This is an optimization exercise on Yosys and OpenROAD, whose aim is small area, not a production implementation. At most, simulation tests tie the RTL to the original design; equivalence was not proved. The series may have gaps, and a smaller design here may also do less where the tests do not look. Function not checked in run 3: the RTL went through the layout flow alone.

`flow/design.v`:
```
module mkMAC(CLK,
	     RST_N,
	     get_values_multiplicand1,
	     get_values_multiplicand2,
	     get_values_addend,
	     get_values_mode,
	     EN_get_values,
	     RDY_get_values,
	     mac_result,
	     RDY_mac_result);
  input  CLK;
  input  RST_N;
  input  [63 : 0] get_values_multiplicand1;
  input  [63 : 0] get_values_multiplicand2;
  input  [63 : 0] get_values_addend;
  input  [1 : 0] get_values_mode;
  input  EN_get_values;
  output RDY_get_values;
  output [127 : 0] mac_result;
  output RDY_mac_result;
  wire [127 : 0] mac_result;
  wire RDY_get_values, RDY_mac_result;
  reg [63 : 0] a;
  wire [63 : 0] a_D_IN;
  wire a_EN;
  reg [3 : 0] counter;
  wire [3 : 0] counter_D_IN;
  wire counter_EN;
  reg flag_0;
  wire flag_0_D_IN, flag_0_EN;
  reg flag_1;
  wire flag_1_D_IN, flag_1_EN;
  reg flag_2;
  wire flag_2_D_IN, flag_2_EN;
  reg flag_3;
  wire flag_3_D_IN, flag_3_EN;
  reg flag_4;
  wire flag_4_D_IN, flag_4_EN;
  reg inp_ready;
  wire inp_ready_D_IN, inp_ready_EN;
  reg [63 : 0] m1;
  wire [63 : 0] m1_D_IN;
  wire m1_EN;
  reg [63 : 0] m2;
  wire [63 : 0] m2_D_IN;
  wire m2_EN;
  reg [127 : 0] mac_output;
  reg [127 : 0] mac_output_D_IN;
  wire mac_output_EN;
  reg mac_ready;
  wire mac_ready_D_IN, mac_ready_EN;
  reg [31 : 0] partial_product_0;
  wire [31 : 0] partial_product_0_D_IN;
  wire partial_product_0_EN;
  reg [31 : 0] partial_product_1;
  wire [31 : 0] partial_product_1_D_IN;
  wire partial_product_1_EN;
  reg [31 : 0] partial_product_10;
  wire [31 : 0] partial_product_10_D_IN;
  wire partial_product_10_EN;
  reg [31 : 0] partial_product_11;
  wire [31 : 0] partial_product_11_D_IN;
  wire partial_product_11_EN;
  reg [31 : 0] partial_product_12;
  wire [31 : 0] partial_product_12_D_IN;
  wire partial_product_12_EN;
  reg [31 : 0] partial_product_13;
  wire [31 : 0] partial_product_13_D_IN;
  wire partial_product_13_EN;
  reg [31 : 0] partial_product_14;
  wire [31 : 0] partial_product_14_D_IN;
  wire partial_product_14_EN;
  reg [31 : 0] partial_product_15;
  wire [31 : 0] partial_product_15_D_IN;
  wire partial_product_15_EN;
  reg [31 : 0] partial_product_2;
  wire [31 : 0] partial_product_2_D_IN;
  wire partial_product_2_EN;
  reg [31 : 0] partial_product_3;
  wire [31 : 0] partial_product_3_D_IN;
  wire partial_product_3_EN;
  reg [31 : 0] partial_product_4;
  wire [31 : 0] partial_product_4_D_IN;
  wire partial_product_4_EN;
  reg [31 : 0] partial_product_5;
  wire [31 : 0] partial_product_5_D_IN;
  wire partial_product_5_EN;
  reg [31 : 0] partial_product_6;
  wire [31 : 0] partial_product_6_D_IN;
  wire partial_product_6_EN;
  reg [31 : 0] partial_product_7;
  wire [31 : 0] partial_product_7_D_IN;
  wire partial_product_7_EN;
  reg [31 : 0] partial_product_8;
  wire [31 : 0] partial_product_8_D_IN;
  wire partial_product_8_EN;
  reg [31 : 0] partial_product_9;
  wire [31 : 0] partial_product_9_D_IN;
  wire partial_product_9_EN;
  reg [127 : 0] partial_sum_0;
  wire [127 : 0] partial_sum_0_D_IN;
  wire partial_sum_0_EN;
  reg [127 : 0] partial_sum_1;
  wire [127 : 0] partial_sum_1_D_IN;
  wire partial_sum_1_EN;
  reg [127 : 0] partial_sum_2;
  wire [127 : 0] partial_sum_2_D_IN;
  wire partial_sum_2_EN;
  reg [127 : 0] partial_sum_3;
  wire [127 : 0] partial_sum_3_D_IN;
  wire partial_sum_3_EN;
  reg [127 : 0] partial_sum_4;
  wire [127 : 0] partial_sum_4_D_IN;
  wire partial_sum_4_EN;
  reg [127 : 0] partial_sum_5;
  wire [127 : 0] partial_sum_5_D_IN;
  wire partial_sum_5_EN;
  reg [127 : 0] partial_sum_6;
  wire [127 : 0] partial_sum_6_D_IN;
  wire partial_sum_6_EN;
  reg [1 : 0] reg_mode;
  wire [1 : 0] reg_mode_D_IN;
  wire reg_mode_EN;
  reg [15 : 0] x_0;
  wire [15 : 0] x_0_D_IN;
  wire x_0_EN;
  reg [15 : 0] x_1;
  reg [15 : 0] x_1_D_IN;
  wire x_1_EN;
  reg [15 : 0] x_10;
  reg [15 : 0] x_10_D_IN;
  wire x_10_EN;
  reg [15 : 0] x_11;
  reg [15 : 0] x_11_D_IN;
  wire x_11_EN;
  reg [15 : 0] x_12;
  reg [15 : 0] x_12_D_IN;
  wire x_12_EN;
  reg [15 : 0] x_13;
  reg [15 : 0] x_13_D_IN;
  wire x_13_EN;
  reg [15 : 0] x_14;
  reg [15 : 0] x_14_D_IN;
  wire x_14_EN;
  reg [15 : 0] x_15;
  wire [15 : 0] x_15_D_IN;
  wire x_15_EN;
  reg [15 : 0] x_2;
  reg [15 : 0] x_2_D_IN;
  wire x_2_EN;
  reg [15 : 0] x_3;
  reg [15 : 0] x_3_D_IN;
  wire x_3_EN;
  reg [15 : 0] x_4;
  reg [15 : 0] x_4_D_IN;
  wire x_4_EN;
  reg [15 : 0] x_5;
  reg [15 : 0] x_5_D_IN;
  wire x_5_EN;
  reg [15 : 0] x_6;
  reg [15 : 0] x_6_D_IN;
  wire x_6_EN;
  reg [15 : 0] x_7;
  reg [15 : 0] x_7_D_IN;
  wire x_7_EN;
  reg [15 : 0] x_8;
  reg [15 : 0] x_8_D_IN;
  wire x_8_EN;
  reg [15 : 0] x_9;
  reg [15 : 0] x_9_D_IN;
  wire x_9_EN;
  reg [15 : 0] y_0;
  wire [15 : 0] y_0_D_IN;
  wire y_0_EN;
  reg [15 : 0] y_1;
  wire [15 : 0] y_1_D_IN;
  wire y_1_EN;
  reg [15 : 0] y_10;
  reg [15 : 0] y_10_D_IN;
  wire y_10_EN;
  reg [15 : 0] y_11;
  reg [15 : 0] y_11_D_IN;
  wire y_11_EN;
  reg [15 : 0] y_12;
  reg [15 : 0] y_12_D_IN;
  wire y_12_EN;
  reg [15 : 0] y_13;
  reg [15 : 0] y_13_D_IN;
  wire y_13_EN;
  reg [15 : 0] y_14;
  wire [15 : 0] y_14_D_IN;
  wire y_14_EN;
  reg [15 : 0] y_15;
  wire [15 : 0] y_15_D_IN;
  wire y_15_EN;
  reg [15 : 0] y_2;
  reg [15 : 0] y_2_D_IN;
  wire y_2_EN;
  reg [15 : 0] y_3;
  reg [15 : 0] y_3_D_IN;
  wire y_3_EN;
  reg [15 : 0] y_4;
  reg [15 : 0] y_4_D_IN;
  wire y_4_EN;
  reg [15 : 0] y_5;
  reg [15 : 0] y_5_D_IN;
  wire y_5_EN;
  reg [15 : 0] y_6;
  reg [15 : 0] y_6_D_IN;
  wire y_6_EN;
  reg [15 : 0] y_7;
  reg [15 : 0] y_7_D_IN;
  wire y_7_EN;
  reg [15 : 0] y_8;
  reg [15 : 0] y_8_D_IN;
  wire y_8_EN;
  reg [15 : 0] y_9;
  reg [15 : 0] y_9_D_IN;
  wire y_9_EN;
  wire CAN_FIRE_RL_compute_MAC,
       CAN_FIRE_get_values,
       WILL_FIRE_RL_compute_MAC,
       WILL_FIRE_get_values;
  wire [127 : 0] x7294_PLUS_y7295__q1,
		 x7384_PLUS_y7385__q2,
		 x7564_PLUS_y7565__q3,
		 x7633_PLUS_y7634__q5,
		 x7700_PLUS_y7701__q4,
		 x__h17294,
		 x__h17384,
		 x__h17564,
		 x__h17633,
		 x__h17700,
		 x__h17702,
		 x__h17704,
		 x__h17920,
		 x__h18412,
		 x__h18601,
		 x__h18855,
		 x__h19064,
		 x__h19066,
		 x__h19068,
		 x__h19070,
		 x__h19072,
		 x__h19074,
		 x__h19076,
		 x__h19078,
		 x__h19080,
		 y__h17295,
		 y__h17385,
		 y__h17565,
		 y__h17634,
		 y__h17701,
		 y__h17703,
		 y__h17705,
		 y__h18890,
		 y__h19067,
		 y__h19069,
		 y__h19071,
		 y__h19073,
		 y__h19077;
  wire [95 : 0] partial_product_5_34_BITS_15_TO_0_71_PLUS_0_CO_ETC___d298;
  wire [63 : 0] _0_CONCAT_x_0_15_16_MUL_0_CONCAT_y_0_17_18___d119,
		_0_CONCAT_x_10_75_76_MUL_0_CONCAT_y_10_77_78___d179,
		_0_CONCAT_x_11_81_82_MUL_0_CONCAT_y_11_83_84___d185,
		_0_CONCAT_x_12_87_88_MUL_0_CONCAT_y_12_89_90___d191,
		_0_CONCAT_x_13_93_94_MUL_0_CONCAT_y_13_95_96___d197,
		_0_CONCAT_x_14_99_00_MUL_0_CONCAT_y_14_01_02___d203,
		_0_CONCAT_x_15_05_06_MUL_0_CONCAT_y_15_07_08___d209,
		_0_CONCAT_x_1_21_22_MUL_0_CONCAT_y_1_23_24___d125,
		_0_CONCAT_x_2_27_28_MUL_0_CONCAT_y_2_29_30___d131,
		_0_CONCAT_x_3_33_34_MUL_0_CONCAT_y_3_35_36___d137,
		_0_CONCAT_x_4_39_40_MUL_0_CONCAT_y_4_41_42___d143,
		_0_CONCAT_x_5_45_46_MUL_0_CONCAT_y_5_47_48___d149,
		_0_CONCAT_x_6_51_52_MUL_0_CONCAT_y_6_53_54___d155,
		_0_CONCAT_x_7_57_58_MUL_0_CONCAT_y_7_59_60___d161,
		_0_CONCAT_x_8_63_64_MUL_0_CONCAT_y_8_65_66___d167,
		_0_CONCAT_x_9_69_70_MUL_0_CONCAT_y_9_71_72___d173,
		partial_product_3_32_BITS_15_TO_0_79_PLUS_0_CO_ETC___d297,
		x__h18635,
		x__h18637,
		x__h18639,
		x__h18738,
		x__h18740,
		x__h18742,
		y__h18636,
		y__h18739;
  wire [31 : 0] x__h15829,
		x__h15916,
		x__h15981,
		x__h16046,
		x__h16111,
		x__h16176,
		x__h16241,
		x__h16306,
		x__h16371,
		x__h16436,
		x__h16501,
		x__h16566,
		x__h16631,
		x__h16696,
		x__h16761,
		x__h16826,
		y__h15830,
		y__h15917,
		y__h15982,
		y__h16047,
		y__h16112,
		y__h16177,
		y__h16242,
		y__h16307,
		y__h16372,
		y__h16437,
		y__h16502,
		y__h16567,
		y__h16632,
		y__h16697,
		y__h16762,
		y__h16827,
		y__h18447,
		y__h18484,
		y__h18516,
		y__h18548;
  wire [15 : 0] x__h5399,
		x__h5463,
		x__h5527,
		x__h5591,
		x__h5655,
		x__h5719,
		x__h5783,
		x__h5847,
		x__h6872,
		x__h6936,
		x__h7000,
		x__h7064,
		x__h7128,
		x__h7192,
		x__h7256,
		x__h7320,
		y__h17955,
		y__h18015,
		y__h18068,
		y__h18121,
		y__h18174,
		y__h18227,
		y__h18280,
		y__h18333;
  wire NOT_get_values_multiplicand1_EQ_m1_60_61_OR_NO_ETC___d367;
  assign RDY_get_values = 1'd1 ;
  assign CAN_FIRE_get_values = 1'd1 ;
  assign WILL_FIRE_get_values = EN_get_values ;
  assign mac_result = mac_output ;
  assign RDY_mac_result = mac_ready ;
  assign CAN_FIRE_RL_compute_MAC = 1'd1 ;
  assign WILL_FIRE_RL_compute_MAC = 1'd1 ;
  assign a_D_IN = get_values_addend ;
  assign a_EN =
	     EN_get_values &&
	     (NOT_get_values_multiplicand1_EQ_m1_60_61_OR_NO_ETC___d367 ||
	      get_values_mode != reg_mode) ;
  assign counter_D_IN = 4'h0 ;
  assign counter_EN = 1'b0 ;
  assign flag_0_D_IN = inp_ready ;
  assign flag_0_EN = 1'd1 ;
  assign flag_1_D_IN = flag_0 ;
  assign flag_1_EN = reg_mode != 2'd0 && reg_mode != 2'd1 || !flag_0 ;
  assign flag_2_D_IN = flag_1 ;
  assign flag_2_EN = 1'd1 ;
  assign flag_3_D_IN = flag_2 || flag_4 ;
  assign flag_3_EN = 1'd1 ;
  assign flag_4_D_IN = 1'd1 ;
  assign flag_4_EN = flag_0 && (reg_mode == 2'd0 || reg_mode == 2'd1) ;
  assign inp_ready_D_IN =
	     NOT_get_values_multiplicand1_EQ_m1_60_61_OR_NO_ETC___d367 ||
	     get_values_mode != reg_mode ;
  assign inp_ready_EN = EN_get_values ;
  assign m1_D_IN = get_values_multiplicand1 ;
  assign m1_EN =
	     EN_get_values &&
	     (NOT_get_values_multiplicand1_EQ_m1_60_61_OR_NO_ETC___d367 ||
	      get_values_mode != reg_mode) ;
  assign m2_D_IN = get_values_multiplicand2 ;
  assign m2_EN =
	     EN_get_values &&
	     (NOT_get_values_multiplicand1_EQ_m1_60_61_OR_NO_ETC___d367 ||
	      get_values_mode != reg_mode) ;
  always@(reg_mode or x__h18855 or x__h17920 or x__h18412 or x__h18601)
  begin
    case (reg_mode)
      2'd0: mac_output_D_IN = x__h17920;
      2'd1: mac_output_D_IN = x__h18412;
      2'd2: mac_output_D_IN = x__h18601;
      2'd3: mac_output_D_IN = x__h18855;
    endcase
  end
  assign mac_output_EN = flag_3_D_IN ;
  assign mac_ready_D_IN = 1'd1 ;
  assign mac_ready_EN = flag_3_D_IN ;
  assign partial_product_0_D_IN =
	     _0_CONCAT_x_0_15_16_MUL_0_CONCAT_y_0_17_18___d119[31:0] ;
  assign partial_product_0_EN = flag_0 ;
  assign partial_product_1_D_IN =
	     _0_CONCAT_x_1_21_22_MUL_0_CONCAT_y_1_23_24___d125[31:0] ;
  assign partial_product_1_EN = flag_0 ;
  assign partial_product_10_D_IN =
	     _0_CONCAT_x_10_75_76_MUL_0_CONCAT_y_10_77_78___d179[31:0] ;
  assign partial_product_10_EN = flag_0 ;
  assign partial_product_11_D_IN =
	     _0_CONCAT_x_11_81_82_MUL_0_CONCAT_y_11_83_84___d185[31:0] ;
  assign partial_product_11_EN = flag_0 ;
  assign partial_product_12_D_IN =
	     _0_CONCAT_x_12_87_88_MUL_0_CONCAT_y_12_89_90___d191[31:0] ;
  assign partial_product_12_EN = flag_0 ;
  assign partial_product_13_D_IN =
	     _0_CONCAT_x_13_93_94_MUL_0_CONCAT_y_13_95_96___d197[31:0] ;
  assign partial_product_13_EN = flag_0 ;
  assign partial_product_14_D_IN =
	     _0_CONCAT_x_14_99_00_MUL_0_CONCAT_y_14_01_02___d203[31:0] ;
  assign partial_product_14_EN = flag_0 ;
  assign partial_product_15_D_IN =
	     _0_CONCAT_x_15_05_06_MUL_0_CONCAT_y_15_07_08___d209[31:0] ;
  assign partial_product_15_EN = flag_0 ;
  assign partial_product_2_D_IN =
	     _0_CONCAT_x_2_27_28_MUL_0_CONCAT_y_2_29_30___d131[31:0] ;
  assign partial_product_2_EN = flag_0 ;
  assign partial_product_3_D_IN =
	     _0_CONCAT_x_3_33_34_MUL_0_CONCAT_y_3_35_36___d137[31:0] ;
  assign partial_product_3_EN = flag_0 ;
  assign partial_product_4_D_IN =
	     _0_CONCAT_x_4_39_40_MUL_0_CONCAT_y_4_41_42___d143[31:0] ;
  assign partial_product_4_EN = flag_0 ;
  assign partial_product_5_D_IN =
	     _0_CONCAT_x_5_45_46_MUL_0_CONCAT_y_5_47_48___d149[31:0] ;
  assign partial_product_5_EN = flag_0 ;
  assign partial_product_6_D_IN =
	     _0_CONCAT_x_6_51_52_MUL_0_CONCAT_y_6_53_54___d155[31:0] ;
  assign partial_product_6_EN = flag_0 ;
  assign partial_product_7_D_IN =
	     _0_CONCAT_x_7_57_58_MUL_0_CONCAT_y_7_59_60___d161[31:0] ;
  assign partial_product_7_EN = flag_0 ;
  assign partial_product_8_D_IN =
	     _0_CONCAT_x_8_63_64_MUL_0_CONCAT_y_8_65_66___d167[31:0] ;
  assign partial_product_8_EN = flag_0 ;
  assign partial_product_9_D_IN =
	     _0_CONCAT_x_9_69_70_MUL_0_CONCAT_y_9_71_72___d173[31:0] ;
  assign partial_product_9_EN = flag_0 ;
  assign partial_sum_0_D_IN = { x7294_PLUS_y7295__q1[111:0], 16'd0 } ;
  assign partial_sum_0_EN = flag_1 ;
  assign partial_sum_1_D_IN = { x7384_PLUS_y7385__q2[111:0], 16'd0 } ;
  assign partial_sum_1_EN = flag_1 ;
  assign partial_sum_2_D_IN = { 64'd0, partial_product_4, 32'd0 } ;
  assign partial_sum_2_EN = flag_1 ;
  assign partial_sum_3_D_IN = { 64'd0, partial_product_15, 32'd0 } ;
  assign partial_sum_3_EN = flag_1 ;
  assign partial_sum_4_D_IN = { x7564_PLUS_y7565__q3[111:0], 16'd0 } ;
  assign partial_sum_4_EN = flag_1 ;
  assign partial_sum_5_D_IN = { x7700_PLUS_y7701__q4[79:0], 48'd0 } ;
  assign partial_sum_5_EN = flag_1 ;
  assign partial_sum_6_D_IN = { x7633_PLUS_y7634__q5[111:0], 16'd0 } ;
  assign partial_sum_6_EN = flag_1 ;
  assign reg_mode_D_IN = get_values_mode ;
  assign reg_mode_EN =
	     EN_get_values &&
	     (NOT_get_values_multiplicand1_EQ_m1_60_61_OR_NO_ETC___d367 ||
	      get_values_mode != reg_mode) ;
  assign x_0_D_IN = (reg_mode == 2'd0) ? x__h5399 : m1[15:0] ;
  assign x_0_EN = inp_ready ;
  always@(reg_mode or m1 or x__h5463)
  begin
    case (reg_mode)
      2'd0: x_1_D_IN = x__h5463;
      2'd1: x_1_D_IN = m1[31:16];
      default: x_1_D_IN = m1[15:0];
    endcase
  end
  assign x_1_EN = inp_ready ;
  always@(reg_mode or m1 or x__h5527)
  begin
    case (reg_mode)
      2'd0: x_10_D_IN = x__h5527;
      2'd1, 2'd2: x_10_D_IN = m1[47:32];
      2'd3: x_10_D_IN = m1[31:16];
    endcase
  end
  assign x_10_EN = inp_ready ;
  always@(reg_mode or m1 or x__h5591)
  begin
    case (reg_mode)
      2'd0: x_11_D_IN = x__h5591;
      2'd1: x_11_D_IN = m1[63:48];
      default: x_11_D_IN = m1[47:32];
    endcase
  end
  assign x_11_EN = inp_ready ;
  always@(reg_mode or m1 or x__h5655)
  begin
    case (reg_mode)
      2'd0: x_12_D_IN = x__h5655;
      2'd1: x_12_D_IN = m1[15:0];
      default: x_12_D_IN = m1[63:48];
    endcase
  end
  assign x_12_EN = inp_ready ;
  always@(reg_mode or m1 or x__h5719)
  begin
    case (reg_mode)
      2'd0: x_13_D_IN = x__h5719;
      2'd1: x_13_D_IN = m1[31:16];
      default: x_13_D_IN = m1[47:32];
    endcase
  end
  assign x_13_EN = inp_ready ;
  always@(reg_mode or m1 or x__h5783)
  begin
    case (reg_mode)
      2'd0: x_14_D_IN = x__h5783;
      2'd1: x_14_D_IN = m1[47:32];
      default: x_14_D_IN = m1[63:48];
    endcase
  end
  assign x_14_EN = inp_ready ;
  assign x_15_D_IN = (reg_mode == 2'd0) ? x__h5847 : m1[63:48] ;
  assign x_15_EN = inp_ready ;
  always@(reg_mode or m1 or x__h5527)
  begin
    case (reg_mode)
      2'd0: x_2_D_IN = x__h5527;
      2'd1: x_2_D_IN = m1[47:32];
      default: x_2_D_IN = m1[31:16];
    endcase
  end
  assign x_2_EN = inp_ready ;
  always@(reg_mode or m1 or x__h5591)
  begin
    case (reg_mode)
      2'd0: x_3_D_IN = x__h5591;
      2'd1: x_3_D_IN = m1[63:48];
      default: x_3_D_IN = m1[15:0];
    endcase
  end
  assign x_3_EN = inp_ready ;
  always@(reg_mode or m1 or x__h5655)
  begin
    case (reg_mode)
      2'd0: x_4_D_IN = x__h5655;
      2'd1: x_4_D_IN = m1[15:0];
      default: x_4_D_IN = m1[31:16];
    endcase
  end
  assign x_4_EN = inp_ready ;
  always@(reg_mode or m1 or x__h5719)
  begin
    case (reg_mode)
      2'd0: x_5_D_IN = x__h5719;
      2'd1, 2'd2: x_5_D_IN = m1[31:16];
      2'd3: x_5_D_IN = m1[47:32];
    endcase
  end
  assign x_5_EN = inp_ready ;
  always@(reg_mode or m1 or x__h5783)
  begin
    case (reg_mode)
      2'd0: x_6_D_IN = x__h5783;
      2'd1: x_6_D_IN = m1[47:32];
      default: x_6_D_IN = m1[15:0];
    endcase
  end
  assign x_6_EN = inp_ready ;
  always@(reg_mode or m1 or x__h5847)
  begin
    case (reg_mode)
      2'd0: x_7_D_IN = x__h5847;
      2'd1: x_7_D_IN = m1[63:48];
      default: x_7_D_IN = m1[31:16];
    endcase
  end
  assign x_7_EN = inp_ready ;
  always@(reg_mode or m1 or x__h5399)
  begin
    case (reg_mode)
      2'd0: x_8_D_IN = x__h5399;
      2'd1: x_8_D_IN = m1[15:0];
      default: x_8_D_IN = m1[47:32];
    endcase
  end
  assign x_8_EN = inp_ready ;
  always@(reg_mode or m1 or x__h5463)
  begin
    case (reg_mode)
      2'd0: x_9_D_IN = x__h5463;
      2'd1: x_9_D_IN = m1[31:16];
      default: x_9_D_IN = m1[63:48];
    endcase
  end
  assign x_9_EN = inp_ready ;
  assign y_0_D_IN = (reg_mode == 2'd0) ? x__h6872 : m2[15:0] ;
  assign y_0_EN = inp_ready ;
  assign y_1_D_IN = (reg_mode == 2'd0) ? x__h6936 : m2[31:16] ;
  assign y_1_EN = inp_ready ;
  always@(reg_mode or m2 or x__h7000)
  begin
    case (reg_mode)
      2'd0: y_10_D_IN = x__h7000;
      2'd1: y_10_D_IN = m2[47:32];
      default: y_10_D_IN = m2[63:48];
    endcase
  end
  assign y_10_EN = inp_ready ;
  always@(reg_mode or m2 or x__h7064)
  begin
    case (reg_mode)
      2'd0: y_11_D_IN = x__h7064;
      2'd1: y_11_D_IN = m2[63:48];
      default: y_11_D_IN = m2[47:32];
    endcase
  end
  assign y_11_EN = inp_ready ;
  always@(reg_mode or m2 or x__h7128)
  begin
    case (reg_mode)
      2'd0: y_12_D_IN = x__h7128;
      2'd1: y_12_D_IN = m2[15:0];
      2'd2: y_12_D_IN = m2[47:32];
      2'd3: y_12_D_IN = m2[31:16];
    endcase
  end
  assign y_12_EN = inp_ready ;
  always@(reg_mode or m2 or x__h7192)
  begin
    case (reg_mode)
      2'd0: y_13_D_IN = x__h7192;
      2'd1: y_13_D_IN = m2[31:16];
      default: y_13_D_IN = m2[63:48];
    endcase
  end
  assign y_13_EN = inp_ready ;
  assign y_14_D_IN = (reg_mode == 2'd0) ? x__h7256 : m2[47:32] ;
  assign y_14_EN = inp_ready ;
  assign y_15_D_IN = (reg_mode == 2'd0) ? x__h7320 : m2[63:48] ;
  assign y_15_EN = inp_ready ;
  always@(reg_mode or m2 or x__h7000)
  begin
    case (reg_mode)
      2'd0: y_2_D_IN = x__h7000;
      2'd1: y_2_D_IN = m2[47:32];
      default: y_2_D_IN = m2[15:0];
    endcase
  end
  assign y_2_EN = inp_ready ;
  always@(reg_mode or m2 or x__h7064)
  begin
    case (reg_mode)
      2'd0: y_3_D_IN = x__h7064;
      2'd1: y_3_D_IN = m2[63:48];
      2'd2: y_3_D_IN = m2[31:16];
      2'd3: y_3_D_IN = m2[47:32];
    endcase
  end
  assign y_3_EN = inp_ready ;
  always@(reg_mode or m2 or x__h7128)
  begin
    case (reg_mode)
      2'd0: y_4_D_IN = x__h7128;
      2'd1: y_4_D_IN = m2[15:0];
      default: y_4_D_IN = m2[31:16];
    endcase
  end
  assign y_4_EN = inp_ready ;
  always@(reg_mode or m2 or x__h7192)
  begin
    case (reg_mode)
      2'd0: y_5_D_IN = x__h7192;
      2'd1: y_5_D_IN = m2[31:16];
      default: y_5_D_IN = m2[15:0];
    endcase
  end
  assign y_5_EN = inp_ready ;
  always@(reg_mode or m2 or x__h7256)
  begin
    case (reg_mode)
      2'd0: y_6_D_IN = x__h7256;
      2'd1: y_6_D_IN = m2[47:32];
      2'd2: y_6_D_IN = m2[15:0];
      2'd3: y_6_D_IN = m2[63:48];
    endcase
  end
  assign y_6_EN = inp_ready ;
  always@(reg_mode or m2 or x__h7320)
  begin
    case (reg_mode)
      2'd0: y_7_D_IN = x__h7320;
      2'd1: y_7_D_IN = m2[63:48];
      2'd2: y_7_D_IN = m2[31:16];
      2'd3: y_7_D_IN = m2[47:32];
    endcase
  end
  assign y_7_EN = inp_ready ;
  always@(reg_mode or m2 or x__h6872)
  begin
    case (reg_mode)
      2'd0: y_8_D_IN = x__h6872;
      2'd1: y_8_D_IN = m2[15:0];
      2'd2: y_8_D_IN = m2[47:32];
      2'd3: y_8_D_IN = m2[31:16];
    endcase
  end
  assign y_8_EN = inp_ready ;
  always@(reg_mode or m2 or x__h6936)
  begin
    case (reg_mode)
      2'd0: y_9_D_IN = x__h6936;
      2'd1: y_9_D_IN = m2[31:16];
      2'd2: y_9_D_IN = m2[63:48];
      2'd3: y_9_D_IN = m2[15:0];
    endcase
  end
  assign y_9_EN = inp_ready ;
  assign NOT_get_values_multiplicand1_EQ_m1_60_61_OR_NO_ETC___d367 =
	     get_values_multiplicand1 != m1 ||
	     get_values_multiplicand2 != m2 ||
	     get_values_addend != a ;
  assign _0_CONCAT_x_0_15_16_MUL_0_CONCAT_y_0_17_18___d119 =
	     x__h15829 * y__h15830 ;
  assign _0_CONCAT_x_10_75_76_MUL_0_CONCAT_y_10_77_78___d179 =
	     x__h16501 * y__h16502 ;
  assign _0_CONCAT_x_11_81_82_MUL_0_CONCAT_y_11_83_84___d185 =
	     x__h16566 * y__h16567 ;
  assign _0_CONCAT_x_12_87_88_MUL_0_CONCAT_y_12_89_90___d191 =
	     x__h16631 * y__h16632 ;
  assign _0_CONCAT_x_13_93_94_MUL_0_CONCAT_y_13_95_96___d197 =
	     x__h16696 * y__h16697 ;
  assign _0_CONCAT_x_14_99_00_MUL_0_CONCAT_y_14_01_02___d203 =
	     x__h16761 * y__h16762 ;
  assign _0_CONCAT_x_15_05_06_MUL_0_CONCAT_y_15_07_08___d209 =
	     x__h16826 * y__h16827 ;
  assign _0_CONCAT_x_1_21_22_MUL_0_CONCAT_y_1_23_24___d125 =
	     x__h15916 * y__h15917 ;
  assign _0_CONCAT_x_2_27_28_MUL_0_CONCAT_y_2_29_30___d131 =
	     x__h15981 * y__h15982 ;
  assign _0_CONCAT_x_3_33_34_MUL_0_CONCAT_y_3_35_36___d137 =
	     x__h16046 * y__h16047 ;
  assign _0_CONCAT_x_4_39_40_MUL_0_CONCAT_y_4_41_42___d143 =
	     x__h16111 * y__h16112 ;
  assign _0_CONCAT_x_5_45_46_MUL_0_CONCAT_y_5_47_48___d149 =
	     x__h16176 * y__h16177 ;
  assign _0_CONCAT_x_6_51_52_MUL_0_CONCAT_y_6_53_54___d155 =
	     x__h16241 * y__h16242 ;
  assign _0_CONCAT_x_7_57_58_MUL_0_CONCAT_y_7_59_60___d161 =
	     x__h16306 * y__h16307 ;
  assign _0_CONCAT_x_8_63_64_MUL_0_CONCAT_y_8_65_66___d167 =
	     x__h16371 * y__h16372 ;
  assign _0_CONCAT_x_9_69_70_MUL_0_CONCAT_y_9_71_72___d173 =
	     x__h16436 * y__h16437 ;
  assign partial_product_3_32_BITS_15_TO_0_79_PLUS_0_CO_ETC___d297 =
	     { partial_product_3[15:0] + y__h18174,
	       partial_product_2[15:0] + y__h18227,
	       partial_product_1[15:0] + y__h18280,
	       partial_product_0[15:0] + y__h18333 } ;
  assign partial_product_5_34_BITS_15_TO_0_71_PLUS_0_CO_ETC___d298 =
	     { partial_product_5[15:0] + y__h18068,
	       partial_product_4[15:0] + y__h18121,
	       partial_product_3_32_BITS_15_TO_0_79_PLUS_0_CO_ETC___d297 } ;
  assign x7294_PLUS_y7295__q1 = x__h17294 + y__h17295 ;
  assign x7384_PLUS_y7385__q2 = x__h17384 + y__h17385 ;
  assign x7564_PLUS_y7565__q3 = x__h17564 + y__h17565 ;
  assign x7633_PLUS_y7634__q5 = x__h17633 + y__h17634 ;
  assign x7700_PLUS_y7701__q4 = x__h17700 + y__h17701 ;
  assign x__h15829 = { 16'd0, x_0 } ;
  assign x__h15916 = { 16'd0, x_1 } ;
  assign x__h15981 = { 16'd0, x_2 } ;
  assign x__h16046 = { 16'd0, x_3 } ;
  assign x__h16111 = { 16'd0, x_4 } ;
  assign x__h16176 = { 16'd0, x_5 } ;
  assign x__h16241 = { 16'd0, x_6 } ;
  assign x__h16306 = { 16'd0, x_7 } ;
  assign x__h16371 = { 16'd0, x_8 } ;
  assign x__h16436 = { 16'd0, x_9 } ;
  assign x__h16501 = { 16'd0, x_10 } ;
  assign x__h16566 = { 16'd0, x_11 } ;
  assign x__h16631 = { 16'd0, x_12 } ;
  assign x__h16696 = { 16'd0, x_13 } ;
  assign x__h16761 = { 16'd0, x_14 } ;
  assign x__h16826 = { 16'd0, x_15 } ;
  assign x__h17294 = { 96'd0, partial_product_1 } ;
  assign x__h17384 = { 96'd0, partial_product_13 } ;
  assign x__h17564 = { 96'd0, partial_product_3 } ;
  assign x__h17633 = { 96'd0, partial_product_10 } ;
  assign x__h17700 = x__h17702 + y__h17703 ;
  assign x__h17702 = x__h17704 + y__h17705 ;
  assign x__h17704 = { 96'd0, partial_product_6 } ;
  assign x__h17920 =
	     { partial_product_7[15:0] + y__h17955,
	       partial_product_6[15:0] + y__h18015,
	       partial_product_5_34_BITS_15_TO_0_71_PLUS_0_CO_ETC___d298 } ;
  assign x__h18412 =
	     { partial_product_3 + y__h18447,
	       partial_product_2 + y__h18484,
	       partial_product_1 + y__h18516,
	       partial_product_0 + y__h18548 } ;
  assign x__h18601 = { x__h18635 + y__h18636, x__h18738 + y__h18739 } ;
  assign x__h18635 = x__h18637 + partial_sum_3[63:0] ;
  assign x__h18637 = x__h18639 + partial_sum_1[63:0] ;
  assign x__h18639 = { 32'd0, partial_product_8 } ;
  assign x__h18738 = x__h18740 + partial_sum_2[63:0] ;
  assign x__h18740 = x__h18742 + partial_sum_0[63:0] ;
  assign x__h18742 = { 32'd0, partial_product_0 } ;
  assign x__h18855 = x__h19064 + y__h18890 ;
  assign x__h19064 = x__h19066 + y__h19067 ;
  assign x__h19066 = x__h19068 + y__h19069 ;
  assign x__h19068 = x__h19070 + y__h19071 ;
  assign x__h19070 = x__h19072 + y__h19073 ;
  assign x__h19072 = x__h19074 + partial_sum_5 ;
  assign x__h19074 = x__h19076 + y__h19077 ;
  assign x__h19076 = x__h19078 + partial_sum_2 ;
  assign x__h19078 = x__h19080 + partial_sum_0 ;
  assign x__h19080 = { 96'd0, partial_product_0 } ;
  assign x__h5399 = { 8'd0, m1[7:0] } ;
  assign x__h5463 = { 8'd0, m1[15:8] } ;
  assign x__h5527 = { 8'd0, m1[23:16] } ;
  assign x__h5591 = { 8'd0, m1[31:24] } ;
  assign x__h5655 = { 8'd0, m1[39:32] } ;
  assign x__h5719 = { 8'd0, m1[47:40] } ;
  assign x__h5783 = { 8'd0, m1[55:48] } ;
  assign x__h5847 = { 8'd0, m1[63:56] } ;
  assign x__h6872 = { 8'd0, m2[7:0] } ;
  assign x__h6936 = { 8'd0, m2[15:8] } ;
  assign x__h7000 = { 8'd0, m2[23:16] } ;
  assign x__h7064 = { 8'd0, m2[31:24] } ;
  assign x__h7128 = { 8'd0, m2[39:32] } ;
  assign x__h7192 = { 8'd0, m2[47:40] } ;
  assign x__h7256 = { 8'd0, m2[55:48] } ;
  assign x__h7320 = { 8'd0, m2[63:56] } ;
  assign y__h15830 = { 16'd0, y_0 } ;
  assign y__h15917 = { 16'd0, y_1 } ;
  assign y__h15982 = { 16'd0, y_2 } ;
  assign y__h16047 = { 16'd0, y_3 } ;
  assign y__h16112 = { 16'd0, y_4 } ;
  assign y__h16177 = { 16'd0, y_5 } ;
  assign y__h16242 = { 16'd0, y_6 } ;
  assign y__h16307 = { 16'd0, y_7 } ;
  assign y__h16372 = { 16'd0, y_8 } ;
  assign y__h16437 = { 16'd0, y_9 } ;
  assign y__h16502 = { 16'd0, y_10 } ;
  assign y__h16567 = { 16'd0, y_11 } ;
  assign y__h16632 = { 16'd0, y_12 } ;
  assign y__h16697 = { 16'd0, y_13 } ;
  assign y__h16762 = { 16'd0, y_14 } ;
  assign y__h16827 = { 16'd0, y_15 } ;
  assign y__h17295 = { 96'd0, partial_product_2 } ;
  assign y__h17385 = { 96'd0, partial_product_14 } ;
  assign y__h17565 = { 96'd0, partial_product_5 } ;
  assign y__h17634 = { 96'd0, partial_product_12 } ;
  assign y__h17701 = { 96'd0, partial_product_9 } ;
  assign y__h17703 = { 96'd0, partial_product_8 } ;
  assign y__h17705 = { 96'd0, partial_product_7 } ;
  assign y__h17955 = { 8'd0, a[63:56] } ;
  assign y__h18015 = { 8'd0, a[55:48] } ;
  assign y__h18068 = { 8'd0, a[47:40] } ;
  assign y__h18121 = { 8'd0, a[39:32] } ;
  assign y__h18174 = { 8'd0, a[31:24] } ;
  assign y__h18227 = { 8'd0, a[23:16] } ;
  assign y__h18280 = { 8'd0, a[15:8] } ;
  assign y__h18333 = { 8'd0, a[7:0] } ;
  assign y__h18447 = { 16'd0, a[63:48] } ;
  assign y__h18484 = { 16'd0, a[47:32] } ;
  assign y__h18516 = { 16'd0, a[31:16] } ;
  assign y__h18548 = { 16'd0, a[15:0] } ;
  assign y__h18636 = { 32'd0, a[63:32] } ;
  assign y__h18739 = { 32'd0, a[31:0] } ;
  assign y__h18890 = { 64'd0, a } ;
  assign y__h19067 = { partial_sum_3[63:0], 64'd0 } ;
  assign y__h19069 = { partial_sum_1[63:0], 64'd0 } ;
  assign y__h19071 = { partial_sum_6[79:0], 48'd0 } ;
  assign y__h19073 = { 32'd0, partial_product_11, 64'd0 } ;
  assign y__h19077 = { partial_sum_4[111:0], 16'd0 } ;
  always@(posedge CLK)
  begin
    if (RST_N == 1'b0)
      begin
        a <=  64'd0;
	counter <=  4'd0;
	flag_0 <=  1'd0;
	flag_1 <=  1'd0;
	flag_2 <=  1'd0;
	flag_3 <=  1'd0;
	flag_4 <=  1'd0;
	inp_ready <=  1'd0;
	m1 <=  64'd0;
	m2 <=  64'd0;
	mac_output <=  128'd0;
	mac_ready <=  1'd0;
	partial_product_0 <=  32'd0;
	partial_product_1 <=  32'd0;
	partial_product_10 <=  32'd0;
	partial_product_11 <=  32'd0;
	partial_product_12 <=  32'd0;
	partial_product_13 <=  32'd0;
	partial_product_14 <=  32'd0;
	partial_product_15 <=  32'd0;
	partial_product_2 <=  32'd0;
	partial_product_3 <=  32'd0;
	partial_product_4 <=  32'd0;
	partial_product_5 <=  32'd0;
	partial_product_6 <=  32'd0;
	partial_product_7 <=  32'd0;
	partial_product_8 <=  32'd0;
	partial_product_9 <=  32'd0;
	partial_sum_0 <=  128'd0;
	partial_sum_1 <=  128'd0;
	partial_sum_2 <=  128'd0;
	partial_sum_3 <=  128'd0;
	partial_sum_4 <=  128'd0;
	partial_sum_5 <=  128'd0;
	partial_sum_6 <=  128'd0;
	reg_mode <=  2'd0;
	x_0 <=  16'd0;
	x_1 <=  16'd0;
	x_10 <=  16'd0;
	x_11 <=  16'd0;
	x_12 <=  16'd0;
	x_13 <=  16'd0;
	x_14 <=  16'd0;
	x_15 <=  16'd0;
	x_2 <=  16'd0;
	x_3 <=  16'd0;
	x_4 <=  16'd0;
	x_5 <=  16'd0;
	x_6 <=  16'd0;
	x_7 <=  16'd0;
	x_8 <=  16'd0;
	x_9 <=  16'd0;
	y_0 <=  16'd0;
	y_1 <=  16'd0;
	y_10 <=  16'd0;
	y_11 <=  16'd0;
	y_12 <=  16'd0;
	y_13 <=  16'd0;
	y_14 <=  16'd0;
	y_15 <=  16'd0;
	y_2 <=  16'd0;
	y_3 <=  16'd0;
	y_4 <=  16'd0;
	y_5 <=  16'd0;
	y_6 <=  16'd0;
	y_7 <=  16'd0;
	y_8 <=  16'd0;
	y_9 <=  16'd0;
      end
    else
      begin
        if (a_EN) a <=  a_D_IN;
	if (counter_EN) counter <=  counter_D_IN;
	if (flag_0_EN) flag_0 <=  flag_0_D_IN;
	if (flag_1_EN) flag_1 <=  flag_1_D_IN;
	if (flag_2_EN) flag_2 <=  flag_2_D_IN;
	if (flag_3_EN) flag_3 <=  flag_3_D_IN;
	if (flag_4_EN) flag_4 <=  flag_4_D_IN;
	if (inp_ready_EN) inp_ready <=  inp_ready_D_IN;
	if (m1_EN) m1 <=  m1_D_IN;
	if (m2_EN) m2 <=  m2_D_IN;
	if (mac_output_EN)
	  mac_output <=  mac_output_D_IN;
	if (mac_ready_EN) mac_ready <=  mac_ready_D_IN;
	if (partial_product_0_EN)
	  partial_product_0 <=  partial_product_0_D_IN;
	if (partial_product_1_EN)
	  partial_product_1 <=  partial_product_1_D_IN;
	if (partial_product_10_EN)
	  partial_product_10 <=  partial_product_10_D_IN;
	if (partial_product_11_EN)
	  partial_product_11 <=  partial_product_11_D_IN;
	if (partial_product_12_EN)
	  partial_product_12 <=  partial_product_12_D_IN;
	if (partial_product_13_EN)
	  partial_product_13 <=  partial_product_13_D_IN;
	if (partial_product_14_EN)
	  partial_product_14 <=  partial_product_14_D_IN;
	if (partial_product_15_EN)
	  partial_product_15 <=  partial_product_15_D_IN;
	if (partial_product_2_EN)
	  partial_product_2 <=  partial_product_2_D_IN;
	if (partial_product_3_EN)
	  partial_product_3 <=  partial_product_3_D_IN;
	if (partial_product_4_EN)
	  partial_product_4 <=  partial_product_4_D_IN;
	if (partial_product_5_EN)
	  partial_product_5 <=  partial_product_5_D_IN;
	if (partial_product_6_EN)
	  partial_product_6 <=  partial_product_6_D_IN;
	if (partial_product_7_EN)
	  partial_product_7 <=  partial_product_7_D_IN;
	if (partial_product_8_EN)
	  partial_product_8 <=  partial_product_8_D_IN;
	if (partial_product_9_EN)
	  partial_product_9 <=  partial_product_9_D_IN;
	if (partial_sum_0_EN)
	  partial_sum_0 <=  partial_sum_0_D_IN;
	if (partial_sum_1_EN)
	  partial_sum_1 <=  partial_sum_1_D_IN;
	if (partial_sum_2_EN)
	  partial_sum_2 <=  partial_sum_2_D_IN;
	if (partial_sum_3_EN)
	  partial_sum_3 <=  partial_sum_3_D_IN;
	if (partial_sum_4_EN)
	  partial_sum_4 <=  partial_sum_4_D_IN;
	if (partial_sum_5_EN)
	  partial_sum_5 <=  partial_sum_5_D_IN;
	if (partial_sum_6_EN)
	  partial_sum_6 <=  partial_sum_6_D_IN;
	if (reg_mode_EN) reg_mode <=  reg_mode_D_IN;
	if (x_0_EN) x_0 <=  x_0_D_IN;
	if (x_1_EN) x_1 <=  x_1_D_IN;
	if (x_10_EN) x_10 <=  x_10_D_IN;
	if (x_11_EN) x_11 <=  x_11_D_IN;
	if (x_12_EN) x_12 <=  x_12_D_IN;
	if (x_13_EN) x_13 <=  x_13_D_IN;
	if (x_14_EN) x_14 <=  x_14_D_IN;
	if (x_15_EN) x_15 <=  x_15_D_IN;
	if (x_2_EN) x_2 <=  x_2_D_IN;
	if (x_3_EN) x_3 <=  x_3_D_IN;
	if (x_4_EN) x_4 <=  x_4_D_IN;
	if (x_5_EN) x_5 <=  x_5_D_IN;
	if (x_6_EN) x_6 <=  x_6_D_IN;
	if (x_7_EN) x_7 <=  x_7_D_IN;
	if (x_8_EN) x_8 <=  x_8_D_IN;
	if (x_9_EN) x_9 <=  x_9_D_IN;
	if (y_0_EN) y_0 <=  y_0_D_IN;
	if (y_1_EN) y_1 <=  y_1_D_IN;
	if (y_10_EN) y_10 <=  y_10_D_IN;
	if (y_11_EN) y_11 <=  y_11_D_IN;
	if (y_12_EN) y_12 <=  y_12_D_IN;
	if (y_13_EN) y_13 <=  y_13_D_IN;
	if (y_14_EN) y_14 <=  y_14_D_IN;
	if (y_15_EN) y_15 <=  y_15_D_IN;
	if (y_2_EN) y_2 <=  y_2_D_IN;
	if (y_3_EN) y_3 <=  y_3_D_IN;
	if (y_4_EN) y_4 <=  y_4_D_IN;
	if (y_5_EN) y_5 <=  y_5_D_IN;
	if (y_6_EN) y_6 <=  y_6_D_IN;
	if (y_7_EN) y_7 <=  y_7_D_IN;
	if (y_8_EN) y_8 <=  y_8_D_IN;
	if (y_9_EN) y_9 <=  y_9_D_IN;
      end
  end
endmodule   
```
`flow/run.sh`:
```
#!/bin/bash
# synth_recipe.tcl (not shown) runs the flow's synth.tcl, then flattens the netlist and writes it again
# the make line also repeats each setting of config.mk as NAME=value (left out here)
make -C /OpenROAD-flow-scripts/flow DESIGN_CONFIG=/design/flow/config.mk WORK_HOME=/design/flow/orfs CLKGATE_MAP_FILE= SYNTH_SCRIPT=/design/flow/synth_recipe.tcl finish
```
`flow/config.mk`:
```
export PLATFORM = sky130hd
export DESIGN_NAME = mkMAC
export DESIGN_NICKNAME = mkMAC
export VERILOG_FILES = /design/flow/design.v
export SDC_FILE = /design/flow/constraint.sdc
export NUM_CORES = 8
export LEC_CHECK = 0
export CAP_MARGIN = 20
export CORE_MARGIN = 2
export CORE_UTILIZATION = 40
export SLEW_MARGIN = 20
```
`flow/constraint.sdc`:
```
create_clock -name core_clock -period 9.0 [get_ports {CLK}]
set_input_delay 1.8000 -clock core_clock [delete_from_list [all_inputs] [get_ports {CLK}]]
set_output_delay 1.8000 -clock core_clock [all_outputs]
set_load 0.01 [all_outputs]
```
Fig. 1: run 1, signal wires on met1
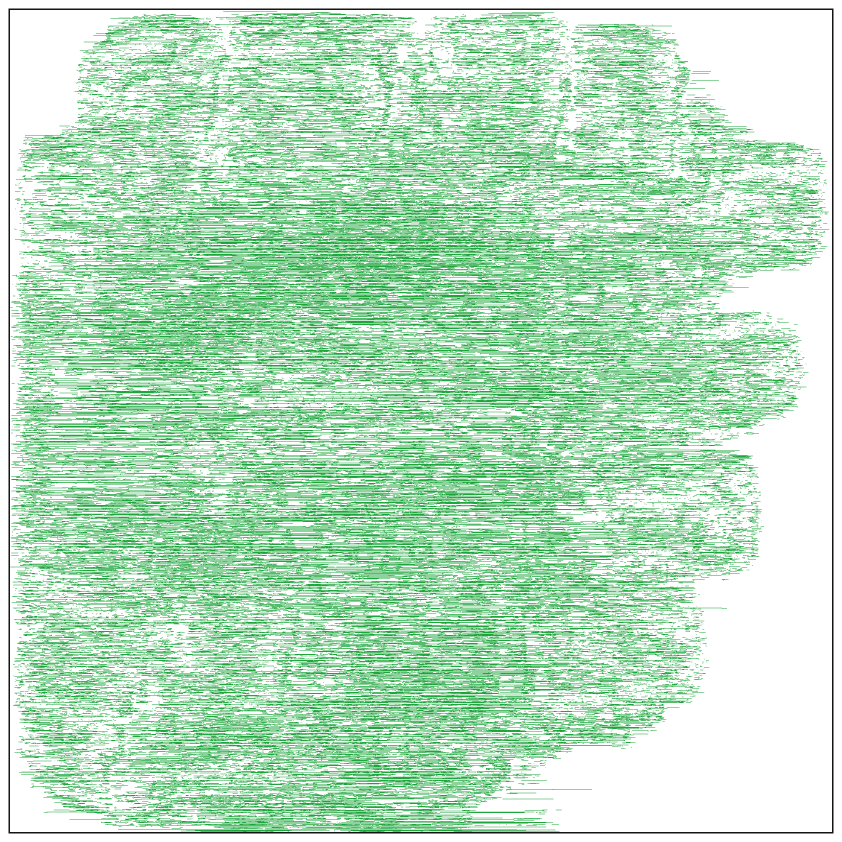
share of all routed wire = 40%
longest straight run = 168 um
main direction = horizontal
met1 track utilization from global routing: 0.472
routed vias: 203000

Fig. 2: run 1, signal wires on met2
Bar = 200 um.
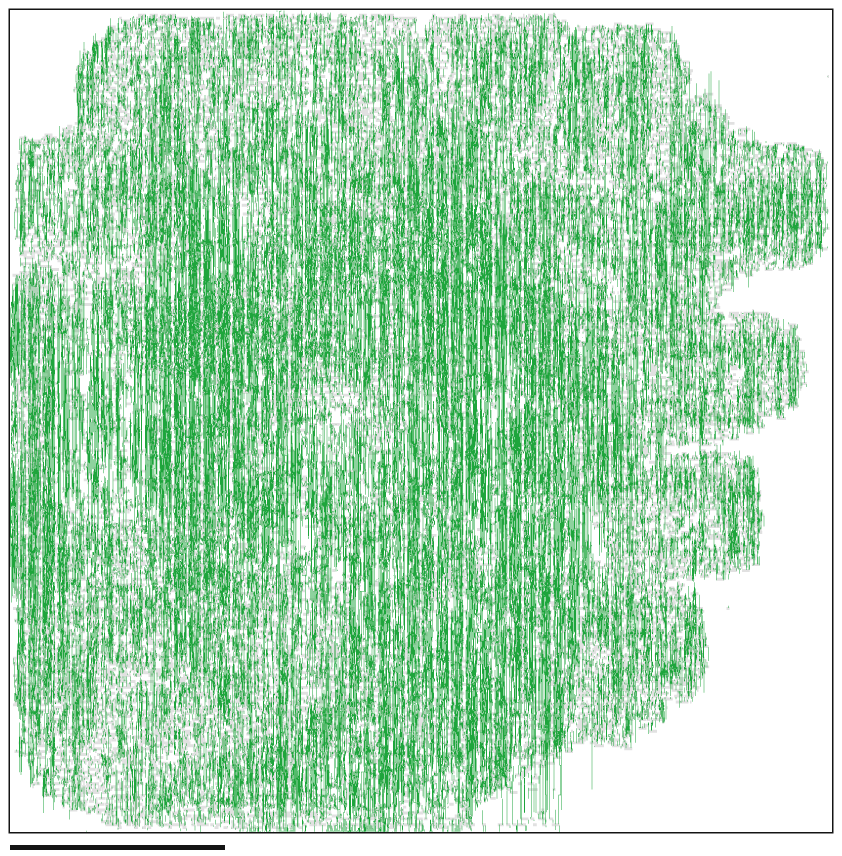
nets with wire on the layer = 27457
main direction = vertical
share of all routed wire = 40%
wire length on this layer = 439 mm

==> impl_metrics.env, run 1 <==
export IMPL_status="no timing/DRC/antenna violations"
export IMPL_timing_fmax_mhz=126
export IMPL_dpl_hpwl_um=873000
export IMPL_synth_async_reset_ratio=0
export IMPL_worst_pin_slew_ns=1.36
export IMPL_ys_seq_elements=1566
export IMPL_synth_cell_type_count=99
export IMPL_core_area_sq_um=577000
export IMPL_clk_pin_slew_ns=0.06
export IMPL_viasPerCell=5.79
export IMPL_dp_slack_ns=1.22
export IMPL_ios=327
export IMPL_die_area_sq_um=585000
export IMPL_critPathRequiredTime_ns=9.86
export IMPL_synth_seq_area_share=0.135
export IMPL_gr_total_overflow=0
export IMPL_reg2reg_depth=24
export IMPL_crit_arrival_ns=8.79
export IMPL_gr_usage_all_layers=0.363
export IMPL_die_h_um=765
export IMPL_whs_ns=0.460
export IMPL_worstSetupPathType="reg2reg"
export IMPL_final_max_slew_viol_count=0
export IMPL_netlist_area_sq_um=232000
export IMPL_areaGrowthSynthToFinish_pct=8.74
export IMPL_fp_row_count=279
export IMPL_routedWlPerCell_um=30.9
export IMPL_place_inst=34600
export IMPL_holdBufCountCts=0
export IMPL_drt_iter0_markers=22900
export IMPL_routed_wl_um=1080000
export IMPL_cts_inserted_buffers=201
export IMPL_reg2reg_setup_slack_ns=1.07
export IMPL_timing_hold_worst_path_depth=1
export IMPL_hold_viol_final=0
export IMPL_max_slew_margin=0.0874
export IMPL_worst_slack_ns=1.07
export IMPL_drt_pass1_iterations=9
export IMPL_post_cts_buffers=0
export IMPL_cap_violations=0
export IMPL_clkLatencyLatePin_ns=1.03
export IMPL_fin_nets=33000
export IMPL_end_kind="flip-flop"
export IMPL_root_buffer="clkbuf_16"
export IMPL_tritoncts="built"
export IMPL_cts_max_level=4
export IMPL_port_buffers=325
export IMPL_fin_crit_sh=0.881
export IMPL_start_util=0.402
export IMPL_gp_congestion=1.06
export IMPL_setup_viol=0
export IMPL_grt_pass1_wl_um=1510000
export IMPL_antenna_found_initial=180
export IMPL_drive_gt1_frac=0.0419
export IMPL_antenna_left=0
export IMPL_clock_path_buffers=4
export IMPL_worstPathMaxFanout=10
export IMPL_layout_min_cycle_time_ns=7.93
export IMPL_syn_avg_cell_area_sq_um=8.48
export IMPL_grt_max_degree=144
export IMPL_drc=0
Fig. 3: run 1, met3 routing
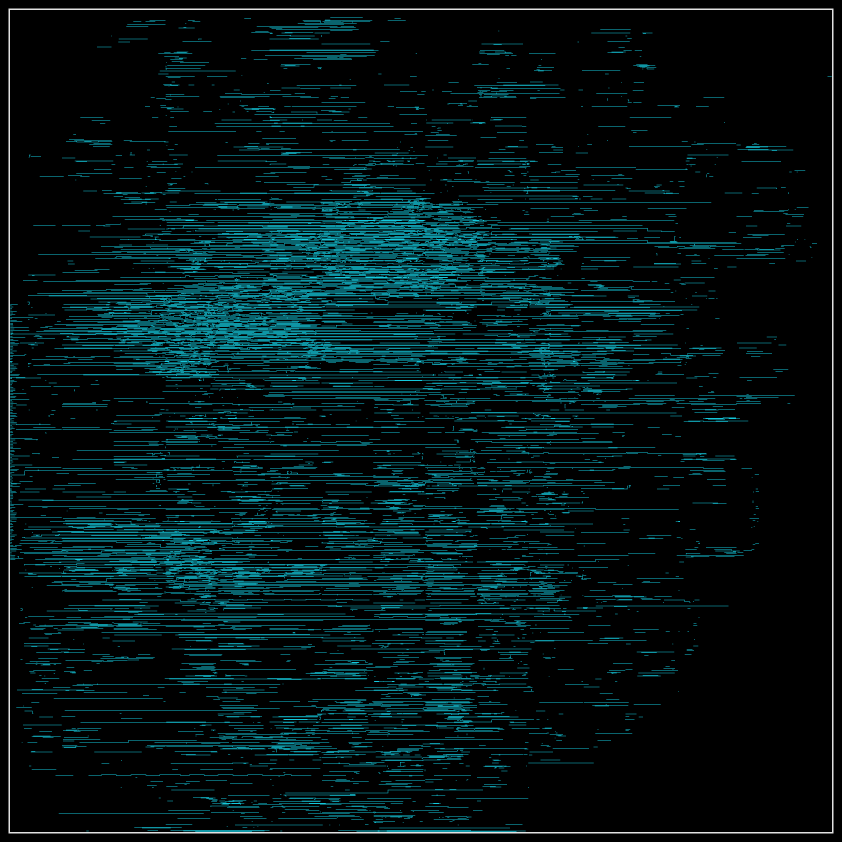
longest straight run = 412 um
main direction = horizontal
share of all routed wire = 11%
wire length on this layer = 124 mm

==> run 1: synthesized netlist by cell type, types with 25 or more instances <==
library cell	count	area [sq um]
a211oi_1	123	923
a21boi_0	40	300
a21o_1	408	3060
a21oi_1	1501	7510
a221o_1	32	320
a221oi_1	93	815
a222oi_1	38	380
a22oi_1	120	901
a31oi_1	195	1220
a41oi_1	25	219
and2_1	1931	12100
and3_1	149	932
and4_1	25	219
buf_1	62	233
clkbuf_1	1272	4770
dfxtp_1	1566	31400
fa_1	3317	66400
ha_1	2400	30000
inv_1	4374	16400
mux2i_1	684	6850
nand2_1	3201	12000
nand2b_1	109	682
nand3_1	272	1360
nand3b_1	27	203
nand4_1	194	1210
nor2_1	1681	6310
nor2b_1	94	588
nor3_1	182	911
nor4_1	47	294
o211ai_1	71	533
o21a_1	134	1010
o21ai_0	974	4870
o21bai_1	168	1260
o221ai_1	66	578
o31ai_1	51	383
or2_2	28	175
or3_1	76	475
xnor2_1	745	6530
xor2_1	434	3800
==> run 1: critical path, cell delays in order, from the launching register on <==
cell and delay [ns]:
dfxtp_1 0.90, buf_4 0.28, nand2_1 0.09, fa_1 0.52, inv_1 0.07, fa_1 0.48, fa_1 0.48, fa_1 0.44
fa_1 0.51, inv_1 0.05, fa_1 0.51, inv_1 0.05, ha_1 0.40, a21o_1 0.21, a21o_1 0.17, a21oi_1 0.26
o21a_1 0.21, nor4bb_2 0.61, o41ai_1 0.23, a211oi_1 0.31, nor2_1 0.13, or4_1 0.42, a31oi_1 0.21, xnor2_1 0.14
o21ai_0 0.09
==> run 1: metal layers <==
metal,vias to the layer above,track usage,part of all wire
li1,87000,-,-
met1,103000,0.472,0.40
met2,11100,0.512,0.40
met3,2429,0.128,0.11
met4,93,0.225,0.075
met5,-,0.0122,0.0015
==> run 1: cells in the final DEF (no fill, tap or decap), types with 94 or more instances in the layout <==
master / instances
nor2_1: 1672
buf_4: 552
ha_1: 2396
clkdlybuf4s50_1: 324
o21ai_0: 972
and3_1: 149
mux2i_1: 684
a22oi_1: 120
nand2b_1: 109
xnor2_1: 734
a21o_1: 408
nor3_1: 181
clkbuf_16: 202
inv_1: 4372
dfxtp_1: 1508
nand3_1: 272
a21oi_1: 1482
nand2_1: 3196
o21a_1: 134
nor2b_1: 94
diode_2: 168
nand4_1: 194
o21bai_1: 168
fa_1: 3317
a31oi_1: 195
a211oi_1: 123
xor2_1: 429
and2_1: 1931
==> run 1: final timing paths <==
path / start / endpoint
hold / removal: mac_output[77] / mac_output[77]
setup reg to reg: x_7[7] / partial_product_7[31]
setup / recovery: x_7[7] / partial_product_7[31]
hold reg to reg: mac_output[77] / mac_output[77]
==> run 1: metrics by stage <==
step	utilization	area, sq um
finish	0.437	252000
global route	0.436	252000
CTS	0.436	251000
detailed placement	0.424	244000
global placement	0.424	244000
floorplan	-	232000
==> run 1: kinds of logic after synthesis <==
kind of cell	count (synthesis)	synth area share
AOI/OAI and AO/OA	4377	0.118
muxes	688	0.0297
buffers and inverters	5740	0.0931
other	1	0.0000162
and+or+nand+nor	8053	0.163
adders and majority gates	5717	0.416
DFF	1566	0.135
xor gates and xnor gates	1179	0.0446
==> run 1: registers in the layout, summed over array words and instances, names as in the netlist, 33 cells and up <==
signal / flops
mac_output: 128
a: 64
m1: 64
m2: 64
partial_sum_5: 34
partial_sum_0: 33
partial_sum_1: 33
partial_sum_4: 33
partial_sum_6: 33
==> run 1: layout make-up <==
class                      instances  area (sq um)
antenna                          168           420
clock buffer                     252          5520
clock inverter                   112          1420
fill                           57600        325000
inverter                        4380         16500
multi-input combinational      20000        179000
sequential                      1566         31400
tap                             7727          9670
timing repair buffer             899          7840
Fig. 4: run 1, the metal 4 layer
Bar = 200 um.
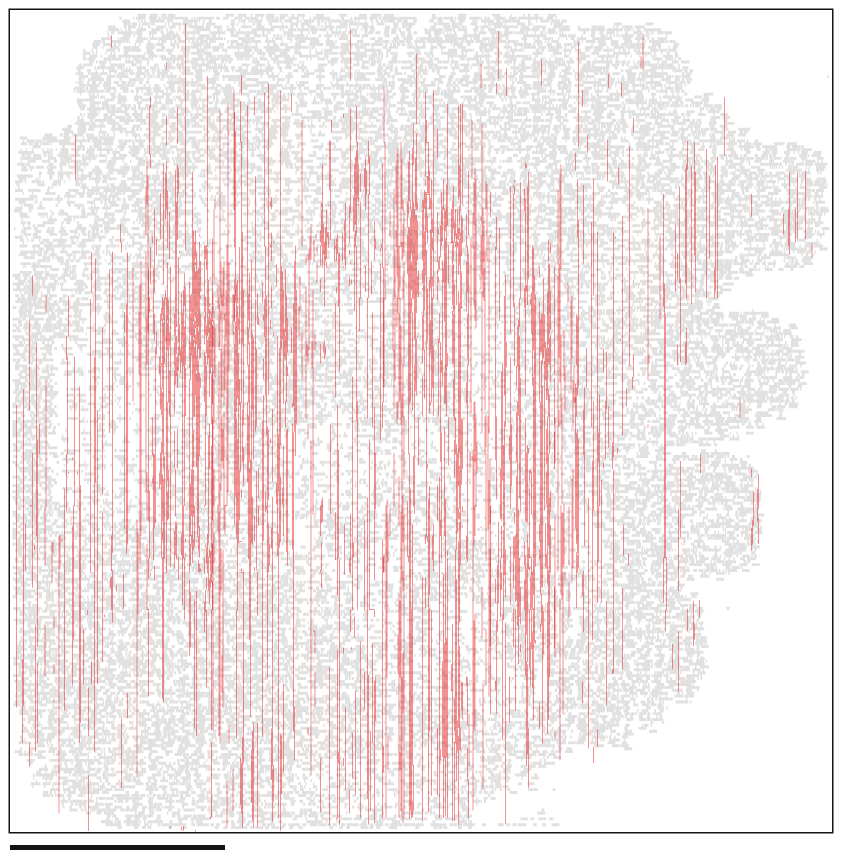

==> run 2: a larger rewrite; changed files in full <==
==> flow/design.v <==
module mkMAC(CLK,
	     RST_N,
	     get_values_multiplicand1,
	     get_values_multiplicand2,
	     get_values_addend,
	     get_values_mode,
	     EN_get_values,
	     RDY_get_values,
	     mac_result,
	     RDY_mac_result);
  input  CLK;
  input  RST_N;
  input  [63 : 0] get_values_multiplicand1;
  input  [63 : 0] get_values_multiplicand2;
  input  [63 : 0] get_values_addend;
  input  [1 : 0] get_values_mode;
  input  EN_get_values;
  output RDY_get_values;
  output [127 : 0] mac_result;
  output RDY_mac_result;
  reg [63:0] m1, m2, a;
  reg [1:0] md;
  reg valid;
  reg [2:0] st;           
  reg [64:0] hi;
  reg [51:0] lo;
  wire differ = (get_values_multiplicand1 != m1) ||
                (get_values_multiplicand2 != m2) ||
                (get_values_addend != a) || (get_values_mode != md);
  wire start = EN_get_values && (differ || !valid);
  reg [127:0] A;
  integer k;
  always @(*) begin
    A = 128'd0;
    case (md)
      2'd0: for (k = 0; k < 8; k = k + 1) A[16*k +: 8] = a[8*k +: 8];
      2'd1: for (k = 0; k < 4; k = k + 1) A[32*k +: 16] = a[16*k +: 16];
      2'd2: for (k = 0; k < 2; k = k + 1) A[64*k +: 32] = a[32*k +: 32];
      default: A[63:0] = a;
    endcase
  end
  reg [12:0] c;
  reg [12:0] X;
  reg [64:0] hin;
  always @(*) begin
    case (st)
      3'd0: begin c = m2[12:0];  X = A[77:65];  hin = A[64:0]; end
      3'd1: begin c = m2[25:13]; X = A[90:78];  hin = hi; end
      3'd2: begin c = m2[38:26]; X = A[103:91]; hin = hi; end
      3'd3: begin c = m2[51:39]; X = A[116:104]; hin = hi; end
      default: begin c = {1'b0, m2[63:52]}; X = {2'b0, A[127:117]}; hin = hi; end
    endcase
  end
  reg [63:0] row [0:12];
  integer jj, i;
  reg [6:0] j;
  always @(*) begin
    for (jj = 0; jj < 13; jj = jj + 1) begin
      j = st * 13 + jj;
      for (i = 0; i < 64; i = i + 1)
        row[jj][i] = m1[i] & c[jj] & ((i >> (3 + md)) == (j >> (3 + md)));
    end
  end
  reg [77:0] S;
  always @(*) begin
    S = {65'd0, hin} + {X, 65'd0};
    for (jj = 0; jj < 13; jj = jj + 1)
      S = S + ({14'd0, row[jj]} << jj);
  end
  always @(posedge CLK) begin
    if (!RST_N) begin
      valid <= 1'b0;
      st <= 3'd4;
    end else if (start) begin
      valid <= 1'b1;
      st <= 3'd0;
    end else if (st != 3'd4)
      st <= st + 3'd1;
  end
  always @(posedge CLK) begin
    if (start) begin
      m1 <= get_values_multiplicand1;
      m2 <= get_values_multiplicand2;
      a <= get_values_addend;
      md <= get_values_mode;
    end
  end
  always @(posedge CLK) begin
    if (st != 3'd4 && !start) begin
      hi <= S[77:13];
      case (st)
        3'd0: lo[12:0] <= S[12:0];
        3'd1: lo[25:13] <= S[12:0];
        3'd2: lo[38:26] <= S[12:0];
        default: lo[51:39] <= S[12:0];
      endcase
    end
  end
  assign RDY_get_values = 1'b1;
  assign mac_result = {S[75:0], lo};
  assign RDY_mac_result = valid && st == 3'd4;
endmodule
Fig. 5: run 2, the metal 4 layer
Bar = 100 um.
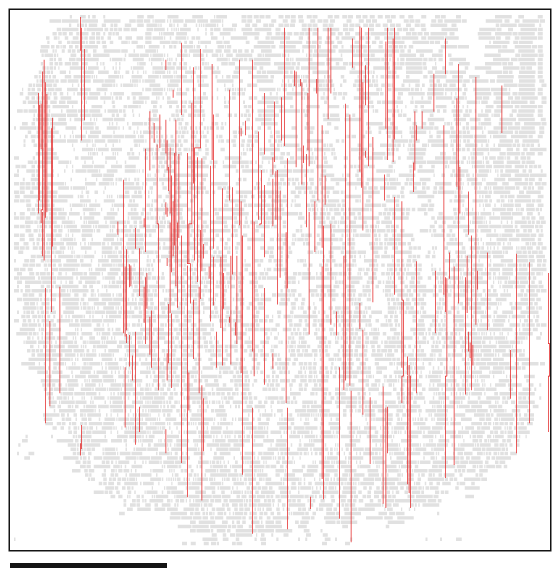
wire length on this layer = 11300 um
main direction = vertical
nets with wire on the layer = 171
share of all routed wire = 5.5%
aggregate routed wire length: 205000 um
routed vias: 42800

Fig. 6: run 2, signal wires on met2
Bar = 100 um.
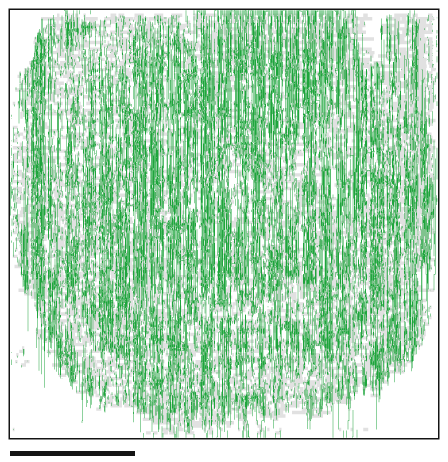
share of all routed wire = 47%
longest straight run = 110 um
main direction = vertical
nets with wire on the layer = 6633
wire length on this layer = 96.8 mm
met2 GRT Util: 0.563

==> impl_metrics.env, run 2 <==
export IMPL_worst_slack_ns=-2.92
export IMPL_hold_viol_final=0
export IMPL_fin_crit_sh=1.32
export IMPL_worstSetupPathType="reg2out"
export IMPL_timing_fmax_mhz=83.9
export IMPL_slowest_delay_ns=0.59
export IMPL_reg2reg_setup_slack_ns=-0.82
export IMPL_start_util=0.402
export IMPL_drt_iter0_markers=4360
export IMPL_status="failed layout checks"
export IMPL_crit_arrival_ns=10.12
export IMPL_grt_max_degree=65
export IMPL_top_register="hi"
export IMPL_die_area_sq_um=118000
export IMPL_critPathRequiredTime_ns=7.20
export IMPL_root_buffer="clkbuf_16"
export IMPL_yosys_cell_count_top_type="inv_1"
export IMPL_dpl_hpwl_um=173000
export IMPL_synth_seq_area_share=0.205
export IMPL_final_max_slew_viol_count=0
export IMPL_antenna_found_initial=3
export IMPL_ios=327
export IMPL_path_delay_family="adder cells"
export IMPL_synth_cell_type_count=104
export IMPL_cts_inserted_buffers=45
export IMPL_gp_congestion=1.01
export IMPL_n_fill_cell=9915
export IMPL_drc=0
export IMPL_cts_max_level=2
export IMPL_core_area_sq_um=114000
export IMPL_drt_pass1_iterations=9
export IMPL_drive_gt1_frac=0.345
export IMPL_violations="negative setup slack"
export IMPL_antenna_left=0
export IMPL_setup_viol=107
export IMPL_layout_commonest_cell="buf_4"
export IMPL_n_antenna_cell=0
export IMPL_netlist_area_sq_um=45900
export IMPL_viasPerCell=5.42
export IMPL_ys_seq_elements=315
==> run 2: cell count changes after synthesis, moves of 544 or more <==
cell / previous run / this run
nor2_1: 1681 / 248
xnor2_1: 745 / 201
nand2_1: 3201 / 704
clkbuf_1: 1272 / 148
inv_1: 4374 / 792
fa_1: 3317 / 758
ha_1: 2400 / 161
o21ai_0: 974 / 93
mux2i_1: 684 / 13
a21oi_1: 1501 / 204
and2_1: 1931 / 145
dfxtp_1: 1566 / 4
==> run 2: what timing repair did <==
action	CTS	global route
buffers inserted	102	80
pin swaps	173	260
gates cloned	0	0
setup endpoints to repair	120	121
gates resized for setup	756	313
hold buffers	0	0
==> run 2: path summary, 6_finish.rpt <==
check                    endpoint  start
hold / removal              valid  valid
setup / recovery  mac_result[124]  st[1]
hold reg to reg             valid  valid
setup reg to reg           hi[64]  st[1]
==> run 2: worst reg2reg max path, delay by kind of cell (launching register included) <==
family / cells / cell delay (ns)
and+or+nand+nor: 5 / 0.90
buffers and inverters: 13 / 1.43
AOI/OAI and AO/OA: 10 / 2.10
xor gates and xnor gates: 3 / 0.30
adders and majority gates: 11 / 4.43
DFF: 1 / 0.38
==> run 2: metal layers <==
metal,part of all wire,track usage,up-vias
li1,-,-,18700
met1,0.39,0.448,21700
met2,0.47,0.563,2032
met3,0.083,0.0576,433
met4,0.055,0.155,4
met5,0.00012,0,-
==> run 2: final cells by class <==
cell class	instances	area share
timing repair buffer	1717	0.220
clock buffer	53	0.0176
multi-input combinational	3476	0.541
tap	1512	0.0283
clock inverter	30	0.00650
inverter	797	0.0451
sequential	315	0.141
==> run 2: per-stage QoR <==
step | cell area (sq um) | util | cells | hold WS [ns]
global placement | 60400 | 0.529 | 7653 | 0.565
CTS | 65000 | 0.569 | 7832 | 0.583
global route | 66800 | 0.585 | 7900 | 0.579
detailed placement | 60400 | 0.529 | 7653 | 0.568
finish | 66800 | 0.585 | 7900 | 0.595
floorplan | 47000 | - | 4873 | 0.454
==> run 2: cell families (layout without fill, tap and decap cells) <==
kind of cell	after synthesis	after routing	share of synthesized area
adder cells (fa/ha/maj)	919	919	0.374
other	1	1	0.0000816
XOR/XNOR	323	323	0.0629
buffers and inverters	1082	2597	0.0964
flip-flops	315	315	0.205
multiplexers	19	19	0.00479
AO/OA/AOI/OAI	677	677	0.0994
AND/OR/NAND/NOR	1537	1537	0.157
Fig. 7: run 2, signal wires on met1
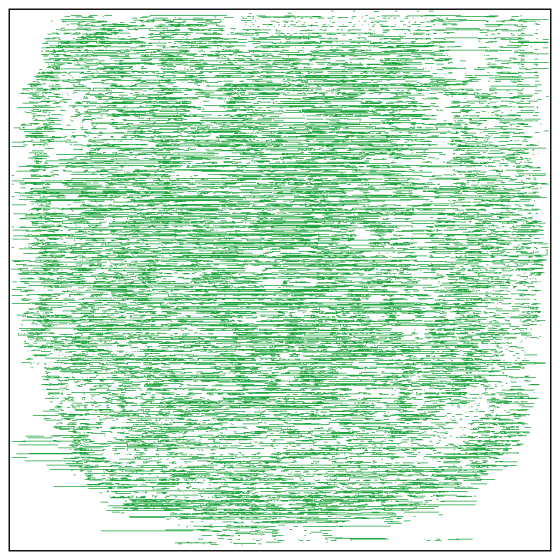

## Run 3: large edit since run 2, in outline
flow/design.v: 102 -> 3885 lines; modules unchanged: 0
  mkMAC: edited, 102 -> 3873 lines
  fa: new, 6 lines
  han: new, 6 lines
==> module fa as of run 3 <==
module fa(a, b, c, s, co);
  input a, b, c;
  output s, co;
  assign s = a ^ b ^ c;
  assign co = (a & b) | (a & c) | (b & c);
endmodule
==> module han as of run 3 <==
module han(a, b, s, co);
  input a, b;
  output s, co;
  assign s = ~(a ^ b);
  assign co = a | b;
endmodule
Fig. 8: run 3, signal wires on met1
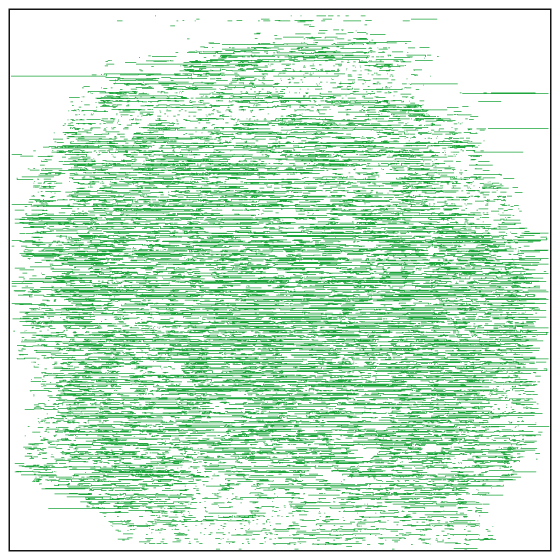
main direction = horizontal
share of all routed wire = 40%
nets with wire on the layer = 5572
wire length on this layer = 66.2 mm
longest straight run = 88.3 um

==> impl_metrics.env, run 3 <==
export IMPL_vias=33800
export IMPL_yosys_cell_count_top_type="inv_1"
export IMPL_ys_seq_elements=315
export IMPL_routed_wl_um=167000
export IMPL_worstSetupPathType="reg2out"
export IMPL_tns_ns=-77.63
export IMPL_synth_warnings=1
export IMPL_root_buffer="clkbuf_16"
export IMPL_cts_max_level=2
export IMPL_netlist_area_sq_um=41500
export IMPL_drt_pass1_iterations=7
export IMPL_worst_setup_path_start_kind="flip-flop"
export IMPL_drive_gt1_frac=0.249
export IMPL_port_buffers=325
export IMPL_status="failed layout checks"
export IMPL_n_fill_cell=9344
export IMPL_cts_inserted_buffers=43
export IMPL_start_util=0.402
export IMPL_syn_avg_cell_area_sq_um=10.3
export IMPL_core_area_sq_um=103000
export IMPL_fin_util=0.532
export IMPL_hp_start="valid"
export IMPL_worst_slack_ns=-1.56
export IMPL_holdPathEnd="valid"
export IMPL_r2r_start="st[1]"
export IMPL_synth_enable_flop_cells=311
export IMPL_grt_pass1_wl_um=242000
export IMPL_drc=0
export IMPL_synth_async_reset_ratio=0
export IMPL_die_area_sq_um=106000
export IMPL_dpl_hpwl_um=141000
export IMPL_clock_path_buffers=3
export IMPL_fin_nets=6070
export IMPL_top_register="hi"
export IMPL_mostFrequentLayoutCells="inv_1 (794), fa_1 (724), buf_4 (716)"
export IMPL_layout_min_cycle_time_ns=10.56
export IMPL_synth_cell_type_count=68
export IMPL_viasPerCell=5.28
export IMPL_max_slew_margin=0.311
export IMPL_timing_hold_worst_path_depth=1
export IMPL_timing_fmax_mhz=94.7
export IMPL_netlist_top_cells_count="inv_1 (829), fa_1 (794), and2_1 (576)"
export IMPL_gp_congestion=1.01
export IMPL_crit_arrival_ns=8.76
export IMPL_fin_crit_sh=1.17
export IMPL_r2r_end="hi[64]"
export IMPL_reg2reg_setup_slack_ns=0.43
export IMPL_drt_iter0_markers=3247
export IMPL_layout_commonest_cell="inv_1"
export IMPL_violations="negative setup slack"
export IMPL_final_area_sq_um=54900
export IMPL_critPathRequiredTime_ns=7.20
export IMPL_antenna_found_initial=4
export IMPL_synth_seq_area_share=0.227
export IMPL_antenna_left=0
export IMPL_hold_viol_final=0
export IMPL_clkLatencyLatePin_ns=0.66
export IMPL_grt_max_degree=84
export IMPL_slowest_delay_ns=0.57
export IMPL_placed_area_sq_um=51200
export IMPL_ios=327
export IMPL_cap_violations=0
export IMPL_setup_viol=60
export IMPL_worstPathMaxFanout=8
export IMPL_final_max_slew_viol_count=0
export IMPL_hp_class="reg2reg"
export IMPL_synth_flop_cell="edfxtp_1"
Fig. 9: run 3, the routed nets
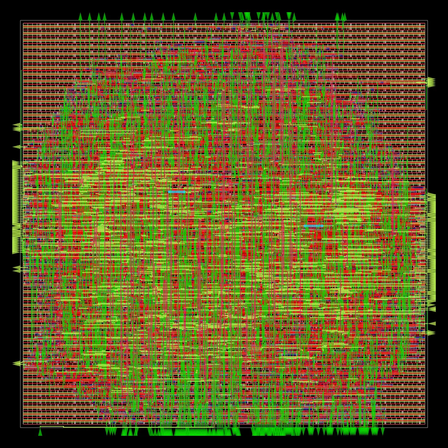
gr usage total: 0.317
metal2 WL: 75400 um
WL met1: 66200 um
met3 WL: 15900 um
Wirelength per Cell: 26.1 um

==> run 3: how the worst max path moves through the flow <==
stage                     slack (ns)  startpoint         endpoint  cells after the start
after floorplan                -0.15       st[1]  mac_result[126]                     30
after global placement         -1.69       st[0]  mac_result[115]                     31
after detailed placement       -1.72       st[0]  mac_result[121]                     27
after CTS                      -1.62       st[1]  mac_result[126]                     32
after global routing           -1.74       st[1]  mac_result[126]                     33
final                          -1.56       st[1]  mac_result[127]                     33
==> run 3: metal layers <==
layer | vias to the layer above | GRT usage | part of all wire
met2 | 1643 | 0.494 | 0.45
met5 | - | 0 | 0.00015
met1 | 17300 | 0.424 | 0.40
li1 | 14500 | - | -
met3 | 349 | 0.0675 | 0.095
met4 | 4 | 0.150 | 0.058
==> run 3: cells by family after synthesis <==
| kind of cell | count (synthesis) | synth area share |
|---|---|---|
| other | 1 | 0.0000904 |
| AO/OA/AOI/OAI | 364 | 0.0612 |
| AND/OR/NAND/NOR | 1279 | 0.167 |
| buffers and inverters | 1055 | 0.102 |
| XOR/XNOR | 131 | 0.0277 |
| flip-flops | 315 | 0.227 |
| adder cells (fa/ha/maj) | 892 | 0.413 |
| multiplexers | 7 | 0.00169 |
==> run 3: area by class of cell <==
cell class | count | area [sq um] | share of cell area
sequential | 315 | 9430 | 0.172
inverter | 832 | 3150 | 0.0574
timing repair buffer | 1115 | 9650 | 0.176
tap | 1380 | 1730 | 0.0315
antenna | 1 | 2.50 | 0.0000456
multi-input combinational | 2674 | 29500 | 0.538
clock buffer | 53 | 1130 | 0.0207
clock inverter | 25 | 229 | 0.00417
==> run 3: what timing repair did <==
item | 4_1_cts | 5_1_grt
pin swaps | 121 | 146
endpoints found under the setup margin | 67 | 68
resized for setup | 497 | 179
hold buffers | 0 | 0
setup buffers | 61 | 37
==> run 3: worst max-delay path, delay by kind of cell (launching register included) <==
| kind | cells | cell delay, ns |
|---|---|---|
| fa+ha+maj | 9 | 3.73 |
| xor+xnor | 1 | 0.16 |
| compound gates | 6 | 1.34 |
| simple gates | 7 | 1.14 |
| buf+inv | 10 | 1.29 |
| flops | 1 | 0.40 |
==> run 3: through the flow <==
step           hold WS [ns]  std cells
3_3_place_gp          0.475       6229
6_report              0.500       6395
2_1_floorplan         0.454       4044
4_1_cts               0.497       6366
3_5_place_dp          0.482       6229
5_1_grt               0.527       6395
Fig. 10: run 3, met3 routing
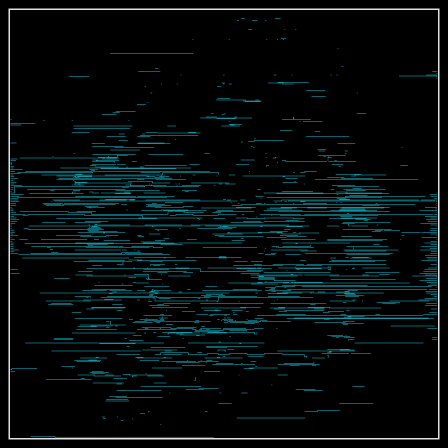

## Run 4: large edit since run 3, in outline
flow/design.v: 3885 -> 4062 lines; modules unchanged: 2
  mkMAC: edited, 3873 -> 4044 lines
  ha: new, 6 lines
==> module ha as of run 4 <==
module ha(a, b, s, co);
  input a, b;
  output s, co;
  assign s = a ^ b;
  assign co = a & b;
endmodule
==> flow/flow/run.sh (new file) <==
#!/bin/bash
# Layout flow: the standard ORFS flow, with the port buffers made from
# sky130_fd_sc_hd__buf_1 instead of the cell buffer_ports picks by default.
set -euo pipefail
bash standard.sh 'BUFFER_PORTS_ARGS=-buffer_cell sky130_fd_sc_hd__buf_1' finish > standard_flow.log 2>&1
==> flow/standard.sh (new file) <==
#!/bin/bash
# synth_recipe.tcl (not shown) runs the flow's synth.tcl, then flattens the netlist and writes it again
# the make line also repeats each setting of config.mk as NAME=value (left out here)
make -C /OpenROAD-flow-scripts/flow DESIGN_CONFIG=/design/flow/config.mk WORK_HOME=/design/flow/orfs CLKGATE_MAP_FILE= SYNTH_SCRIPT=/design/flow/synth_recipe.tcl "${@:-finish}"
--- a/flow/config.mk
+++ b/flow/config.mk
@@ -9,3 +9,10 @@
 export CORE_MARGIN = 2
 export CORE_UTILIZATION = 40
+export CTS_BUF_LIST = sky130_fd_sc_hd__clkbuf_4 sky130_fd_sc_hd__clkbuf_8
+export CTS_CLUSTER_DIAMETER = 60
+export CTS_CLUSTER_SIZE = 18
+export GPL_TIMING_DRIVEN = 0
+export SETUP_SLACK_MARGIN = 0.1
 export SLEW_MARGIN = 20
+export SYNTH_HIERARCHICAL = 1
+export SYNTH_MINIMUM_KEEP_SIZE = 0
removed: flow/run.sh
Fig. 11: run 4, met3 routing
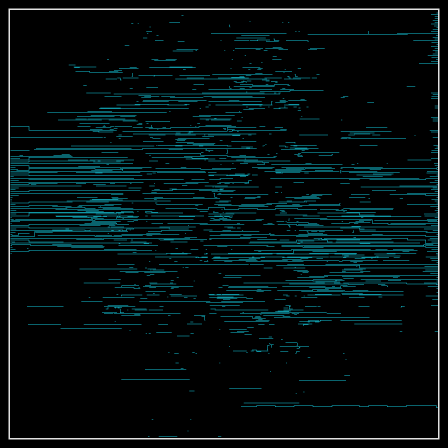
longest straight run = 125 um
main direction = horizontal
share of all routed wire = 11%
wire length on this layer = 17500 um
nets with wire on the layer = 778
routed vias: 30300
GR Layer Usage met3: 0.0900
aggregate routed wire length: 154000 um

Fig. 12: run 4, the routed nets
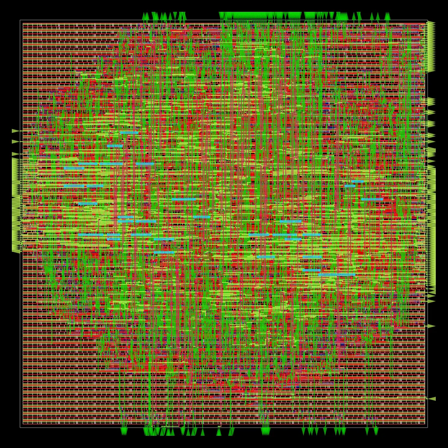
met3 WL: 17500 um
gr usage total: 0.314
metal2 WL: 69500 um
uppermost layer routed: met5
WL met1: 56800 um

==> impl_metrics.env, run 4 <==
export IMPL_hold_viol_final=0
export IMPL_clkLatencyLatePin_ns=0.74
export IMPL_tns_ns=0
export IMPL_antenna_left=0
export IMPL_drive_gt1_frac=0.104
export IMPL_worst_slack_ns=0.260
export IMPL_worstSetupPathType="in2reg"
export IMPL_synth_seq_area_share=0.259
export IMPL_reg2reg_setup_slack_ns=0.26
export IMPL_worstPathMaxFanout=8
export IMPL_netlist_top_cells_count="nand2_1 (918), fa_1 (762), edfxtp_1 (324)"
export IMPL_port_buffers=325
export IMPL_crit_arrival_ns=9.19
export IMPL_status="no timing/DRC/antenna violations"
export IMPL_grt_max_degree=43
export IMPL_final_max_slew_viol_count=0
export IMPL_clock_path_buffers=3
export IMPL_synth_flop_cell="edfxtp_1"
export IMPL_fin_crit_sh=0.971
export IMPL_setup_viol=0
export IMPL_fin_util=0.457
export IMPL_whs_ns=0.516
export IMPL_drt_pass1_iterations=7
export IMPL_hp_class="reg2reg"
export IMPL_drc=0
export IMPL_syn_avg_cell_area_sq_um=11.0
export IMPL_cap_violations=0
export IMPL_fin_nets=4934
export IMPL_cts_max_level=2
export IMPL_synth_async_reset_ratio=0
export IMPL_drt_iter0_markers=3778
export IMPL_die_area_sq_um=97700
export IMPL_cts_inserted_buffers=43
export IMPL_holdBufCountCts=0
export IMPL_mostFrequentLayoutCells="nand2_1 (916), fa_1 (759), buf_1 (328)"
export IMPL_synth_cell_type_count=64
export IMPL_antenna_found_initial=62
export IMPL_layout_commonest_cell="nand2_1"
export IMPL_start_util=0.402
export IMPL_worst_setup_path_start_kind="input port"
export IMPL_grt_pass1_wl_um=218000
export IMPL_synth_warnings=7
export IMPL_dpl_hpwl_um=129000
export IMPL_crit_top_cell="fa_1"
export IMPL_root_buffer="clkbuf_8"
export IMPL_slowest_delay_ns=0.56
export IMPL_viasPerCell=5.81
export IMPL_synth_enable_flop_cells=324
export IMPL_die_w_um=313
export IMPL_layout_min_cycle_time_ns=8.74
export IMPL_gp_congestion=1.04
export IMPL_critPathRequiredTime_ns=9.45
export IMPL_routedWlPerCell_um=29.6
==> run 4: cell count changes after synthesis, sizes merged, moves of 25 or more <==
cell and delta:
a21oi +25, a221oi +30, a22oi -27, and2 -561, fa -32, inv -633
mux2 +43, nand2 +740, nor2b -38, nor3 -170
==> run 4: per-layer routing <==
metal  global-route usage  vias up
met2                0.481     1854
met5                    0        -
met3               0.0900      412
li1                     -    12400
met1                0.405    15500
met4                0.170       64
==> run 4: what timing repair did <==
| item | CTS | global route |
|---|---|---|
| setup endpoints to repair | 56 | 35 |
| gates resized for setup | 133 | 125 |
| pin swaps | 5 | 17 |
| buffers inserted | 7 | 13 |
==> run 4: worst max-delay path, delay by kind of cell <==
family / cells / cell delay, ns
AO/OA/AOI/OAI: 11 / 2.79
XOR/XNOR: 1 / 0.07
adder cells (fa/ha/maj): 7 / 3.27
buffers and inverters: 2 / 0.37
AND/OR/NAND/NOR: 4 / 0.88
==> run 4: kinds of logic after synthesis <==
logic type               count (synthesis)  share of synthesized area
AO/OA/AOI/OAI                          439                     0.0809
XOR/XNOR                               157                     0.0361
adder cells (fa/ha/maj)                857                      0.432
buffers and inverters                  388                     0.0446
flip-flops                             330                      0.259
multiplexers                            53                     0.0153
other                                    1                  0.0000985
AND/OR/NAND/NOR                       1249                      0.133
==> run 4: cell type report <==
type	count	area, sq um
Antenna cell	29	72.6
Buffer	185	1020
Clock buffer	44	599
Clock inverter	32	328
Fill cell	9102	51400
Inverter	199	747
Multi-Input combinational cell	2756	27300
Sequential cell	330	9860
Tap cell	1265	1580
Timing Repair Buffer	365	1740
==> run 4: per-stage QoR <==
| step | area (sq um) | cells |
|---|---|---|
| floorplan | 38100 | 3474 |
| global placement | 40900 | 5064 |
| detailed placement | 41500 | 5084 |
| CTS | 42800 | 5167 |
| global route | 43200 | 5188 |
| finish | 43300 | 5205 |
==> run 4: worst paths after layout <==
check | startpoint | end | cells after the start
worst max-delay path | get_values_mode[1] | hi[41] | 25
worst min-delay path | valid | valid | 1
worst max register to register | st[0] | hi[41] | 23
worst min register to register | valid | valid | 1
==> run 4: Yosys stat by module, one instance, submodules excluded <==
module	cell area [sq um]	times used	cells	flops+latches
fa	20.0	755	1	0
han	27.5	13	5	0
mkMAC	22600	1	2654	330
Fig. 13: run 4, the metal 4 layer
Bar = 100 um.
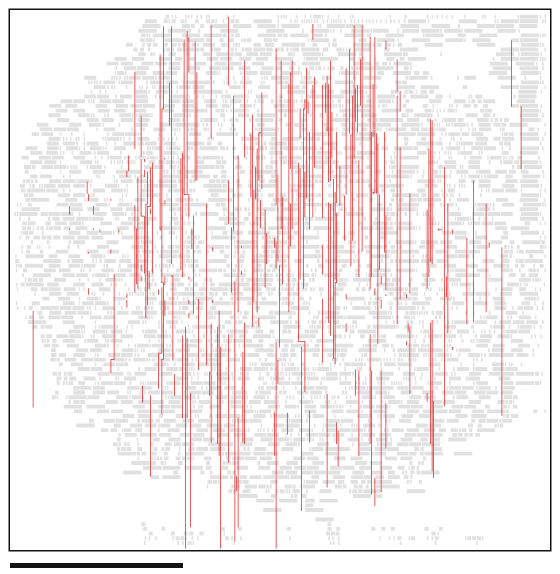

==> run 5: changes to the inputs <==
--- a/flow/config.mk
+++ b/flow/config.mk
@@ -10,8 +10,5 @@
 export CORE_UTILIZATION = 40
 export CTS_BUF_LIST = sky130_fd_sc_hd__clkbuf_4 sky130_fd_sc_hd__clkbuf_8
-export CTS_CLUSTER_DIAMETER = 60
-export CTS_CLUSTER_SIZE = 18
 export GPL_TIMING_DRIVEN = 0
-export SETUP_SLACK_MARGIN = 0.1
 export SLEW_MARGIN = 20
 export SYNTH_HIERARCHICAL = 1
Fig. 14: run 5, the metal 4 layer
Bar = 100 um.
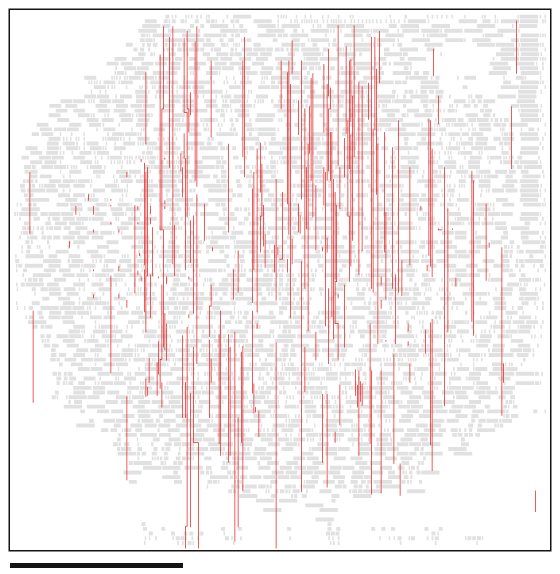
main direction = vertical
nets with wire on the layer = 172
longest straight run = 146 um
routed vias: 30700
aggregate routed wire length: 155000 um

Fig. 15: run 5, the routed nets
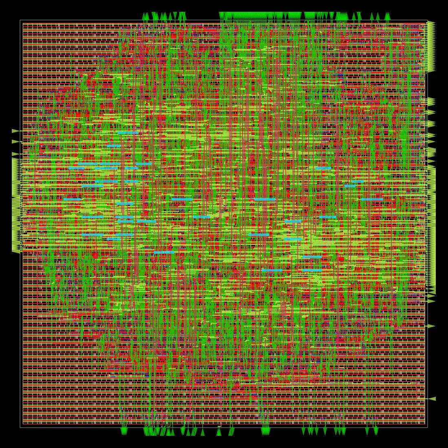
gr usage total: 0.317
metal2 WL: 70600 um

==> impl_metrics.env, run 5 <==
export IMPL_place_inst=5084
export IMPL_synth_async_reset_ratio=0
export IMPL_setup_viol=0
export IMPL_port_buffers=325
export IMPL_critPathRequiredTime_ns=9.42
export IMPL_crit_arrival_ns=9.26
export IMPL_grt_max_degree=43
export IMPL_synth_cell_type_count=64
export IMPL_gp_congestion=1.04
export IMPL_fin_nets=4952
export IMPL_viasPerCell=5.86
export IMPL_layout_commonest_cell="nand2_1"
export IMPL_synth_area_leaders="fa_1 (40%), edfxtp_1 (26%), nand2_1 (9.0%)"
export IMPL_synth_enable_flop_cells=324
export IMPL_syn_avg_cell_area_sq_um=11.0
export IMPL_routedWlPerCell_um=29.6
export IMPL_cts_max_level=3
export IMPL_grt_pass1_wl_um=219000
export IMPL_crit_top_cell="fa_1"
export IMPL_drive_gt1_frac=0.110
export IMPL_final_area_sq_um=43600
export IMPL_end_kind="flip-flop"
export IMPL_drc=0
export IMPL_placed_area_sq_um=41500
export IMPL_max_slew_margin=0.202
export IMPL_fin_crit_sh=0.982
export IMPL_whs_ns=0.516
export IMPL_layout_min_cycle_time_ns=8.83
export IMPL_die_area_sq_um=97700
export IMPL_synth_warnings=7
export IMPL_mostFrequentLayoutCells="nand2_1 (916), fa_1 (762), buf_1 (327)"
export IMPL_worstSetupPathType="in2reg"
export IMPL_status="no timing/DRC/antenna violations"
export IMPL_synth_seq_area_share=0.259
export IMPL_ios=327
export IMPL_drt_pass1_iterations=9
export IMPL_fp_row_count=113
export IMPL_root_buffer="clkbuf_8"
export IMPL_cap_violations=0
export IMPL_final_max_slew_viol_count=0
export IMPL_n_fill_cell=9074
export IMPL_worst_setup_path_start_kind="input port"
export IMPL_worstPathMaxFanout=10
export IMPL_antenna_found_initial=60
export IMPL_drt_iter0_markers=3794
export IMPL_tritoncts="built"
export IMPL_holdBufCountCts=0
export IMPL_cts_inserted_buffers=67
export IMPL_gr_total_overflow=0
export IMPL_clock_path_buffers=3
export IMPL_yosysTopAreaCell="fa_1"
export IMPL_clkLatencyLatePin_ns=0.75
export IMPL_syn_instance_count=3474
export IMPL_die_w_um=313
export IMPL_netlist_top_cells_count="nand2_1 (918), fa_1 (762), edfxtp_1 (324)"
export IMPL_fin_cells=5243
export IMPL_start_util=0.402
export IMPL_hold_viol_final=0
export IMPL_slowest_delay_ns=0.63
export IMPL_hp_class="reg2reg"
export IMPL_fin_worst_skew_ns=0.0825
export IMPL_antenna_left=0
export IMPL_tns_ns=0
export IMPL_synth_flop_cell="edfxtp_1"
export IMPL_dpl_hpwl_um=129000
-- run 5: what timing repair did --
item	in CTS	in global routing
endpoints found under the setup margin	55	31
setup buffers	6	11
pin swaps	4	12
resized for setup	111	148
-- run 5: path summary, 6_finish.rpt --
path                                         start     end  slack, ns  cells after the start
worst max-delay path            get_values_mode[1]  hi[41]       0.17                     26
worst min-delay path                         valid   valid       0.52                      1
worst max register to register               st[0]  hi[41]       0.22                     23
worst min register to register               valid   valid       0.52                      1
-- run 5: kinds of logic (layout without fill, tap and decap cells) --
logic type               count (synthesis)  count (layout)  share of synthesized area
AND/OR/NAND/NOR                       1249            1249                      0.133
adder cells (fa/ha/maj)                857             857                      0.432
AO/OA/AOI/OAI                          439             439                     0.0809
buffers and inverters                  388             864                     0.0446
flip-flops                             330             330                      0.259
XOR/XNOR                               157             157                     0.0361
multiplexers                            53              53                     0.0153
other                                    1              29                  0.0000985
-- run 5: metrics by stage --
step                      worst slack [ns]   util
after floorplan                      0.427      -
after global placement               -7.42  0.432
after detailed placement             -2.76  0.438
after CTS                           0.0109  0.456
after global routing               0.00936  0.460
final                                0.166  0.461
-- run 5: cell type report --
| cell class | count | area (sq um) | area share |
|---|---|---|---|
| timing repair buffer | 362 | 1720 | 0.0393 |
| inverter | 199 | 747 | 0.0171 |
| multi-input combinational | 2756 | 27300 | 0.626 |
| tap | 1265 | 1580 | 0.0363 |
| buffer | 182 | 1020 | 0.0233 |
| clock buffer | 94 | 1140 | 0.0261 |
| antenna | 28 | 70.1 | 0.00161 |
| clock inverter | 27 | 204 | 0.00467 |
| sequential | 330 | 9860 | 0.226 |
-- run 5: per-module statistics from Yosys, one instance, submodules excluded --
module / area (sq um) / flip-flops and latches
mkMAC: 22600 / 330
fa: 20.0 / 0
han: 27.5 / 0
-- run 5: metal layers --
metal	up-vias	share of wire	wire length [um]	GRT usage
met2	1903	0.45	70600	0.488
met1	15900	0.37	57300	0.405
met3	442	0.11	17600	0.0952
li1	12500	-	-	-
met5	-	0.0027	415	0
met4	70	0.060	9310	0.166
-- run 5: worst max-delay path, delay by kind of cell --
kind	cells	cell delay, ns
xor+xnor	1	0.07
fa+ha+maj	7	3.38
simple gates	4	0.64
buf+inv	3	0.59
compound gates	11	2.76
Fig. 16: run 5, met3 routing
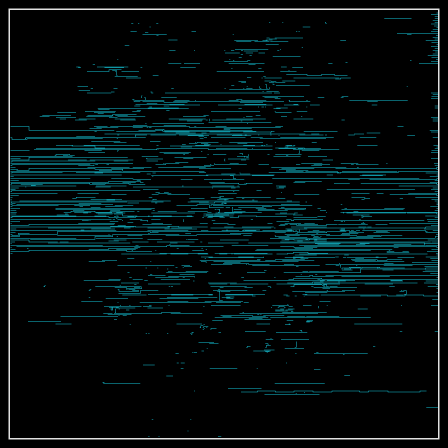

==> run 6: changes to the inputs <==
--- a/flow/design.v
+++ b/flow/design.v
@@ -31,6 +31,7 @@
   wire s0 = st[0], s1 = st[1], s2 = st[2], s3 = st[3], s4 = st[4];
   wire [63:0] M = s0 ? get_values_multiplicand1 : m1;
-  wire [1:0] mde = s0 ? get_values_mode : md;
-  wire mo0 = mde == 2'd0, mo1 = mde == 2'd1, mo2 = mde == 2'd2, mo3 = mde == 2'd3;
+  wire pm0 = get_values_mode == 2'd0, pm1 = get_values_mode == 2'd1,
+       pm2 = get_values_mode == 2'd2, pm3 = get_values_mode == 2'd3;
+  wire rm0 = md == 2'd0, rm1 = md == 2'd1, rm2 = md == 2'd2, rm3 = md == 2'd3;
   reg [127:0] Ap, Ar;
   integer k;
@@ -57,108 +58,108 @@
   wire [64:0] hin = s0 ? Ap[64:0] : hi;
   wire [103:0] cm;
-  assign cm[0] = c[0] & (s0 | (s1 & (mo1 | mo2 | mo3)) | (s2 & (mo2 | mo3)) | (s3 & (mo3)) | (s4 & (mo3)));
-  assign cm[1] = c[0] & ((s0 & (mo1 | mo2 | mo3)) | s1 | (s2 & (mo2 | mo3)) | (s3 & (mo3)) | (s4 & (mo3)));
-  assign cm[2] = c[0] & ((s0 & (mo2 | mo3)) | (s1 & (mo2 | mo3)) | (s2 & (mo1 | mo2 | mo3)) | (s3 & (mo3)) | (s4 & (mo3)));
-  assign cm[3] = c[0] & ((s0 & (mo2 | mo3)) | (s1 & (mo2 | mo3)) | s2 | (s3 & (mo3)) | (s4 & (mo3)));
-  assign cm[4] = c[0] & ((s0 & (mo3)) | (s1 & (mo3)) | (s2 & (mo3)) | s3 | (s4 & (mo2 | mo3)));
-  assign cm[5] = c[0] & ((s0 & (mo3)) | (s1 & (mo3)) | (s2 & (mo3)) | (s3 & (mo1 | mo2 | mo3)) | (s4 & (mo2 | mo3)));
-  assign cm[6] = c[0] & ((s0 & (mo3)) | (s1 & (mo3)) | (s2 & (mo3)) | (s3 & (mo2 | mo3)) | s4);
-  assign cm[7] = c[0] & ((s0 & (mo3)) | (s1 & (mo3)) | (s2 & (mo3)) | (s3 & (mo2 | mo3)) | (s4 & (mo1 | mo2 | mo3)));
-  assign cm[8] = c[1] & (s0 | (s1 & (mo1 | mo2 | mo3)) | (s2 & (mo2 | mo3)) | (s3 & (mo3)) | (s4 & (mo3)));
-  assign cm[9] = c[1] & ((s0 & (mo1 | mo2 | mo3)) | s1 | (s2 & (mo2 | mo3)) | (s3 & (mo3)) | (s4 & (mo3)));
-  assign cm[10] = c[1] & ((s0 & (mo2 | mo3)) | (s1 & (mo2 | mo3)) | (s2 & (mo1 | mo2 | mo3)) | (s3 & (mo3)) | (s4 & (mo3)));
-  assign cm[11] = c[1] & ((s0 & (mo2 | mo3)) | (s1 & (mo2 | mo3)) | s2 | (s3 & (mo3)) | (s4 & (mo3)));
-  assign cm[12] = c[1] & ((s0 & (mo3)) | (s1 & (mo3)) | (s2 & (mo3)) | (s3 & (mo1 | mo2 | mo3)) | (s4 & (mo2 | mo3)));
-  assign cm[13] = c[1] & ((s0 & (mo3)) | (s1 & (mo3)) | (s2 & (mo3)) | s3 | (s4 & (mo2 | mo3)));
-  assign cm[14] = c[1] & ((s0 & (mo3)) | (s1 & (mo3)) | (s2 & (mo3)) | (s3 & (mo2 | mo3)) | s4);
-  assign cm[15] = c[1] & ((s0 & (mo3)) | (s1 & (mo3)) | (s2 & (mo3)) | (s3 & (mo2 | mo3)) | (s4 & (mo1 | mo2 | mo3)));
-  assign cm[16] = c[2] & (s0 | (s1 & (mo1 | mo2 | mo3)) | (s2 & (mo2 | mo3)) | (s3 & (mo3)) | (s4 & (mo3)));
-  assign cm[17] = c[2] & ((s0 & (mo1 | mo2 | mo3)) | s1 | (s2 & (mo2 | mo3)) | (s3 & (mo3)) | (s4 & (mo3)));
-  assign cm[18] = c[2] & ((s0 & (mo2 | mo3)) | (s1 & (mo2 | mo3)) | (s2 & (mo1 | mo2 | mo3)) | (s3 & (mo3)) | (s4 & (mo3)));
-  assign cm[19] = c[2] & ((s0 & (mo2 | mo3)) | (s1 & (mo2 | mo3)) | s2 | (s3 & (mo3)) | (s4 & (mo3)));
-  assign cm[20] = c[2] & ((s0 & (mo3)) | (s1 & (mo3)) | (s2 & (mo3)) | (s3 & (mo1 | mo2 | mo3)) | (s4 & (mo2 | mo3)));
-  assign cm[21] = c[2] & ((s0 & (mo3)) | (s1 & (mo3)) | (s2 & (mo3)) | s3 | (s4 & (mo2 | mo3)));
-  assign cm[22] = c[2] & ((s0 & (mo3)) | (s1 & (mo3)) | (s2 & (mo3)) | (s3 & (mo2 | mo3)) | s4);
-  assign cm[23] = c[2] & ((s0 & (mo3)) | (s1 & (mo3)) | (s2 & (mo3)) | (s3 & (mo2 | mo3)) | (s4 & (mo1 | mo2 | mo3)));
-  assign cm[24] = c[3] & (s0 | (s1 & (mo2 | mo3)) | (s2 & (mo2 | mo3)) | (s3 & (mo3)) | (s4 & (mo3)));
-  assign cm[25] = c[3] & ((s0 & (mo1 | mo2 | mo3)) | (s1 & (mo2 | mo3)) | (s2 & (mo2 | mo3)) | (s3 & (mo3)) | (s4 & (mo3)));
-  assign cm[26] = c[3] & ((s0 & (mo2 | mo3)) | s1 | (s2 & (mo1 | mo2 | mo3)) | (s3 & (mo3)) | (s4 & (mo3)));
-  assign cm[27] = c[3] & ((s0 & (mo2 | mo3)) | (s1 & (mo1 | mo2 | mo3)) | s2 | (s3 & (mo3)) | (s4 & (mo3)));
-  assign cm[28] = c[3] & ((s0 & (mo3)) | (s1 & (mo3)) | (s2 & (mo3)) | (s3 & (mo1 | mo2 | mo3)) | (s4 & (mo2 | mo3)));
-  assign cm[29] = c[3] & ((s0 & (mo3)) | (s1 & (mo3)) | (s2 & (mo3)) | s3 | (s4 & (mo2 | mo3)));
-  assign cm[30] = c[3] & ((s0 & (mo3)) | (s1 & (mo3)) | (s2 & (mo3)) | (s3 & (mo2 | mo3)) | s4);
-  assign cm[31] = c[3] & ((s0 & (mo3)) | (s1 & (mo3)) | (s2 & (mo3)) | (s3 & (mo2 | mo3)) | (s4 & (mo1 | mo2 | mo3)));
-  assign cm[32] = c[4] & (s0 | (s1 & (mo2 | mo3)) | (s2 & (mo2 | mo3)) | (s3 & (mo3)) | (s4 & (mo3)));
-  assign cm[33] = c[4] & ((s0 & (mo1 | mo2 | mo3)) | (s1 & (mo2 | mo3)) | (s2 & (mo2 | mo3)) | (s3 & (mo3)) | (s4 & (mo3)));
-  assign cm[34] = c[4] & ((s0 & (mo2 | mo3)) | s1 | (s2 & (mo1 | mo2 | mo3)) | (s3 & (mo3)) | (s4 & (mo3)));
-  assign cm[35] = c[4] & ((s0 & (mo2 | mo3)) | (s1 & (mo1 | mo2 | mo3)) | s2 | (s3 & (mo3)) | (s4 & (mo3)));
-  assign cm[36] = c[4] & ((s0 & (mo3)) | (s1 & (mo3)) | (s2 & (mo3)) | (s3 & (mo1 | mo2 | mo3)) | (s4 & (mo2 | mo3)));
-  assign cm[37] = c[4] & ((s0 & (mo3)) | (s1 & (mo3)) | (s2 & (mo3)) | s3 | (s4 & (mo2 | mo3)));
-  assign cm[38] = c[4] & ((s0 & (mo3)) | (s1 & (mo3)) | (s2 & (mo3)) | (s3 & (mo2 | mo3)) | (s4 & (mo1 | mo2 | mo3)));
-  assign cm[39] = c[4] & ((s0 & (mo3)) | (s1 & (mo3)) | (s2 & (mo3)) | (s3 & (mo2 | mo3)) | s4);
-  assign cm[40] = c[5] & (s0 | (s1 & (mo2 | mo3)) | (s2 & (mo2 | mo3)) | (s3 & (mo3)) | (s4 & (mo3)));
-  assign cm[41] = c[5] & ((s0 & (mo1 | mo2 | mo3)) | (s1 & (mo2 | mo3)) | (s2 & (mo2 | mo3)) | (s3 & (mo3)) | (s4 & (mo3)));
-  assign cm[42] = c[5] & ((s0 & (mo2 | mo3)) | s1 | (s2 & (mo1 | mo2 | mo3)) | (s3 & (mo3)) | (s4 & (mo3)));
-  assign cm[43] = c[5] & ((s0 & (mo2 | mo3)) | (s1 & (mo1 | mo2 | mo3)) | s2 | (s3 & (mo3)) | (s4 & (mo3)));
-  assign cm[44] = c[5] & ((s0 & (mo3)) | (s1 & (mo3)) | (s2 & (mo3)) | (s3 & (mo1 | mo2 | mo3)) | (s4 & (mo2 | mo3)));
-  assign cm[45] = c[5] & ((s0 & (mo3)) | (s1 & (mo3)) | (s2 & (mo3)) | s3 | (s4 & (mo2 | mo3)));
-  assign cm[46] = c[5] & ((s0 & (mo3)) | (s1 & (mo3)) | (s2 & (mo3)) | (s3 & (mo2 | mo3)) | (s4 & (mo1 | mo2 | mo3)));
-  assign cm[47] = c[5] & ((s0 & (mo3)) | (s1 & (mo3)) | (s2 & (mo3)) | (s3 & (mo2 | mo3)) | s4);
-  assign cm[48] = c[6] & (s0 | (s1 & (mo2 | mo3)) | (s2 & (mo3)) | (s3 & (mo3)) | (s4 & (mo3)));
-  assign cm[49] = c[6] & ((s0 & (mo1 | mo2 | mo3)) | (s1 & (mo2 | mo3)) | (s2 & (mo3)) | (s3 & (mo3)) | (s4 & (mo3)));
-  assign cm[50] = c[6] & ((s0 & (mo2 | mo3)) | s1 | (s2 & (mo3)) | (s3 & (mo3)) | (s4 & (mo3)));
-  assign cm[51] = c[6] & ((s0 & (mo2 | mo3)) | (s1 & (mo1 | mo2 | mo3)) | (s2 & (mo3)) | (s3 & (mo3)) | (s4 & (mo3)));
-  assign cm[52] = c[6] & ((s0 & (mo3)) | (s1 & (mo3)) | s2 | (s3 & (mo1 | mo2 | mo3)) | (s4 & (mo2 | mo3)));
-  assign cm[53] = c[6] & ((s0 & (mo3)) | (s1 & (mo3)) | (s2 & (mo1 | mo2 | mo3)) | s3 | (s4 & (mo2 | mo3)));
-  assign cm[54] = c[6] & ((s0 & (mo3)) | (s1 & (mo3)) | (s2 & (mo2 | mo3)) | (s3 & (mo2 | mo3)) | (s4 & (mo1 | mo2 | mo3)));
-  assign cm[55] = c[6] & ((s0 & (mo3)) | (s1 & (mo3)) | (s2 & (mo2 | mo3)) | (s3 & (mo2 | mo3)) | s4);
-  assign cm[56] = c[7] & (s0 | (s1 & (mo2 | mo3)) | (s2 & (mo3)) | (s3 & (mo3)) | (s4 & (mo3)));
-  assign cm[57] = c[7] & ((s0 & (mo1 | mo2 | mo3)) | (s1 & (mo2 | mo3)) | (s2 & (mo3)) | (s3 & (mo3)) | (s4 & (mo3)));
-  assign cm[58] = c[7] & ((s0 & (mo2 | mo3)) | s1 | (s2 & (mo3)) | (s3 & (mo3)) | (s4 & (mo3)));
-  assign cm[59] = c[7] & ((s0 & (mo2 | mo3)) | (s1 & (mo1 | mo2 | mo3)) | (s2 & (mo3)) | (s3 & (mo3)) | (s4 & (mo3)));
-  assign cm[60] = c[7] & ((s0 & (mo3)) | (s1 & (mo3)) | s2 | (s3 & (mo1 | mo2 | mo3)) | (s4 & (mo2 | mo3)));
-  assign cm[61] = c[7] & ((s0 & (mo3)) | (s1 & (mo3)) | (s2 & (mo1 | mo2 | mo3)) | s3 | (s4 & (mo2 | mo3)));
-  assign cm[62] = c[7] & ((s0 & (mo3)) | (s1 & (mo3)) | (s2 & (mo2 | mo3)) | (s3 & (mo2 | mo3)) | (s4 & (mo1 | mo2 | mo3)));
-  assign cm[63] = c[7] & ((s0 & (mo3)) | (s1 & (mo3)) | (s2 & (mo2 | mo3)) | (s3 & (mo2 | mo3)) | s4);
-  assign cm[64] = c[8] & ((s0 & (mo1 | mo2 | mo3)) | (s1 & (mo2 | mo3)) | (s2 & (mo3)) | (s3 & (mo3)) | (s4 & (mo3)));
-  assign cm[65] = c[8] & (s0 | (s1 & (mo2 | mo3)) | (s2 & (mo3)) | (s3 & (mo3)) | (s4 & (mo3)));
-  assign cm[66] = c[8] & ((s0 & (mo2 | mo3)) | s1 | (s2 & (mo3)) | (s3 & (mo3)) | (s4 & (mo3)));
-  assign cm[67] = c[8] & ((s0 & (mo2 | mo3)) | (s1 & (mo1 | mo2 | mo3)) | (s2 & (mo3)) | (s3 & (mo3)) | (s4 & (mo3)));
-  assign cm[68] = c[8] & ((s0 & (mo3)) | (s1 & (mo3)) | s2 | (s3 & (mo1 | mo2 | mo3)) | (s4 & (mo2 | mo3)));
-  assign cm[69] = c[8] & ((s0 & (mo3)) | (s1 & (mo3)) | (s2 & (mo1 | mo2 | mo3)) | s3 | (s4 & (mo2 | mo3)));
-  assign cm[70] = c[8] & ((s0 & (mo3)) | (s1 & (mo3)) | (s2 & (mo2 | mo3)) | (s3 & (mo2 | mo3)) | (s4 & (mo1 | mo2 | mo3)));
-  assign cm[71] = c[8] & ((s0 & (mo3)) | (s1 & (mo3)) | (s2 & (mo2 | mo3)) | (s3 & (mo2 | mo3)) | s4);
-  assign cm[72] = c[9] & ((s0 & (mo1 | mo2 | mo3)) | (s1 & (mo2 | mo3)) | (s2 & (mo3)) | (s3 & (mo3)) | (s4 & (mo3)));
-  assign cm[73] = c[9] & (s0 | (s1 & (mo2 | mo3)) | (s2 & (mo3)) | (s3 & (mo3)) | (s4 & (mo3)));
-  assign cm[74] = c[9] & ((s0 & (mo2 | mo3)) | s1 | (s2 & (mo3)) | (s3 & (mo3)) | (s4 & (mo3)));
-  assign cm[75] = c[9] & ((s0 & (mo2 | mo3)) | (s1 & (mo1 | mo2 | mo3)) | (s2 & (mo3)) | (s3 & (mo3)) | (s4 & (mo3)));
-  assign cm[76] = c[9] & ((s0 & (mo3)) | (s1 & (mo3)) | s2 | (s3 & (mo2 | mo3)) | (s4 & (mo2 | mo3)));
-  assign cm[77] = c[9] & ((s0 & (mo3)) | (s1 & (mo3)) | (s2 & (mo1 | mo2 | mo3)) | (s3 & (mo2 | mo3)) | (s4 & (mo2 | mo3)));
-  assign cm[78] = c[9] & ((s0 & (mo3)) | (s1 & (mo3)) | (s2 & (mo2 | mo3)) | s3 | (s4 & (mo1 | mo2 | mo3)));
-  assign cm[79] = c[9] & ((s0 & (mo3)) | (s1 & (mo3)) | (s2 & (mo2 | mo3)) | (s3 & (mo1 | mo2 | mo3)) | s4);
-  assign cm[80] = c[10] & ((s0 & (mo1 | mo2 | mo3)) | (s1 & (mo2 | mo3)) | (s2 & (mo3)) | (s3 & (mo3)) | (s4 & (mo3)));
-  assign cm[81] = c[10] & (s0 | (s1 & (mo2 | mo3)) | (s2 & (mo3)) | (s3 & (mo3)) | (s4 & (mo3)));
-  assign cm[82] = c[10] & ((s0 & (mo2 | mo3)) | s1 | (s2 & (mo3)) | (s3 & (mo3)) | (s4 & (mo3)));
-  assign cm[83] = c[10] & ((s0 & (mo2 | mo3)) | (s1 & (mo1 | mo2 | mo3)) | (s2 & (mo3)) | (s3 & (mo3)) | (s4 & (mo3)));
-  assign cm[84] = c[10] & ((s0 & (mo3)) | (s1 & (mo3)) | s2 | (s3 & (mo2 | mo3)) | (s4 & (mo2 | mo3)));
-  assign cm[85] = c[10] & ((s0 & (mo3)) | (s1 & (mo3)) | (s2 & (mo1 | mo2 | mo3)) | (s3 & (mo2 | mo3)) | (s4 & (mo2 | mo3)));
-  assign cm[86] = c[10] & ((s0 & (mo3)) | (s1 & (mo3)) | (s2 & (mo2 | mo3)) | s3 | (s4 & (mo1 | mo2 | mo3)));
-  assign cm[87] = c[10] & ((s0 & (mo3)) | (s1 & (mo3)) | (s2 & (mo2 | mo3)) | (s3 & (mo1 | mo2 | mo3)) | s4);
-  assign cm[88] = c[11] & ((s0 & (mo1 | mo2 | mo3)) | (s1 & (mo2 | mo3)) | (s2 & (mo3)) | (s3 & (mo3)) | (s4 & (mo3)));
-  assign cm[89] = c[11] & (s0 | (s1 & (mo2 | mo3)) | (s2 & (mo3)) | (s3 & (mo3)) | (s4 & (mo3)));
-  assign cm[90] = c[11] & ((s0 & (mo2 | mo3)) | (s1 & (mo1 | mo2 | mo3)) | (s2 & (mo3)) | (s3 & (mo3)) | (s4 & (mo3)));
-  assign cm[91] = c[11] & ((s0 & (mo2 | mo3)) | s1 | (s2 & (mo3)) | (s3 & (mo3)) | (s4 & (mo3)));
-  assign cm[92] = c[11] & ((s0 & (mo3)) | (s1 & (mo3)) | s2 | (s3 & (mo2 | mo3)) | (s4 & (mo2 | mo3)));
-  assign cm[93] = c[11] & ((s0 & (mo3)) | (s1 & (mo3)) | (s2 & (mo1 | mo2 | mo3)) | (s3 & (mo2 | mo3)) | (s4 & (mo2 | mo3)));
-  assign cm[94] = c[11] & ((s0 & (mo3)) | (s1 & (mo3)) | (s2 & (mo2 | mo3)) | s3 | (s4 & (mo1 | mo2 | mo3)));
-  assign cm[95] = c[11] & ((s0 & (mo3)) | (s1 & (mo3)) | (s2 & (mo2 | mo3)) | (s3 & (mo1 | mo2 | mo3)) | s4);
-  assign cm[96] = c[12] & ((s0 & (mo1 | mo2 | mo3)) | (s1 & (mo2 | mo3)) | (s2 & (mo3)) | (s3 & (mo3)));
-  assign cm[97] = c[12] & (s0 | (s1 & (mo2 | mo3)) | (s2 & (mo3)) | (s3 & (mo3)));
-  assign cm[98] = c[12] & ((s0 & (mo2 | mo3)) | (s1 & (mo1 | mo2 | mo3)) | (s2 & (mo3)) | (s3 & (mo3)));
-  assign cm[99] = c[12] & ((s0 & (mo2 | mo3)) | s1 | (s2 & (mo3)) | (s3 & (mo3)));
-  assign cm[100] = c[12] & ((s0 & (mo3)) | (s1 & (mo3)) | s2 | (s3 & (mo2 | mo3)));
-  assign cm[101] = c[12] & ((s0 & (mo3)) | (s1 & (mo3)) | (s2 & (mo1 | mo2 | mo3)) | (s3 & (mo2 | mo3)));
-  assign cm[102] = c[12] & ((s0 & (mo3)) | (s1 & (mo3)) | (s2 & (mo2 | mo3)) | s3);
-  assign cm[103] = c[12] & ((s0 & (mo3)) | (s1 & (mo3)) | (s2 & (mo2 | mo3)) | (s3 & (mo1 | mo2 | mo3)));
+  assign cm[0] = c[0] & (s0 | (s1 & (rm1 | rm2 | rm3)) | (s2 & (rm2 | rm3)) | (s3 & (rm3)) | (s4 & (rm3)));
+  assign cm[1] = c[0] & ((s0 & (pm1 | pm2 | pm3)) | s1 | (s2 & (rm2 | rm3)) | (s3 & (rm3)) | (s4 & (rm3)));
+  assign cm[2] = c[0] & ((s0 & (pm2 | pm3)) | (s1 & (rm2 | rm3)) | (s2 & (rm1 | rm2 | rm3)) | (s3 & (rm3)) | (s4 & (rm3)));
+  assign cm[3] = c[0] & ((s0 & (pm2 | pm3)) | (s1 & (rm2 | rm3)) | s2 | (s3 & (rm3)) | (s4 & (rm3)));
+  assign cm[4] = c[0] & ((s0 & (pm3)) | (s1 & (rm3)) | (s2 & (rm3)) | s3 | (s4 & (rm2 | rm3)));
+  assign cm[5] = c[0] & ((s0 & (pm3)) | (s1 & (rm3)) | (s2 & (rm3)) | (s3 & (rm1 | rm2 | rm3)) | (s4 & (rm2 | rm3)));
+  assign cm[6] = c[0] & ((s0 & (pm3)) | (s1 & (rm3)) | (s2 & (rm3)) | (s3 & (rm2 | rm3)) | s4);
+  assign cm[7] = c[0] & ((s0 & (pm3)) | (s1 & (rm3)) | (s2 & (rm3)) | (s3 & (rm2 | rm3)) | (s4 & (rm1 | rm2 | rm3)));
+  assign cm[8] = c[1] & (s0 | (s1 & (rm1 | rm2 | rm3)) | (s2 & (rm2 | rm3)) | (s3 & (rm3)) | (s4 & (rm3)));
+  assign cm[9] = c[1] & ((s0 & (pm1 | pm2 | pm3)) | s1 | (s2 & (rm2 | rm3)) | (s3 & (rm3)) | (s4 & (rm3)));
+  assign cm[10] = c[1] & ((s0 & (pm2 | pm3)) | (s1 & (rm2 | rm3)) | (s2 & (rm1 | rm2 | rm3)) | (s3 & (rm3)) | (s4 & (rm3)));
+  assign cm[11] = c[1] & ((s0 & (pm2 | pm3)) | (s1 & (rm2 | rm3)) | s2 | (s3 & (rm3)) | (s4 & (rm3)));
+  assign cm[12] = c[1] & ((s0 & (pm3)) | (s1 & (rm3)) | (s2 & (rm3)) | (s3 & (rm1 | rm2 | rm3)) | (s4 & (rm2 | rm3)));
+  assign cm[13] = c[1] & ((s0 & (pm3)) | (s1 & (rm3)) | (s2 & (rm3)) | s3 | (s4 & (rm2 | rm3)));
+  assign cm[14] = c[1] & ((s0 & (pm3)) | (s1 & (rm3)) | (s2 & (rm3)) | (s3 & (rm2 | rm3)) | s4);
+  assign cm[15] = c[1] & ((s0 & (pm3)) | (s1 & (rm3)) | (s2 & (rm3)) | (s3 & (rm2 | rm3)) | (s4 & (rm1 | rm2 | rm3)));
+  assign cm[16] = c[2] & (s0 | (s1 & (rm1 | rm2 | rm3)) | (s2 & (rm2 | rm3)) | (s3 & (rm3)) | (s4 & (rm3)));
+  assign cm[17] = c[2] & ((s0 & (pm1 | pm2 | pm3)) | s1 | (s2 & (rm2 | rm3)) | (s3 & (rm3)) | (s4 & (rm3)));
+  assign cm[18] = c[2] & ((s0 & (pm2 | pm3)) | (s1 & (rm2 | rm3)) | (s2 & (rm1 | rm2 | rm3)) | (s3 & (rm3)) | (s4 & (rm3)));
+  assign cm[19] = c[2] & ((s0 & (pm2 | pm3)) | (s1 & (rm2 | rm3)) | s2 | (s3 & (rm3)) | (s4 & (rm3)));
+  assign cm[20] = c[2] & ((s0 & (pm3)) | (s1 & (rm3)) | (s2 & (rm3)) | (s3 & (rm1 | rm2 | rm3)) | (s4 & (rm2 | rm3)));
+  assign cm[21] = c[2] & ((s0 & (pm3)) | (s1 & (rm3)) | (s2 & (rm3)) | s3 | (s4 & (rm2 | rm3)));
+  assign cm[22] = c[2] & ((s0 & (pm3)) | (s1 & (rm3)) | (s2 & (rm3)) | (s3 & (rm2 | rm3)) | s4);
+  assign cm[23] = c[2] & ((s0 & (pm3)) | (s1 & (rm3)) | (s2 & (rm3)) | (s3 & (rm2 | rm3)) | (s4 & (rm1 | rm2 | rm3)));
+  assign cm[24] = c[3] & (s0 | (s1 & (rm2 | rm3)) | (s2 & (rm2 | rm3)) | (s3 & (rm3)) | (s4 & (rm3)));
+  assign cm[25] = c[3] & ((s0 & (pm1 | pm2 | pm3)) | (s1 & (rm2 | rm3)) | (s2 & (rm2 | rm3)) | (s3 & (rm3)) | (s4 & (rm3)));
+  assign cm[26] = c[3] & ((s0 & (pm2 | pm3)) | s1 | (s2 & (rm1 | rm2 | rm3)) | (s3 & (rm3)) | (s4 & (rm3)));
+  assign cm[27] = c[3] & ((s0 & (pm2 | pm3)) | (s1 & (rm1 | rm2 | rm3)) | s2 | (s3 & (rm3)) | (s4 & (rm3)));
+  assign cm[28] = c[3] & ((s0 & (pm3)) | (s1 & (rm3)) | (s2 & (rm3)) | (s3 & (rm1 | rm2 | rm3)) | (s4 & (rm2 | rm3)));
+  assign cm[29] = c[3] & ((s0 & (pm3)) | (s1 & (rm3)) | (s2 & (rm3)) | s3 | (s4 & (rm2 | rm3)));
+  assign cm[30] = c[3] & ((s0 & (pm3)) | (s1 & (rm3)) | (s2 & (rm3)) | (s3 & (rm2 | rm3)) | s4);
+  assign cm[31] = c[3] & ((s0 & (pm3)) | (s1 & (rm3)) | (s2 & (rm3)) | (s3 & (rm2 | rm3)) | (s4 & (rm1 | rm2 | rm3)));
+  assign cm[32] = c[4] & (s0 | (s1 & (rm2 | rm3)) | (s2 & (rm2 | rm3)) | (s3 & (rm3)) | (s4 & (rm3)));
+  assign cm[33] = c[4] & ((s0 & (pm1 | pm2 | pm3)) | (s1 & (rm2 | rm3)) | (s2 & (rm2 | rm3)) | (s3 & (rm3)) | (s4 & (rm3)));
+  assign cm[34] = c[4] & ((s0 & (pm2 | pm3)) | s1 | (s2 & (rm1 | rm2 | rm3)) | (s3 & (rm3)) | (s4 & (rm3)));
+  assign cm[35] = c[4] & ((s0 & (pm2 | pm3)) | (s1 & (rm1 | rm2 | rm3)) | s2 | (s3 & (rm3)) | (s4 & (rm3)));
+  assign cm[36] = c[4] & ((s0 & (pm3)) | (s1 & (rm3)) | (s2 & (rm3)) | (s3 & (rm1 | rm2 | rm3)) | (s4 & (rm2 | rm3)));
+  assign cm[37] = c[4] & ((s0 & (pm3)) | (s1 & (rm3)) | (s2 & (rm3)) | s3 | (s4 & (rm2 | rm3)));
+  assign cm[38] = c[4] & ((s0 & (pm3)) | (s1 & (rm3)) | (s2 & (rm3)) | (s3 & (rm2 | rm3)) | (s4 & (rm1 | rm2 | rm3)));
+  assign cm[39] = c[4] & ((s0 & (pm3)) | (s1 & (rm3)) | (s2 & (rm3)) | (s3 & (rm2 | rm3)) | s4);
+  assign cm[40] = c[5] & (s0 | (s1 & (rm2 | rm3)) | (s2 & (rm2 | rm3)) | (s3 & (rm3)) | (s4 & (rm3)));
+  assign cm[41] = c[5] & ((s0 & (pm1 | pm2 | pm3)) | (s1 & (rm2 | rm3)) | (s2 & (rm2 | rm3)) | (s3 & (rm3)) | (s4 & (rm3)));
+  assign cm[42] = c[5] & ((s0 & (pm2 | pm3)) | s1 | (s2 & (rm1 | rm2 | rm3)) | (s3 & (rm3)) | (s4 & (rm3)));
+  assign cm[43] = c[5] & ((s0 & (pm2 | pm3)) | (s1 & (rm1 | rm2 | rm3)) | s2 | (s3 & (rm3)) | (s4 & (rm3)));
+  assign cm[44] = c[5] & ((s0 & (pm3)) | (s1 & (rm3)) | (s2 & (rm3)) | (s3 & (rm1 | rm2 | rm3)) | (s4 & (rm2 | rm3)));
+  assign cm[45] = c[5] & ((s0 & (pm3)) | (s1 & (rm3)) | (s2 & (rm3)) | s3 | (s4 & (rm2 | rm3)));
+  assign cm[46] = c[5] & ((s0 & (pm3)) | (s1 & (rm3)) | (s2 & (rm3)) | (s3 & (rm2 | rm3)) | (s4 & (rm1 | rm2 | rm3)));
+  assign cm[47] = c[5] & ((s0 & (pm3)) | (s1 & (rm3)) | (s2 & (rm3)) | (s3 & (rm2 | rm3)) | s4);
+  assign cm[48] = c[6] & (s0 | (s1 & (rm2 | rm3)) | (s2 & (rm3)) | (s3 & (rm3)) | (s4 & (rm3)));
+  assign cm[49] = c[6] & ((s0 & (pm1 | pm2 | pm3)) | (s1 & (rm2 | rm3)) | (s2 & (rm3)) | (s3 & (rm3)) | (s4 & (rm3)));
+  assign cm[50] = c[6] & ((s0 & (pm2 | pm3)) | s1 | (s2 & (rm3)) | (s3 & (rm3)) | (s4 & (rm3)));
+  assign cm[51] = c[6] & ((s0 & (pm2 | pm3)) | (s1 & (rm1 | rm2 | rm3)) | (s2 & (rm3)) | (s3 & (rm3)) | (s4 & (rm3)));
+  assign cm[52] = c[6] & ((s0 & (pm3)) | (s1 & (rm3)) | s2 | (s3 & (rm1 | rm2 | rm3)) | (s4 & (rm2 | rm3)));
+  assign cm[53] = c[6] & ((s0 & (pm3)) | (s1 & (rm3)) | (s2 & (rm1 | rm2 | rm3)) | s3 | (s4 & (rm2 | rm3)));
+  assign cm[54] = c[6] & ((s0 & (pm3)) | (s1 & (rm3)) | (s2 & (rm2 | rm3)) | (s3 & (rm2 | rm3)) | (s4 & (rm1 | rm2 | rm3)));
+  assign cm[55] = c[6] & ((s0 & (pm3)) | (s1 & (rm3)) | (s2 & (rm2 | rm3)) | (s3 & (rm2 | rm3)) | s4);
+  assign cm[56] = c[7] & (s0 | (s1 & (rm2 | rm3)) | (s2 & (rm3)) | (s3 & (rm3)) | (s4 & (rm3)));
+  assign cm[57] = c[7] & ((s0 & (pm1 | pm2 | pm3)) | (s1 & (rm2 | rm3)) | (s2 & (rm3)) | (s3 & (rm3)) | (s4 & (rm3)));
+  assign cm[58] = c[7] & ((s0 & (pm2 | pm3)) | s1 | (s2 & (rm3)) | (s3 & (rm3)) | (s4 & (rm3)));
+  assign cm[59] = c[7] & ((s0 & (pm2 | pm3)) | (s1 & (rm1 | rm2 | rm3)) | (s2 & (rm3)) | (s3 & (rm3)) | (s4 & (rm3)));
+  assign cm[60] = c[7] & ((s0 & (pm3)) | (s1 & (rm3)) | s2 | (s3 & (rm1 | rm2 | rm3)) | (s4 & (rm2 | rm3)));
+  assign cm[61] = c[7] & ((s0 & (pm3)) | (s1 & (rm3)) | (s2 & (rm1 | rm2 | rm3)) | s3 | (s4 & (rm2 | rm3)));
+  assign cm[62] = c[7] & ((s0 & (pm3)) | (s1 & (rm3)) | (s2 & (rm2 | rm3)) | (s3 & (rm2 | rm3)) | (s4 & (rm1 | rm2 | rm3)));
+  assign cm[63] = c[7] & ((s0 & (pm3)) | (s1 & (rm3)) | (s2 & (rm2 | rm3)) | (s3 & (rm2 | rm3)) | s4);
+  assign cm[64] = c[8] & ((s0 & (pm1 | pm2 | pm3)) | (s1 & (rm2 | rm3)) | (s2 & (rm3)) | (s3 & (rm3)) | (s4 & (rm3)));
+  assign cm[65] = c[8] & (s0 | (s1 & (rm2 | rm3)) | (s2 & (rm3)) | (s3 & (rm3)) | (s4 & (rm3)));
+  assign cm[66] = c[8] & ((s0 & (pm2 | pm3)) | s1 | (s2 & (rm3)) | (s3 & (rm3)) | (s4 & (rm3)));
+  assign cm[67] = c[8] & ((s0 & (pm2 | pm3)) | (s1 & (rm1 | rm2 | rm3)) | (s2 & (rm3)) | (s3 & (rm3)) | (s4 & (rm3)));
+  assign cm[68] = c[8] & ((s0 & (pm3)) | (s1 & (rm3)) | s2 | (s3 & (rm1 | rm2 | rm3)) | (s4 & (rm2 | rm3)));
+  assign cm[69] = c[8] & ((s0 & (pm3)) | (s1 & (rm3)) | (s2 & (rm1 | rm2 | rm3)) | s3 | (s4 & (rm2 | rm3)));
+  assign cm[70] = c[8] & ((s0 & (pm3)) | (s1 & (rm3)) | (s2 & (rm2 | rm3)) | (s3 & (rm2 | rm3)) | (s4 & (rm1 | rm2 | rm3)));
+  assign cm[71] = c[8] & ((s0 & (pm3)) | (s1 & (rm3)) | (s2 & (rm2 | rm3)) | (s3 & (rm2 | rm3)) | s4);
+  assign cm[72] = c[9] & ((s0 & (pm1 | pm2 | pm3)) | (s1 & (rm2 | rm3)) | (s2 & (rm3)) | (s3 & (rm3)) | (s4 & (rm3)));
+  assign cm[73] = c[9] & (s0 | (s1 & (rm2 | rm3)) | (s2 & (rm3)) | (s3 & (rm3)) | (s4 & (rm3)));
+  assign cm[74] = c[9] & ((s0 & (pm2 | pm3)) | s1 | (s2 & (rm3)) | (s3 & (rm3)) | (s4 & (rm3)));
+  assign cm[75] = c[9] & ((s0 & (pm2 | pm3)) | (s1 & (rm1 | rm2 | rm3)) | (s2 & (rm3)) | (s3 & (rm3)) | (s4 & (rm3)));
+  assign cm[76] = c[9] & ((s0 & (pm3)) | (s1 & (rm3)) | s2 | (s3 & (rm2 | rm3)) | (s4 & (rm2 | rm3)));
+  assign cm[77] = c[9] & ((s0 & (pm3)) | (s1 & (rm3)) | (s2 & (rm1 | rm2 | rm3)) | (s3 & (rm2 | rm3)) | (s4 & (rm2 | rm3)));
+  assign cm[78] = c[9] & ((s0 & (pm3)) | (s1 & (rm3)) | (s2 & (rm2 | rm3)) | s3 | (s4 & (rm1 | rm2 | rm3)));
+  assign cm[79] = c[9] & ((s0 & (pm3)) | (s1 & (rm3)) | (s2 & (rm2 | rm3)) | (s3 & (rm1 | rm2 | rm3)) | s4);
+  assign cm[80] = c[10] & ((s0 & (pm1 | pm2 | pm3)) | (s1 & (rm2 | rm3)) | (s2 & (rm3)) | (s3 & (rm3)) | (s4 & (rm3)));
+  assign cm[81] = c[10] & (s0 | (s1 & (rm2 | rm3)) | (s2 & (rm3)) | (s3 & (rm3)) | (s4 & (rm3)));
+  assign cm[82] = c[10] & ((s0 & (pm2 | pm3)) | s1 | (s2 & (rm3)) | (s3 & (rm3)) | (s4 & (rm3)));
+  assign cm[83] = c[10] & ((s0 & (pm2 | pm3)) | (s1 & (rm1 | rm2 | rm3)) | (s2 & (rm3)) | (s3 & (rm3)) | (s4 & (rm3)));
+  assign cm[84] = c[10] & ((s0 & (pm3)) | (s1 & (rm3)) | s2 | (s3 & (rm2 | rm3)) | (s4 & (rm2 | rm3)));
+  assign cm[85] = c[10] & ((s0 & (pm3)) | (s1 & (rm3)) | (s2 & (rm1 | rm2 | rm3)) | (s3 & (rm2 | rm3)) | (s4 & (rm2 | rm3)));
+  assign cm[86] = c[10] & ((s0 & (pm3)) | (s1 & (rm3)) | (s2 & (rm2 | rm3)) | s3 | (s4 & (rm1 | rm2 | rm3)));
+  assign cm[87] = c[10] & ((s0 & (pm3)) | (s1 & (rm3)) | (s2 & (rm2 | rm3)) | (s3 & (rm1 | rm2 | rm3)) | s4);
+  assign cm[88] = c[11] & ((s0 & (pm1 | pm2 | pm3)) | (s1 & (rm2 | rm3)) | (s2 & (rm3)) | (s3 & (rm3)) | (s4 & (rm3)));
+  assign cm[89] = c[11] & (s0 | (s1 & (rm2 | rm3)) | (s2 & (rm3)) | (s3 & (rm3)) | (s4 & (rm3)));
+  assign cm[90] = c[11] & ((s0 & (pm2 | pm3)) | (s1 & (rm1 | rm2 | rm3)) | (s2 & (rm3)) | (s3 & (rm3)) | (s4 & (rm3)));
+  assign cm[91] = c[11] & ((s0 & (pm2 | pm3)) | s1 | (s2 & (rm3)) | (s3 & (rm3)) | (s4 & (rm3)));
+  assign cm[92] = c[11] & ((s0 & (pm3)) | (s1 & (rm3)) | s2 | (s3 & (rm2 | rm3)) | (s4 & (rm2 | rm3)));
+  assign cm[93] = c[11] & ((s0 & (pm3)) | (s1 & (rm3)) | (s2 & (rm1 | rm2 | rm3)) | (s3 & (rm2 | rm3)) | (s4 & (rm2 | rm3)));
+  assign cm[94] = c[11] & ((s0 & (pm3)) | (s1 & (rm3)) | (s2 & (rm2 | rm3)) | s3 | (s4 & (rm1 | rm2 | rm3)));
+  assign cm[95] = c[11] & ((s0 & (pm3)) | (s1 & (rm3)) | (s2 & (rm2 | rm3)) | (s3 & (rm1 | rm2 | rm3)) | s4);
+  assign cm[96] = c[12] & ((s0 & (pm1 | pm2 | pm3)) | (s1 & (rm2 | rm3)) | (s2 & (rm3)) | (s3 & (rm3)));
+  assign cm[97] = c[12] & (s0 | (s1 & (rm2 | rm3)) | (s2 & (rm3)) | (s3 & (rm3)));
+  assign cm[98] = c[12] & ((s0 & (pm2 | pm3)) | (s1 & (rm1 | rm2 | rm3)) | (s2 & (rm3)) | (s3 & (rm3)));
+  assign cm[99] = c[12] & ((s0 & (pm2 | pm3)) | s1 | (s2 & (rm3)) | (s3 & (rm3)));
+  assign cm[100] = c[12] & ((s0 & (pm3)) | (s1 & (rm3)) | s2 | (s3 & (rm2 | rm3)));
+  assign cm[101] = c[12] & ((s0 & (pm3)) | (s1 & (rm3)) | (s2 & (rm1 | rm2 | rm3)) | (s3 & (rm2 | rm3)));
+  assign cm[102] = c[12] & ((s0 & (pm3)) | (s1 & (rm3)) | (s2 & (rm2 | rm3)) | s3);
+  assign cm[103] = c[12] & ((s0 & (pm3)) | (s1 & (rm3)) | (s2 & (rm2 | rm3)) | (s3 & (rm1 | rm2 | rm3)));
   wire [64:0] hn = ~hin;
   wire [12:0] xn = ~X;
@@ -4052,6 +4053,16 @@
   input a, b;
   output s, co;
-  assign s = ~(a ^ b);
-  assign co = a | b;
+  xnr ux (.a(a), .b(b), .y(s));
+  orr uo (.a(a), .b(b), .y(co));
+endmodule
+module xnr(a, b, y);
+  input a, b;
+  output y;
+  assign y = ~(a ^ b);
+endmodule
+module orr(a, b, y);
+  input a, b;
+  output y;
+  assign y = a | b;
 endmodule
 module ha(a, b, s, co);
--- a/flow/config.mk
+++ b/flow/config.mk
@@ -10,5 +10,8 @@
 export CORE_UTILIZATION = 40
 export CTS_BUF_LIST = sky130_fd_sc_hd__clkbuf_4 sky130_fd_sc_hd__clkbuf_8
+export CTS_CLUSTER_DIAMETER = 60
+export CTS_CLUSTER_SIZE = 18
 export GPL_TIMING_DRIVEN = 0
+export SETUP_SLACK_MARGIN = 0.1
 export SLEW_MARGIN = 20
 export SYNTH_HIERARCHICAL = 1
Fig. 17: run 6, met3 routing
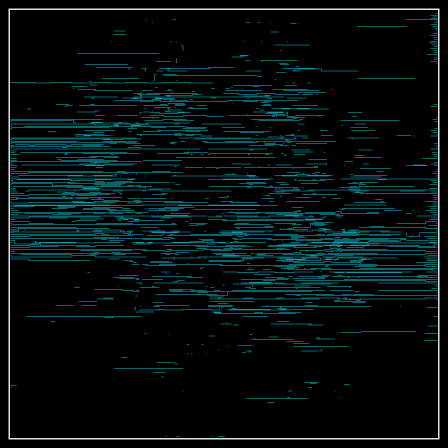
longest straight run = 139 um
wire length on this layer = 18600 um
main direction = horizontal
share of all routed wire = 12%

Fig. 18: run 6, the routed nets
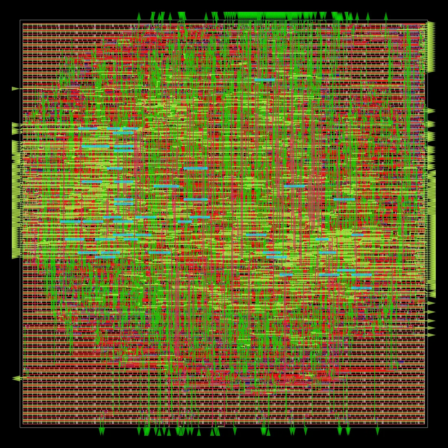
aggregate routed wire length: 154000 um
metal2 WL: 68000 um
met3 WL: 18600 um

==> impl_metrics.env, run 6 <==
export IMPL_status="no timing/DRC/antenna violations"
export IMPL_worstSetupPathType="in2reg"
export IMPL_reg2reg_setup_slack_ns=0.34
export IMPL_hp_start="valid"
export IMPL_r2r_start="st[4]"
export IMPL_hold_viol_final=0
export IMPL_crit_top_cell="fa_1"
export IMPL_vias=30300
export IMPL_n_fill_cell=9196
export IMPL_syn_instance_count=3486
export IMPL_yosys_cell_count_top_type="nand2_1"
export IMPL_setup_viol=0
export IMPL_holdPathEnd="valid"
export IMPL_worstPathMaxFanout=8
export IMPL_netlist_area_sq_um=38100
export IMPL_synth_async_reset_ratio=0
export IMPL_routedWlPerCell_um=29.6
export IMPL_critPathRequiredTime_ns=9.50
export IMPL_crit_arrival_ns=9.21
export IMPL_layout_commonest_cell="nand2_1"
export IMPL_placed_area_sq_um=41500
export IMPL_max_slew_margin=0.203
export IMPL_root_buffer="clkbuf_8"
export IMPL_worst_pin_slew_ns=1.18
export IMPL_drt_pass1_iterations=8
export IMPL_reg2reg_depth=24
export IMPL_viasPerCell=5.83
export IMPL_gp_congestion=1.03
export IMPL_layout_min_cycle_time_ns=8.71
export IMPL_fin_util=0.454
export IMPL_port_buffers=325
export IMPL_tns_ns=0
export IMPL_antenna_left=0
export IMPL_netlist_top_cells_count="nand2_1 (934), fa_1 (762), edfxtp_1 (324)"
export IMPL_synth_seq_area_share=0.258
export IMPL_gr_total_overflow=0
export IMPL_first_global_vias=30800
export IMPL_core_area_sq_um=94700
export IMPL_dpl_hpwl_um=130000
export IMPL_ff_latch_area_sq_um=9860
export IMPL_synth_enable_flop_cells=324
export IMPL_ys_seq_elements=330
export IMPL_cts_inserted_buffers=43
export IMPL_grt_max_degree=39
export IMPL_tritoncts="built"
export IMPL_yosysTopAreaCell="fa_1"
export IMPL_ios=327
export IMPL_synth_flop_cell="edfxtp_1"
export IMPL_timing_fmax_mhz=115
export IMPL_reg_top3="hi x65, lo x65"
export IMPL_grt_pass1_wl_um=218000
export IMPL_synth_cell_type_count=69
export IMPL_rsz0062_at_grt="true"
export IMPL_multiInputGateArea_sq_um=27200
export IMPL_cts_max_level=2
export IMPL_synth_warnings=7
export IMPL_areaGrowthSynthToFinish_pct=12.6
export IMPL_gr_usage_all_layers=0.314
export IMPL_final_max_slew_viol_count=0
export IMPL_antenna_found_initial=69
export IMPL_yosysTopAreaCellShare=0.400
export IMPL_fin_nets=4923
export IMPL_die_w_um=313
export IMPL_cpMaxStageDelayCell="fa_1"
export IMPL_fp_row_count=113
export IMPL_clk_pin_slew_ns=0.09
export IMPL_end_kind="flip-flop"
export IMPL_slowest_delay_ns=0.55
export IMPL_mostFrequentLayoutCells="nand2_1 (933), fa_1 (762), buf_1 (331)"
export IMPL_r2r_end="hi[49]"
export IMPL_clock_sinks=330
export IMPL_syn_avg_cell_area_sq_um=10.9
export IMPL_die_h_um=313
export IMPL_synth_area_leaders="fa_1 (40%), edfxtp_1 (26%), nand2_1 (9.2%)"
export IMPL_worst_setup_path_start_kind="input port"
export IMPL_die_area_sq_um=97900
export IMPL_drive_gt1_frac=0.0828
export IMPL_final_area_sq_um=43000
export IMPL_holdBufCountCts=0
export IMPL_timing_hold_worst_path_depth=1
export IMPL_start_util=0.403
export IMPL_crit_chain="buf_1 -> ha_4 -> a22oi_1 -> nand2_1 -> a211oi_4 -> nor2_1 -> nand2_1 -> fa_1 -> fa_1 -> fa_1 -> fa_1 -> fa_1 -> fa_1 -> ha_1 -> nand4_1 -> nor3_1 -> nand2_1 -> a31oi_4 -> o21ai_0 -> o211ai_4 -> a211oi_2 -> o21bai_1 -> xnor2_1"
export IMPL_fin_worst_skew_ns=0.0675
export IMPL_whs_ns=0.530
export IMPL_clkLatencyLatePin_ns=0.77
export IMPL_fin_crit_sh=0.968
export IMPL_hp_class="reg2reg"
export IMPL_drc=0
export IMPL_clock_path_buffers=3
export IMPL_drt_iter0_markers=3413
export IMPL_cap_violations=0
run 6: cell count changes in the layout (fill, tap and decap cells not counted), moves of 12 or more:
cell and delta:
inv_1 -38, clkbuf_4 -30, nor2_1 +29, xnor2_1 +29, clkbuf_8 -26, clkbuf_1 +24, nor2_4 -22, nand2_1 +17
nand2b_1 +15, xor2_1 -14, clkbuf_2 -12, ha_1 -12, or2_1 +12
run 6: critical path, delay by kind of cell:
| family | cells | cell delay, ns |
|---|---|---|
| buffers and inverters | 1 | 0.17 |
| AOI/OAI and AO/OA | 7 | 2.04 |
| xor gates and xnor gates | 1 | 0.13 |
| and+or+nand+nor | 6 | 1.47 |
| adders and majority gates | 8 | 3.57 |
run 6: worst max path at each step:
stage / startpoint / end / slack (ns) / cells past startpoint
global route: get_values_mode[1] / hi[52] / 0.07 / 23
floorplan: get_values_multiplicand2[1] / hi[49] / 0.82 / 21
finish: get_values_mode[1] / hi[64] / 0.29 / 23
global placement: EN_get_values / hi[27] / -6.96 / 3
detailed placement: get_values_mode[1] / hi[52] / -1.31 / 24
CTS: get_values_mode[0] / hi[64] / 0.11 / 25
run 6: area by class of cell:
cell class | count | area share
diodes | 24 | 0.00140
plain buffers | 185 | 0.0227
clock buffers | 44 | 0.0140
clock inverters | 35 | 0.0108
inverters | 161 | 0.0141
multi-input cells | 2808 | 0.633
flip-flops and latches | 330 | 0.229
well taps | 1265 | 0.0368
repair buffers | 351 | 0.0379
run 6: timing repair:
item | in CTS | in global routing
pin swaps | 1 | 5
cloned | 0 | 0
buffers inserted | 2 | 3
hold endpoints to repair | 0 | 0
endpoints found under the setup margin | 59 | 29
gates resized for setup | 50 | 50
run 6: Yosys stat by module (local to each module, per instance), excerpt:
module / area, sq um / cells / copies in the design / flops+latches
xnr: 8.76 / 1 / 13 / 0
orr: 6.26 / 1 / 13 / 0
mkMAC: 22800 / 2705 / 1 / 330
fa: 20.0 / 1 / 755 / 0
run 6: cells by family (layout without fill, tap and decap cells):
logic type	count (synthesis)	in the layout	share of synthesized area
buf+inv	348	776	0.0406
simple gates	1310	1310	0.141
mux	50	50	0.0144
xor+xnor	172	172	0.0395
flops	330	330	0.258
fa+ha+maj	846	846	0.427
other cells	1	25	0.0000983
compound gates	429	429	0.0786
run 6: layer usage:
metal	global-route usage	part of all wire
met5	0	0.0037
met2	0.472	0.44
met4	0.153	0.057
met3	0.111	0.12
met1	0.405	0.38
run 6: per-stage QoR:
stage	instances	setup WS, ns
floorplan	3486	0.824
global placement	5076	-6.96
detailed placement	5097	-1.31
CTS	5177	0.108
global route	5190	0.0680
finish	5203	0.291
Fig. 19: run 6, the whole layout, all layers
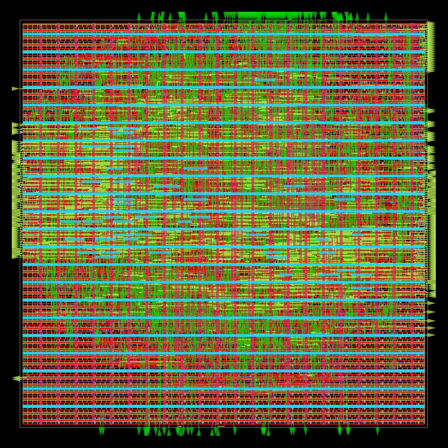

==> run 7: changes to the inputs <==
==> flow/flow/run.sh (replaced) <==
#!/bin/bash
# Layout flow: the standard ORFS flow, with the port buffers made from
# sky130_fd_sc_hd__buf_1 and the synthesis buffers removed before placement
# (the resizer rebuffers where needed).
set -euo pipefail
bash standard.sh 'BUFFER_PORTS_ARGS=-buffer_cell sky130_fd_sc_hd__buf_1' REMOVE_ABC_BUFFERS=1 finish > standard_flow.log 2>&1
Fig. 20: run 7, the whole layout, all layers
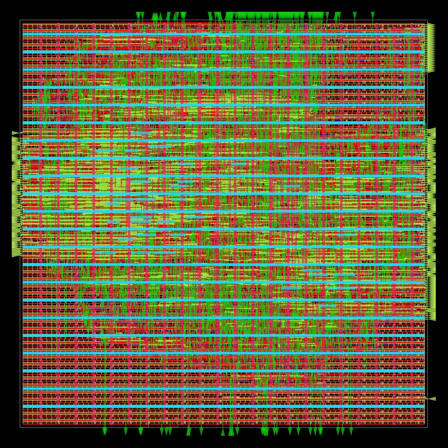
post-route insts no fill: 5039
fin util: 0.448
Die ar.: 97900 sq um
Core Rows: 113

==> impl_metrics.env, run 7 <==
export IMPL_status="no timing/DRC/antenna violations"
export IMPL_hold_viol_final=0
export IMPL_fin_worst_skew_ns=0.104
export IMPL_final_max_slew_viol_count=0
export IMPL_synth_warnings=7
export IMPL_hp_class="reg2reg"
export IMPL_netlist_area_sq_um=38100
export IMPL_synth_enable_flop_cells=324
export IMPL_drc=0
export IMPL_netlist_top_cells_count="nand2_1 (934), fa_1 (762), edfxtp_1 (324)"
export IMPL_clk_pin_slew_ns=0.10
export IMPL_worstPathMaxFanout=17
export IMPL_drive_gt1_frac=0.0714
export IMPL_gr_usage_all_layers=0.293
export IMPL_holdBufCountCts=0
export IMPL_dpl_hpwl_um=119000
export IMPL_fin_nets=4762
export IMPL_critPathRequiredTime_ns=9.45
export IMPL_reg_top3="hi x65, lo x65"
export IMPL_place_inst=4929
export IMPL_die_h_um=313
export IMPL_fin_crit_sh=0.967
export IMPL_timing_fmax_mhz=115
export IMPL_cap_violations=0
export IMPL_synth_seq_area_share=0.258
export IMPL_layout_commonest_cell="nand2_1"
export IMPL_synth_cell_type_count=69
export IMPL_synth_flop_cell="edfxtp_1"
export IMPL_routedWlPerCell_um=28.4
export IMPL_rsz0062_at_grt="true"
export IMPL_syn_instance_count=3486
export IMPL_setup_viol=0
export IMPL_yosysTopAreaCellShare=0.400
export IMPL_max_slew_margin=0.275
export IMPL_grt_pass1_wl_um=207000
export IMPL_gp_congestion=0.989
export IMPL_clock_path_buffers=3
export IMPL_root_buffer="clkbuf_8"
export IMPL_die_w_um=313
export IMPL_syn_avg_cell_area_sq_um=10.9
export IMPL_drt_iter0_markers=3366
export IMPL_end_kind="flip-flop"
export IMPL_worst_pin_slew_ns=1.08
export IMPL_clkLatencyLatePin_ns=0.75
export IMPL_areaGrowthSynthToFinish_pct=11.2
export IMPL_drt_pass1_iterations=9
export IMPL_mostFrequentLayoutCells="nand2_1 (933), fa_1 (762), edfxtp_1 (324)"
export IMPL_viasPerCell=5.82
export IMPL_start_util=0.403
export IMPL_worstSetupPathType="in2reg"
export IMPL_yosys_cell_count_top_type="nand2_1"
export IMPL_crit_arrival_ns=9.15
export IMPL_port_buffers=325
Fig. 21: run 7, the routed nets
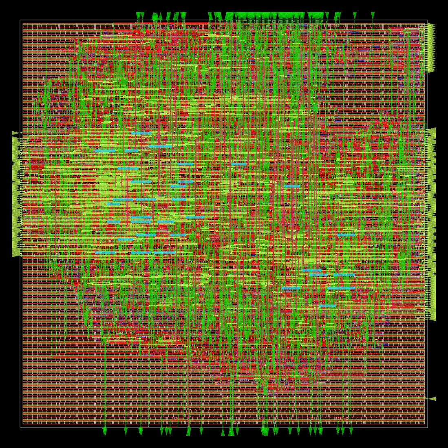
aggregate routed wire length: 143000 um
routed vias: 29300
WL met1: 53800 um

==> run 7: cell count changes in the layout (fill, tap and decap cells not counted), moves of 5 or more <==
cell and delta:
buf_8 -8, buf_4 -56, clkbuf_1 -85, clkbuf_2 -24, o21ai_2 +15, buf_1 -9, o21ai_0 -17, buf_6 +14
buf_16 +8, nor2_2 -8, nor2_1 +5
==> run 7: Yosys stat by module (local to each module, per instance), excerpt <==
| module | cell area [sq um] | times used |
|---|---|---|
| mkMAC | 22800 | 1 |
| fa | 20.0 | 755 |
| xnr | 8.76 | 13 |
| orr | 6.26 | 13 |
==> run 7: metal layers <==
layer / global-route usage / wire length (um) / vias up
met5: 0 / 402 / -
met4: 0.118 / 6830 / 66
met3: 0.113 / 18400 / 344
met2: 0.446 / 63900 / 1661
met1: 0.377 / 53800 / 15200
li1: - / - / 12100
==> run 7: repair_timing <==
| action | 4_1_cts | 5_1_grt |
|---|---|---|
| pin swaps | 5 | 4 |
| gates resized for setup | 15 | 36 |
| setup buffers | 4 | 5 |
| endpoints found under the setup margin | 40 | 34 |
| gates cloned | 0 | 0 |
==> run 7: path summary, 6_finish.rpt <==
kind / start / endpoint / slack (ns) / depth (start not counted)
hold reg to reg: valid / valid / 0.61 / 1
setup reg to reg: st[0] / hi[52] / 0.65 / 25
setup / recovery: get_values_mode[1] / hi[52] / 0.30 / 20
hold / removal: valid / valid / 0.61 / 1
==> run 7: critical path, stage by stage <==
cell	delay (ns)
clkbuf_2	0.15
inv_1	0.14
ha_1	0.83
nor2_1	0.46
o311ai_0	0.81
o21ai_0	0.41
fa_1	0.55
fa_1	0.41
fa_1	0.56
fa_1	0.43
ha_1	0.36
nand4_1	0.23
nor3_4	0.30
nand3_1	0.20
nor2_4	0.25
o211ai_4	0.24
a21oi_1	0.34
inv_1	0.09
fa_1	0.38
xor2_1	0.17
==> run 7: per-stage QoR <==
| stage | util | setup TNS [ns] | setup WS (ns) | cell area (sq um) | hold slack, ns |
|---|---|---|---|---|---|
| floorplan | - | -82.65 | -1.64 | 37200 | 0.454 |
| global placement | 0.422 | -1562.51 | -7.96 | 40000 | 0.605 |
| detailed placement | 0.433 | -48.63 | -1.53 | 41000 | 0.614 |
| CTS | 0.445 | 0 | 0.0868 | 42200 | 0.628 |
| global route | 0.447 | 0 | 0.0739 | 42400 | 0.638 |
| finish | 0.448 | 0 | 0.297 | 42400 | 0.611 |
==> run 7: cells by family (layout without fill, tap and decap cells) <==
kind of cell	count (synthesis)	after routing	share of synthesized area
compound gates	429	429	0.0786
fa+ha+maj	846	846	0.427
xor+xnor	172	172	0.0395
other cells	1	22	0.0000983
buf+inv	348	615	0.0406
flops	330	330	0.258
simple gates	1310	1310	0.141
mux	50	50	0.0144
==> run 7: layout make-up <==
| class | count | area (sq um) |
|---|---|---|
| Fill cell | 9012 | 52300 |
| Sequential cell | 330 | 9870 |
| Clock buffer | 50 | 657 |
| Tap cell | 1265 | 1580 |
| Antenna cell | 21 | 52.6 |
| Inverter | 161 | 607 |
| Timing Repair Buffer | 374 | 1970 |
| Clock inverter | 30 | 390 |
| Multi-Input combinational cell | 2808 | 27300 |
Fig. 22: run 7, signal wires on met1
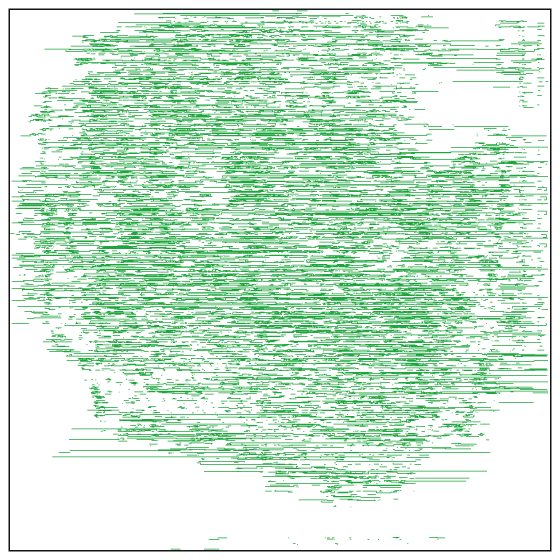

==> run 8: changes to the inputs <==
--- a/flow/config.mk
+++ b/flow/config.mk
@@ -9,7 +9,7 @@
 export CORE_MARGIN = 2
 export CORE_UTILIZATION = 40
-export CTS_BUF_LIST = sky130_fd_sc_hd__clkbuf_4 sky130_fd_sc_hd__clkbuf_8
-export CTS_CLUSTER_DIAMETER = 60
-export CTS_CLUSTER_SIZE = 18
+export CTS_BUF_LIST = sky130_fd_sc_hd__clkbuf_16
+export CTS_CLUSTER_DIAMETER = 80
+export CTS_CLUSTER_SIZE = 30
 export GPL_TIMING_DRIVEN = 0
 export SETUP_SLACK_MARGIN = 0.1
Fig. 23: run 8, signal wires on met1
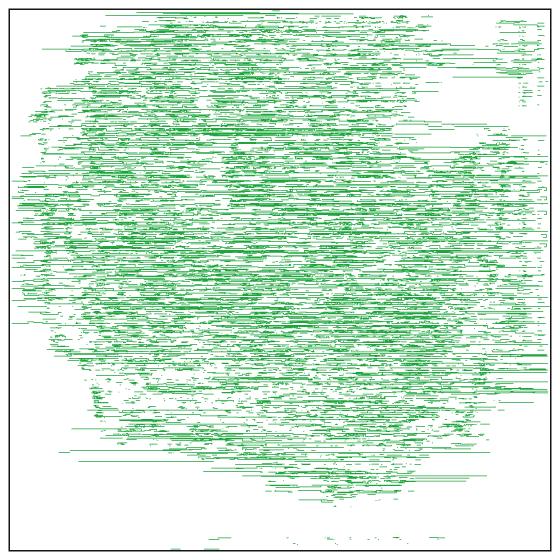
main direction = horizontal
longest straight run = 114 um

Fig. 24: run 8, the metal 4 layer
Bar = 100 um.
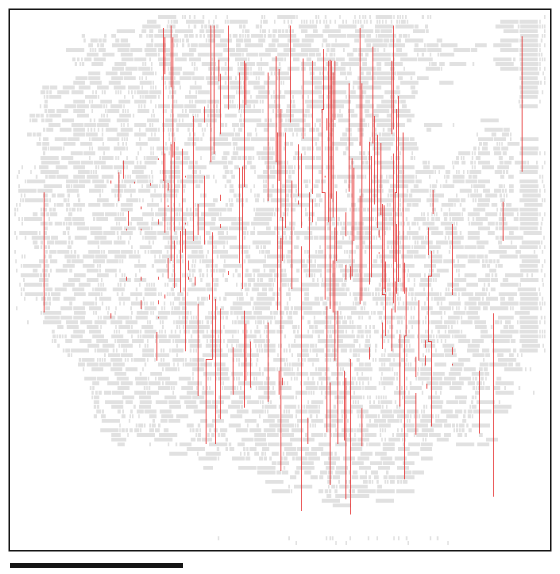
main direction = vertical
share of all routed wire = 4.5%
nets with wire on the layer = 129
wire length on this layer = 6430 um
longest straight run = 153 um
aggregate routed wire length: 143000 um
routed vias: 29400

==> impl_metrics.env, run 8 <==
export IMPL_status="no timing/DRC/antenna violations"
export IMPL_cp_num_buf_inv=2
export IMPL_slowest_delay_ns=0.62
export IMPL_cpMaxStageDelayCell="fa_1"
export IMPL_gp_congestion=0.989
export IMPL_fp_row_count=113
export IMPL_fin_crit_sh=0.970
export IMPL_synth_flop_cell="edfxtp_1"
export IMPL_critPathRequiredTime_ns=9.40
export IMPL_setup_viol=0
export IMPL_fin_worst_skew_ns=0.0577
export IMPL_reg2reg_setup_slack_ns=0.39
export IMPL_start_util=0.403
export IMPL_clock_path_buffers=3
export IMPL_reg2reg_depth=25
export IMPL_netlist_area_sq_um=38100
export IMPL_worst_pin_slew_ns=1.09
export IMPL_gr_usage_all_layers=0.292
export IMPL_areaGrowthSynthToFinish_pct=11.1
export IMPL_mostFrequentLayoutCells="nand2_1 (932), fa_1 (762), edfxtp_1 (324)"
export IMPL_worstPathMaxFanout=18
export IMPL_holdPathEnd="valid"
export IMPL_hp_class="reg2reg"
export IMPL_worstSetupPathType="in2reg"
export IMPL_whs_ns=0.608
export IMPL_fin_util=0.448
export IMPL_timing_hold_worst_path_depth=1
export IMPL_synth_cell_type_count=69
export IMPL_syn_instance_count=3486
export IMPL_drc=0
export IMPL_hp_start="valid"
export IMPL_drt_iter0_markers=3474
export IMPL_drive_gt1_frac=0.0653
export IMPL_yosysTopAreaCellShare=0.400
export IMPL_netlist_top_cells_count="nand2_1 (934), fa_1 (762), edfxtp_1 (324)"
export IMPL_clk_pin_slew_ns=0.10
export IMPL_hold_viol_final=0
export IMPL_crit_top_cell="fa_1"
export IMPL_rsz0062_at_grt="true"
export IMPL_yosys_cell_count_top_type="nand2_1"
export IMPL_crit_arrival_ns=9.13
export IMPL_crit_chain="clkbuf_2 -> ha_4 -> a22oi_2 -> o21ai_0 -> nor2_2 -> nor2_4 -> nand2_1 -> fa_1 -> fa_1 -> fa_1 -> fa_1 -> fa_1 -> fa_1 -> ha_1 -> nand2_1 -> o21ai_0 -> a22oi_2 -> a31oi_4 -> nor3_1 -> a21oi_1 -> inv_1 -> fa_1 -> xor2_1"
export IMPL_fin_nets=4745
export IMPL_cap_violations=0
export IMPL_synth_warnings=7
export IMPL_syn_avg_cell_area_sq_um=10.9
export IMPL_final_max_slew_viol_count=0
export IMPL_path_delay_family="adder cells"
export IMPL_synth_seq_area_share=0.258
export IMPL_ys_seq_elements=330
export IMPL_die_h_um=313
export IMPL_layout_commonest_cell="nand2_1"
export IMPL_viasPerCell=5.87
export IMPL_placed_area_sq_um=41000
export IMPL_final_area_sq_um=42400
export IMPL_die_area_sq_um=97900
export IMPL_routedWlPerCell_um=28.6
export IMPL_r2r_end="hi[52]"
[run 8: cells by family after synthesis]
| logic type | share of synthesized area |
|---|---|
| buffers and inverters | 0.0406 |
| AO/OA/AOI/OAI | 0.0786 |
| adder cells (fa/ha/maj) | 0.427 |
| XOR/XNOR | 0.0395 |
| other | 0.0000983 |
| multiplexers | 0.0144 |
| flip-flops | 0.258 |
| AND/OR/NAND/NOR | 0.141 |
[run 8: repair_timing]
item / in CTS / in global routing
buffers inserted: 7 / 2
gates resized for setup: 23 / 30
pin swaps: 6 / 4
setup endpoints to repair: 40 / 31
hold buffers: 0 / 0
[run 8: worst max path at each step]
stage,startpoint,to,slack [ns],depth (start not counted)
2_1_floorplan,st[0],hi[52],-1.64,21
3_3_place_gp,EN_get_values,hi[33],-7.96,3
3_5_place_dp,get_values_mode[1],hi[52],-1.53,23
4_1_cts,get_values_mode[1],hi[52],0.1,23
5_1_grt,get_values_mode[1],hi[52],0.07,23
6_report,get_values_mode[1],hi[52],0.27,23
[run 8: through the flow]
stage               worst slack, ns  cells  setup TNS, ns
CTS                          0.0994   4986              0
global route                 0.0660   4991              0
floorplan                     -1.64   3299         -82.65
finish                        0.270   5006              0
detailed placement            -1.53   4929         -48.63
global placement              -7.96   4889       -1562.51
[run 8: area by class of cell]
type                       count  area (sq um)  share of cell area
sequential                   330          9870               0.233
inverter                     161           607              0.0143
antenna                       18          45.0             0.00106
multi-input combinational   2808         27300               0.643
clock inverter                23           373             0.00879
clock buffer                  27           676              0.0159
tap                         1265          1580              0.0373
timing repair buffer         374          1970              0.0464
[run 8: metal layers]
metal,up-vias,wire [um],part of all wire,global-route usage
met1,15300,53800,0.38,0.376
met3,311,18000,0.13,0.110
met2,1683,64400,0.45,0.449
li1,12100,-,-,-
met5,-,375,0.0026,0
met4,60,6430,0.045,0.106
[run 8: per-module statistics from Yosys, one instance, submodules excluded, a selection]
module / flops+latches / area [sq um]
mkMAC: 330 / 22800
orr: 0 / 6.26
fa: 0 / 20.0
xnr: 0 / 8.76
Fig. 25: run 8, the routed nets
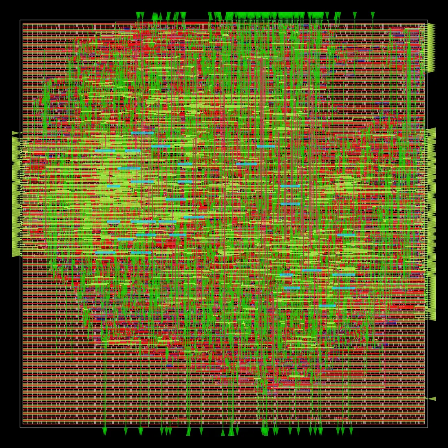

==> run 9: changes to the inputs <==
==> flow/flow/run.sh (replaced) <==
#!/bin/bash
# Layout flow: the standard ORFS flow, with the port buffers made from
# sky130_fd_sc_hd__buf_1 and the synthesis buffers removed before placement
# (the resizer rebuffers where needed), and cells on paths with slack sized
# down after global routing.
set -euo pipefail
bash standard.sh 'BUFFER_PORTS_ARGS=-buffer_cell sky130_fd_sc_hd__buf_1' REMOVE_ABC_BUFFERS=1 RECOVER_POWER=100 finish > standard_flow.log 2>&1
--- a/flow/config.mk
+++ b/flow/config.mk
@@ -9,9 +9,9 @@
 export CORE_MARGIN = 2
 export CORE_UTILIZATION = 40
-export CTS_BUF_LIST = sky130_fd_sc_hd__clkbuf_16
-export CTS_CLUSTER_DIAMETER = 80
-export CTS_CLUSTER_SIZE = 30
+export CTS_BUF_LIST = sky130_fd_sc_hd__clkbuf_4 sky130_fd_sc_hd__clkbuf_8
+export CTS_CLUSTER_DIAMETER = 60
+export CTS_CLUSTER_SIZE = 18
 export GPL_TIMING_DRIVEN = 0
-export SETUP_SLACK_MARGIN = 0.1
+export SETUP_SLACK_MARGIN = 0.2
 export SLEW_MARGIN = 20
 export SYNTH_HIERARCHICAL = 1
Fig. 26: run 9, the routed nets
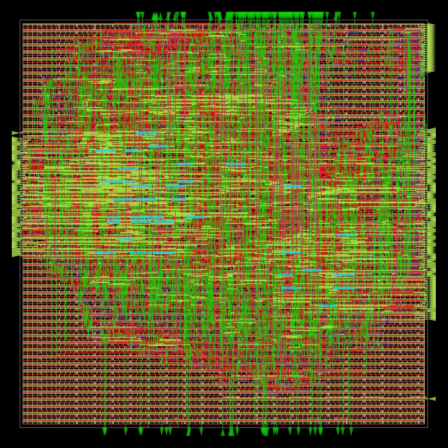
routed vias: 29300
met3 WL: 18200 um

Fig. 27: run 9, signal wires on met1
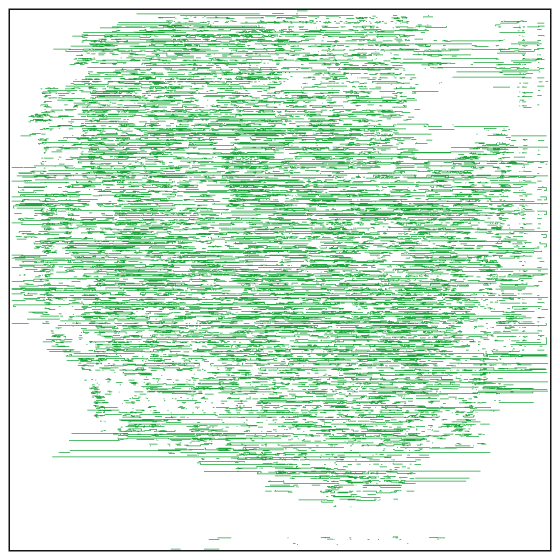
wire length on this layer = 53.8 mm
main direction = horizontal
share of all routed wire = 38%
nets with wire on the layer = 4252
longest straight run = 126 um
aggregate routed wire length: 143000 um
met1 track utilization from global routing: 0.378

==> impl_metrics.env, run 9 <==
export IMPL_clk_pin_slew_ns=0.10
export IMPL_reg2reg_depth=21
export IMPL_ys_seq_elements=330
export IMPL_setup_viol=0
export IMPL_synth_cell_type_count=69
export IMPL_final_max_slew_viol_count=216
export IMPL_syn_instance_count=3486
export IMPL_die_h_um=313
export IMPL_cap_violations=7
export IMPL_fin_util=0.446
export IMPL_start_util=0.403
export IMPL_fin_worst_skew_ns=0.0980
export IMPL_yosysTopAreaCellShare=0.400
export IMPL_violations="max-capacitance violations, max-slew violations"
export IMPL_synth_seq_area_share=0.258
export IMPL_synth_flop_cell="edfxtp_1"
export IMPL_synth_warnings=7
export IMPL_reg2reg_setup_slack_ns=0.50
export IMPL_routedWlPerCell_um=28.4
export IMPL_worst_pin_slew_ns=2.37
export IMPL_drive_gt1_frac=0.0679
export IMPL_netlist_top_cells_count="nand2_1 (934), fa_1 (762), edfxtp_1 (324)"
export IMPL_slowest_delay_ns=0.57
export IMPL_areaGrowthSynthToFinish_pct=10.7
export IMPL_status="failed layout checks"
export IMPL_yosys_area_share_xor_xnor=0.0395
export IMPL_fin_nets=4763
export IMPL_drc=0
export IMPL_timing_hold_worst_path_depth=1
export IMPL_layout_commonest_cell="nand2_1"
export IMPL_synthSimpleGateAreaFrac=0.141
export IMPL_holdBufCountCts=0
export IMPL_netlist_area_sq_um=38100
export IMPL_cpMaxStageDelayCell="fa_1"
export IMPL_crit_arrival_ns=9.07
export IMPL_rsz0062_at_grt="true"
export IMPL_fin_crit_sh=0.958
export IMPL_syn_avg_cell_area_sq_um=10.9
export IMPL_crit_top_cell="fa_1"
export IMPL_synth_top_family_by_area="adder cells"
==> run 9: cell counts after synthesis <==
Identical to the previous run, type by type.
==> run 9: worst max-delay path: cells and delay by family <==
family	cells	cell delay [ns]
compound gates	8	2.32
xor+xnor	1	0.14
fa+ha+maj	8	3.55
buf+inv	4	0.69
simple gates	4	0.51
==> run 9: per-stage QoR <==
stage	instance area, sq um	setup TNS, ns	hold slack [ns]	worst slack, ns	instances
floorplan	37200	-82.65	0.454	-1.64	3299
global placement	40000	-1562.51	0.605	-7.96	4889
detailed placement	41000	-48.63	0.614	-1.53	4929
CTS	42200	0	0.628	0.208	5015
global route	42200	0	0.638	0.0942	5025
finish	42200	0	0.600	0.374	5039
==> run 9: worst max path at each step <==
stage	slack (ns)	cells after the start	to
6_report	0.37	25	hi[64]
5_1_grt	0.09	21	hi[64]
4_1_cts	0.21	23	hi[52]
3_5_place_dp	-1.53	23	hi[52]
3_3_place_gp	-7.96	3	hi[33]
2_1_floorplan	-1.64	21	hi[52]
==> run 9: final cells by class <==
type / instances / area (sq um)
antenna: 20 / 50.0
clock buffer: 50 / 657
clock inverter: 30 / 390
fill: 9028 / 52500
inverter: 161 / 607
multi-input combinational: 2808 / 27300
sequential: 330 / 9860
tap: 1265 / 1580
timing repair buffer: 375 / 1830
==> run 9: routing by layer <==
layer | GRT usage | wire (um) | vias up
met1 | 0.378 | 53800 | 15100
met5 | 0.00532 | 424 | -
met4 | 0.112 | 6510 | 66
met3 | 0.111 | 18200 | 343
met2 | 0.449 | 64300 | 1708
li1 | - | - | 12100
==> run 9: cells by family after synthesis <==
logic type / Yosys count
compound gates: 429
xor+xnor: 172
fa+ha+maj: 846
buf+inv: 348
flops: 330
mux: 50
other cells: 1
simple gates: 1310
==> run 9: what timing repair did <==
item,CTS,global route
buffers inserted,6,4
resized for setup,24,34
endpoints found under the setup margin,43,34
pin swaps,5,4
==> run 9: per-module statistics from Yosys (local to each module, per instance), excerpt <==
module  area, sq um  cells inside
fa             20.0             1
xnr            8.76             1
mkMAC         22800          2705
orr            6.26             1
Fig. 28: run 9, signal wires on met2
Bar = 100 um.
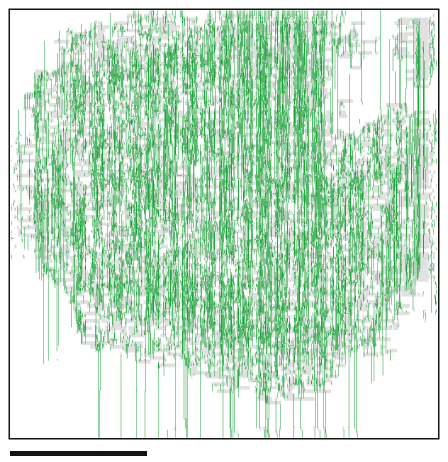

==> run 10: changes to the inputs <==
--- a/flow/design.v
+++ b/flow/design.v
@@ -30,31 +30,26 @@
   wire start = EN_get_values && (differ || !valid);
   wire s0 = st[0], s1 = st[1], s2 = st[2], s3 = st[3], s4 = st[4];
-  wire [63:0] M = s0 ? get_values_multiplicand1 : m1;
+  wire [63:0] M = (get_values_multiplicand1 & {64{EN_get_values}}) | (m1 & {64{~EN_get_values}});
+  wire [63:0] AE = (get_values_addend & {64{EN_get_values}}) | (a & {64{~EN_get_values}});
+  wire [1:0] ME = (get_values_mode & {2{EN_get_values}}) | (md & {2{~EN_get_values}});
   wire pm0 = get_values_mode == 2'd0, pm1 = get_values_mode == 2'd1,
        pm2 = get_values_mode == 2'd2, pm3 = get_values_mode == 2'd3;
   wire rm0 = md == 2'd0, rm1 = md == 2'd1, rm2 = md == 2'd2, rm3 = md == 2'd3;
-  reg [127:0] Ap, Ar;
+  reg [127:0] A;
   integer k;
   always @(*) begin
-    Ap = 128'd0;
-    case (get_values_mode)
-      2'd0: for (k = 0; k < 8; k = k + 1) Ap[16*k +: 8] = get_values_addend[8*k +: 8];
-      2'd1: for (k = 0; k < 4; k = k + 1) Ap[32*k +: 16] = get_values_addend[16*k +: 16];
-      2'd2: for (k = 0; k < 2; k = k + 1) Ap[64*k +: 32] = get_values_addend[32*k +: 32];
-      default: Ap[63:0] = get_values_addend;
-    endcase
-    Ar = 128'd0;
-    case (md)
-      2'd0: for (k = 0; k < 8; k = k + 1) Ar[16*k +: 8] = a[8*k +: 8];
-      2'd1: for (k = 0; k < 4; k = k + 1) Ar[32*k +: 16] = a[16*k +: 16];
-      2'd2: for (k = 0; k < 2; k = k + 1) Ar[64*k +: 32] = a[32*k +: 32];
-      default: Ar[63:0] = a;
+    A = 128'd0;
+    case (ME)
+      2'd0: for (k = 0; k < 8; k = k + 1) A[16*k +: 8] = AE[8*k +: 8];
+      2'd1: for (k = 0; k < 4; k = k + 1) A[32*k +: 16] = AE[16*k +: 16];
+      2'd2: for (k = 0; k < 2; k = k + 1) A[64*k +: 32] = AE[32*k +: 32];
+      default: A[63:0] = AE;
     endcase
   end
   wire [12:0] c = ({13{s0}} & get_values_multiplicand2[12:0]) | ({13{s1}} & m2[25:13]) |
                   ({13{s2}} & m2[38:26]) | ({13{s3}} & m2[51:39]) | ({13{s4}} & {1'b0, m2[63:52]});
-  wire [12:0] X = ({13{s0}} & Ap[77:65]) | ({13{s1}} & Ar[90:78]) | ({13{s2}} & Ar[103:91]) |
-                  ({13{s3}} & Ar[116:104]) | ({13{s4}} & {2'b0, Ar[127:117]});
-  wire [64:0] hin = s0 ? Ap[64:0] : hi;
+  wire [12:0] X = ({13{s0}} & A[77:65]) | ({13{s1}} & A[90:78]) | ({13{s2}} & A[103:91]) |
+                  ({13{s3}} & A[116:104]) | ({13{s4}} & {2'b0, A[127:117]});
+  wire [64:0] hin = s0 ? A[64:0] : hi;
   wire [103:0] cm;
   assign cm[0] = c[0] & (s0 | (s1 & (rm1 | rm2 | rm3)) | (s2 & (rm2 | rm3)) | (s3 & (rm3)) | (s4 & (rm3)));
@@ -4025,10 +4020,9 @@
   end
   always @(posedge CLK) begin
-    if (EN_get_values) begin
-      m1 <= get_values_multiplicand1;
+    m1 <= M;
+    a <= AE;
+    md <= ME;
+    if (EN_get_values)
       m2 <= get_values_multiplicand2;
-      a <= get_values_addend;
-      md <= get_values_mode;
-    end
   end
   always @(posedge CLK) begin
==> flow/flow/run.sh (replaced) <==
#!/bin/bash
# Layout flow: the standard ORFS flow, with the port buffers made from
# sky130_fd_sc_hd__buf_1 and the synthesis buffers removed before placement
# (the resizer rebuffers where needed).
set -euo pipefail
bash standard.sh 'BUFFER_PORTS_ARGS=-buffer_cell sky130_fd_sc_hd__buf_1' REMOVE_ABC_BUFFERS=1 finish > standard_flow.log 2>&1
--- a/flow/config.mk
+++ b/flow/config.mk
@@ -13,5 +13,5 @@
 export CTS_CLUSTER_SIZE = 18
 export GPL_TIMING_DRIVEN = 0
-export SETUP_SLACK_MARGIN = 0.2
+export SETUP_SLACK_MARGIN = 0.1
 export SLEW_MARGIN = 20
 export SYNTH_HIERARCHICAL = 1
Fig. 29: run 10, signal wires on met2
Bar = 100 um.
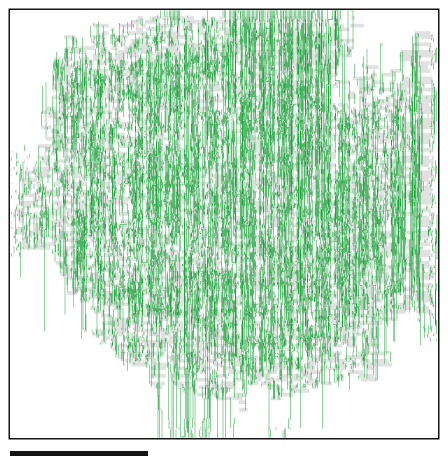
longest straight run = 120 um
nets with wire on the layer = 4310

Fig. 30: run 10, signal wires on met1
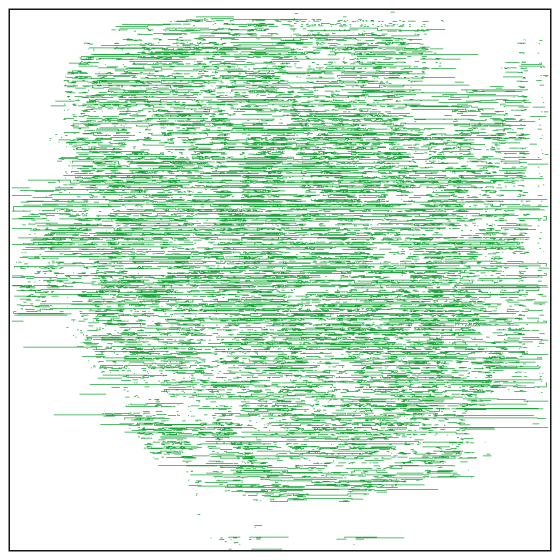
wire length on this layer = 54.2 mm
longest straight run = 123 um
share of all routed wire = 37%
nets with wire on the layer = 4258
aggregate routed wire length: 146000 um
routed vias: 29500
met1 track utilization from global routing: 0.386

==> impl_metrics.env, run 10 <==
export IMPL_status="no timing/DRC/antenna violations"
export IMPL_wl_met3_um=17700
export IMPL_slowest_delay_ns=1.12
export IMPL_layout_commonest_cell="nand2_1"
export IMPL_fin_cells=5039
export IMPL_areaGrowthSynthToFinish_pct=12.3
export IMPL_routed_top_layer="met5"
export IMPL_fin_worst_skew_ns=0.0822
export IMPL_crit_arrival_ns=9.25
export IMPL_placed_area_sq_um=40000
export IMPL_cpMaxStageDelayCell="dfxtp_1"
export IMPL_synth_cell_type_count=76
export IMPL_final_max_slew_viol_count=0
export IMPL_syn_instance_count=3490
export IMPL_dp_slack_ns=-1.97
export IMPL_n_fill_cell=8777
export IMPL_synth_top_family_by_area="adder cells"
export IMPL_syn_avg_cell_area_sq_um=10.7
export IMPL_worst_pin_slew_ns=1.23
export IMPL_synth_warnings=7
export IMPL_netlist_top_cells_count="nand2_1 (920), fa_1 (762), edfxtp_1 (194)"
export IMPL_synth_seq_area_share=0.230
export IMPL_drc=0
export IMPL_worst_slack_ns=0.189
export IMPL_routedWlPerCell_um=28.9
export IMPL_clk_pin_slew_ns=0.09
export IMPL_met2_length_um=64800
export IMPL_timing_hold_worst_path_depth=2
export IMPL_die_h_um=309
export IMPL_yosys_area_share_xor_xnor=0.0395
export IMPL_setup_viol=0
export IMPL_drive_gt1_frac=0.0867
export IMPL_final_area_sq_um=41800
export IMPL_fin_nets=4777
export IMPL_place_inst=4909
export IMPL_reg2reg_depth=23
export IMPL_cap_violations=0
export IMPL_drt_met1_wl_um=54200
export IMPL_start_util=0.405
==> run 10: cell types whose count changed after synthesis, sizes merged, moves of 16 or more <==
cell and change:
edfxtp -130, and3 -16, o22ai +18, mux2 +24, xnor2 -43, o311ai -16
a21oi -41, mux2i +17, xor2 +39, nor2 -20, dfxtp +130, o21a +17
a221o +29, o21ai +27
==> run 10: layer usage <==
layer / track usage / vias up
met5: 0 / -
met4: 0.153 / 32
met3: 0.102 / 393
met2: 0.461 / 1866
met1: 0.386 / 15200
li1: - / 12100
==> run 10: path summary, 6_finish.rpt <==
path | from | slack (ns) | to
min | m1[57] | 0.52 | m1[57]
max | md[1] | 0.19 | hi[64]
min reg2reg | m1[57] | 0.52 | m1[57]
max reg2reg | md[1] | 0.19 | hi[64]
==> run 10: Yosys stat by module (local to each module, per instance), excerpt <==
| module | copies in the design | cell area [sq um] |
|---|---|---|
| mkMAC | 1 | 21900 |
| fa | 755 | 20.0 |
| orr | 13 | 6.26 |
| xnr | 13 | 8.76 |
==> run 10: metrics by stage <==
| step | utilization | setup TNS, ns | hold slack (ns) |
|---|---|---|---|
| after floorplan | - | 0 | 0.448 |
| after global placement | 0.425 | -2915.28 | 0.501 |
| after detailed placement | 0.435 | -76.61 | 0.498 |
| after CTS | 0.450 | 0 | 0.510 |
| after global routing | 0.454 | 0 | 0.531 |
| final | 0.455 | 0 | 0.520 |
==> run 10: what timing repair did <==
item                       CTS  global route
gates cloned                 2             3
pin swaps                    7             8
gates resized for setup     46            42
setup endpoints to repair   52            34
buffers inserted             7            15
==> run 10: cell type report <==
type	count	share of cell area
multi-input cells	2803	0.664
flip-flops and latches	330	0.205
repair buffers	392	0.0529
well taps	1243	0.0372
inverters	168	0.0151
clock buffers	47	0.0150
clock inverters	33	0.00966
diodes	23	0.00138
==> run 10: logic make-up after synthesis <==
kind of cell	after synthesis
and+or+nand+nor	1252
buffers and inverters	357
adders and majority gates	842
AOI/OAI and AO/OA	449
muxes	91
other	1
DFF	330
xor gates and xnor gates	168
==> run 10: worst max-delay path: cells and delay by family, from the launching register on <==
family | cells | cell delay, ns
buffers and inverters | 1 | 0.21
and+or+nand+nor | 6 | 1.61
xor gates and xnor gates | 1 | 0.12
AOI/OAI and AO/OA | 8 | 2.12
adders and majority gates | 7 | 3.32
DFF | 1 | 1.12
Fig. 31: run 10, the metal 4 layer
Bar = 100 um.
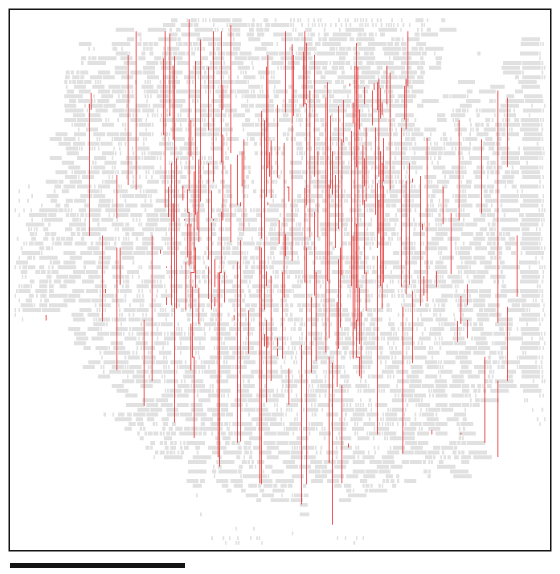

==> run 11: changes to the inputs <==
--- a/flow/config.mk
+++ b/flow/config.mk
@@ -8,8 +8,8 @@
 export CAP_MARGIN = 20
 export CORE_MARGIN = 2
-export CORE_UTILIZATION = 40
+export CORE_UTILIZATION = 60
 export CTS_BUF_LIST = sky130_fd_sc_hd__clkbuf_4 sky130_fd_sc_hd__clkbuf_8
-export CTS_CLUSTER_DIAMETER = 60
-export CTS_CLUSTER_SIZE = 18
+export CTS_CLUSTER_DIAMETER = 45
+export CTS_CLUSTER_SIZE = 16
 export GPL_TIMING_DRIVEN = 0
 export SETUP_SLACK_MARGIN = 0.1
Fig. 32: run 11, the metal 4 layer
Bar = 100 um.
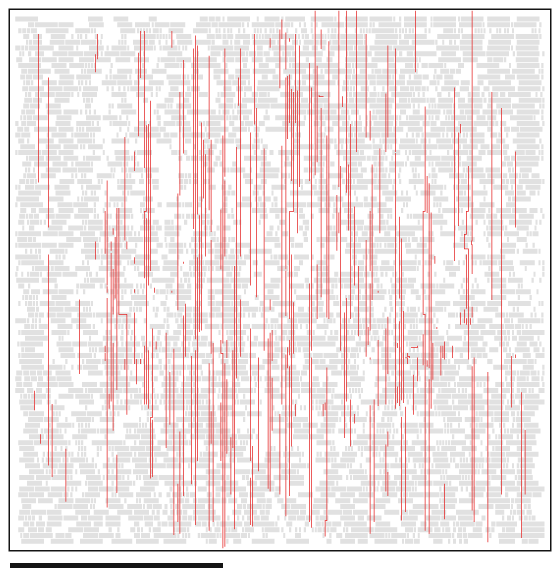
longest straight run = 181 um
share of all routed wire = 7.3%
main direction = vertical

Fig. 33: run 11, signal wires on met2
Bar = 100 um.
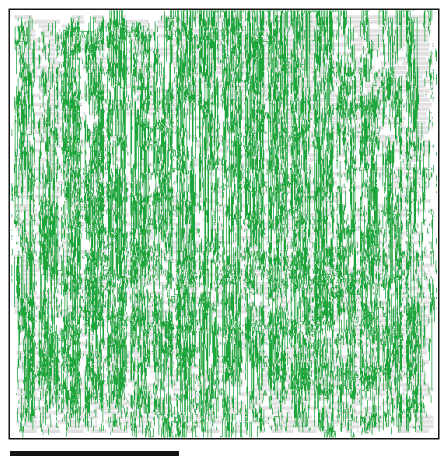
main direction = vertical
share of all routed wire = 46%
wire length on this layer = 63.2 mm

==> impl_metrics.env, run 11 <==
export IMPL_areaGrowthSynthToFinish_pct=10.1
export IMPL_syn_instance_count=3490
export IMPL_vias=30100
export IMPL_tritoncts="built"
export IMPL_fin_util=0.667
export IMPL_synth_cell_type_count=76
export IMPL_status="no timing/DRC/antenna violations"
export IMPL_synth_area_leaders="fa_1 (41%), edfxtp_1 (16%), nand2_1 (9.3%)"
export IMPL_gp_congestion=1.04
export IMPL_fin_worst_skew_ns=0.0355
export IMPL_die_h_um=253
export IMPL_holdBufCountCts=0
export IMPL_synth_enable_flop_cells=194
export IMPL_path_delay_family="adder cells"
export IMPL_worstPathMaxFanout=8
export IMPL_muxShareOfSynthArea=0.0266
export IMPL_worst_setup_path_start_kind="input port"
export IMPL_cpMaxStageDelayCell="or4b_1"
export IMPL_routedWlPerCell_um=30.1
export IMPL_fin_nets=4767
export IMPL_cap_violations=0
export IMPL_setup_viol=0
export IMPL_clock_path_buffers=3
export IMPL_slowest_delay_ns=0.64
export IMPL_place_inst=4452
export IMPL_port_buffers=325
export IMPL_clk_pin_slew_ns=0.07
export IMPL_reg2reg_setup_slack_ns=0.50
export IMPL_worst_pin_slew_ns=1.17
export IMPL_core_area_sq_um=61500
export IMPL_mostFrequentLayoutCells="nand2_1 (919), fa_1 (762), buf_1 (324)"
export IMPL_ys_seq_elements=330
export IMPL_yosys_area_share_xor_xnor=0.0395
export IMPL_drive_gt1_frac=0.0835
export IMPL_synth_compound_area_frac=0.0878
export IMPL_critPathRequiredTime_ns=9.45
export IMPL_clock_sinks=330
export IMPL_start_util=0.606
export IMPL_netlist_top_cells_count="nand2_1 (920), fa_1 (762), edfxtp_1 (194)"
export IMPL_reg_top3="hi x65, lo x65"
export IMPL_drc=0
export IMPL_crit_top_cell="fa_1"
export IMPL_drt_pass1_iterations=8
export IMPL_routed_wl_um=138000
export IMPL_crit_arrival_ns=9.24
export IMPL_rsz0062_at_grt="true"
export IMPL_grt_pass1_wl_um=200000
export IMPL_synth_top_family_by_area="adder cells"
export IMPL_synth_async_reset_ratio=0
export IMPL_synth_seq_area_share=0.230
export IMPL_gr_total_overflow=0
export IMPL_timing_fmax_mhz=114
export IMPL_layout_commonest_cell="nand2_1"
export IMPL_max_slew_margin=0.210
export IMPL_die_w_um=253
export IMPL_synth_warnings=7
export IMPL_cp_num_buf_inv=4
export IMPL_final_max_slew_viol_count=0
export IMPL_fin_cells=4583
export IMPL_first_global_vias=31300
export IMPL_syn_avg_cell_area_sq_um=10.7
## run 11: cell counts after synthesis
No cell type changed its count.
## run 11: modules after synthesis (local to each module, per instance), excerpt
| module | copies in the design | cells inside | flops+latches | cell area (sq um) |
|---|---|---|---|---|
| mkMAC | 1 | 2709 | 330 | 21900 |
| fa | 755 | 1 | 0 | 20.0 |
| xnr | 13 | 1 | 0 | 8.76 |
| orr | 13 | 1 | 0 | 6.26 |
## run 11: worst paths after layout
check,startpoint,endpoint,cells after the start
hold / removal,m1[59],m1[59],2
hold reg to reg,m1[59],m1[59],2
setup reg to reg,st[4],hi[52],26
setup / recovery,get_values_multiplicand2[0],hi[52],24
## run 11: repair_timing
item	CTS	global route
cloned	0	1
pin swaps	5	4
hold endpoints to repair	0	0
setup endpoints to repair	38	29
resized for setup	19	30
setup buffers	7	2
## run 11: final cells by class
| type | count | area (sq um) |
|---|---|---|
| tap | 790 | 988 |
| timing repair buffer | 371 | 1910 |
| clock inverter | 45 | 440 |
| clock buffer | 57 | 772 |
| antenna | 19 | 47.5 |
| inverter | 168 | 633 |
| sequential | 330 | 8560 |
| multi-input combinational | 2803 | 27600 |
| fill | 4849 | 20500 |
## run 11: through the flow
stage	TNS, ns	hold WS [ns]	area (sq um)	setup slack (ns)
after global routing	0	0.541	41000	0.0913
after floorplan	0	0.448	36300	0.545
after global placement	-2549.45	0.505	38500	-13.77
after CTS	0	0.520	40800	0.111
after detailed placement	-50.65	0.511	39400	-1.63
final	0	0.523	41000	0.211
## run 11: logic make-up (layout without fill, tap and decap cells)
family / count (synthesis) / after routing
simple gates: 1252 / 1252
buf+inv: 357 / 641
fa+ha+maj: 842 / 842
xor+xnor: 168 / 168
compound gates: 449 / 449
other cells: 1 / 20
flops: 330 / 330
mux: 91 / 91
## run 11: worst register-to-register path: stages (launching register included)
cell and delay [ns]:
dfxtp_2 0.67, buf_12 0.28, nor2_1 0.14, nor2b_1 0.19, o21ai_0 0.13, nand2_1 0.15, nor2_1 0.10, nor2_2 0.36
nand2_1 0.15, fa_1 0.59, fa_1 0.47, fa_1 0.50, fa_1 0.44, fa_1 0.46, fa_1 0.55, ha_1 0.38
nand4_1 0.21, or4b_1 0.64, o22ai_4 0.18, buf_12 0.16, o2bb2ai_4 0.22, o211ai_1 0.16, buf_4 0.20, nand2_2 0.18
a31oi_2 0.15, fa_1 0.39, xor2_1 0.19
## run 11: per-layer routing
metal / up-vias / GRT usage / part of all wire
met5: - / 0 / 0.0019
li1: 12100 / - / -
met1: 15300 / 0.540 / 0.35
met3: 493 / 0.141 / 0.12
met4: 28 / 0.254 / 0.073
met2: 2174 / 0.679 / 0.46
Fig. 34: run 11, signal wires on met1
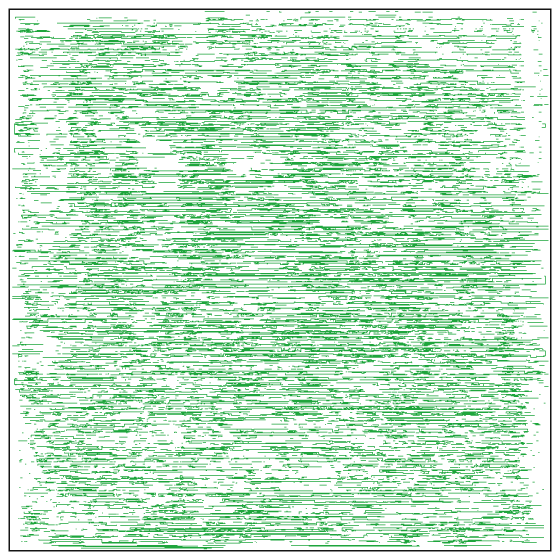

==> run 12: changes to the inputs <==
--- a/flow/config.mk
+++ b/flow/config.mk
@@ -8,7 +8,7 @@
 export CAP_MARGIN = 20
 export CORE_MARGIN = 2
-export CORE_UTILIZATION = 60
+export CORE_UTILIZATION = 45
 export CTS_BUF_LIST = sky130_fd_sc_hd__clkbuf_4 sky130_fd_sc_hd__clkbuf_8
-export CTS_CLUSTER_DIAMETER = 45
+export CTS_CLUSTER_DIAMETER = 50
 export CTS_CLUSTER_SIZE = 16
 export GPL_TIMING_DRIVEN = 0
Fig. 35: run 12, signal wires on met1
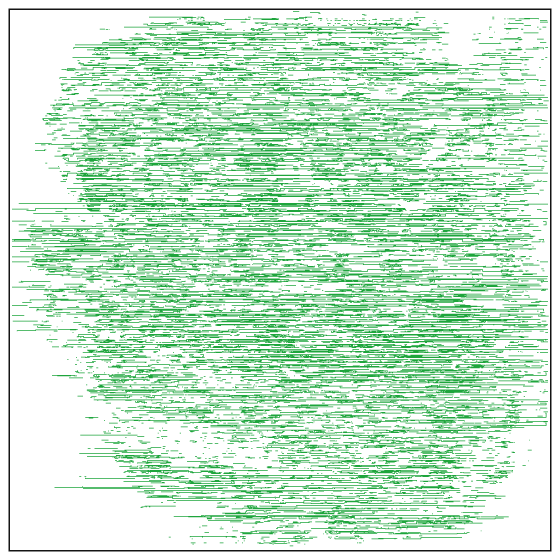
share of all routed wire = 37%
wire length on this layer = 53.9 mm
main direction = horizontal
nets with wire on the layer = 4283
longest straight run = 103 um

Fig. 36: run 12, signal wires on met2
Bar = 100 um.
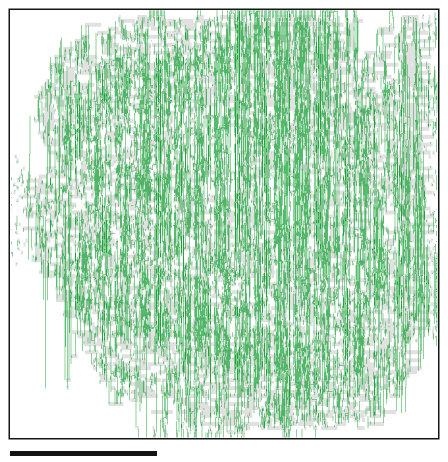
nets with wire on the layer = 4326
wire length on this layer = 65.3 mm
main direction = vertical
longest straight run = 122 um

==> impl_metrics.env, run 12 <==
export IMPL_netlist_area_sq_um=37200
export IMPL_mostFrequentLayoutCells="nand2_1 (919), fa_1 (762), buf_1 (323)"
export IMPL_cpMaxStageDelayCell="fa_1"
export IMPL_drive_gt1_frac=0.0862
export IMPL_routed_wl_um=144000
export IMPL_yosysTopAreaCellShare=0.410
export IMPL_routedWlPerCell_um=29.6
export IMPL_start_util=0.454
export IMPL_first_global_vias=30000
export IMPL_final_area_sq_um=41700
export IMPL_gr_total_overflow=0
export IMPL_holdBufCountCts=0
export IMPL_ios=327
export IMPL_core_area_sq_um=82000
export IMPL_crit_arrival_ns=9.22
export IMPL_clock_sinks=330
export IMPL_synth_top_family_by_area="adder cells"
export IMPL_yosysTopAreaCell="fa_1"
export IMPL_viasPerCell=6.05
export IMPL_synth_seq_area_share=0.230
export IMPL_grt_pass1_wl_um=207000
export IMPL_end_kind="flip-flop"
export IMPL_areaGrowthSynthToFinish_pct=12.0
export IMPL_clk_pin_slew_ns=0.08
export IMPL_hold_viol_final=0
export IMPL_syn_avg_cell_area_sq_um=10.7
export IMPL_grt_max_degree=64
export IMPL_die_area_sq_um=85100
export IMPL_synth_cell_type_count=76
export IMPL_drt_pass1_iterations=6
export IMPL_final_max_slew_viol_count=0
export IMPL_clkLatencyLatePin_ns=0.74
export IMPL_cts_inserted_buffers=51
export IMPL_timing_fmax_mhz=114
export IMPL_fin_util=0.509
export IMPL_rsz0062_at_grt="false"
export IMPL_yosys_cell_count_top_type="nand2_1"
export IMPL_synth_area_leaders="fa_1 (41%), edfxtp_1 (16%), nand2_1 (9.3%)"
export IMPL_worst_setup_path_start_kind="input port"
export IMPL_fin_crit_sh=0.973
export IMPL_antenna_left=0
export IMPL_die_h_um=292
export IMPL_synth_async_reset_ratio=0
export IMPL_die_w_um=292
export IMPL_reg_top3="hi x65, lo x65"
export IMPL_hp_class="reg2reg"
export IMPL_placed_area_sq_um=39700
export IMPL_slowest_delay_ns=0.58
export IMPL_setup_viol=0
export IMPL_status="no timing/DRC/antenna violations"
export IMPL_synth_warnings=7
export IMPL_synth_enable_flop_cells=194
export IMPL_clock_path_buffers=3
export IMPL_synthAdderAreaFrac=0.437
export IMPL_worstSetupPathType="in2reg"
export IMPL_syn_instance_count=3490
export IMPL_port_buffers=325
export IMPL_fin_worst_skew_ns=0.0456
export IMPL_layout_commonest_cell="nand2_1"
export IMPL_synthSimpleGateAreaFrac=0.137
export IMPL_tritoncts="built"
export IMPL_whs_ns=0.521
export IMPL_muxShareOfSynthArea=0.0266
export IMPL_yosys_area_share_xor_xnor=0.0395
export IMPL_root_buffer="clkbuf_8"
export IMPL_fp_row_count=105
export IMPL_gr_usage_all_layers=0.338
export IMPL_synth_compound_area_frac=0.0878
export IMPL_fin_nets=4778
export IMPL_cts_max_level=2
export IMPL_critPathRequiredTime_ns=9.47
export IMPL_worst_pin_slew_ns=1.30
export IMPL_ys_seq_elements=330
export IMPL_worstPathMaxFanout=8
export IMPL_dpl_hpwl_um=118000
export IMPL_vias=29400
export IMPL_synth_flop_cell="edfxtp_1"
export IMPL_antenna_found_initial=23
export IMPL_cap_violations=0
export IMPL_drt_iter0_markers=2955
export IMPL_layout_min_cycle_time_ns=8.75
export IMPL_netlist_top_cells_count="nand2_1 (920), fa_1 (762), edfxtp_1 (194)"
export IMPL_gp_congestion=0.996
export IMPL_crit_top_cell="fa_1"
export IMPL_max_slew_margin=0.125
export IMPL_drc=0
run 12: logic make-up after synthesis:
group | after synthesis
other | 1
AO/OA/AOI/OAI | 449
AND/OR/NAND/NOR | 1252
buffers and inverters | 357
multiplexers | 91
flip-flops | 330
adder cells (fa/ha/maj) | 842
XOR/XNOR | 168
run 12: area by class of cell:
class / instances / area, sq um
fill: 7619 / 40300
multi-input combinational: 2804 / 27700
sequential: 330 / 8570
timing repair buffer: 384 / 2160
tap: 1070 / 1340
clock buffer: 58 / 767
inverter: 168 / 633
clock inverter: 37 / 465
antenna: 11 / 27.5
run 12: layer usage:
layer	global-route usage	part of all wire	wire length (um)
met1	0.439	0.37	53900
met2	0.523	0.45	65300
met3	0.0881	0.11	15500
met4	0.175	0.063	9120
met5	0	0.0012	170
run 12: worst paths after layout:
check                           cells past startpoint                        start  slack, ns      to
worst min register to register                      2                       m1[21]       0.52  m1[21]
worst min-delay path                                2                       m1[21]       0.52  m1[21]
worst max-delay path                               26  get_values_multiplicand2[0]       0.25  hi[64]
worst max register to register                     27                        st[3]       0.53  hi[64]
run 12: worst max-delay path: cells and delay by family:
family / cells / cell delay (ns)
AO/OA/AOI/OAI: 9 / 2.14
XOR/XNOR: 1 / 0.12
adder cells (fa/ha/maj): 7 / 3.26
buffers and inverters: 5 / 0.89
AND/OR/NAND/NOR: 4 / 0.97
run 12: what timing repair did:
item,4_1_cts,5_1_grt
cloned,3,4
hold endpoints to repair,0,0
buffers inserted,5,16
pin swaps,8,5
resized for setup,44,35
endpoints found under the setup margin,54,30
run 12: per-stage QoR:
step	worst slack [ns]	std cells	setup TNS [ns]
after floorplan	0.545	3301	0
after global placement	-14.32	4696	-2807.66
after detailed placement	-1.97	4728	-75.24
after CTS	0.104	4831	0
after global routing	0.103	4853	0
final	0.245	4862	0
run 12: per-module statistics from Yosys, one instance, submodules excluded, excerpt:
module	flops+latches	copies in the design
fa	0	755
mkMAC	330	1
orr	0	13
xnr	0	13
Fig. 37: run 12, the metal 4 layer
Bar = 100 um.
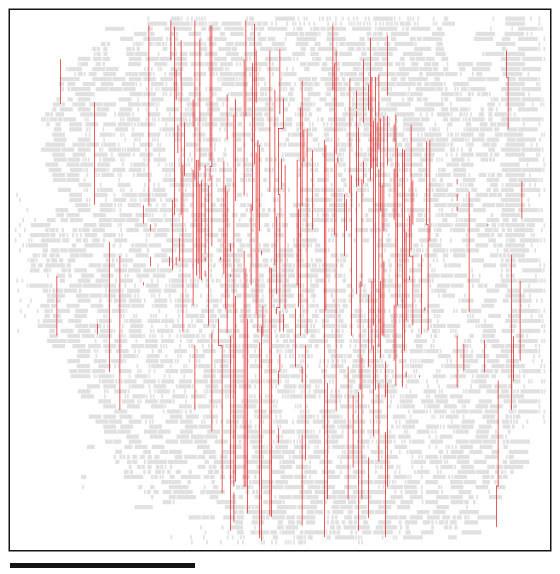

==> run 13: changes to the inputs <==
--- a/flow/config.mk
+++ b/flow/config.mk
@@ -8,5 +8,5 @@
 export CAP_MARGIN = 20
 export CORE_MARGIN = 2
-export CORE_UTILIZATION = 45
+export CORE_UTILIZATION = 50
 export CTS_BUF_LIST = sky130_fd_sc_hd__clkbuf_4 sky130_fd_sc_hd__clkbuf_8
 export CTS_CLUSTER_DIAMETER = 50
Fig. 38: run 13, the metal 4 layer
Bar = 100 um.
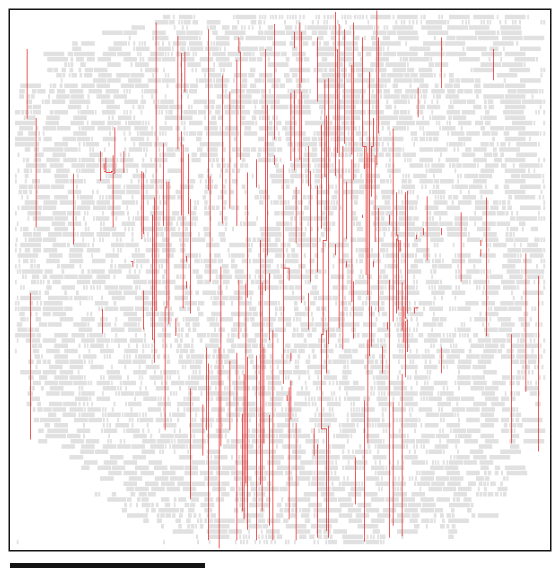
nets with wire on the layer = 123
share of all routed wire = 5.5%

==> impl_metrics.env, run 13 <==
export IMPL_grt_max_degree=64
export IMPL_first_global_vias=29600
export IMPL_antenna_found_initial=15
export IMPL_n_fill_cell=6621
export IMPL_drc=0
export IMPL_start_util=0.503
export IMPL_hp_class="reg2reg"
export IMPL_end_kind="flip-flop"
export IMPL_multiInputGateArea_sq_um=27600
export IMPL_syn_avg_cell_area_sq_um=10.7
export IMPL_path_delay_family="adder cells"
export IMPL_synth_warnings=7
export IMPL_clk_pin_slew_ns=0.10
export IMPL_fp_row_count=100
export IMPL_drt_iter0_markers=3210
export IMPL_max_slew_margin=0.269
export IMPL_setup_viol=0
export IMPL_routedWlPerCell_um=28.9
export IMPL_synth_cell_type_count=76
export IMPL_synth_enable_flop_cells=194
export IMPL_cp_num_buf_inv=2
export IMPL_netlist_area_sq_um=37200
export IMPL_crit_chain="buf_1 -> o21ai_1 -> nand2_1 -> nor2_2 -> nor2_4 -> nand2_1 -> fa_1 -> fa_1 -> fa_1 -> fa_1 -> fa_1 -> fa_1 -> ha_1 -> nand4_1 -> or4b_1 -> o22ai_4 -> o2bb2ai_2 -> nor2_2 -> o41ai_4 -> buf_4 -> a21o_2 -> a41oi_1 -> xor2_1"
export IMPL_core_area_sq_um=74100
export IMPL_die_h_um=277
export IMPL_hp_start="m1[21]"
export IMPL_die_w_um=277
export IMPL_vias=28900
export IMPL_routed_wl_um=137000
export IMPL_root_buffer="clkbuf_8"
export IMPL_clock_path_buffers=3
export IMPL_ios=327
export IMPL_drive_gt1_frac=0.0785
export IMPL_areaGrowthSynthToFinish_pct=9.75
export IMPL_netlist_top_cells_count="nand2_1 (920), fa_1 (762), edfxtp_1 (194)"
export IMPL_fin_util=0.552
export IMPL_yosys_cell_count_top_type="nand2_1"
export IMPL_hold_viol_final=0
export IMPL_worstPathMaxFanout=8
export IMPL_r2r_start="md[1]"
export IMPL_cts_inserted_buffers=50
export IMPL_yosysTopAreaCell="fa_1"
export IMPL_gr_usage_all_layers=0.359
export IMPL_fin_cells=4735
export IMPL_rsz0062_at_grt="true"
export IMPL_timing_hold_worst_path_depth=2
export IMPL_layout_commonest_cell="nand2_1"
export IMPL_r2r_end="hi[42]"
export IMPL_yosysTopAreaCellShare=0.410
export IMPL_viasPerCell=6.10
export IMPL_synth_seq_area_share=0.230
export IMPL_worstSetupPathType="in2reg"
export IMPL_reg_top3="hi x65, lo x65"
export IMPL_synth_async_reset_ratio=0
export IMPL_worst_pin_slew_ns=1.09
export IMPL_reg2reg_setup_slack_ns=0.34
export IMPL_clkLatencyLatePin_ns=0.78
export IMPL_gp_congestion=0.980
export IMPL_crit_top_cell="fa_1"
export IMPL_grt_pass1_wl_um=199000
export IMPL_critPathRequiredTime_ns=9.43
export IMPL_cts_max_level=2
export IMPL_cap_violations=0
export IMPL_fin_worst_skew_ns=0.107
export IMPL_place_inst=4629
export IMPL_timing_fmax_mhz=114
export IMPL_crit_arrival_ns=9.20
export IMPL_drt_pass1_iterations=7
export IMPL_reg2reg_depth=22
export IMPL_holdPathEnd="m1[21]"
export IMPL_tritoncts="built"
export IMPL_clock_sinks=330
export IMPL_synth_area_leaders="fa_1 (41%), edfxtp_1 (16%), nand2_1 (9.3%)"
export IMPL_fin_crit_sh=0.975
export IMPL_syn_instance_count=3490
export IMPL_ff_latch_area_sq_um=8570
export IMPL_antenna_left=0
export IMPL_layout_min_cycle_time_ns=8.77
export IMPL_port_buffers=325
export IMPL_ys_seq_elements=330
export IMPL_gr_total_overflow=0
export IMPL_final_max_slew_viol_count=0
export IMPL_status="no timing/DRC/antenna violations"
export IMPL_worst_setup_path_start_kind="input port"
export IMPL_fin_nets=4756
export IMPL_cpMaxStageDelayCell="or4b_1"
export IMPL_slowest_delay_ns=0.62
export IMPL_dpl_hpwl_um=112000
export IMPL_holdBufCountCts=0
export IMPL_synth_flop_cell="edfxtp_1"
export IMPL_die_area_sq_um=76700
export IMPL_mostFrequentLayoutCells="nand2_1 (918), fa_1 (762), buf_1 (324)"
Fig. 39: run 13, signal wires on met1
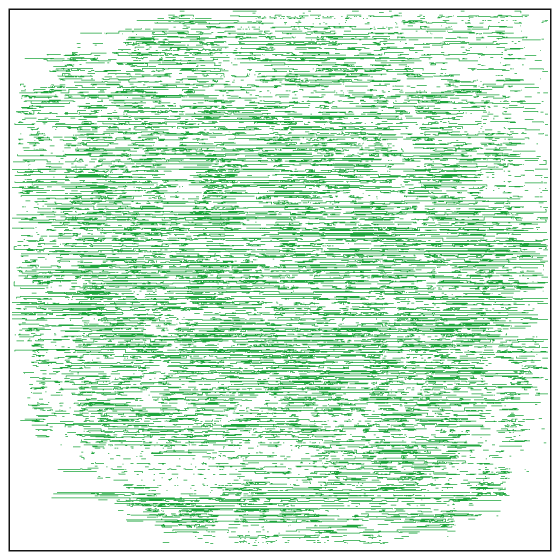
longest straight run = 112 um
share of all routed wire = 38%

run 13: cell counts after synthesis:
Identical to the previous run, type by type.
run 13: layout make-up:
type / count / share of cell area
tap: 969 / 0.0297
multi-input combinational: 2803 / 0.675
inverter: 168 / 0.0155
clock inverter: 41 / 0.00912
sequential: 330 / 0.210
clock buffer: 52 / 0.0174
timing repair buffer: 364 / 0.0436
antenna: 8 / 0.000490
run 13: layer usage:
metal,routed length (um),track usage,share of wire
met5,85,0,0.00062
met4,7550,0.164,0.055
met3,15700,0.110,0.12
met2,62000,0.552,0.45
met1,51300,0.467,0.38
run 13: modules after synthesis, one instance, submodules excluded, a selection:
module,cells,copies in the design
mkMAC,2709,1
orr,1,13
xnr,1,13
fa,1,755
run 13: repair_timing:
item,4_1_cts,5_1_grt
cloned,0,0
pin swaps,1,2
endpoints found under the setup margin,25,26
resized for setup,14,27
buffers inserted,3,2
run 13: how the worst max path moves through the flow:
stage | startpoint | endpoint | cells after the start
6_report | get_values_mode[1] | hi[42] | 23
5_1_grt | get_values_multiplicand2[2] | hi[64] | 25
4_1_cts | EN_get_values | hi[64] | 23
3_5_place_dp | get_values_mode[1] | hi[64] | 23
3_3_place_gp | EN_get_values | hi[51] | 18
2_1_floorplan | get_values_multiplicand2[1] | hi[51] | 20
run 13: kinds of logic after synthesis:
family	count (synthesis)	share of synthesized area
buffers and inverters	357	0.0424
XOR/XNOR	168	0.0395
other	1	0.000101
AND/OR/NAND/NOR	1252	0.137
flip-flops	330	0.230
multiplexers	91	0.0266
adder cells (fa/ha/maj)	842	0.437
AO/OA/AOI/OAI	449	0.0878
run 13: tightest hold or removal path: cells and delay by family (launching register included):
family                 cells  cell delay (ns)
buffers and inverters      1             0.08
DFF                        1             0.32
AOI/OAI and AO/OA          1             0.07
run 13: stage by stage:
| stage | cell area [sq um] | worst slack [ns] | hold slack [ns] | setup TNS, ns |
|---|---|---|---|---|
| global route | 40900 | 0.0320 | 0.548 | 0 |
| CTS | 40700 | 0.0912 | 0.506 | 0 |
| finish | 40900 | 0.228 | 0.504 | 0 |
| detailed placement | 39600 | -1.19 | 0.493 | -30.36 |
| floorplan | 36300 | 0.545 | 0.448 | 0 |
| global placement | 38700 | -14.13 | 0.506 | -2756.64 |
Fig. 40: run 13, the whole layout, all layers
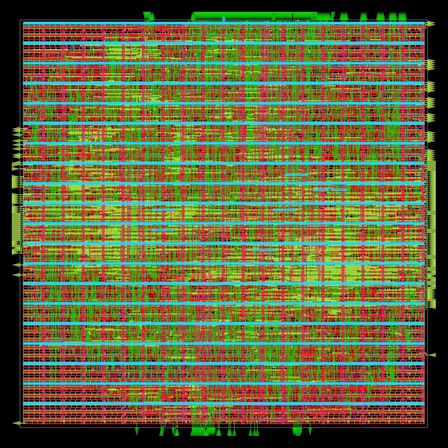

==> run 14: changes to the inputs <==
--- a/flow/config.mk
+++ b/flow/config.mk
@@ -13,5 +13,5 @@
 export CTS_CLUSTER_SIZE = 16
 export GPL_TIMING_DRIVEN = 0
-export SETUP_SLACK_MARGIN = 0.1
+export SETUP_SLACK_MARGIN = 0.05
 export SLEW_MARGIN = 20
 export SYNTH_HIERARCHICAL = 1
Fig. 41: run 14, the whole layout, all layers
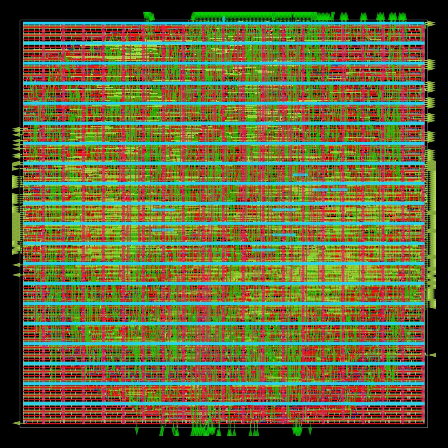
aggregate routed wire length: 137000 um
fin util: 0.551
post-route insts no fill: 4734
I/O pin count: 327

Fig. 42: run 14, signal wires on met1
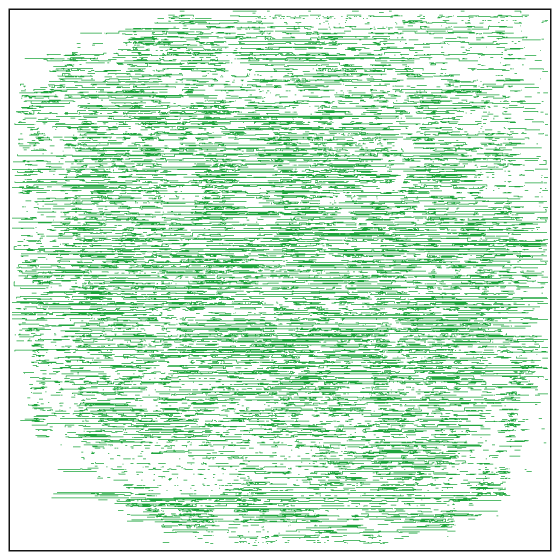
longest straight run = 112 um
nets with wire on the layer = 4260
wire length on this layer = 51.6 mm
main direction = horizontal
met1 track utilization from global routing: 0.469
routed vias: 28900

==> impl_metrics.env, run 14 <==
export IMPL_status="no timing/DRC/antenna violations"
export IMPL_mostFrequentLayoutCells="nand2_1 (919), fa_1 (762), buf_1 (324)"
export IMPL_cts_inserted_buffers=50
export IMPL_grt_pass1_wl_um=199000
export IMPL_tritoncts="built"
export IMPL_synthAdderAreaFrac=0.437
export IMPL_syn_avg_cell_area_sq_um=10.7
export IMPL_synth_cell_type_count=76
export IMPL_antenna_found_initial=15
export IMPL_muxShareOfSynthArea=0.0266
export IMPL_worst_pin_slew_ns=1.10
export IMPL_gr_total_overflow=0
export IMPL_viasPerCell=6.11
export IMPL_die_area_sq_um=76700
export IMPL_fin_worst_skew_ns=0.110
export IMPL_clock_sinks=330
export IMPL_max_slew_margin=0.259
export IMPL_cap_violations=0
export IMPL_antenna_left=0
export IMPL_synth_async_reset_ratio=0
export IMPL_gr_usage_all_layers=0.359
export IMPL_worstPathMaxFanout=35
export IMPL_netlist_top_cells_count="nand2_1 (920), fa_1 (762), edfxtp_1 (194)"
export IMPL_yosys_area_share_xor_xnor=0.0395
export IMPL_synth_compound_area_frac=0.0878
export IMPL_end_kind="flip-flop"
export IMPL_synth_seq_area_share=0.230
export IMPL_netlist_area_sq_um=37200
export IMPL_die_w_um=277
export IMPL_rsz0062_at_grt="true"
export IMPL_placed_area_sq_um=39600
export IMPL_synth_top_family_by_area="adder cells"
export IMPL_start_util=0.503
export IMPL_reg_top3="hi x65, lo x65"
export IMPL_port_buffers=325
export IMPL_hold_viol_final=0
export IMPL_yosysTopAreaCellShare=0.410
export IMPL_final_max_slew_viol_count=0
export IMPL_gp_congestion=0.980
export IMPL_yosysTopAreaCell="fa_1"
export IMPL_fin_crit_sh=0.981
export IMPL_clk_pin_slew_ns=0.10
export IMPL_core_area_sq_um=74100
export IMPL_grt_max_degree=64
export IMPL_dpl_hpwl_um=112000
export IMPL_drt_iter0_markers=3137
export IMPL_die_h_um=277
export IMPL_synth_enable_flop_cells=194
export IMPL_drive_gt1_frac=0.0777
export IMPL_reg2reg_depth=22
export IMPL_final_area_sq_um=40800
export IMPL_worst_setup_path_start_kind="input port"
export IMPL_timing_hold_worst_path_depth=2
export IMPL_ys_seq_elements=330
export IMPL_drc=0
export IMPL_holdBufCountCts=0
export IMPL_setup_viol=0
export IMPL_layout_min_cycle_time_ns=8.83
export IMPL_critPathRequiredTime_ns=9.44
export IMPL_cts_max_level=2
export IMPL_place_inst=4629
export IMPL_synth_flop_cell="edfxtp_1"
export IMPL_timing_fmax_mhz=113
export IMPL_layout_commonest_cell="nand2_1"
export IMPL_hp_class="reg2reg"
export IMPL_crit_arrival_ns=9.26
export IMPL_drt_pass1_iterations=8
export IMPL_fp_row_count=100
export IMPL_root_buffer="clkbuf_8"
export IMPL_first_global_vias=29600
export IMPL_synthSimpleGateAreaFrac=0.137
export IMPL_worstSetupPathType="in2reg"
export IMPL_syn_instance_count=3490
export IMPL_clock_path_buffers=3
export IMPL_routedWlPerCell_um=28.8
export IMPL_synth_warnings=7
export IMPL_whs_ns=0.504
export IMPL_clkLatencyLatePin_ns=0.79
export IMPL_areaGrowthSynthToFinish_pct=9.66
==> run 14: cell counts after synthesis <==
Identical to the previous run, type by type.
==> run 14: cell families after synthesis <==
logic type	after synthesis
compound gates	449
xor+xnor	168
fa+ha+maj	842
buf+inv	357
flops	330
mux	91
other cells	1
simple gates	1252
==> run 14: timing repair <==
item | 4_1_cts | 5_1_grt
setup buffers | 2 | 3
endpoints found under the hold margin | 0 | 0
resized for setup | 10 | 25
setup endpoints to repair | 24 | 24
pin swaps | 1 | 2
==> run 14: cell type report <==
type | count | area, sq um
Antenna cell | 7 | 17.5
Clock buffer | 52 | 709
Clock inverter | 41 | 373
Fill cell | 6622 | 33200
Inverter | 168 | 633
Multi-Input combinational cell | 2803 | 27500
Sequential cell | 330 | 8570
Tap cell | 969 | 1210
Timing Repair Buffer | 364 | 1780
==> run 14: worst paths after layout <==
| path | from | slack [ns] | endpoint |
|---|---|---|---|
| setup / recovery | EN_get_values | 0.17 | hi[51] |
| hold / removal | m1[21] | 0.50 | m1[21] |
| setup reg to reg | md[1] | 0.38 | hi[42] |
| hold reg to reg | m1[21] | 0.50 | m1[21] |
==> run 14: per-module statistics from Yosys, one instance, submodules excluded, a selection <==
module | copies in the design | flops+latches | cells inside
orr | 13 | 0 | 1
fa | 755 | 0 | 1
xnr | 13 | 0 | 1
mkMAC | 1 | 330 | 2709
==> run 14: metrics by stage <==
| stage | setup TNS, ns | worst slack (ns) |
|---|---|---|
| CTS | 0 | 0.0345 |
| global placement | -2756.64 | -14.13 |
| floorplan | 0 | 0.545 |
| finish | 0 | 0.175 |
| global route | 0 | 0.0353 |
| detailed placement | -30.36 | -1.19 |
==> run 14: critical path, stage by stage <==
cell	delay [ns]
buf_2	0.13
buf_12	0.23
buf_12	0.25
mux2i_1	0.34
inv_1	0.13
ha_1	0.36
nor2_2	0.48
nor2_1	0.24
a221o_1	0.40
o21ai_0	0.20
fa_1	0.53
fa_1	0.40
fa_1	0.55
fa_1	0.43
ha_1	0.36
and4_1	0.24
nand3_1	0.22
o22ai_1	0.14
or3_4	0.41
a2111oi_4	0.30
buf_4	0.20
nand2_2	0.11
a31oi_2	0.26
fa_1	0.49
==> run 14: metal layers <==
layer	track usage	share of wire	vias to the layer above
met2	0.552	0.45	1731
met1	0.469	0.38	14800
met3	0.110	0.11	331
li1	-	-	12000
met4	0.162	0.055	16
met5	0	0.00068	-
Fig. 43: run 14, signal wires on met2
Bar = 100 um.
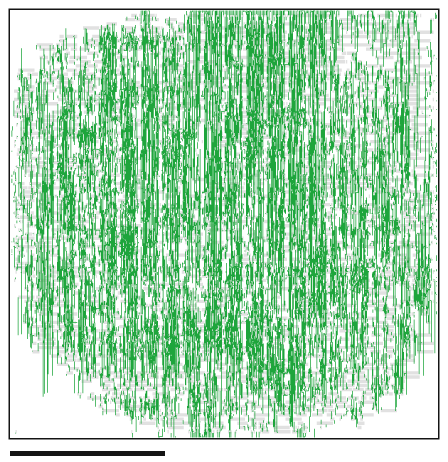

==> run 15: changes to the inputs <==
--- a/flow/config.mk
+++ b/flow/config.mk
@@ -10,8 +10,8 @@
 export CORE_UTILIZATION = 50
 export CTS_BUF_LIST = sky130_fd_sc_hd__clkbuf_4 sky130_fd_sc_hd__clkbuf_8
-export CTS_CLUSTER_DIAMETER = 50
-export CTS_CLUSTER_SIZE = 16
+export CTS_CLUSTER_DIAMETER = 40
+export CTS_CLUSTER_SIZE = 10
 export GPL_TIMING_DRIVEN = 0
-export SETUP_SLACK_MARGIN = 0.05
+export SETUP_SLACK_MARGIN = 0.1
 export SLEW_MARGIN = 20
 export SYNTH_HIERARCHICAL = 1
Fig. 44: run 15, signal wires on met2
Bar = 100 um.
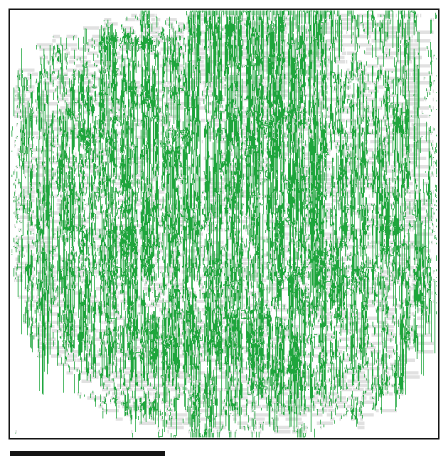
main direction = vertical
nets with wire on the layer = 4278
share of all routed wire = 45%
wire length on this layer = 61.7 mm

==> impl_metrics.env, run 15 <==
export IMPL_yosysTopAreaCellShare=0.410
export IMPL_max_slew_margin=0.256
export IMPL_worst_slack_ns=0.222
export IMPL_routedWlPerCell_um=28.6
export IMPL_grt_max_degree=64
export IMPL_crit_arrival_ns=9.19
export IMPL_critPathRequiredTime_ns=9.41
export IMPL_dp_slack_ns=-1.19
export IMPL_start_util=0.503
export IMPL_hp_class="reg2reg"
export IMPL_cap_violations=0
export IMPL_reg2reg_depth=23
export IMPL_multiInputGateArea_sq_um=27600
export IMPL_clock_path_buffers=3
export IMPL_gp_congestion=0.980
export IMPL_setup_viol=0
export IMPL_status="no timing/DRC/antenna violations"
export IMPL_port_buffers=325
export IMPL_ys_seq_elements=330
export IMPL_gr_total_overflow=0
export IMPL_clkLatencyLatePin_ns=0.70
export IMPL_whs_ns=0.502
export IMPL_netlist_top_cells_count="nand2_1 (920), fa_1 (762), edfxtp_1 (194)"
export IMPL_drt_iter0_markers=3017
export IMPL_reg_top3="hi x65, lo x65"
export IMPL_gr_usage_all_layers=0.360
export IMPL_syn_avg_cell_area_sq_um=10.7
export IMPL_yosysTopAreaCell="fa_1"
export IMPL_netlist_area_sq_um=37200
export IMPL_worstSetupPathType="in2reg"
export IMPL_grt_pass1_wl_um=200000
export IMPL_fin_worst_skew_ns=0.0451
export IMPL_vias=29100
export IMPL_die_area_sq_um=76700
export IMPL_antenna_found_initial=14
export IMPL_final_area_sq_um=41400
export IMPL_hold_viol_final=0
export IMPL_areaGrowthSynthToFinish_pct=11.3
export IMPL_hp_start="m1[21]"
export IMPL_timing_hold_worst_path_depth=2
export IMPL_timing_fmax_mhz=114
export IMPL_ff_latch_area_sq_um=8570
export IMPL_n_fill_cell=6573
export IMPL_placed_area_sq_um=39600
export IMPL_dpl_hpwl_um=112000
export IMPL_synth_cell_type_count=76
export IMPL_syn_instance_count=3490
export IMPL_synth_flop_cell="edfxtp_1"
export IMPL_synth_seq_area_share=0.230
export IMPL_worst_pin_slew_ns=1.11
export IMPL_root_buffer="clkbuf_8"
export IMPL_synth_warnings=7
export IMPL_tritoncts="built"
export IMPL_drive_gt1_frac=0.0887
export IMPL_first_global_vias=29800
export IMPL_layout_commonest_cell="nand2_1"
export IMPL_layout_min_cycle_time_ns=8.78
export IMPL_rsz0062_at_grt="true"
export IMPL_routed_wl_um=137000
export IMPL_synth_enable_flop_cells=194
Fig. 45: run 15, met3 routing
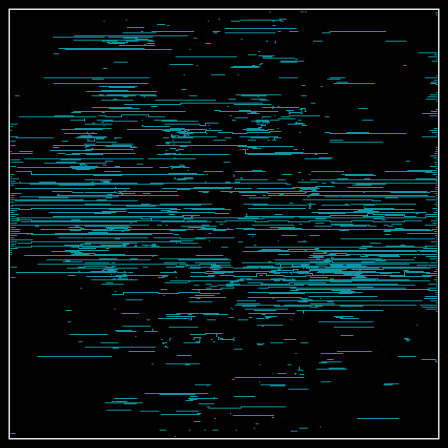
nets with wire on the layer = 710
longest straight run = 133 um
share of all routed wire = 11%
main direction = horizontal
wire length on this layer = 15300 um

-- run 15: how the worst max path moves through the flow --
stage	startpoint	to	cells after the start
floorplan	get_values_multiplicand2[1]	hi[51]	20
global placement	EN_get_values	hi[51]	18
detailed placement	get_values_mode[1]	hi[64]	23
CTS	EN_get_values	hi[51]	21
global route	get_values_multiplicand2[2]	hi[64]	25
finish	get_values_mode[1]	hi[46]	24
-- run 15: final cells by class --
cell class	instances	share of cell area
Antenna cell	7	0.000423
Clock buffer	94	0.0294
Clock inverter	40	0.0104
Inverter	168	0.0153
Multi-Input combinational cell	2803	0.665
Sequential cell	330	0.207
Tap cell	969	0.0293
Timing Repair Buffer	364	0.0432
-- run 15: cells by family (layout without fill, tap and decap cells) --
logic type | Yosys count | after routing | synth area share
flops | 330 | 330 | 0.230
compound gates | 449 | 449 | 0.0878
other cells | 1 | 8 | 0.000101
simple gates | 1252 | 1252 | 0.137
mux | 91 | 91 | 0.0266
buf+inv | 357 | 666 | 0.0424
fa+ha+maj | 842 | 842 | 0.437
xor+xnor | 168 | 168 | 0.0395
-- run 15: critical path, stage by stage --
cell and delay (ns):
buf_1 0.38, o21ai_1 0.24, nand2_1 0.16, nor2_2 0.11, nor2_4 0.26, nand2_1 0.12
fa_1 0.53, fa_1 0.46, fa_1 0.50, fa_1 0.57, fa_1 0.43, fa_1 0.51
ha_1 0.37, nand4_1 0.21, or4b_1 0.62, o22ai_4 0.27, o2bb2ai_2 0.32, nor2_2 0.21
o41ai_4 0.37, buf_4 0.20, a21oi_2 0.10, o21bai_2 0.17, a21oi_1 0.10, xor2_1 0.14
-- run 15: Yosys stat by module (local to each module, per instance), a selection --
| module | area, sq um | flip-flops and latches | cells inside | copies in the design |
|---|---|---|---|---|
| mkMAC | 21900 | 330 | 2709 | 1 |
| fa | 20.0 | 0 | 1 | 755 |
| orr | 6.26 | 0 | 1 | 13 |
| xnr | 8.76 | 0 | 1 | 13 |
-- run 15: stage by stage --
stage	util	instances	TNS, ns
after global routing	0.560	4775	0
after detailed placement	0.534	4629	-30.36
after floorplan	-	3301	0
final	0.560	4775	0
after CTS	0.558	4766	0
after global placement	0.523	4595	-2756.64
-- run 15: per-layer routing --
metal	vias to the layer above	GRT usage	share of wire
li1	12100	-	-
met1	14900	0.468	0.38
met2	1716	0.548	0.45
met3	341	0.113	0.11
met4	14	0.177	0.060
met5	-	0	0.00063
-- run 15: timing repair --
item | CTS | global route
setup buffers | 3 | 2
hold buffers | 0 | 0
endpoints found under the hold margin | 0 | 0
setup endpoints to repair | 27 | 24
gates resized for setup | 20 | 25
pin swaps | 1 | 2
Fig. 46: run 15, the metal 4 layer
Bar = 100 um.
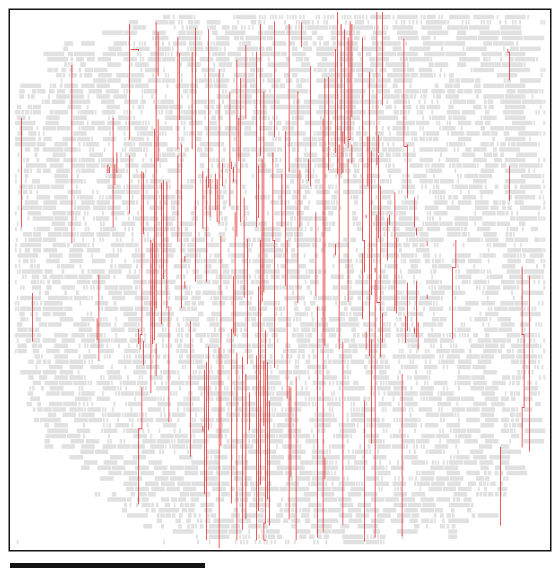

==> run 16: changes to the inputs <==
--- a/flow/config.mk
+++ b/flow/config.mk
@@ -9,7 +9,7 @@
 export CORE_MARGIN = 2
 export CORE_UTILIZATION = 50
-export CTS_BUF_LIST = sky130_fd_sc_hd__clkbuf_4 sky130_fd_sc_hd__clkbuf_8
+export CTS_BUF_LIST = sky130_fd_sc_hd__clkbuf_2 sky130_fd_sc_hd__clkbuf_4 sky130_fd_sc_hd__clkbuf_8
 export CTS_CLUSTER_DIAMETER = 40
-export CTS_CLUSTER_SIZE = 10
+export CTS_CLUSTER_SIZE = 12
 export GPL_TIMING_DRIVEN = 0
 export SETUP_SLACK_MARGIN = 0.1
Fig. 47: run 16, the metal 4 layer
Bar = 100 um.
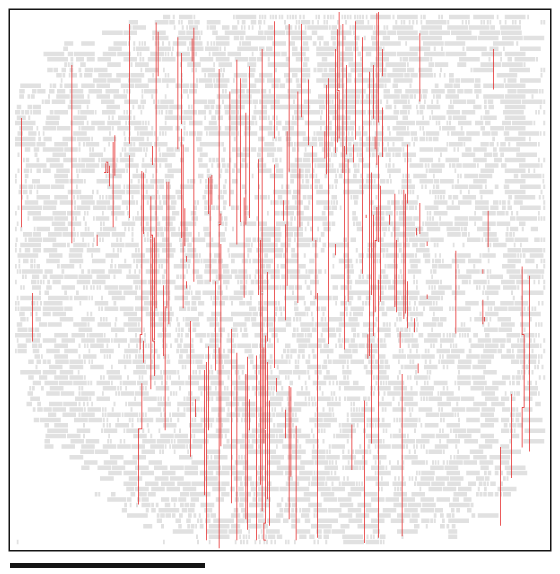
nets with wire on the layer = 127
share of all routed wire = 5.5%
longest straight run = 146 um
wire length on this layer = 7530 um
aggregate routed wire length: 137000 um
routed vias: 29100

==> impl_metrics.env, run 16 <==
export IMPL_hold_viol_final=0
export IMPL_yosysTopAreaCellShare=0.410
export IMPL_reg_top3="hi x65, lo x65"
export IMPL_multiInputGateArea_sq_um=27600
export IMPL_dp_slack_ns=-1.19
export IMPL_ff_latch_area_sq_um=8570
export IMPL_max_slew_margin=0.218
export IMPL_whs_ns=0.502
export IMPL_setup_viol=0
export IMPL_netlist_area_sq_um=37200
export IMPL_clkLatencyLatePin_ns=0.70
export IMPL_worstSetupPathType="in2reg"
export IMPL_netlist_top_cells_count="nand2_1 (920), fa_1 (762), edfxtp_1 (194)"
export IMPL_status="no timing/DRC/antenna violations"
export IMPL_timing_fmax_mhz=115
export IMPL_grt_pass1_wl_um=199000
export IMPL_critPathRequiredTime_ns=9.40
export IMPL_layout_commonest_cell="nand2_1"
export IMPL_syn_instance_count=3490
export IMPL_first_global_vias=29800
export IMPL_synth_flop_cell="edfxtp_1"
export IMPL_gp_congestion=0.980
export IMPL_gr_usage_all_layers=0.360
export IMPL_clk_pin_slew_ns=0.07
export IMPL_root_buffer="clkbuf_8"
export IMPL_clock_path_buffers=3
export IMPL_gr_total_overflow=0
export IMPL_ys_seq_elements=330
export IMPL_rsz0062_at_grt="false"
export IMPL_die_area_sq_um=76700
export IMPL_synth_seq_area_share=0.230
export IMPL_cap_violations=0
export IMPL_crit_arrival_ns=9.06
export IMPL_areaGrowthSynthToFinish_pct=11.3
export IMPL_fin_util=0.559
export IMPL_syn_avg_cell_area_sq_um=10.7
export IMPL_start_util=0.503
export IMPL_synth_warnings=7
export IMPL_drive_gt1_frac=0.0885
export IMPL_tritoncts="built"
export IMPL_n_fill_cell=6577
export IMPL_yosysTopAreaCell="fa_1"
export IMPL_dpl_hpwl_um=112000
export IMPL_grt_max_degree=64
export IMPL_worst_pin_slew_ns=1.16
export IMPL_synth_enable_flop_cells=194
Fig. 48: run 16, met3 routing
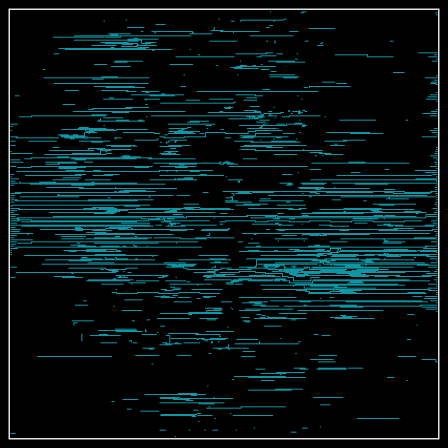
nets with wire on the layer = 725
main direction = horizontal

[run 16: cell counts after synthesis]
No cell type changed its count.
[run 16: worst paths after layout]
path / startpoint / endpoint / depth (start not counted)
worst max-delay path: EN_get_values / hi[51] / 23
worst min-delay path: m1[21] / m1[21] / 2
worst max register to register: md[1] / hi[42] / 22
worst min register to register: m1[21] / m1[21] / 2
[run 16: through the flow]
| stage | TNS (ns) | instance area [sq um] | cells |
|---|---|---|---|
| 6_report | 0 | 41400 | 4774 |
| 5_1_grt | 0 | 41400 | 4772 |
| 4_1_cts | 0 | 41300 | 4765 |
| 3_5_place_dp | -30.36 | 39600 | 4629 |
| 3_3_place_gp | -2756.64 | 38700 | 4595 |
| 2_1_floorplan | 0 | 36300 | 3301 |
[run 16: critical path: stages]
cell and delay (ns):
buf_2 0.12, buf_12 0.22, buf_16 0.24, buf_12 0.22, buf_16 0.20, mux2_4 0.33
nand2_1 0.12, fa_1 0.57, fa_1 0.45, fa_1 0.50, fa_1 0.43, fa_1 0.56
fa_1 0.44, ha_1 0.35, a21o_1 0.21, a31oi_2 0.26, o22ai_1 0.14, or3_4 0.41
a2111oi_4 0.35, buf_4 0.20, nand2_2 0.11, a31oi_2 0.26, fa_1 0.49
[run 16: area by class of cell]
| type | count | share of cell area |
|---|---|---|
| antenna | 8 | 0.000483 |
| clock buffer | 91 | 0.0284 |
| clock inverter | 41 | 0.0102 |
| inverter | 168 | 0.0153 |
| multi-input combinational | 2803 | 0.666 |
| sequential | 330 | 0.207 |
| tap | 969 | 0.0293 |
| timing repair buffer | 364 | 0.0432 |
[run 16: timing repair]
item / CTS / global route
setup buffers: 4 / 1
cloned: 0 / 0
setup endpoints to repair: 26 / 23
resized for setup: 18 / 30
hold endpoints to repair: 0 / 0
pin swaps: 2 / 1
hold buffers: 0 / 0
[run 16: logic make-up (layout without fill, tap and decap cells)]
| kind of cell | count (synthesis) | after routing | share of synthesized area |
|---|---|---|---|
| buffers and inverters | 357 | 664 | 0.0424 |
| other | 1 | 9 | 0.000101 |
| XOR/XNOR | 168 | 168 | 0.0395 |
| adder cells (fa/ha/maj) | 842 | 842 | 0.437 |
| multiplexers | 91 | 91 | 0.0266 |
| AO/OA/AOI/OAI | 449 | 449 | 0.0878 |
| flip-flops | 330 | 330 | 0.230 |
| AND/OR/NAND/NOR | 1252 | 1252 | 0.137 |
[run 16: per-module statistics from Yosys (local to each module, per instance), excerpt]
module	cell area [sq um]	cells	flip-flops and latches
fa	20.0	1	0
mkMAC	21900	2709	330
xnr	8.76	1	0
orr	6.26	1	0
[run 16: routing by layer]
metal / vias up / global-route usage / wire length (um)
met4: 12 / 0.162 / 7530
met1: 14900 / 0.468 / 51700
met2: 1747 / 0.555 / 62200
li1: 12100 / - / -
met5: - / 0 / 74
met3: 323 / 0.114 / 15600

[what the ideal ports hide]
In the flow no input, the clock included, has a driving cell. The finished layouts below were timed again as built, in two steps. Step 1, drivers: a clkbuf_16 drives CLK and a buf_2 each remaining input, both assumed. Step 2 also shifts input and output timing later by t, the mid clock arrival at the registers, as if the neighbouring blocks saw the same clock. Slacks: no drivers / after step 1 / after step 2; pairs: no drivers / after step 1.
run | t (ns) | slack for setup (ns) | worst register clock-pin slew, ns
run 1 | 1.121 | 1.068 / 1.068 / 1.068 | 0.08 / 0.08
run 2 | 0.719 | -2.920 / -2.989 / -2.270 | 0.07 / 0.07
run 3 | 0.704 | -1.558 / -1.629 / -0.925 | 0.07 / 0.07
run 4 | 0.788 | 0.260 / 0.250 / -0.538 | 0.11 / 0.11
run 5 | 0.784 | 0.166 / 0.083 / -0.701 | 0.08 / 0.08
run 6 | 0.796 | 0.291 / 0.266 / -0.530 | 0.12 / 0.12
run 7 | 0.765 | 0.297 / 0.267 / -0.498 | 0.12 / 0.12
run 8 | 0.723 | 0.270 / 0.238 / -0.485 | 0.11 / 0.11
run 9 | 0.756 | 0.374 / 0.361 / -0.395 | 0.11 / 0.11
run 10 | 0.772 | 0.189 / 0.189 / -0.492 | 0.12 / 0.12
run 11 | 0.790 | 0.211 / 0.251 / -0.539 | 0.10 / 0.10
run 12 | 0.790 | 0.245 / 0.284 / -0.506 | 0.10 / 0.10
run 13 | 0.793 | 0.228 / 0.221 / -0.572 | 0.10 / 0.10
run 14 | 0.794 | 0.175 / 0.219 / -0.575 | 0.10 / 0.10
run 15 | 0.744 | 0.222 / 0.191 / -0.553 | 0.08 / 0.08
run 16 | 0.745 | 0.340 / 0.324 / -0.421 | 0.08 / 0.08
The setup slack of run 5, which loses most, moves by -0.083 ns with the drivers and by -0.867 ns with both steps.
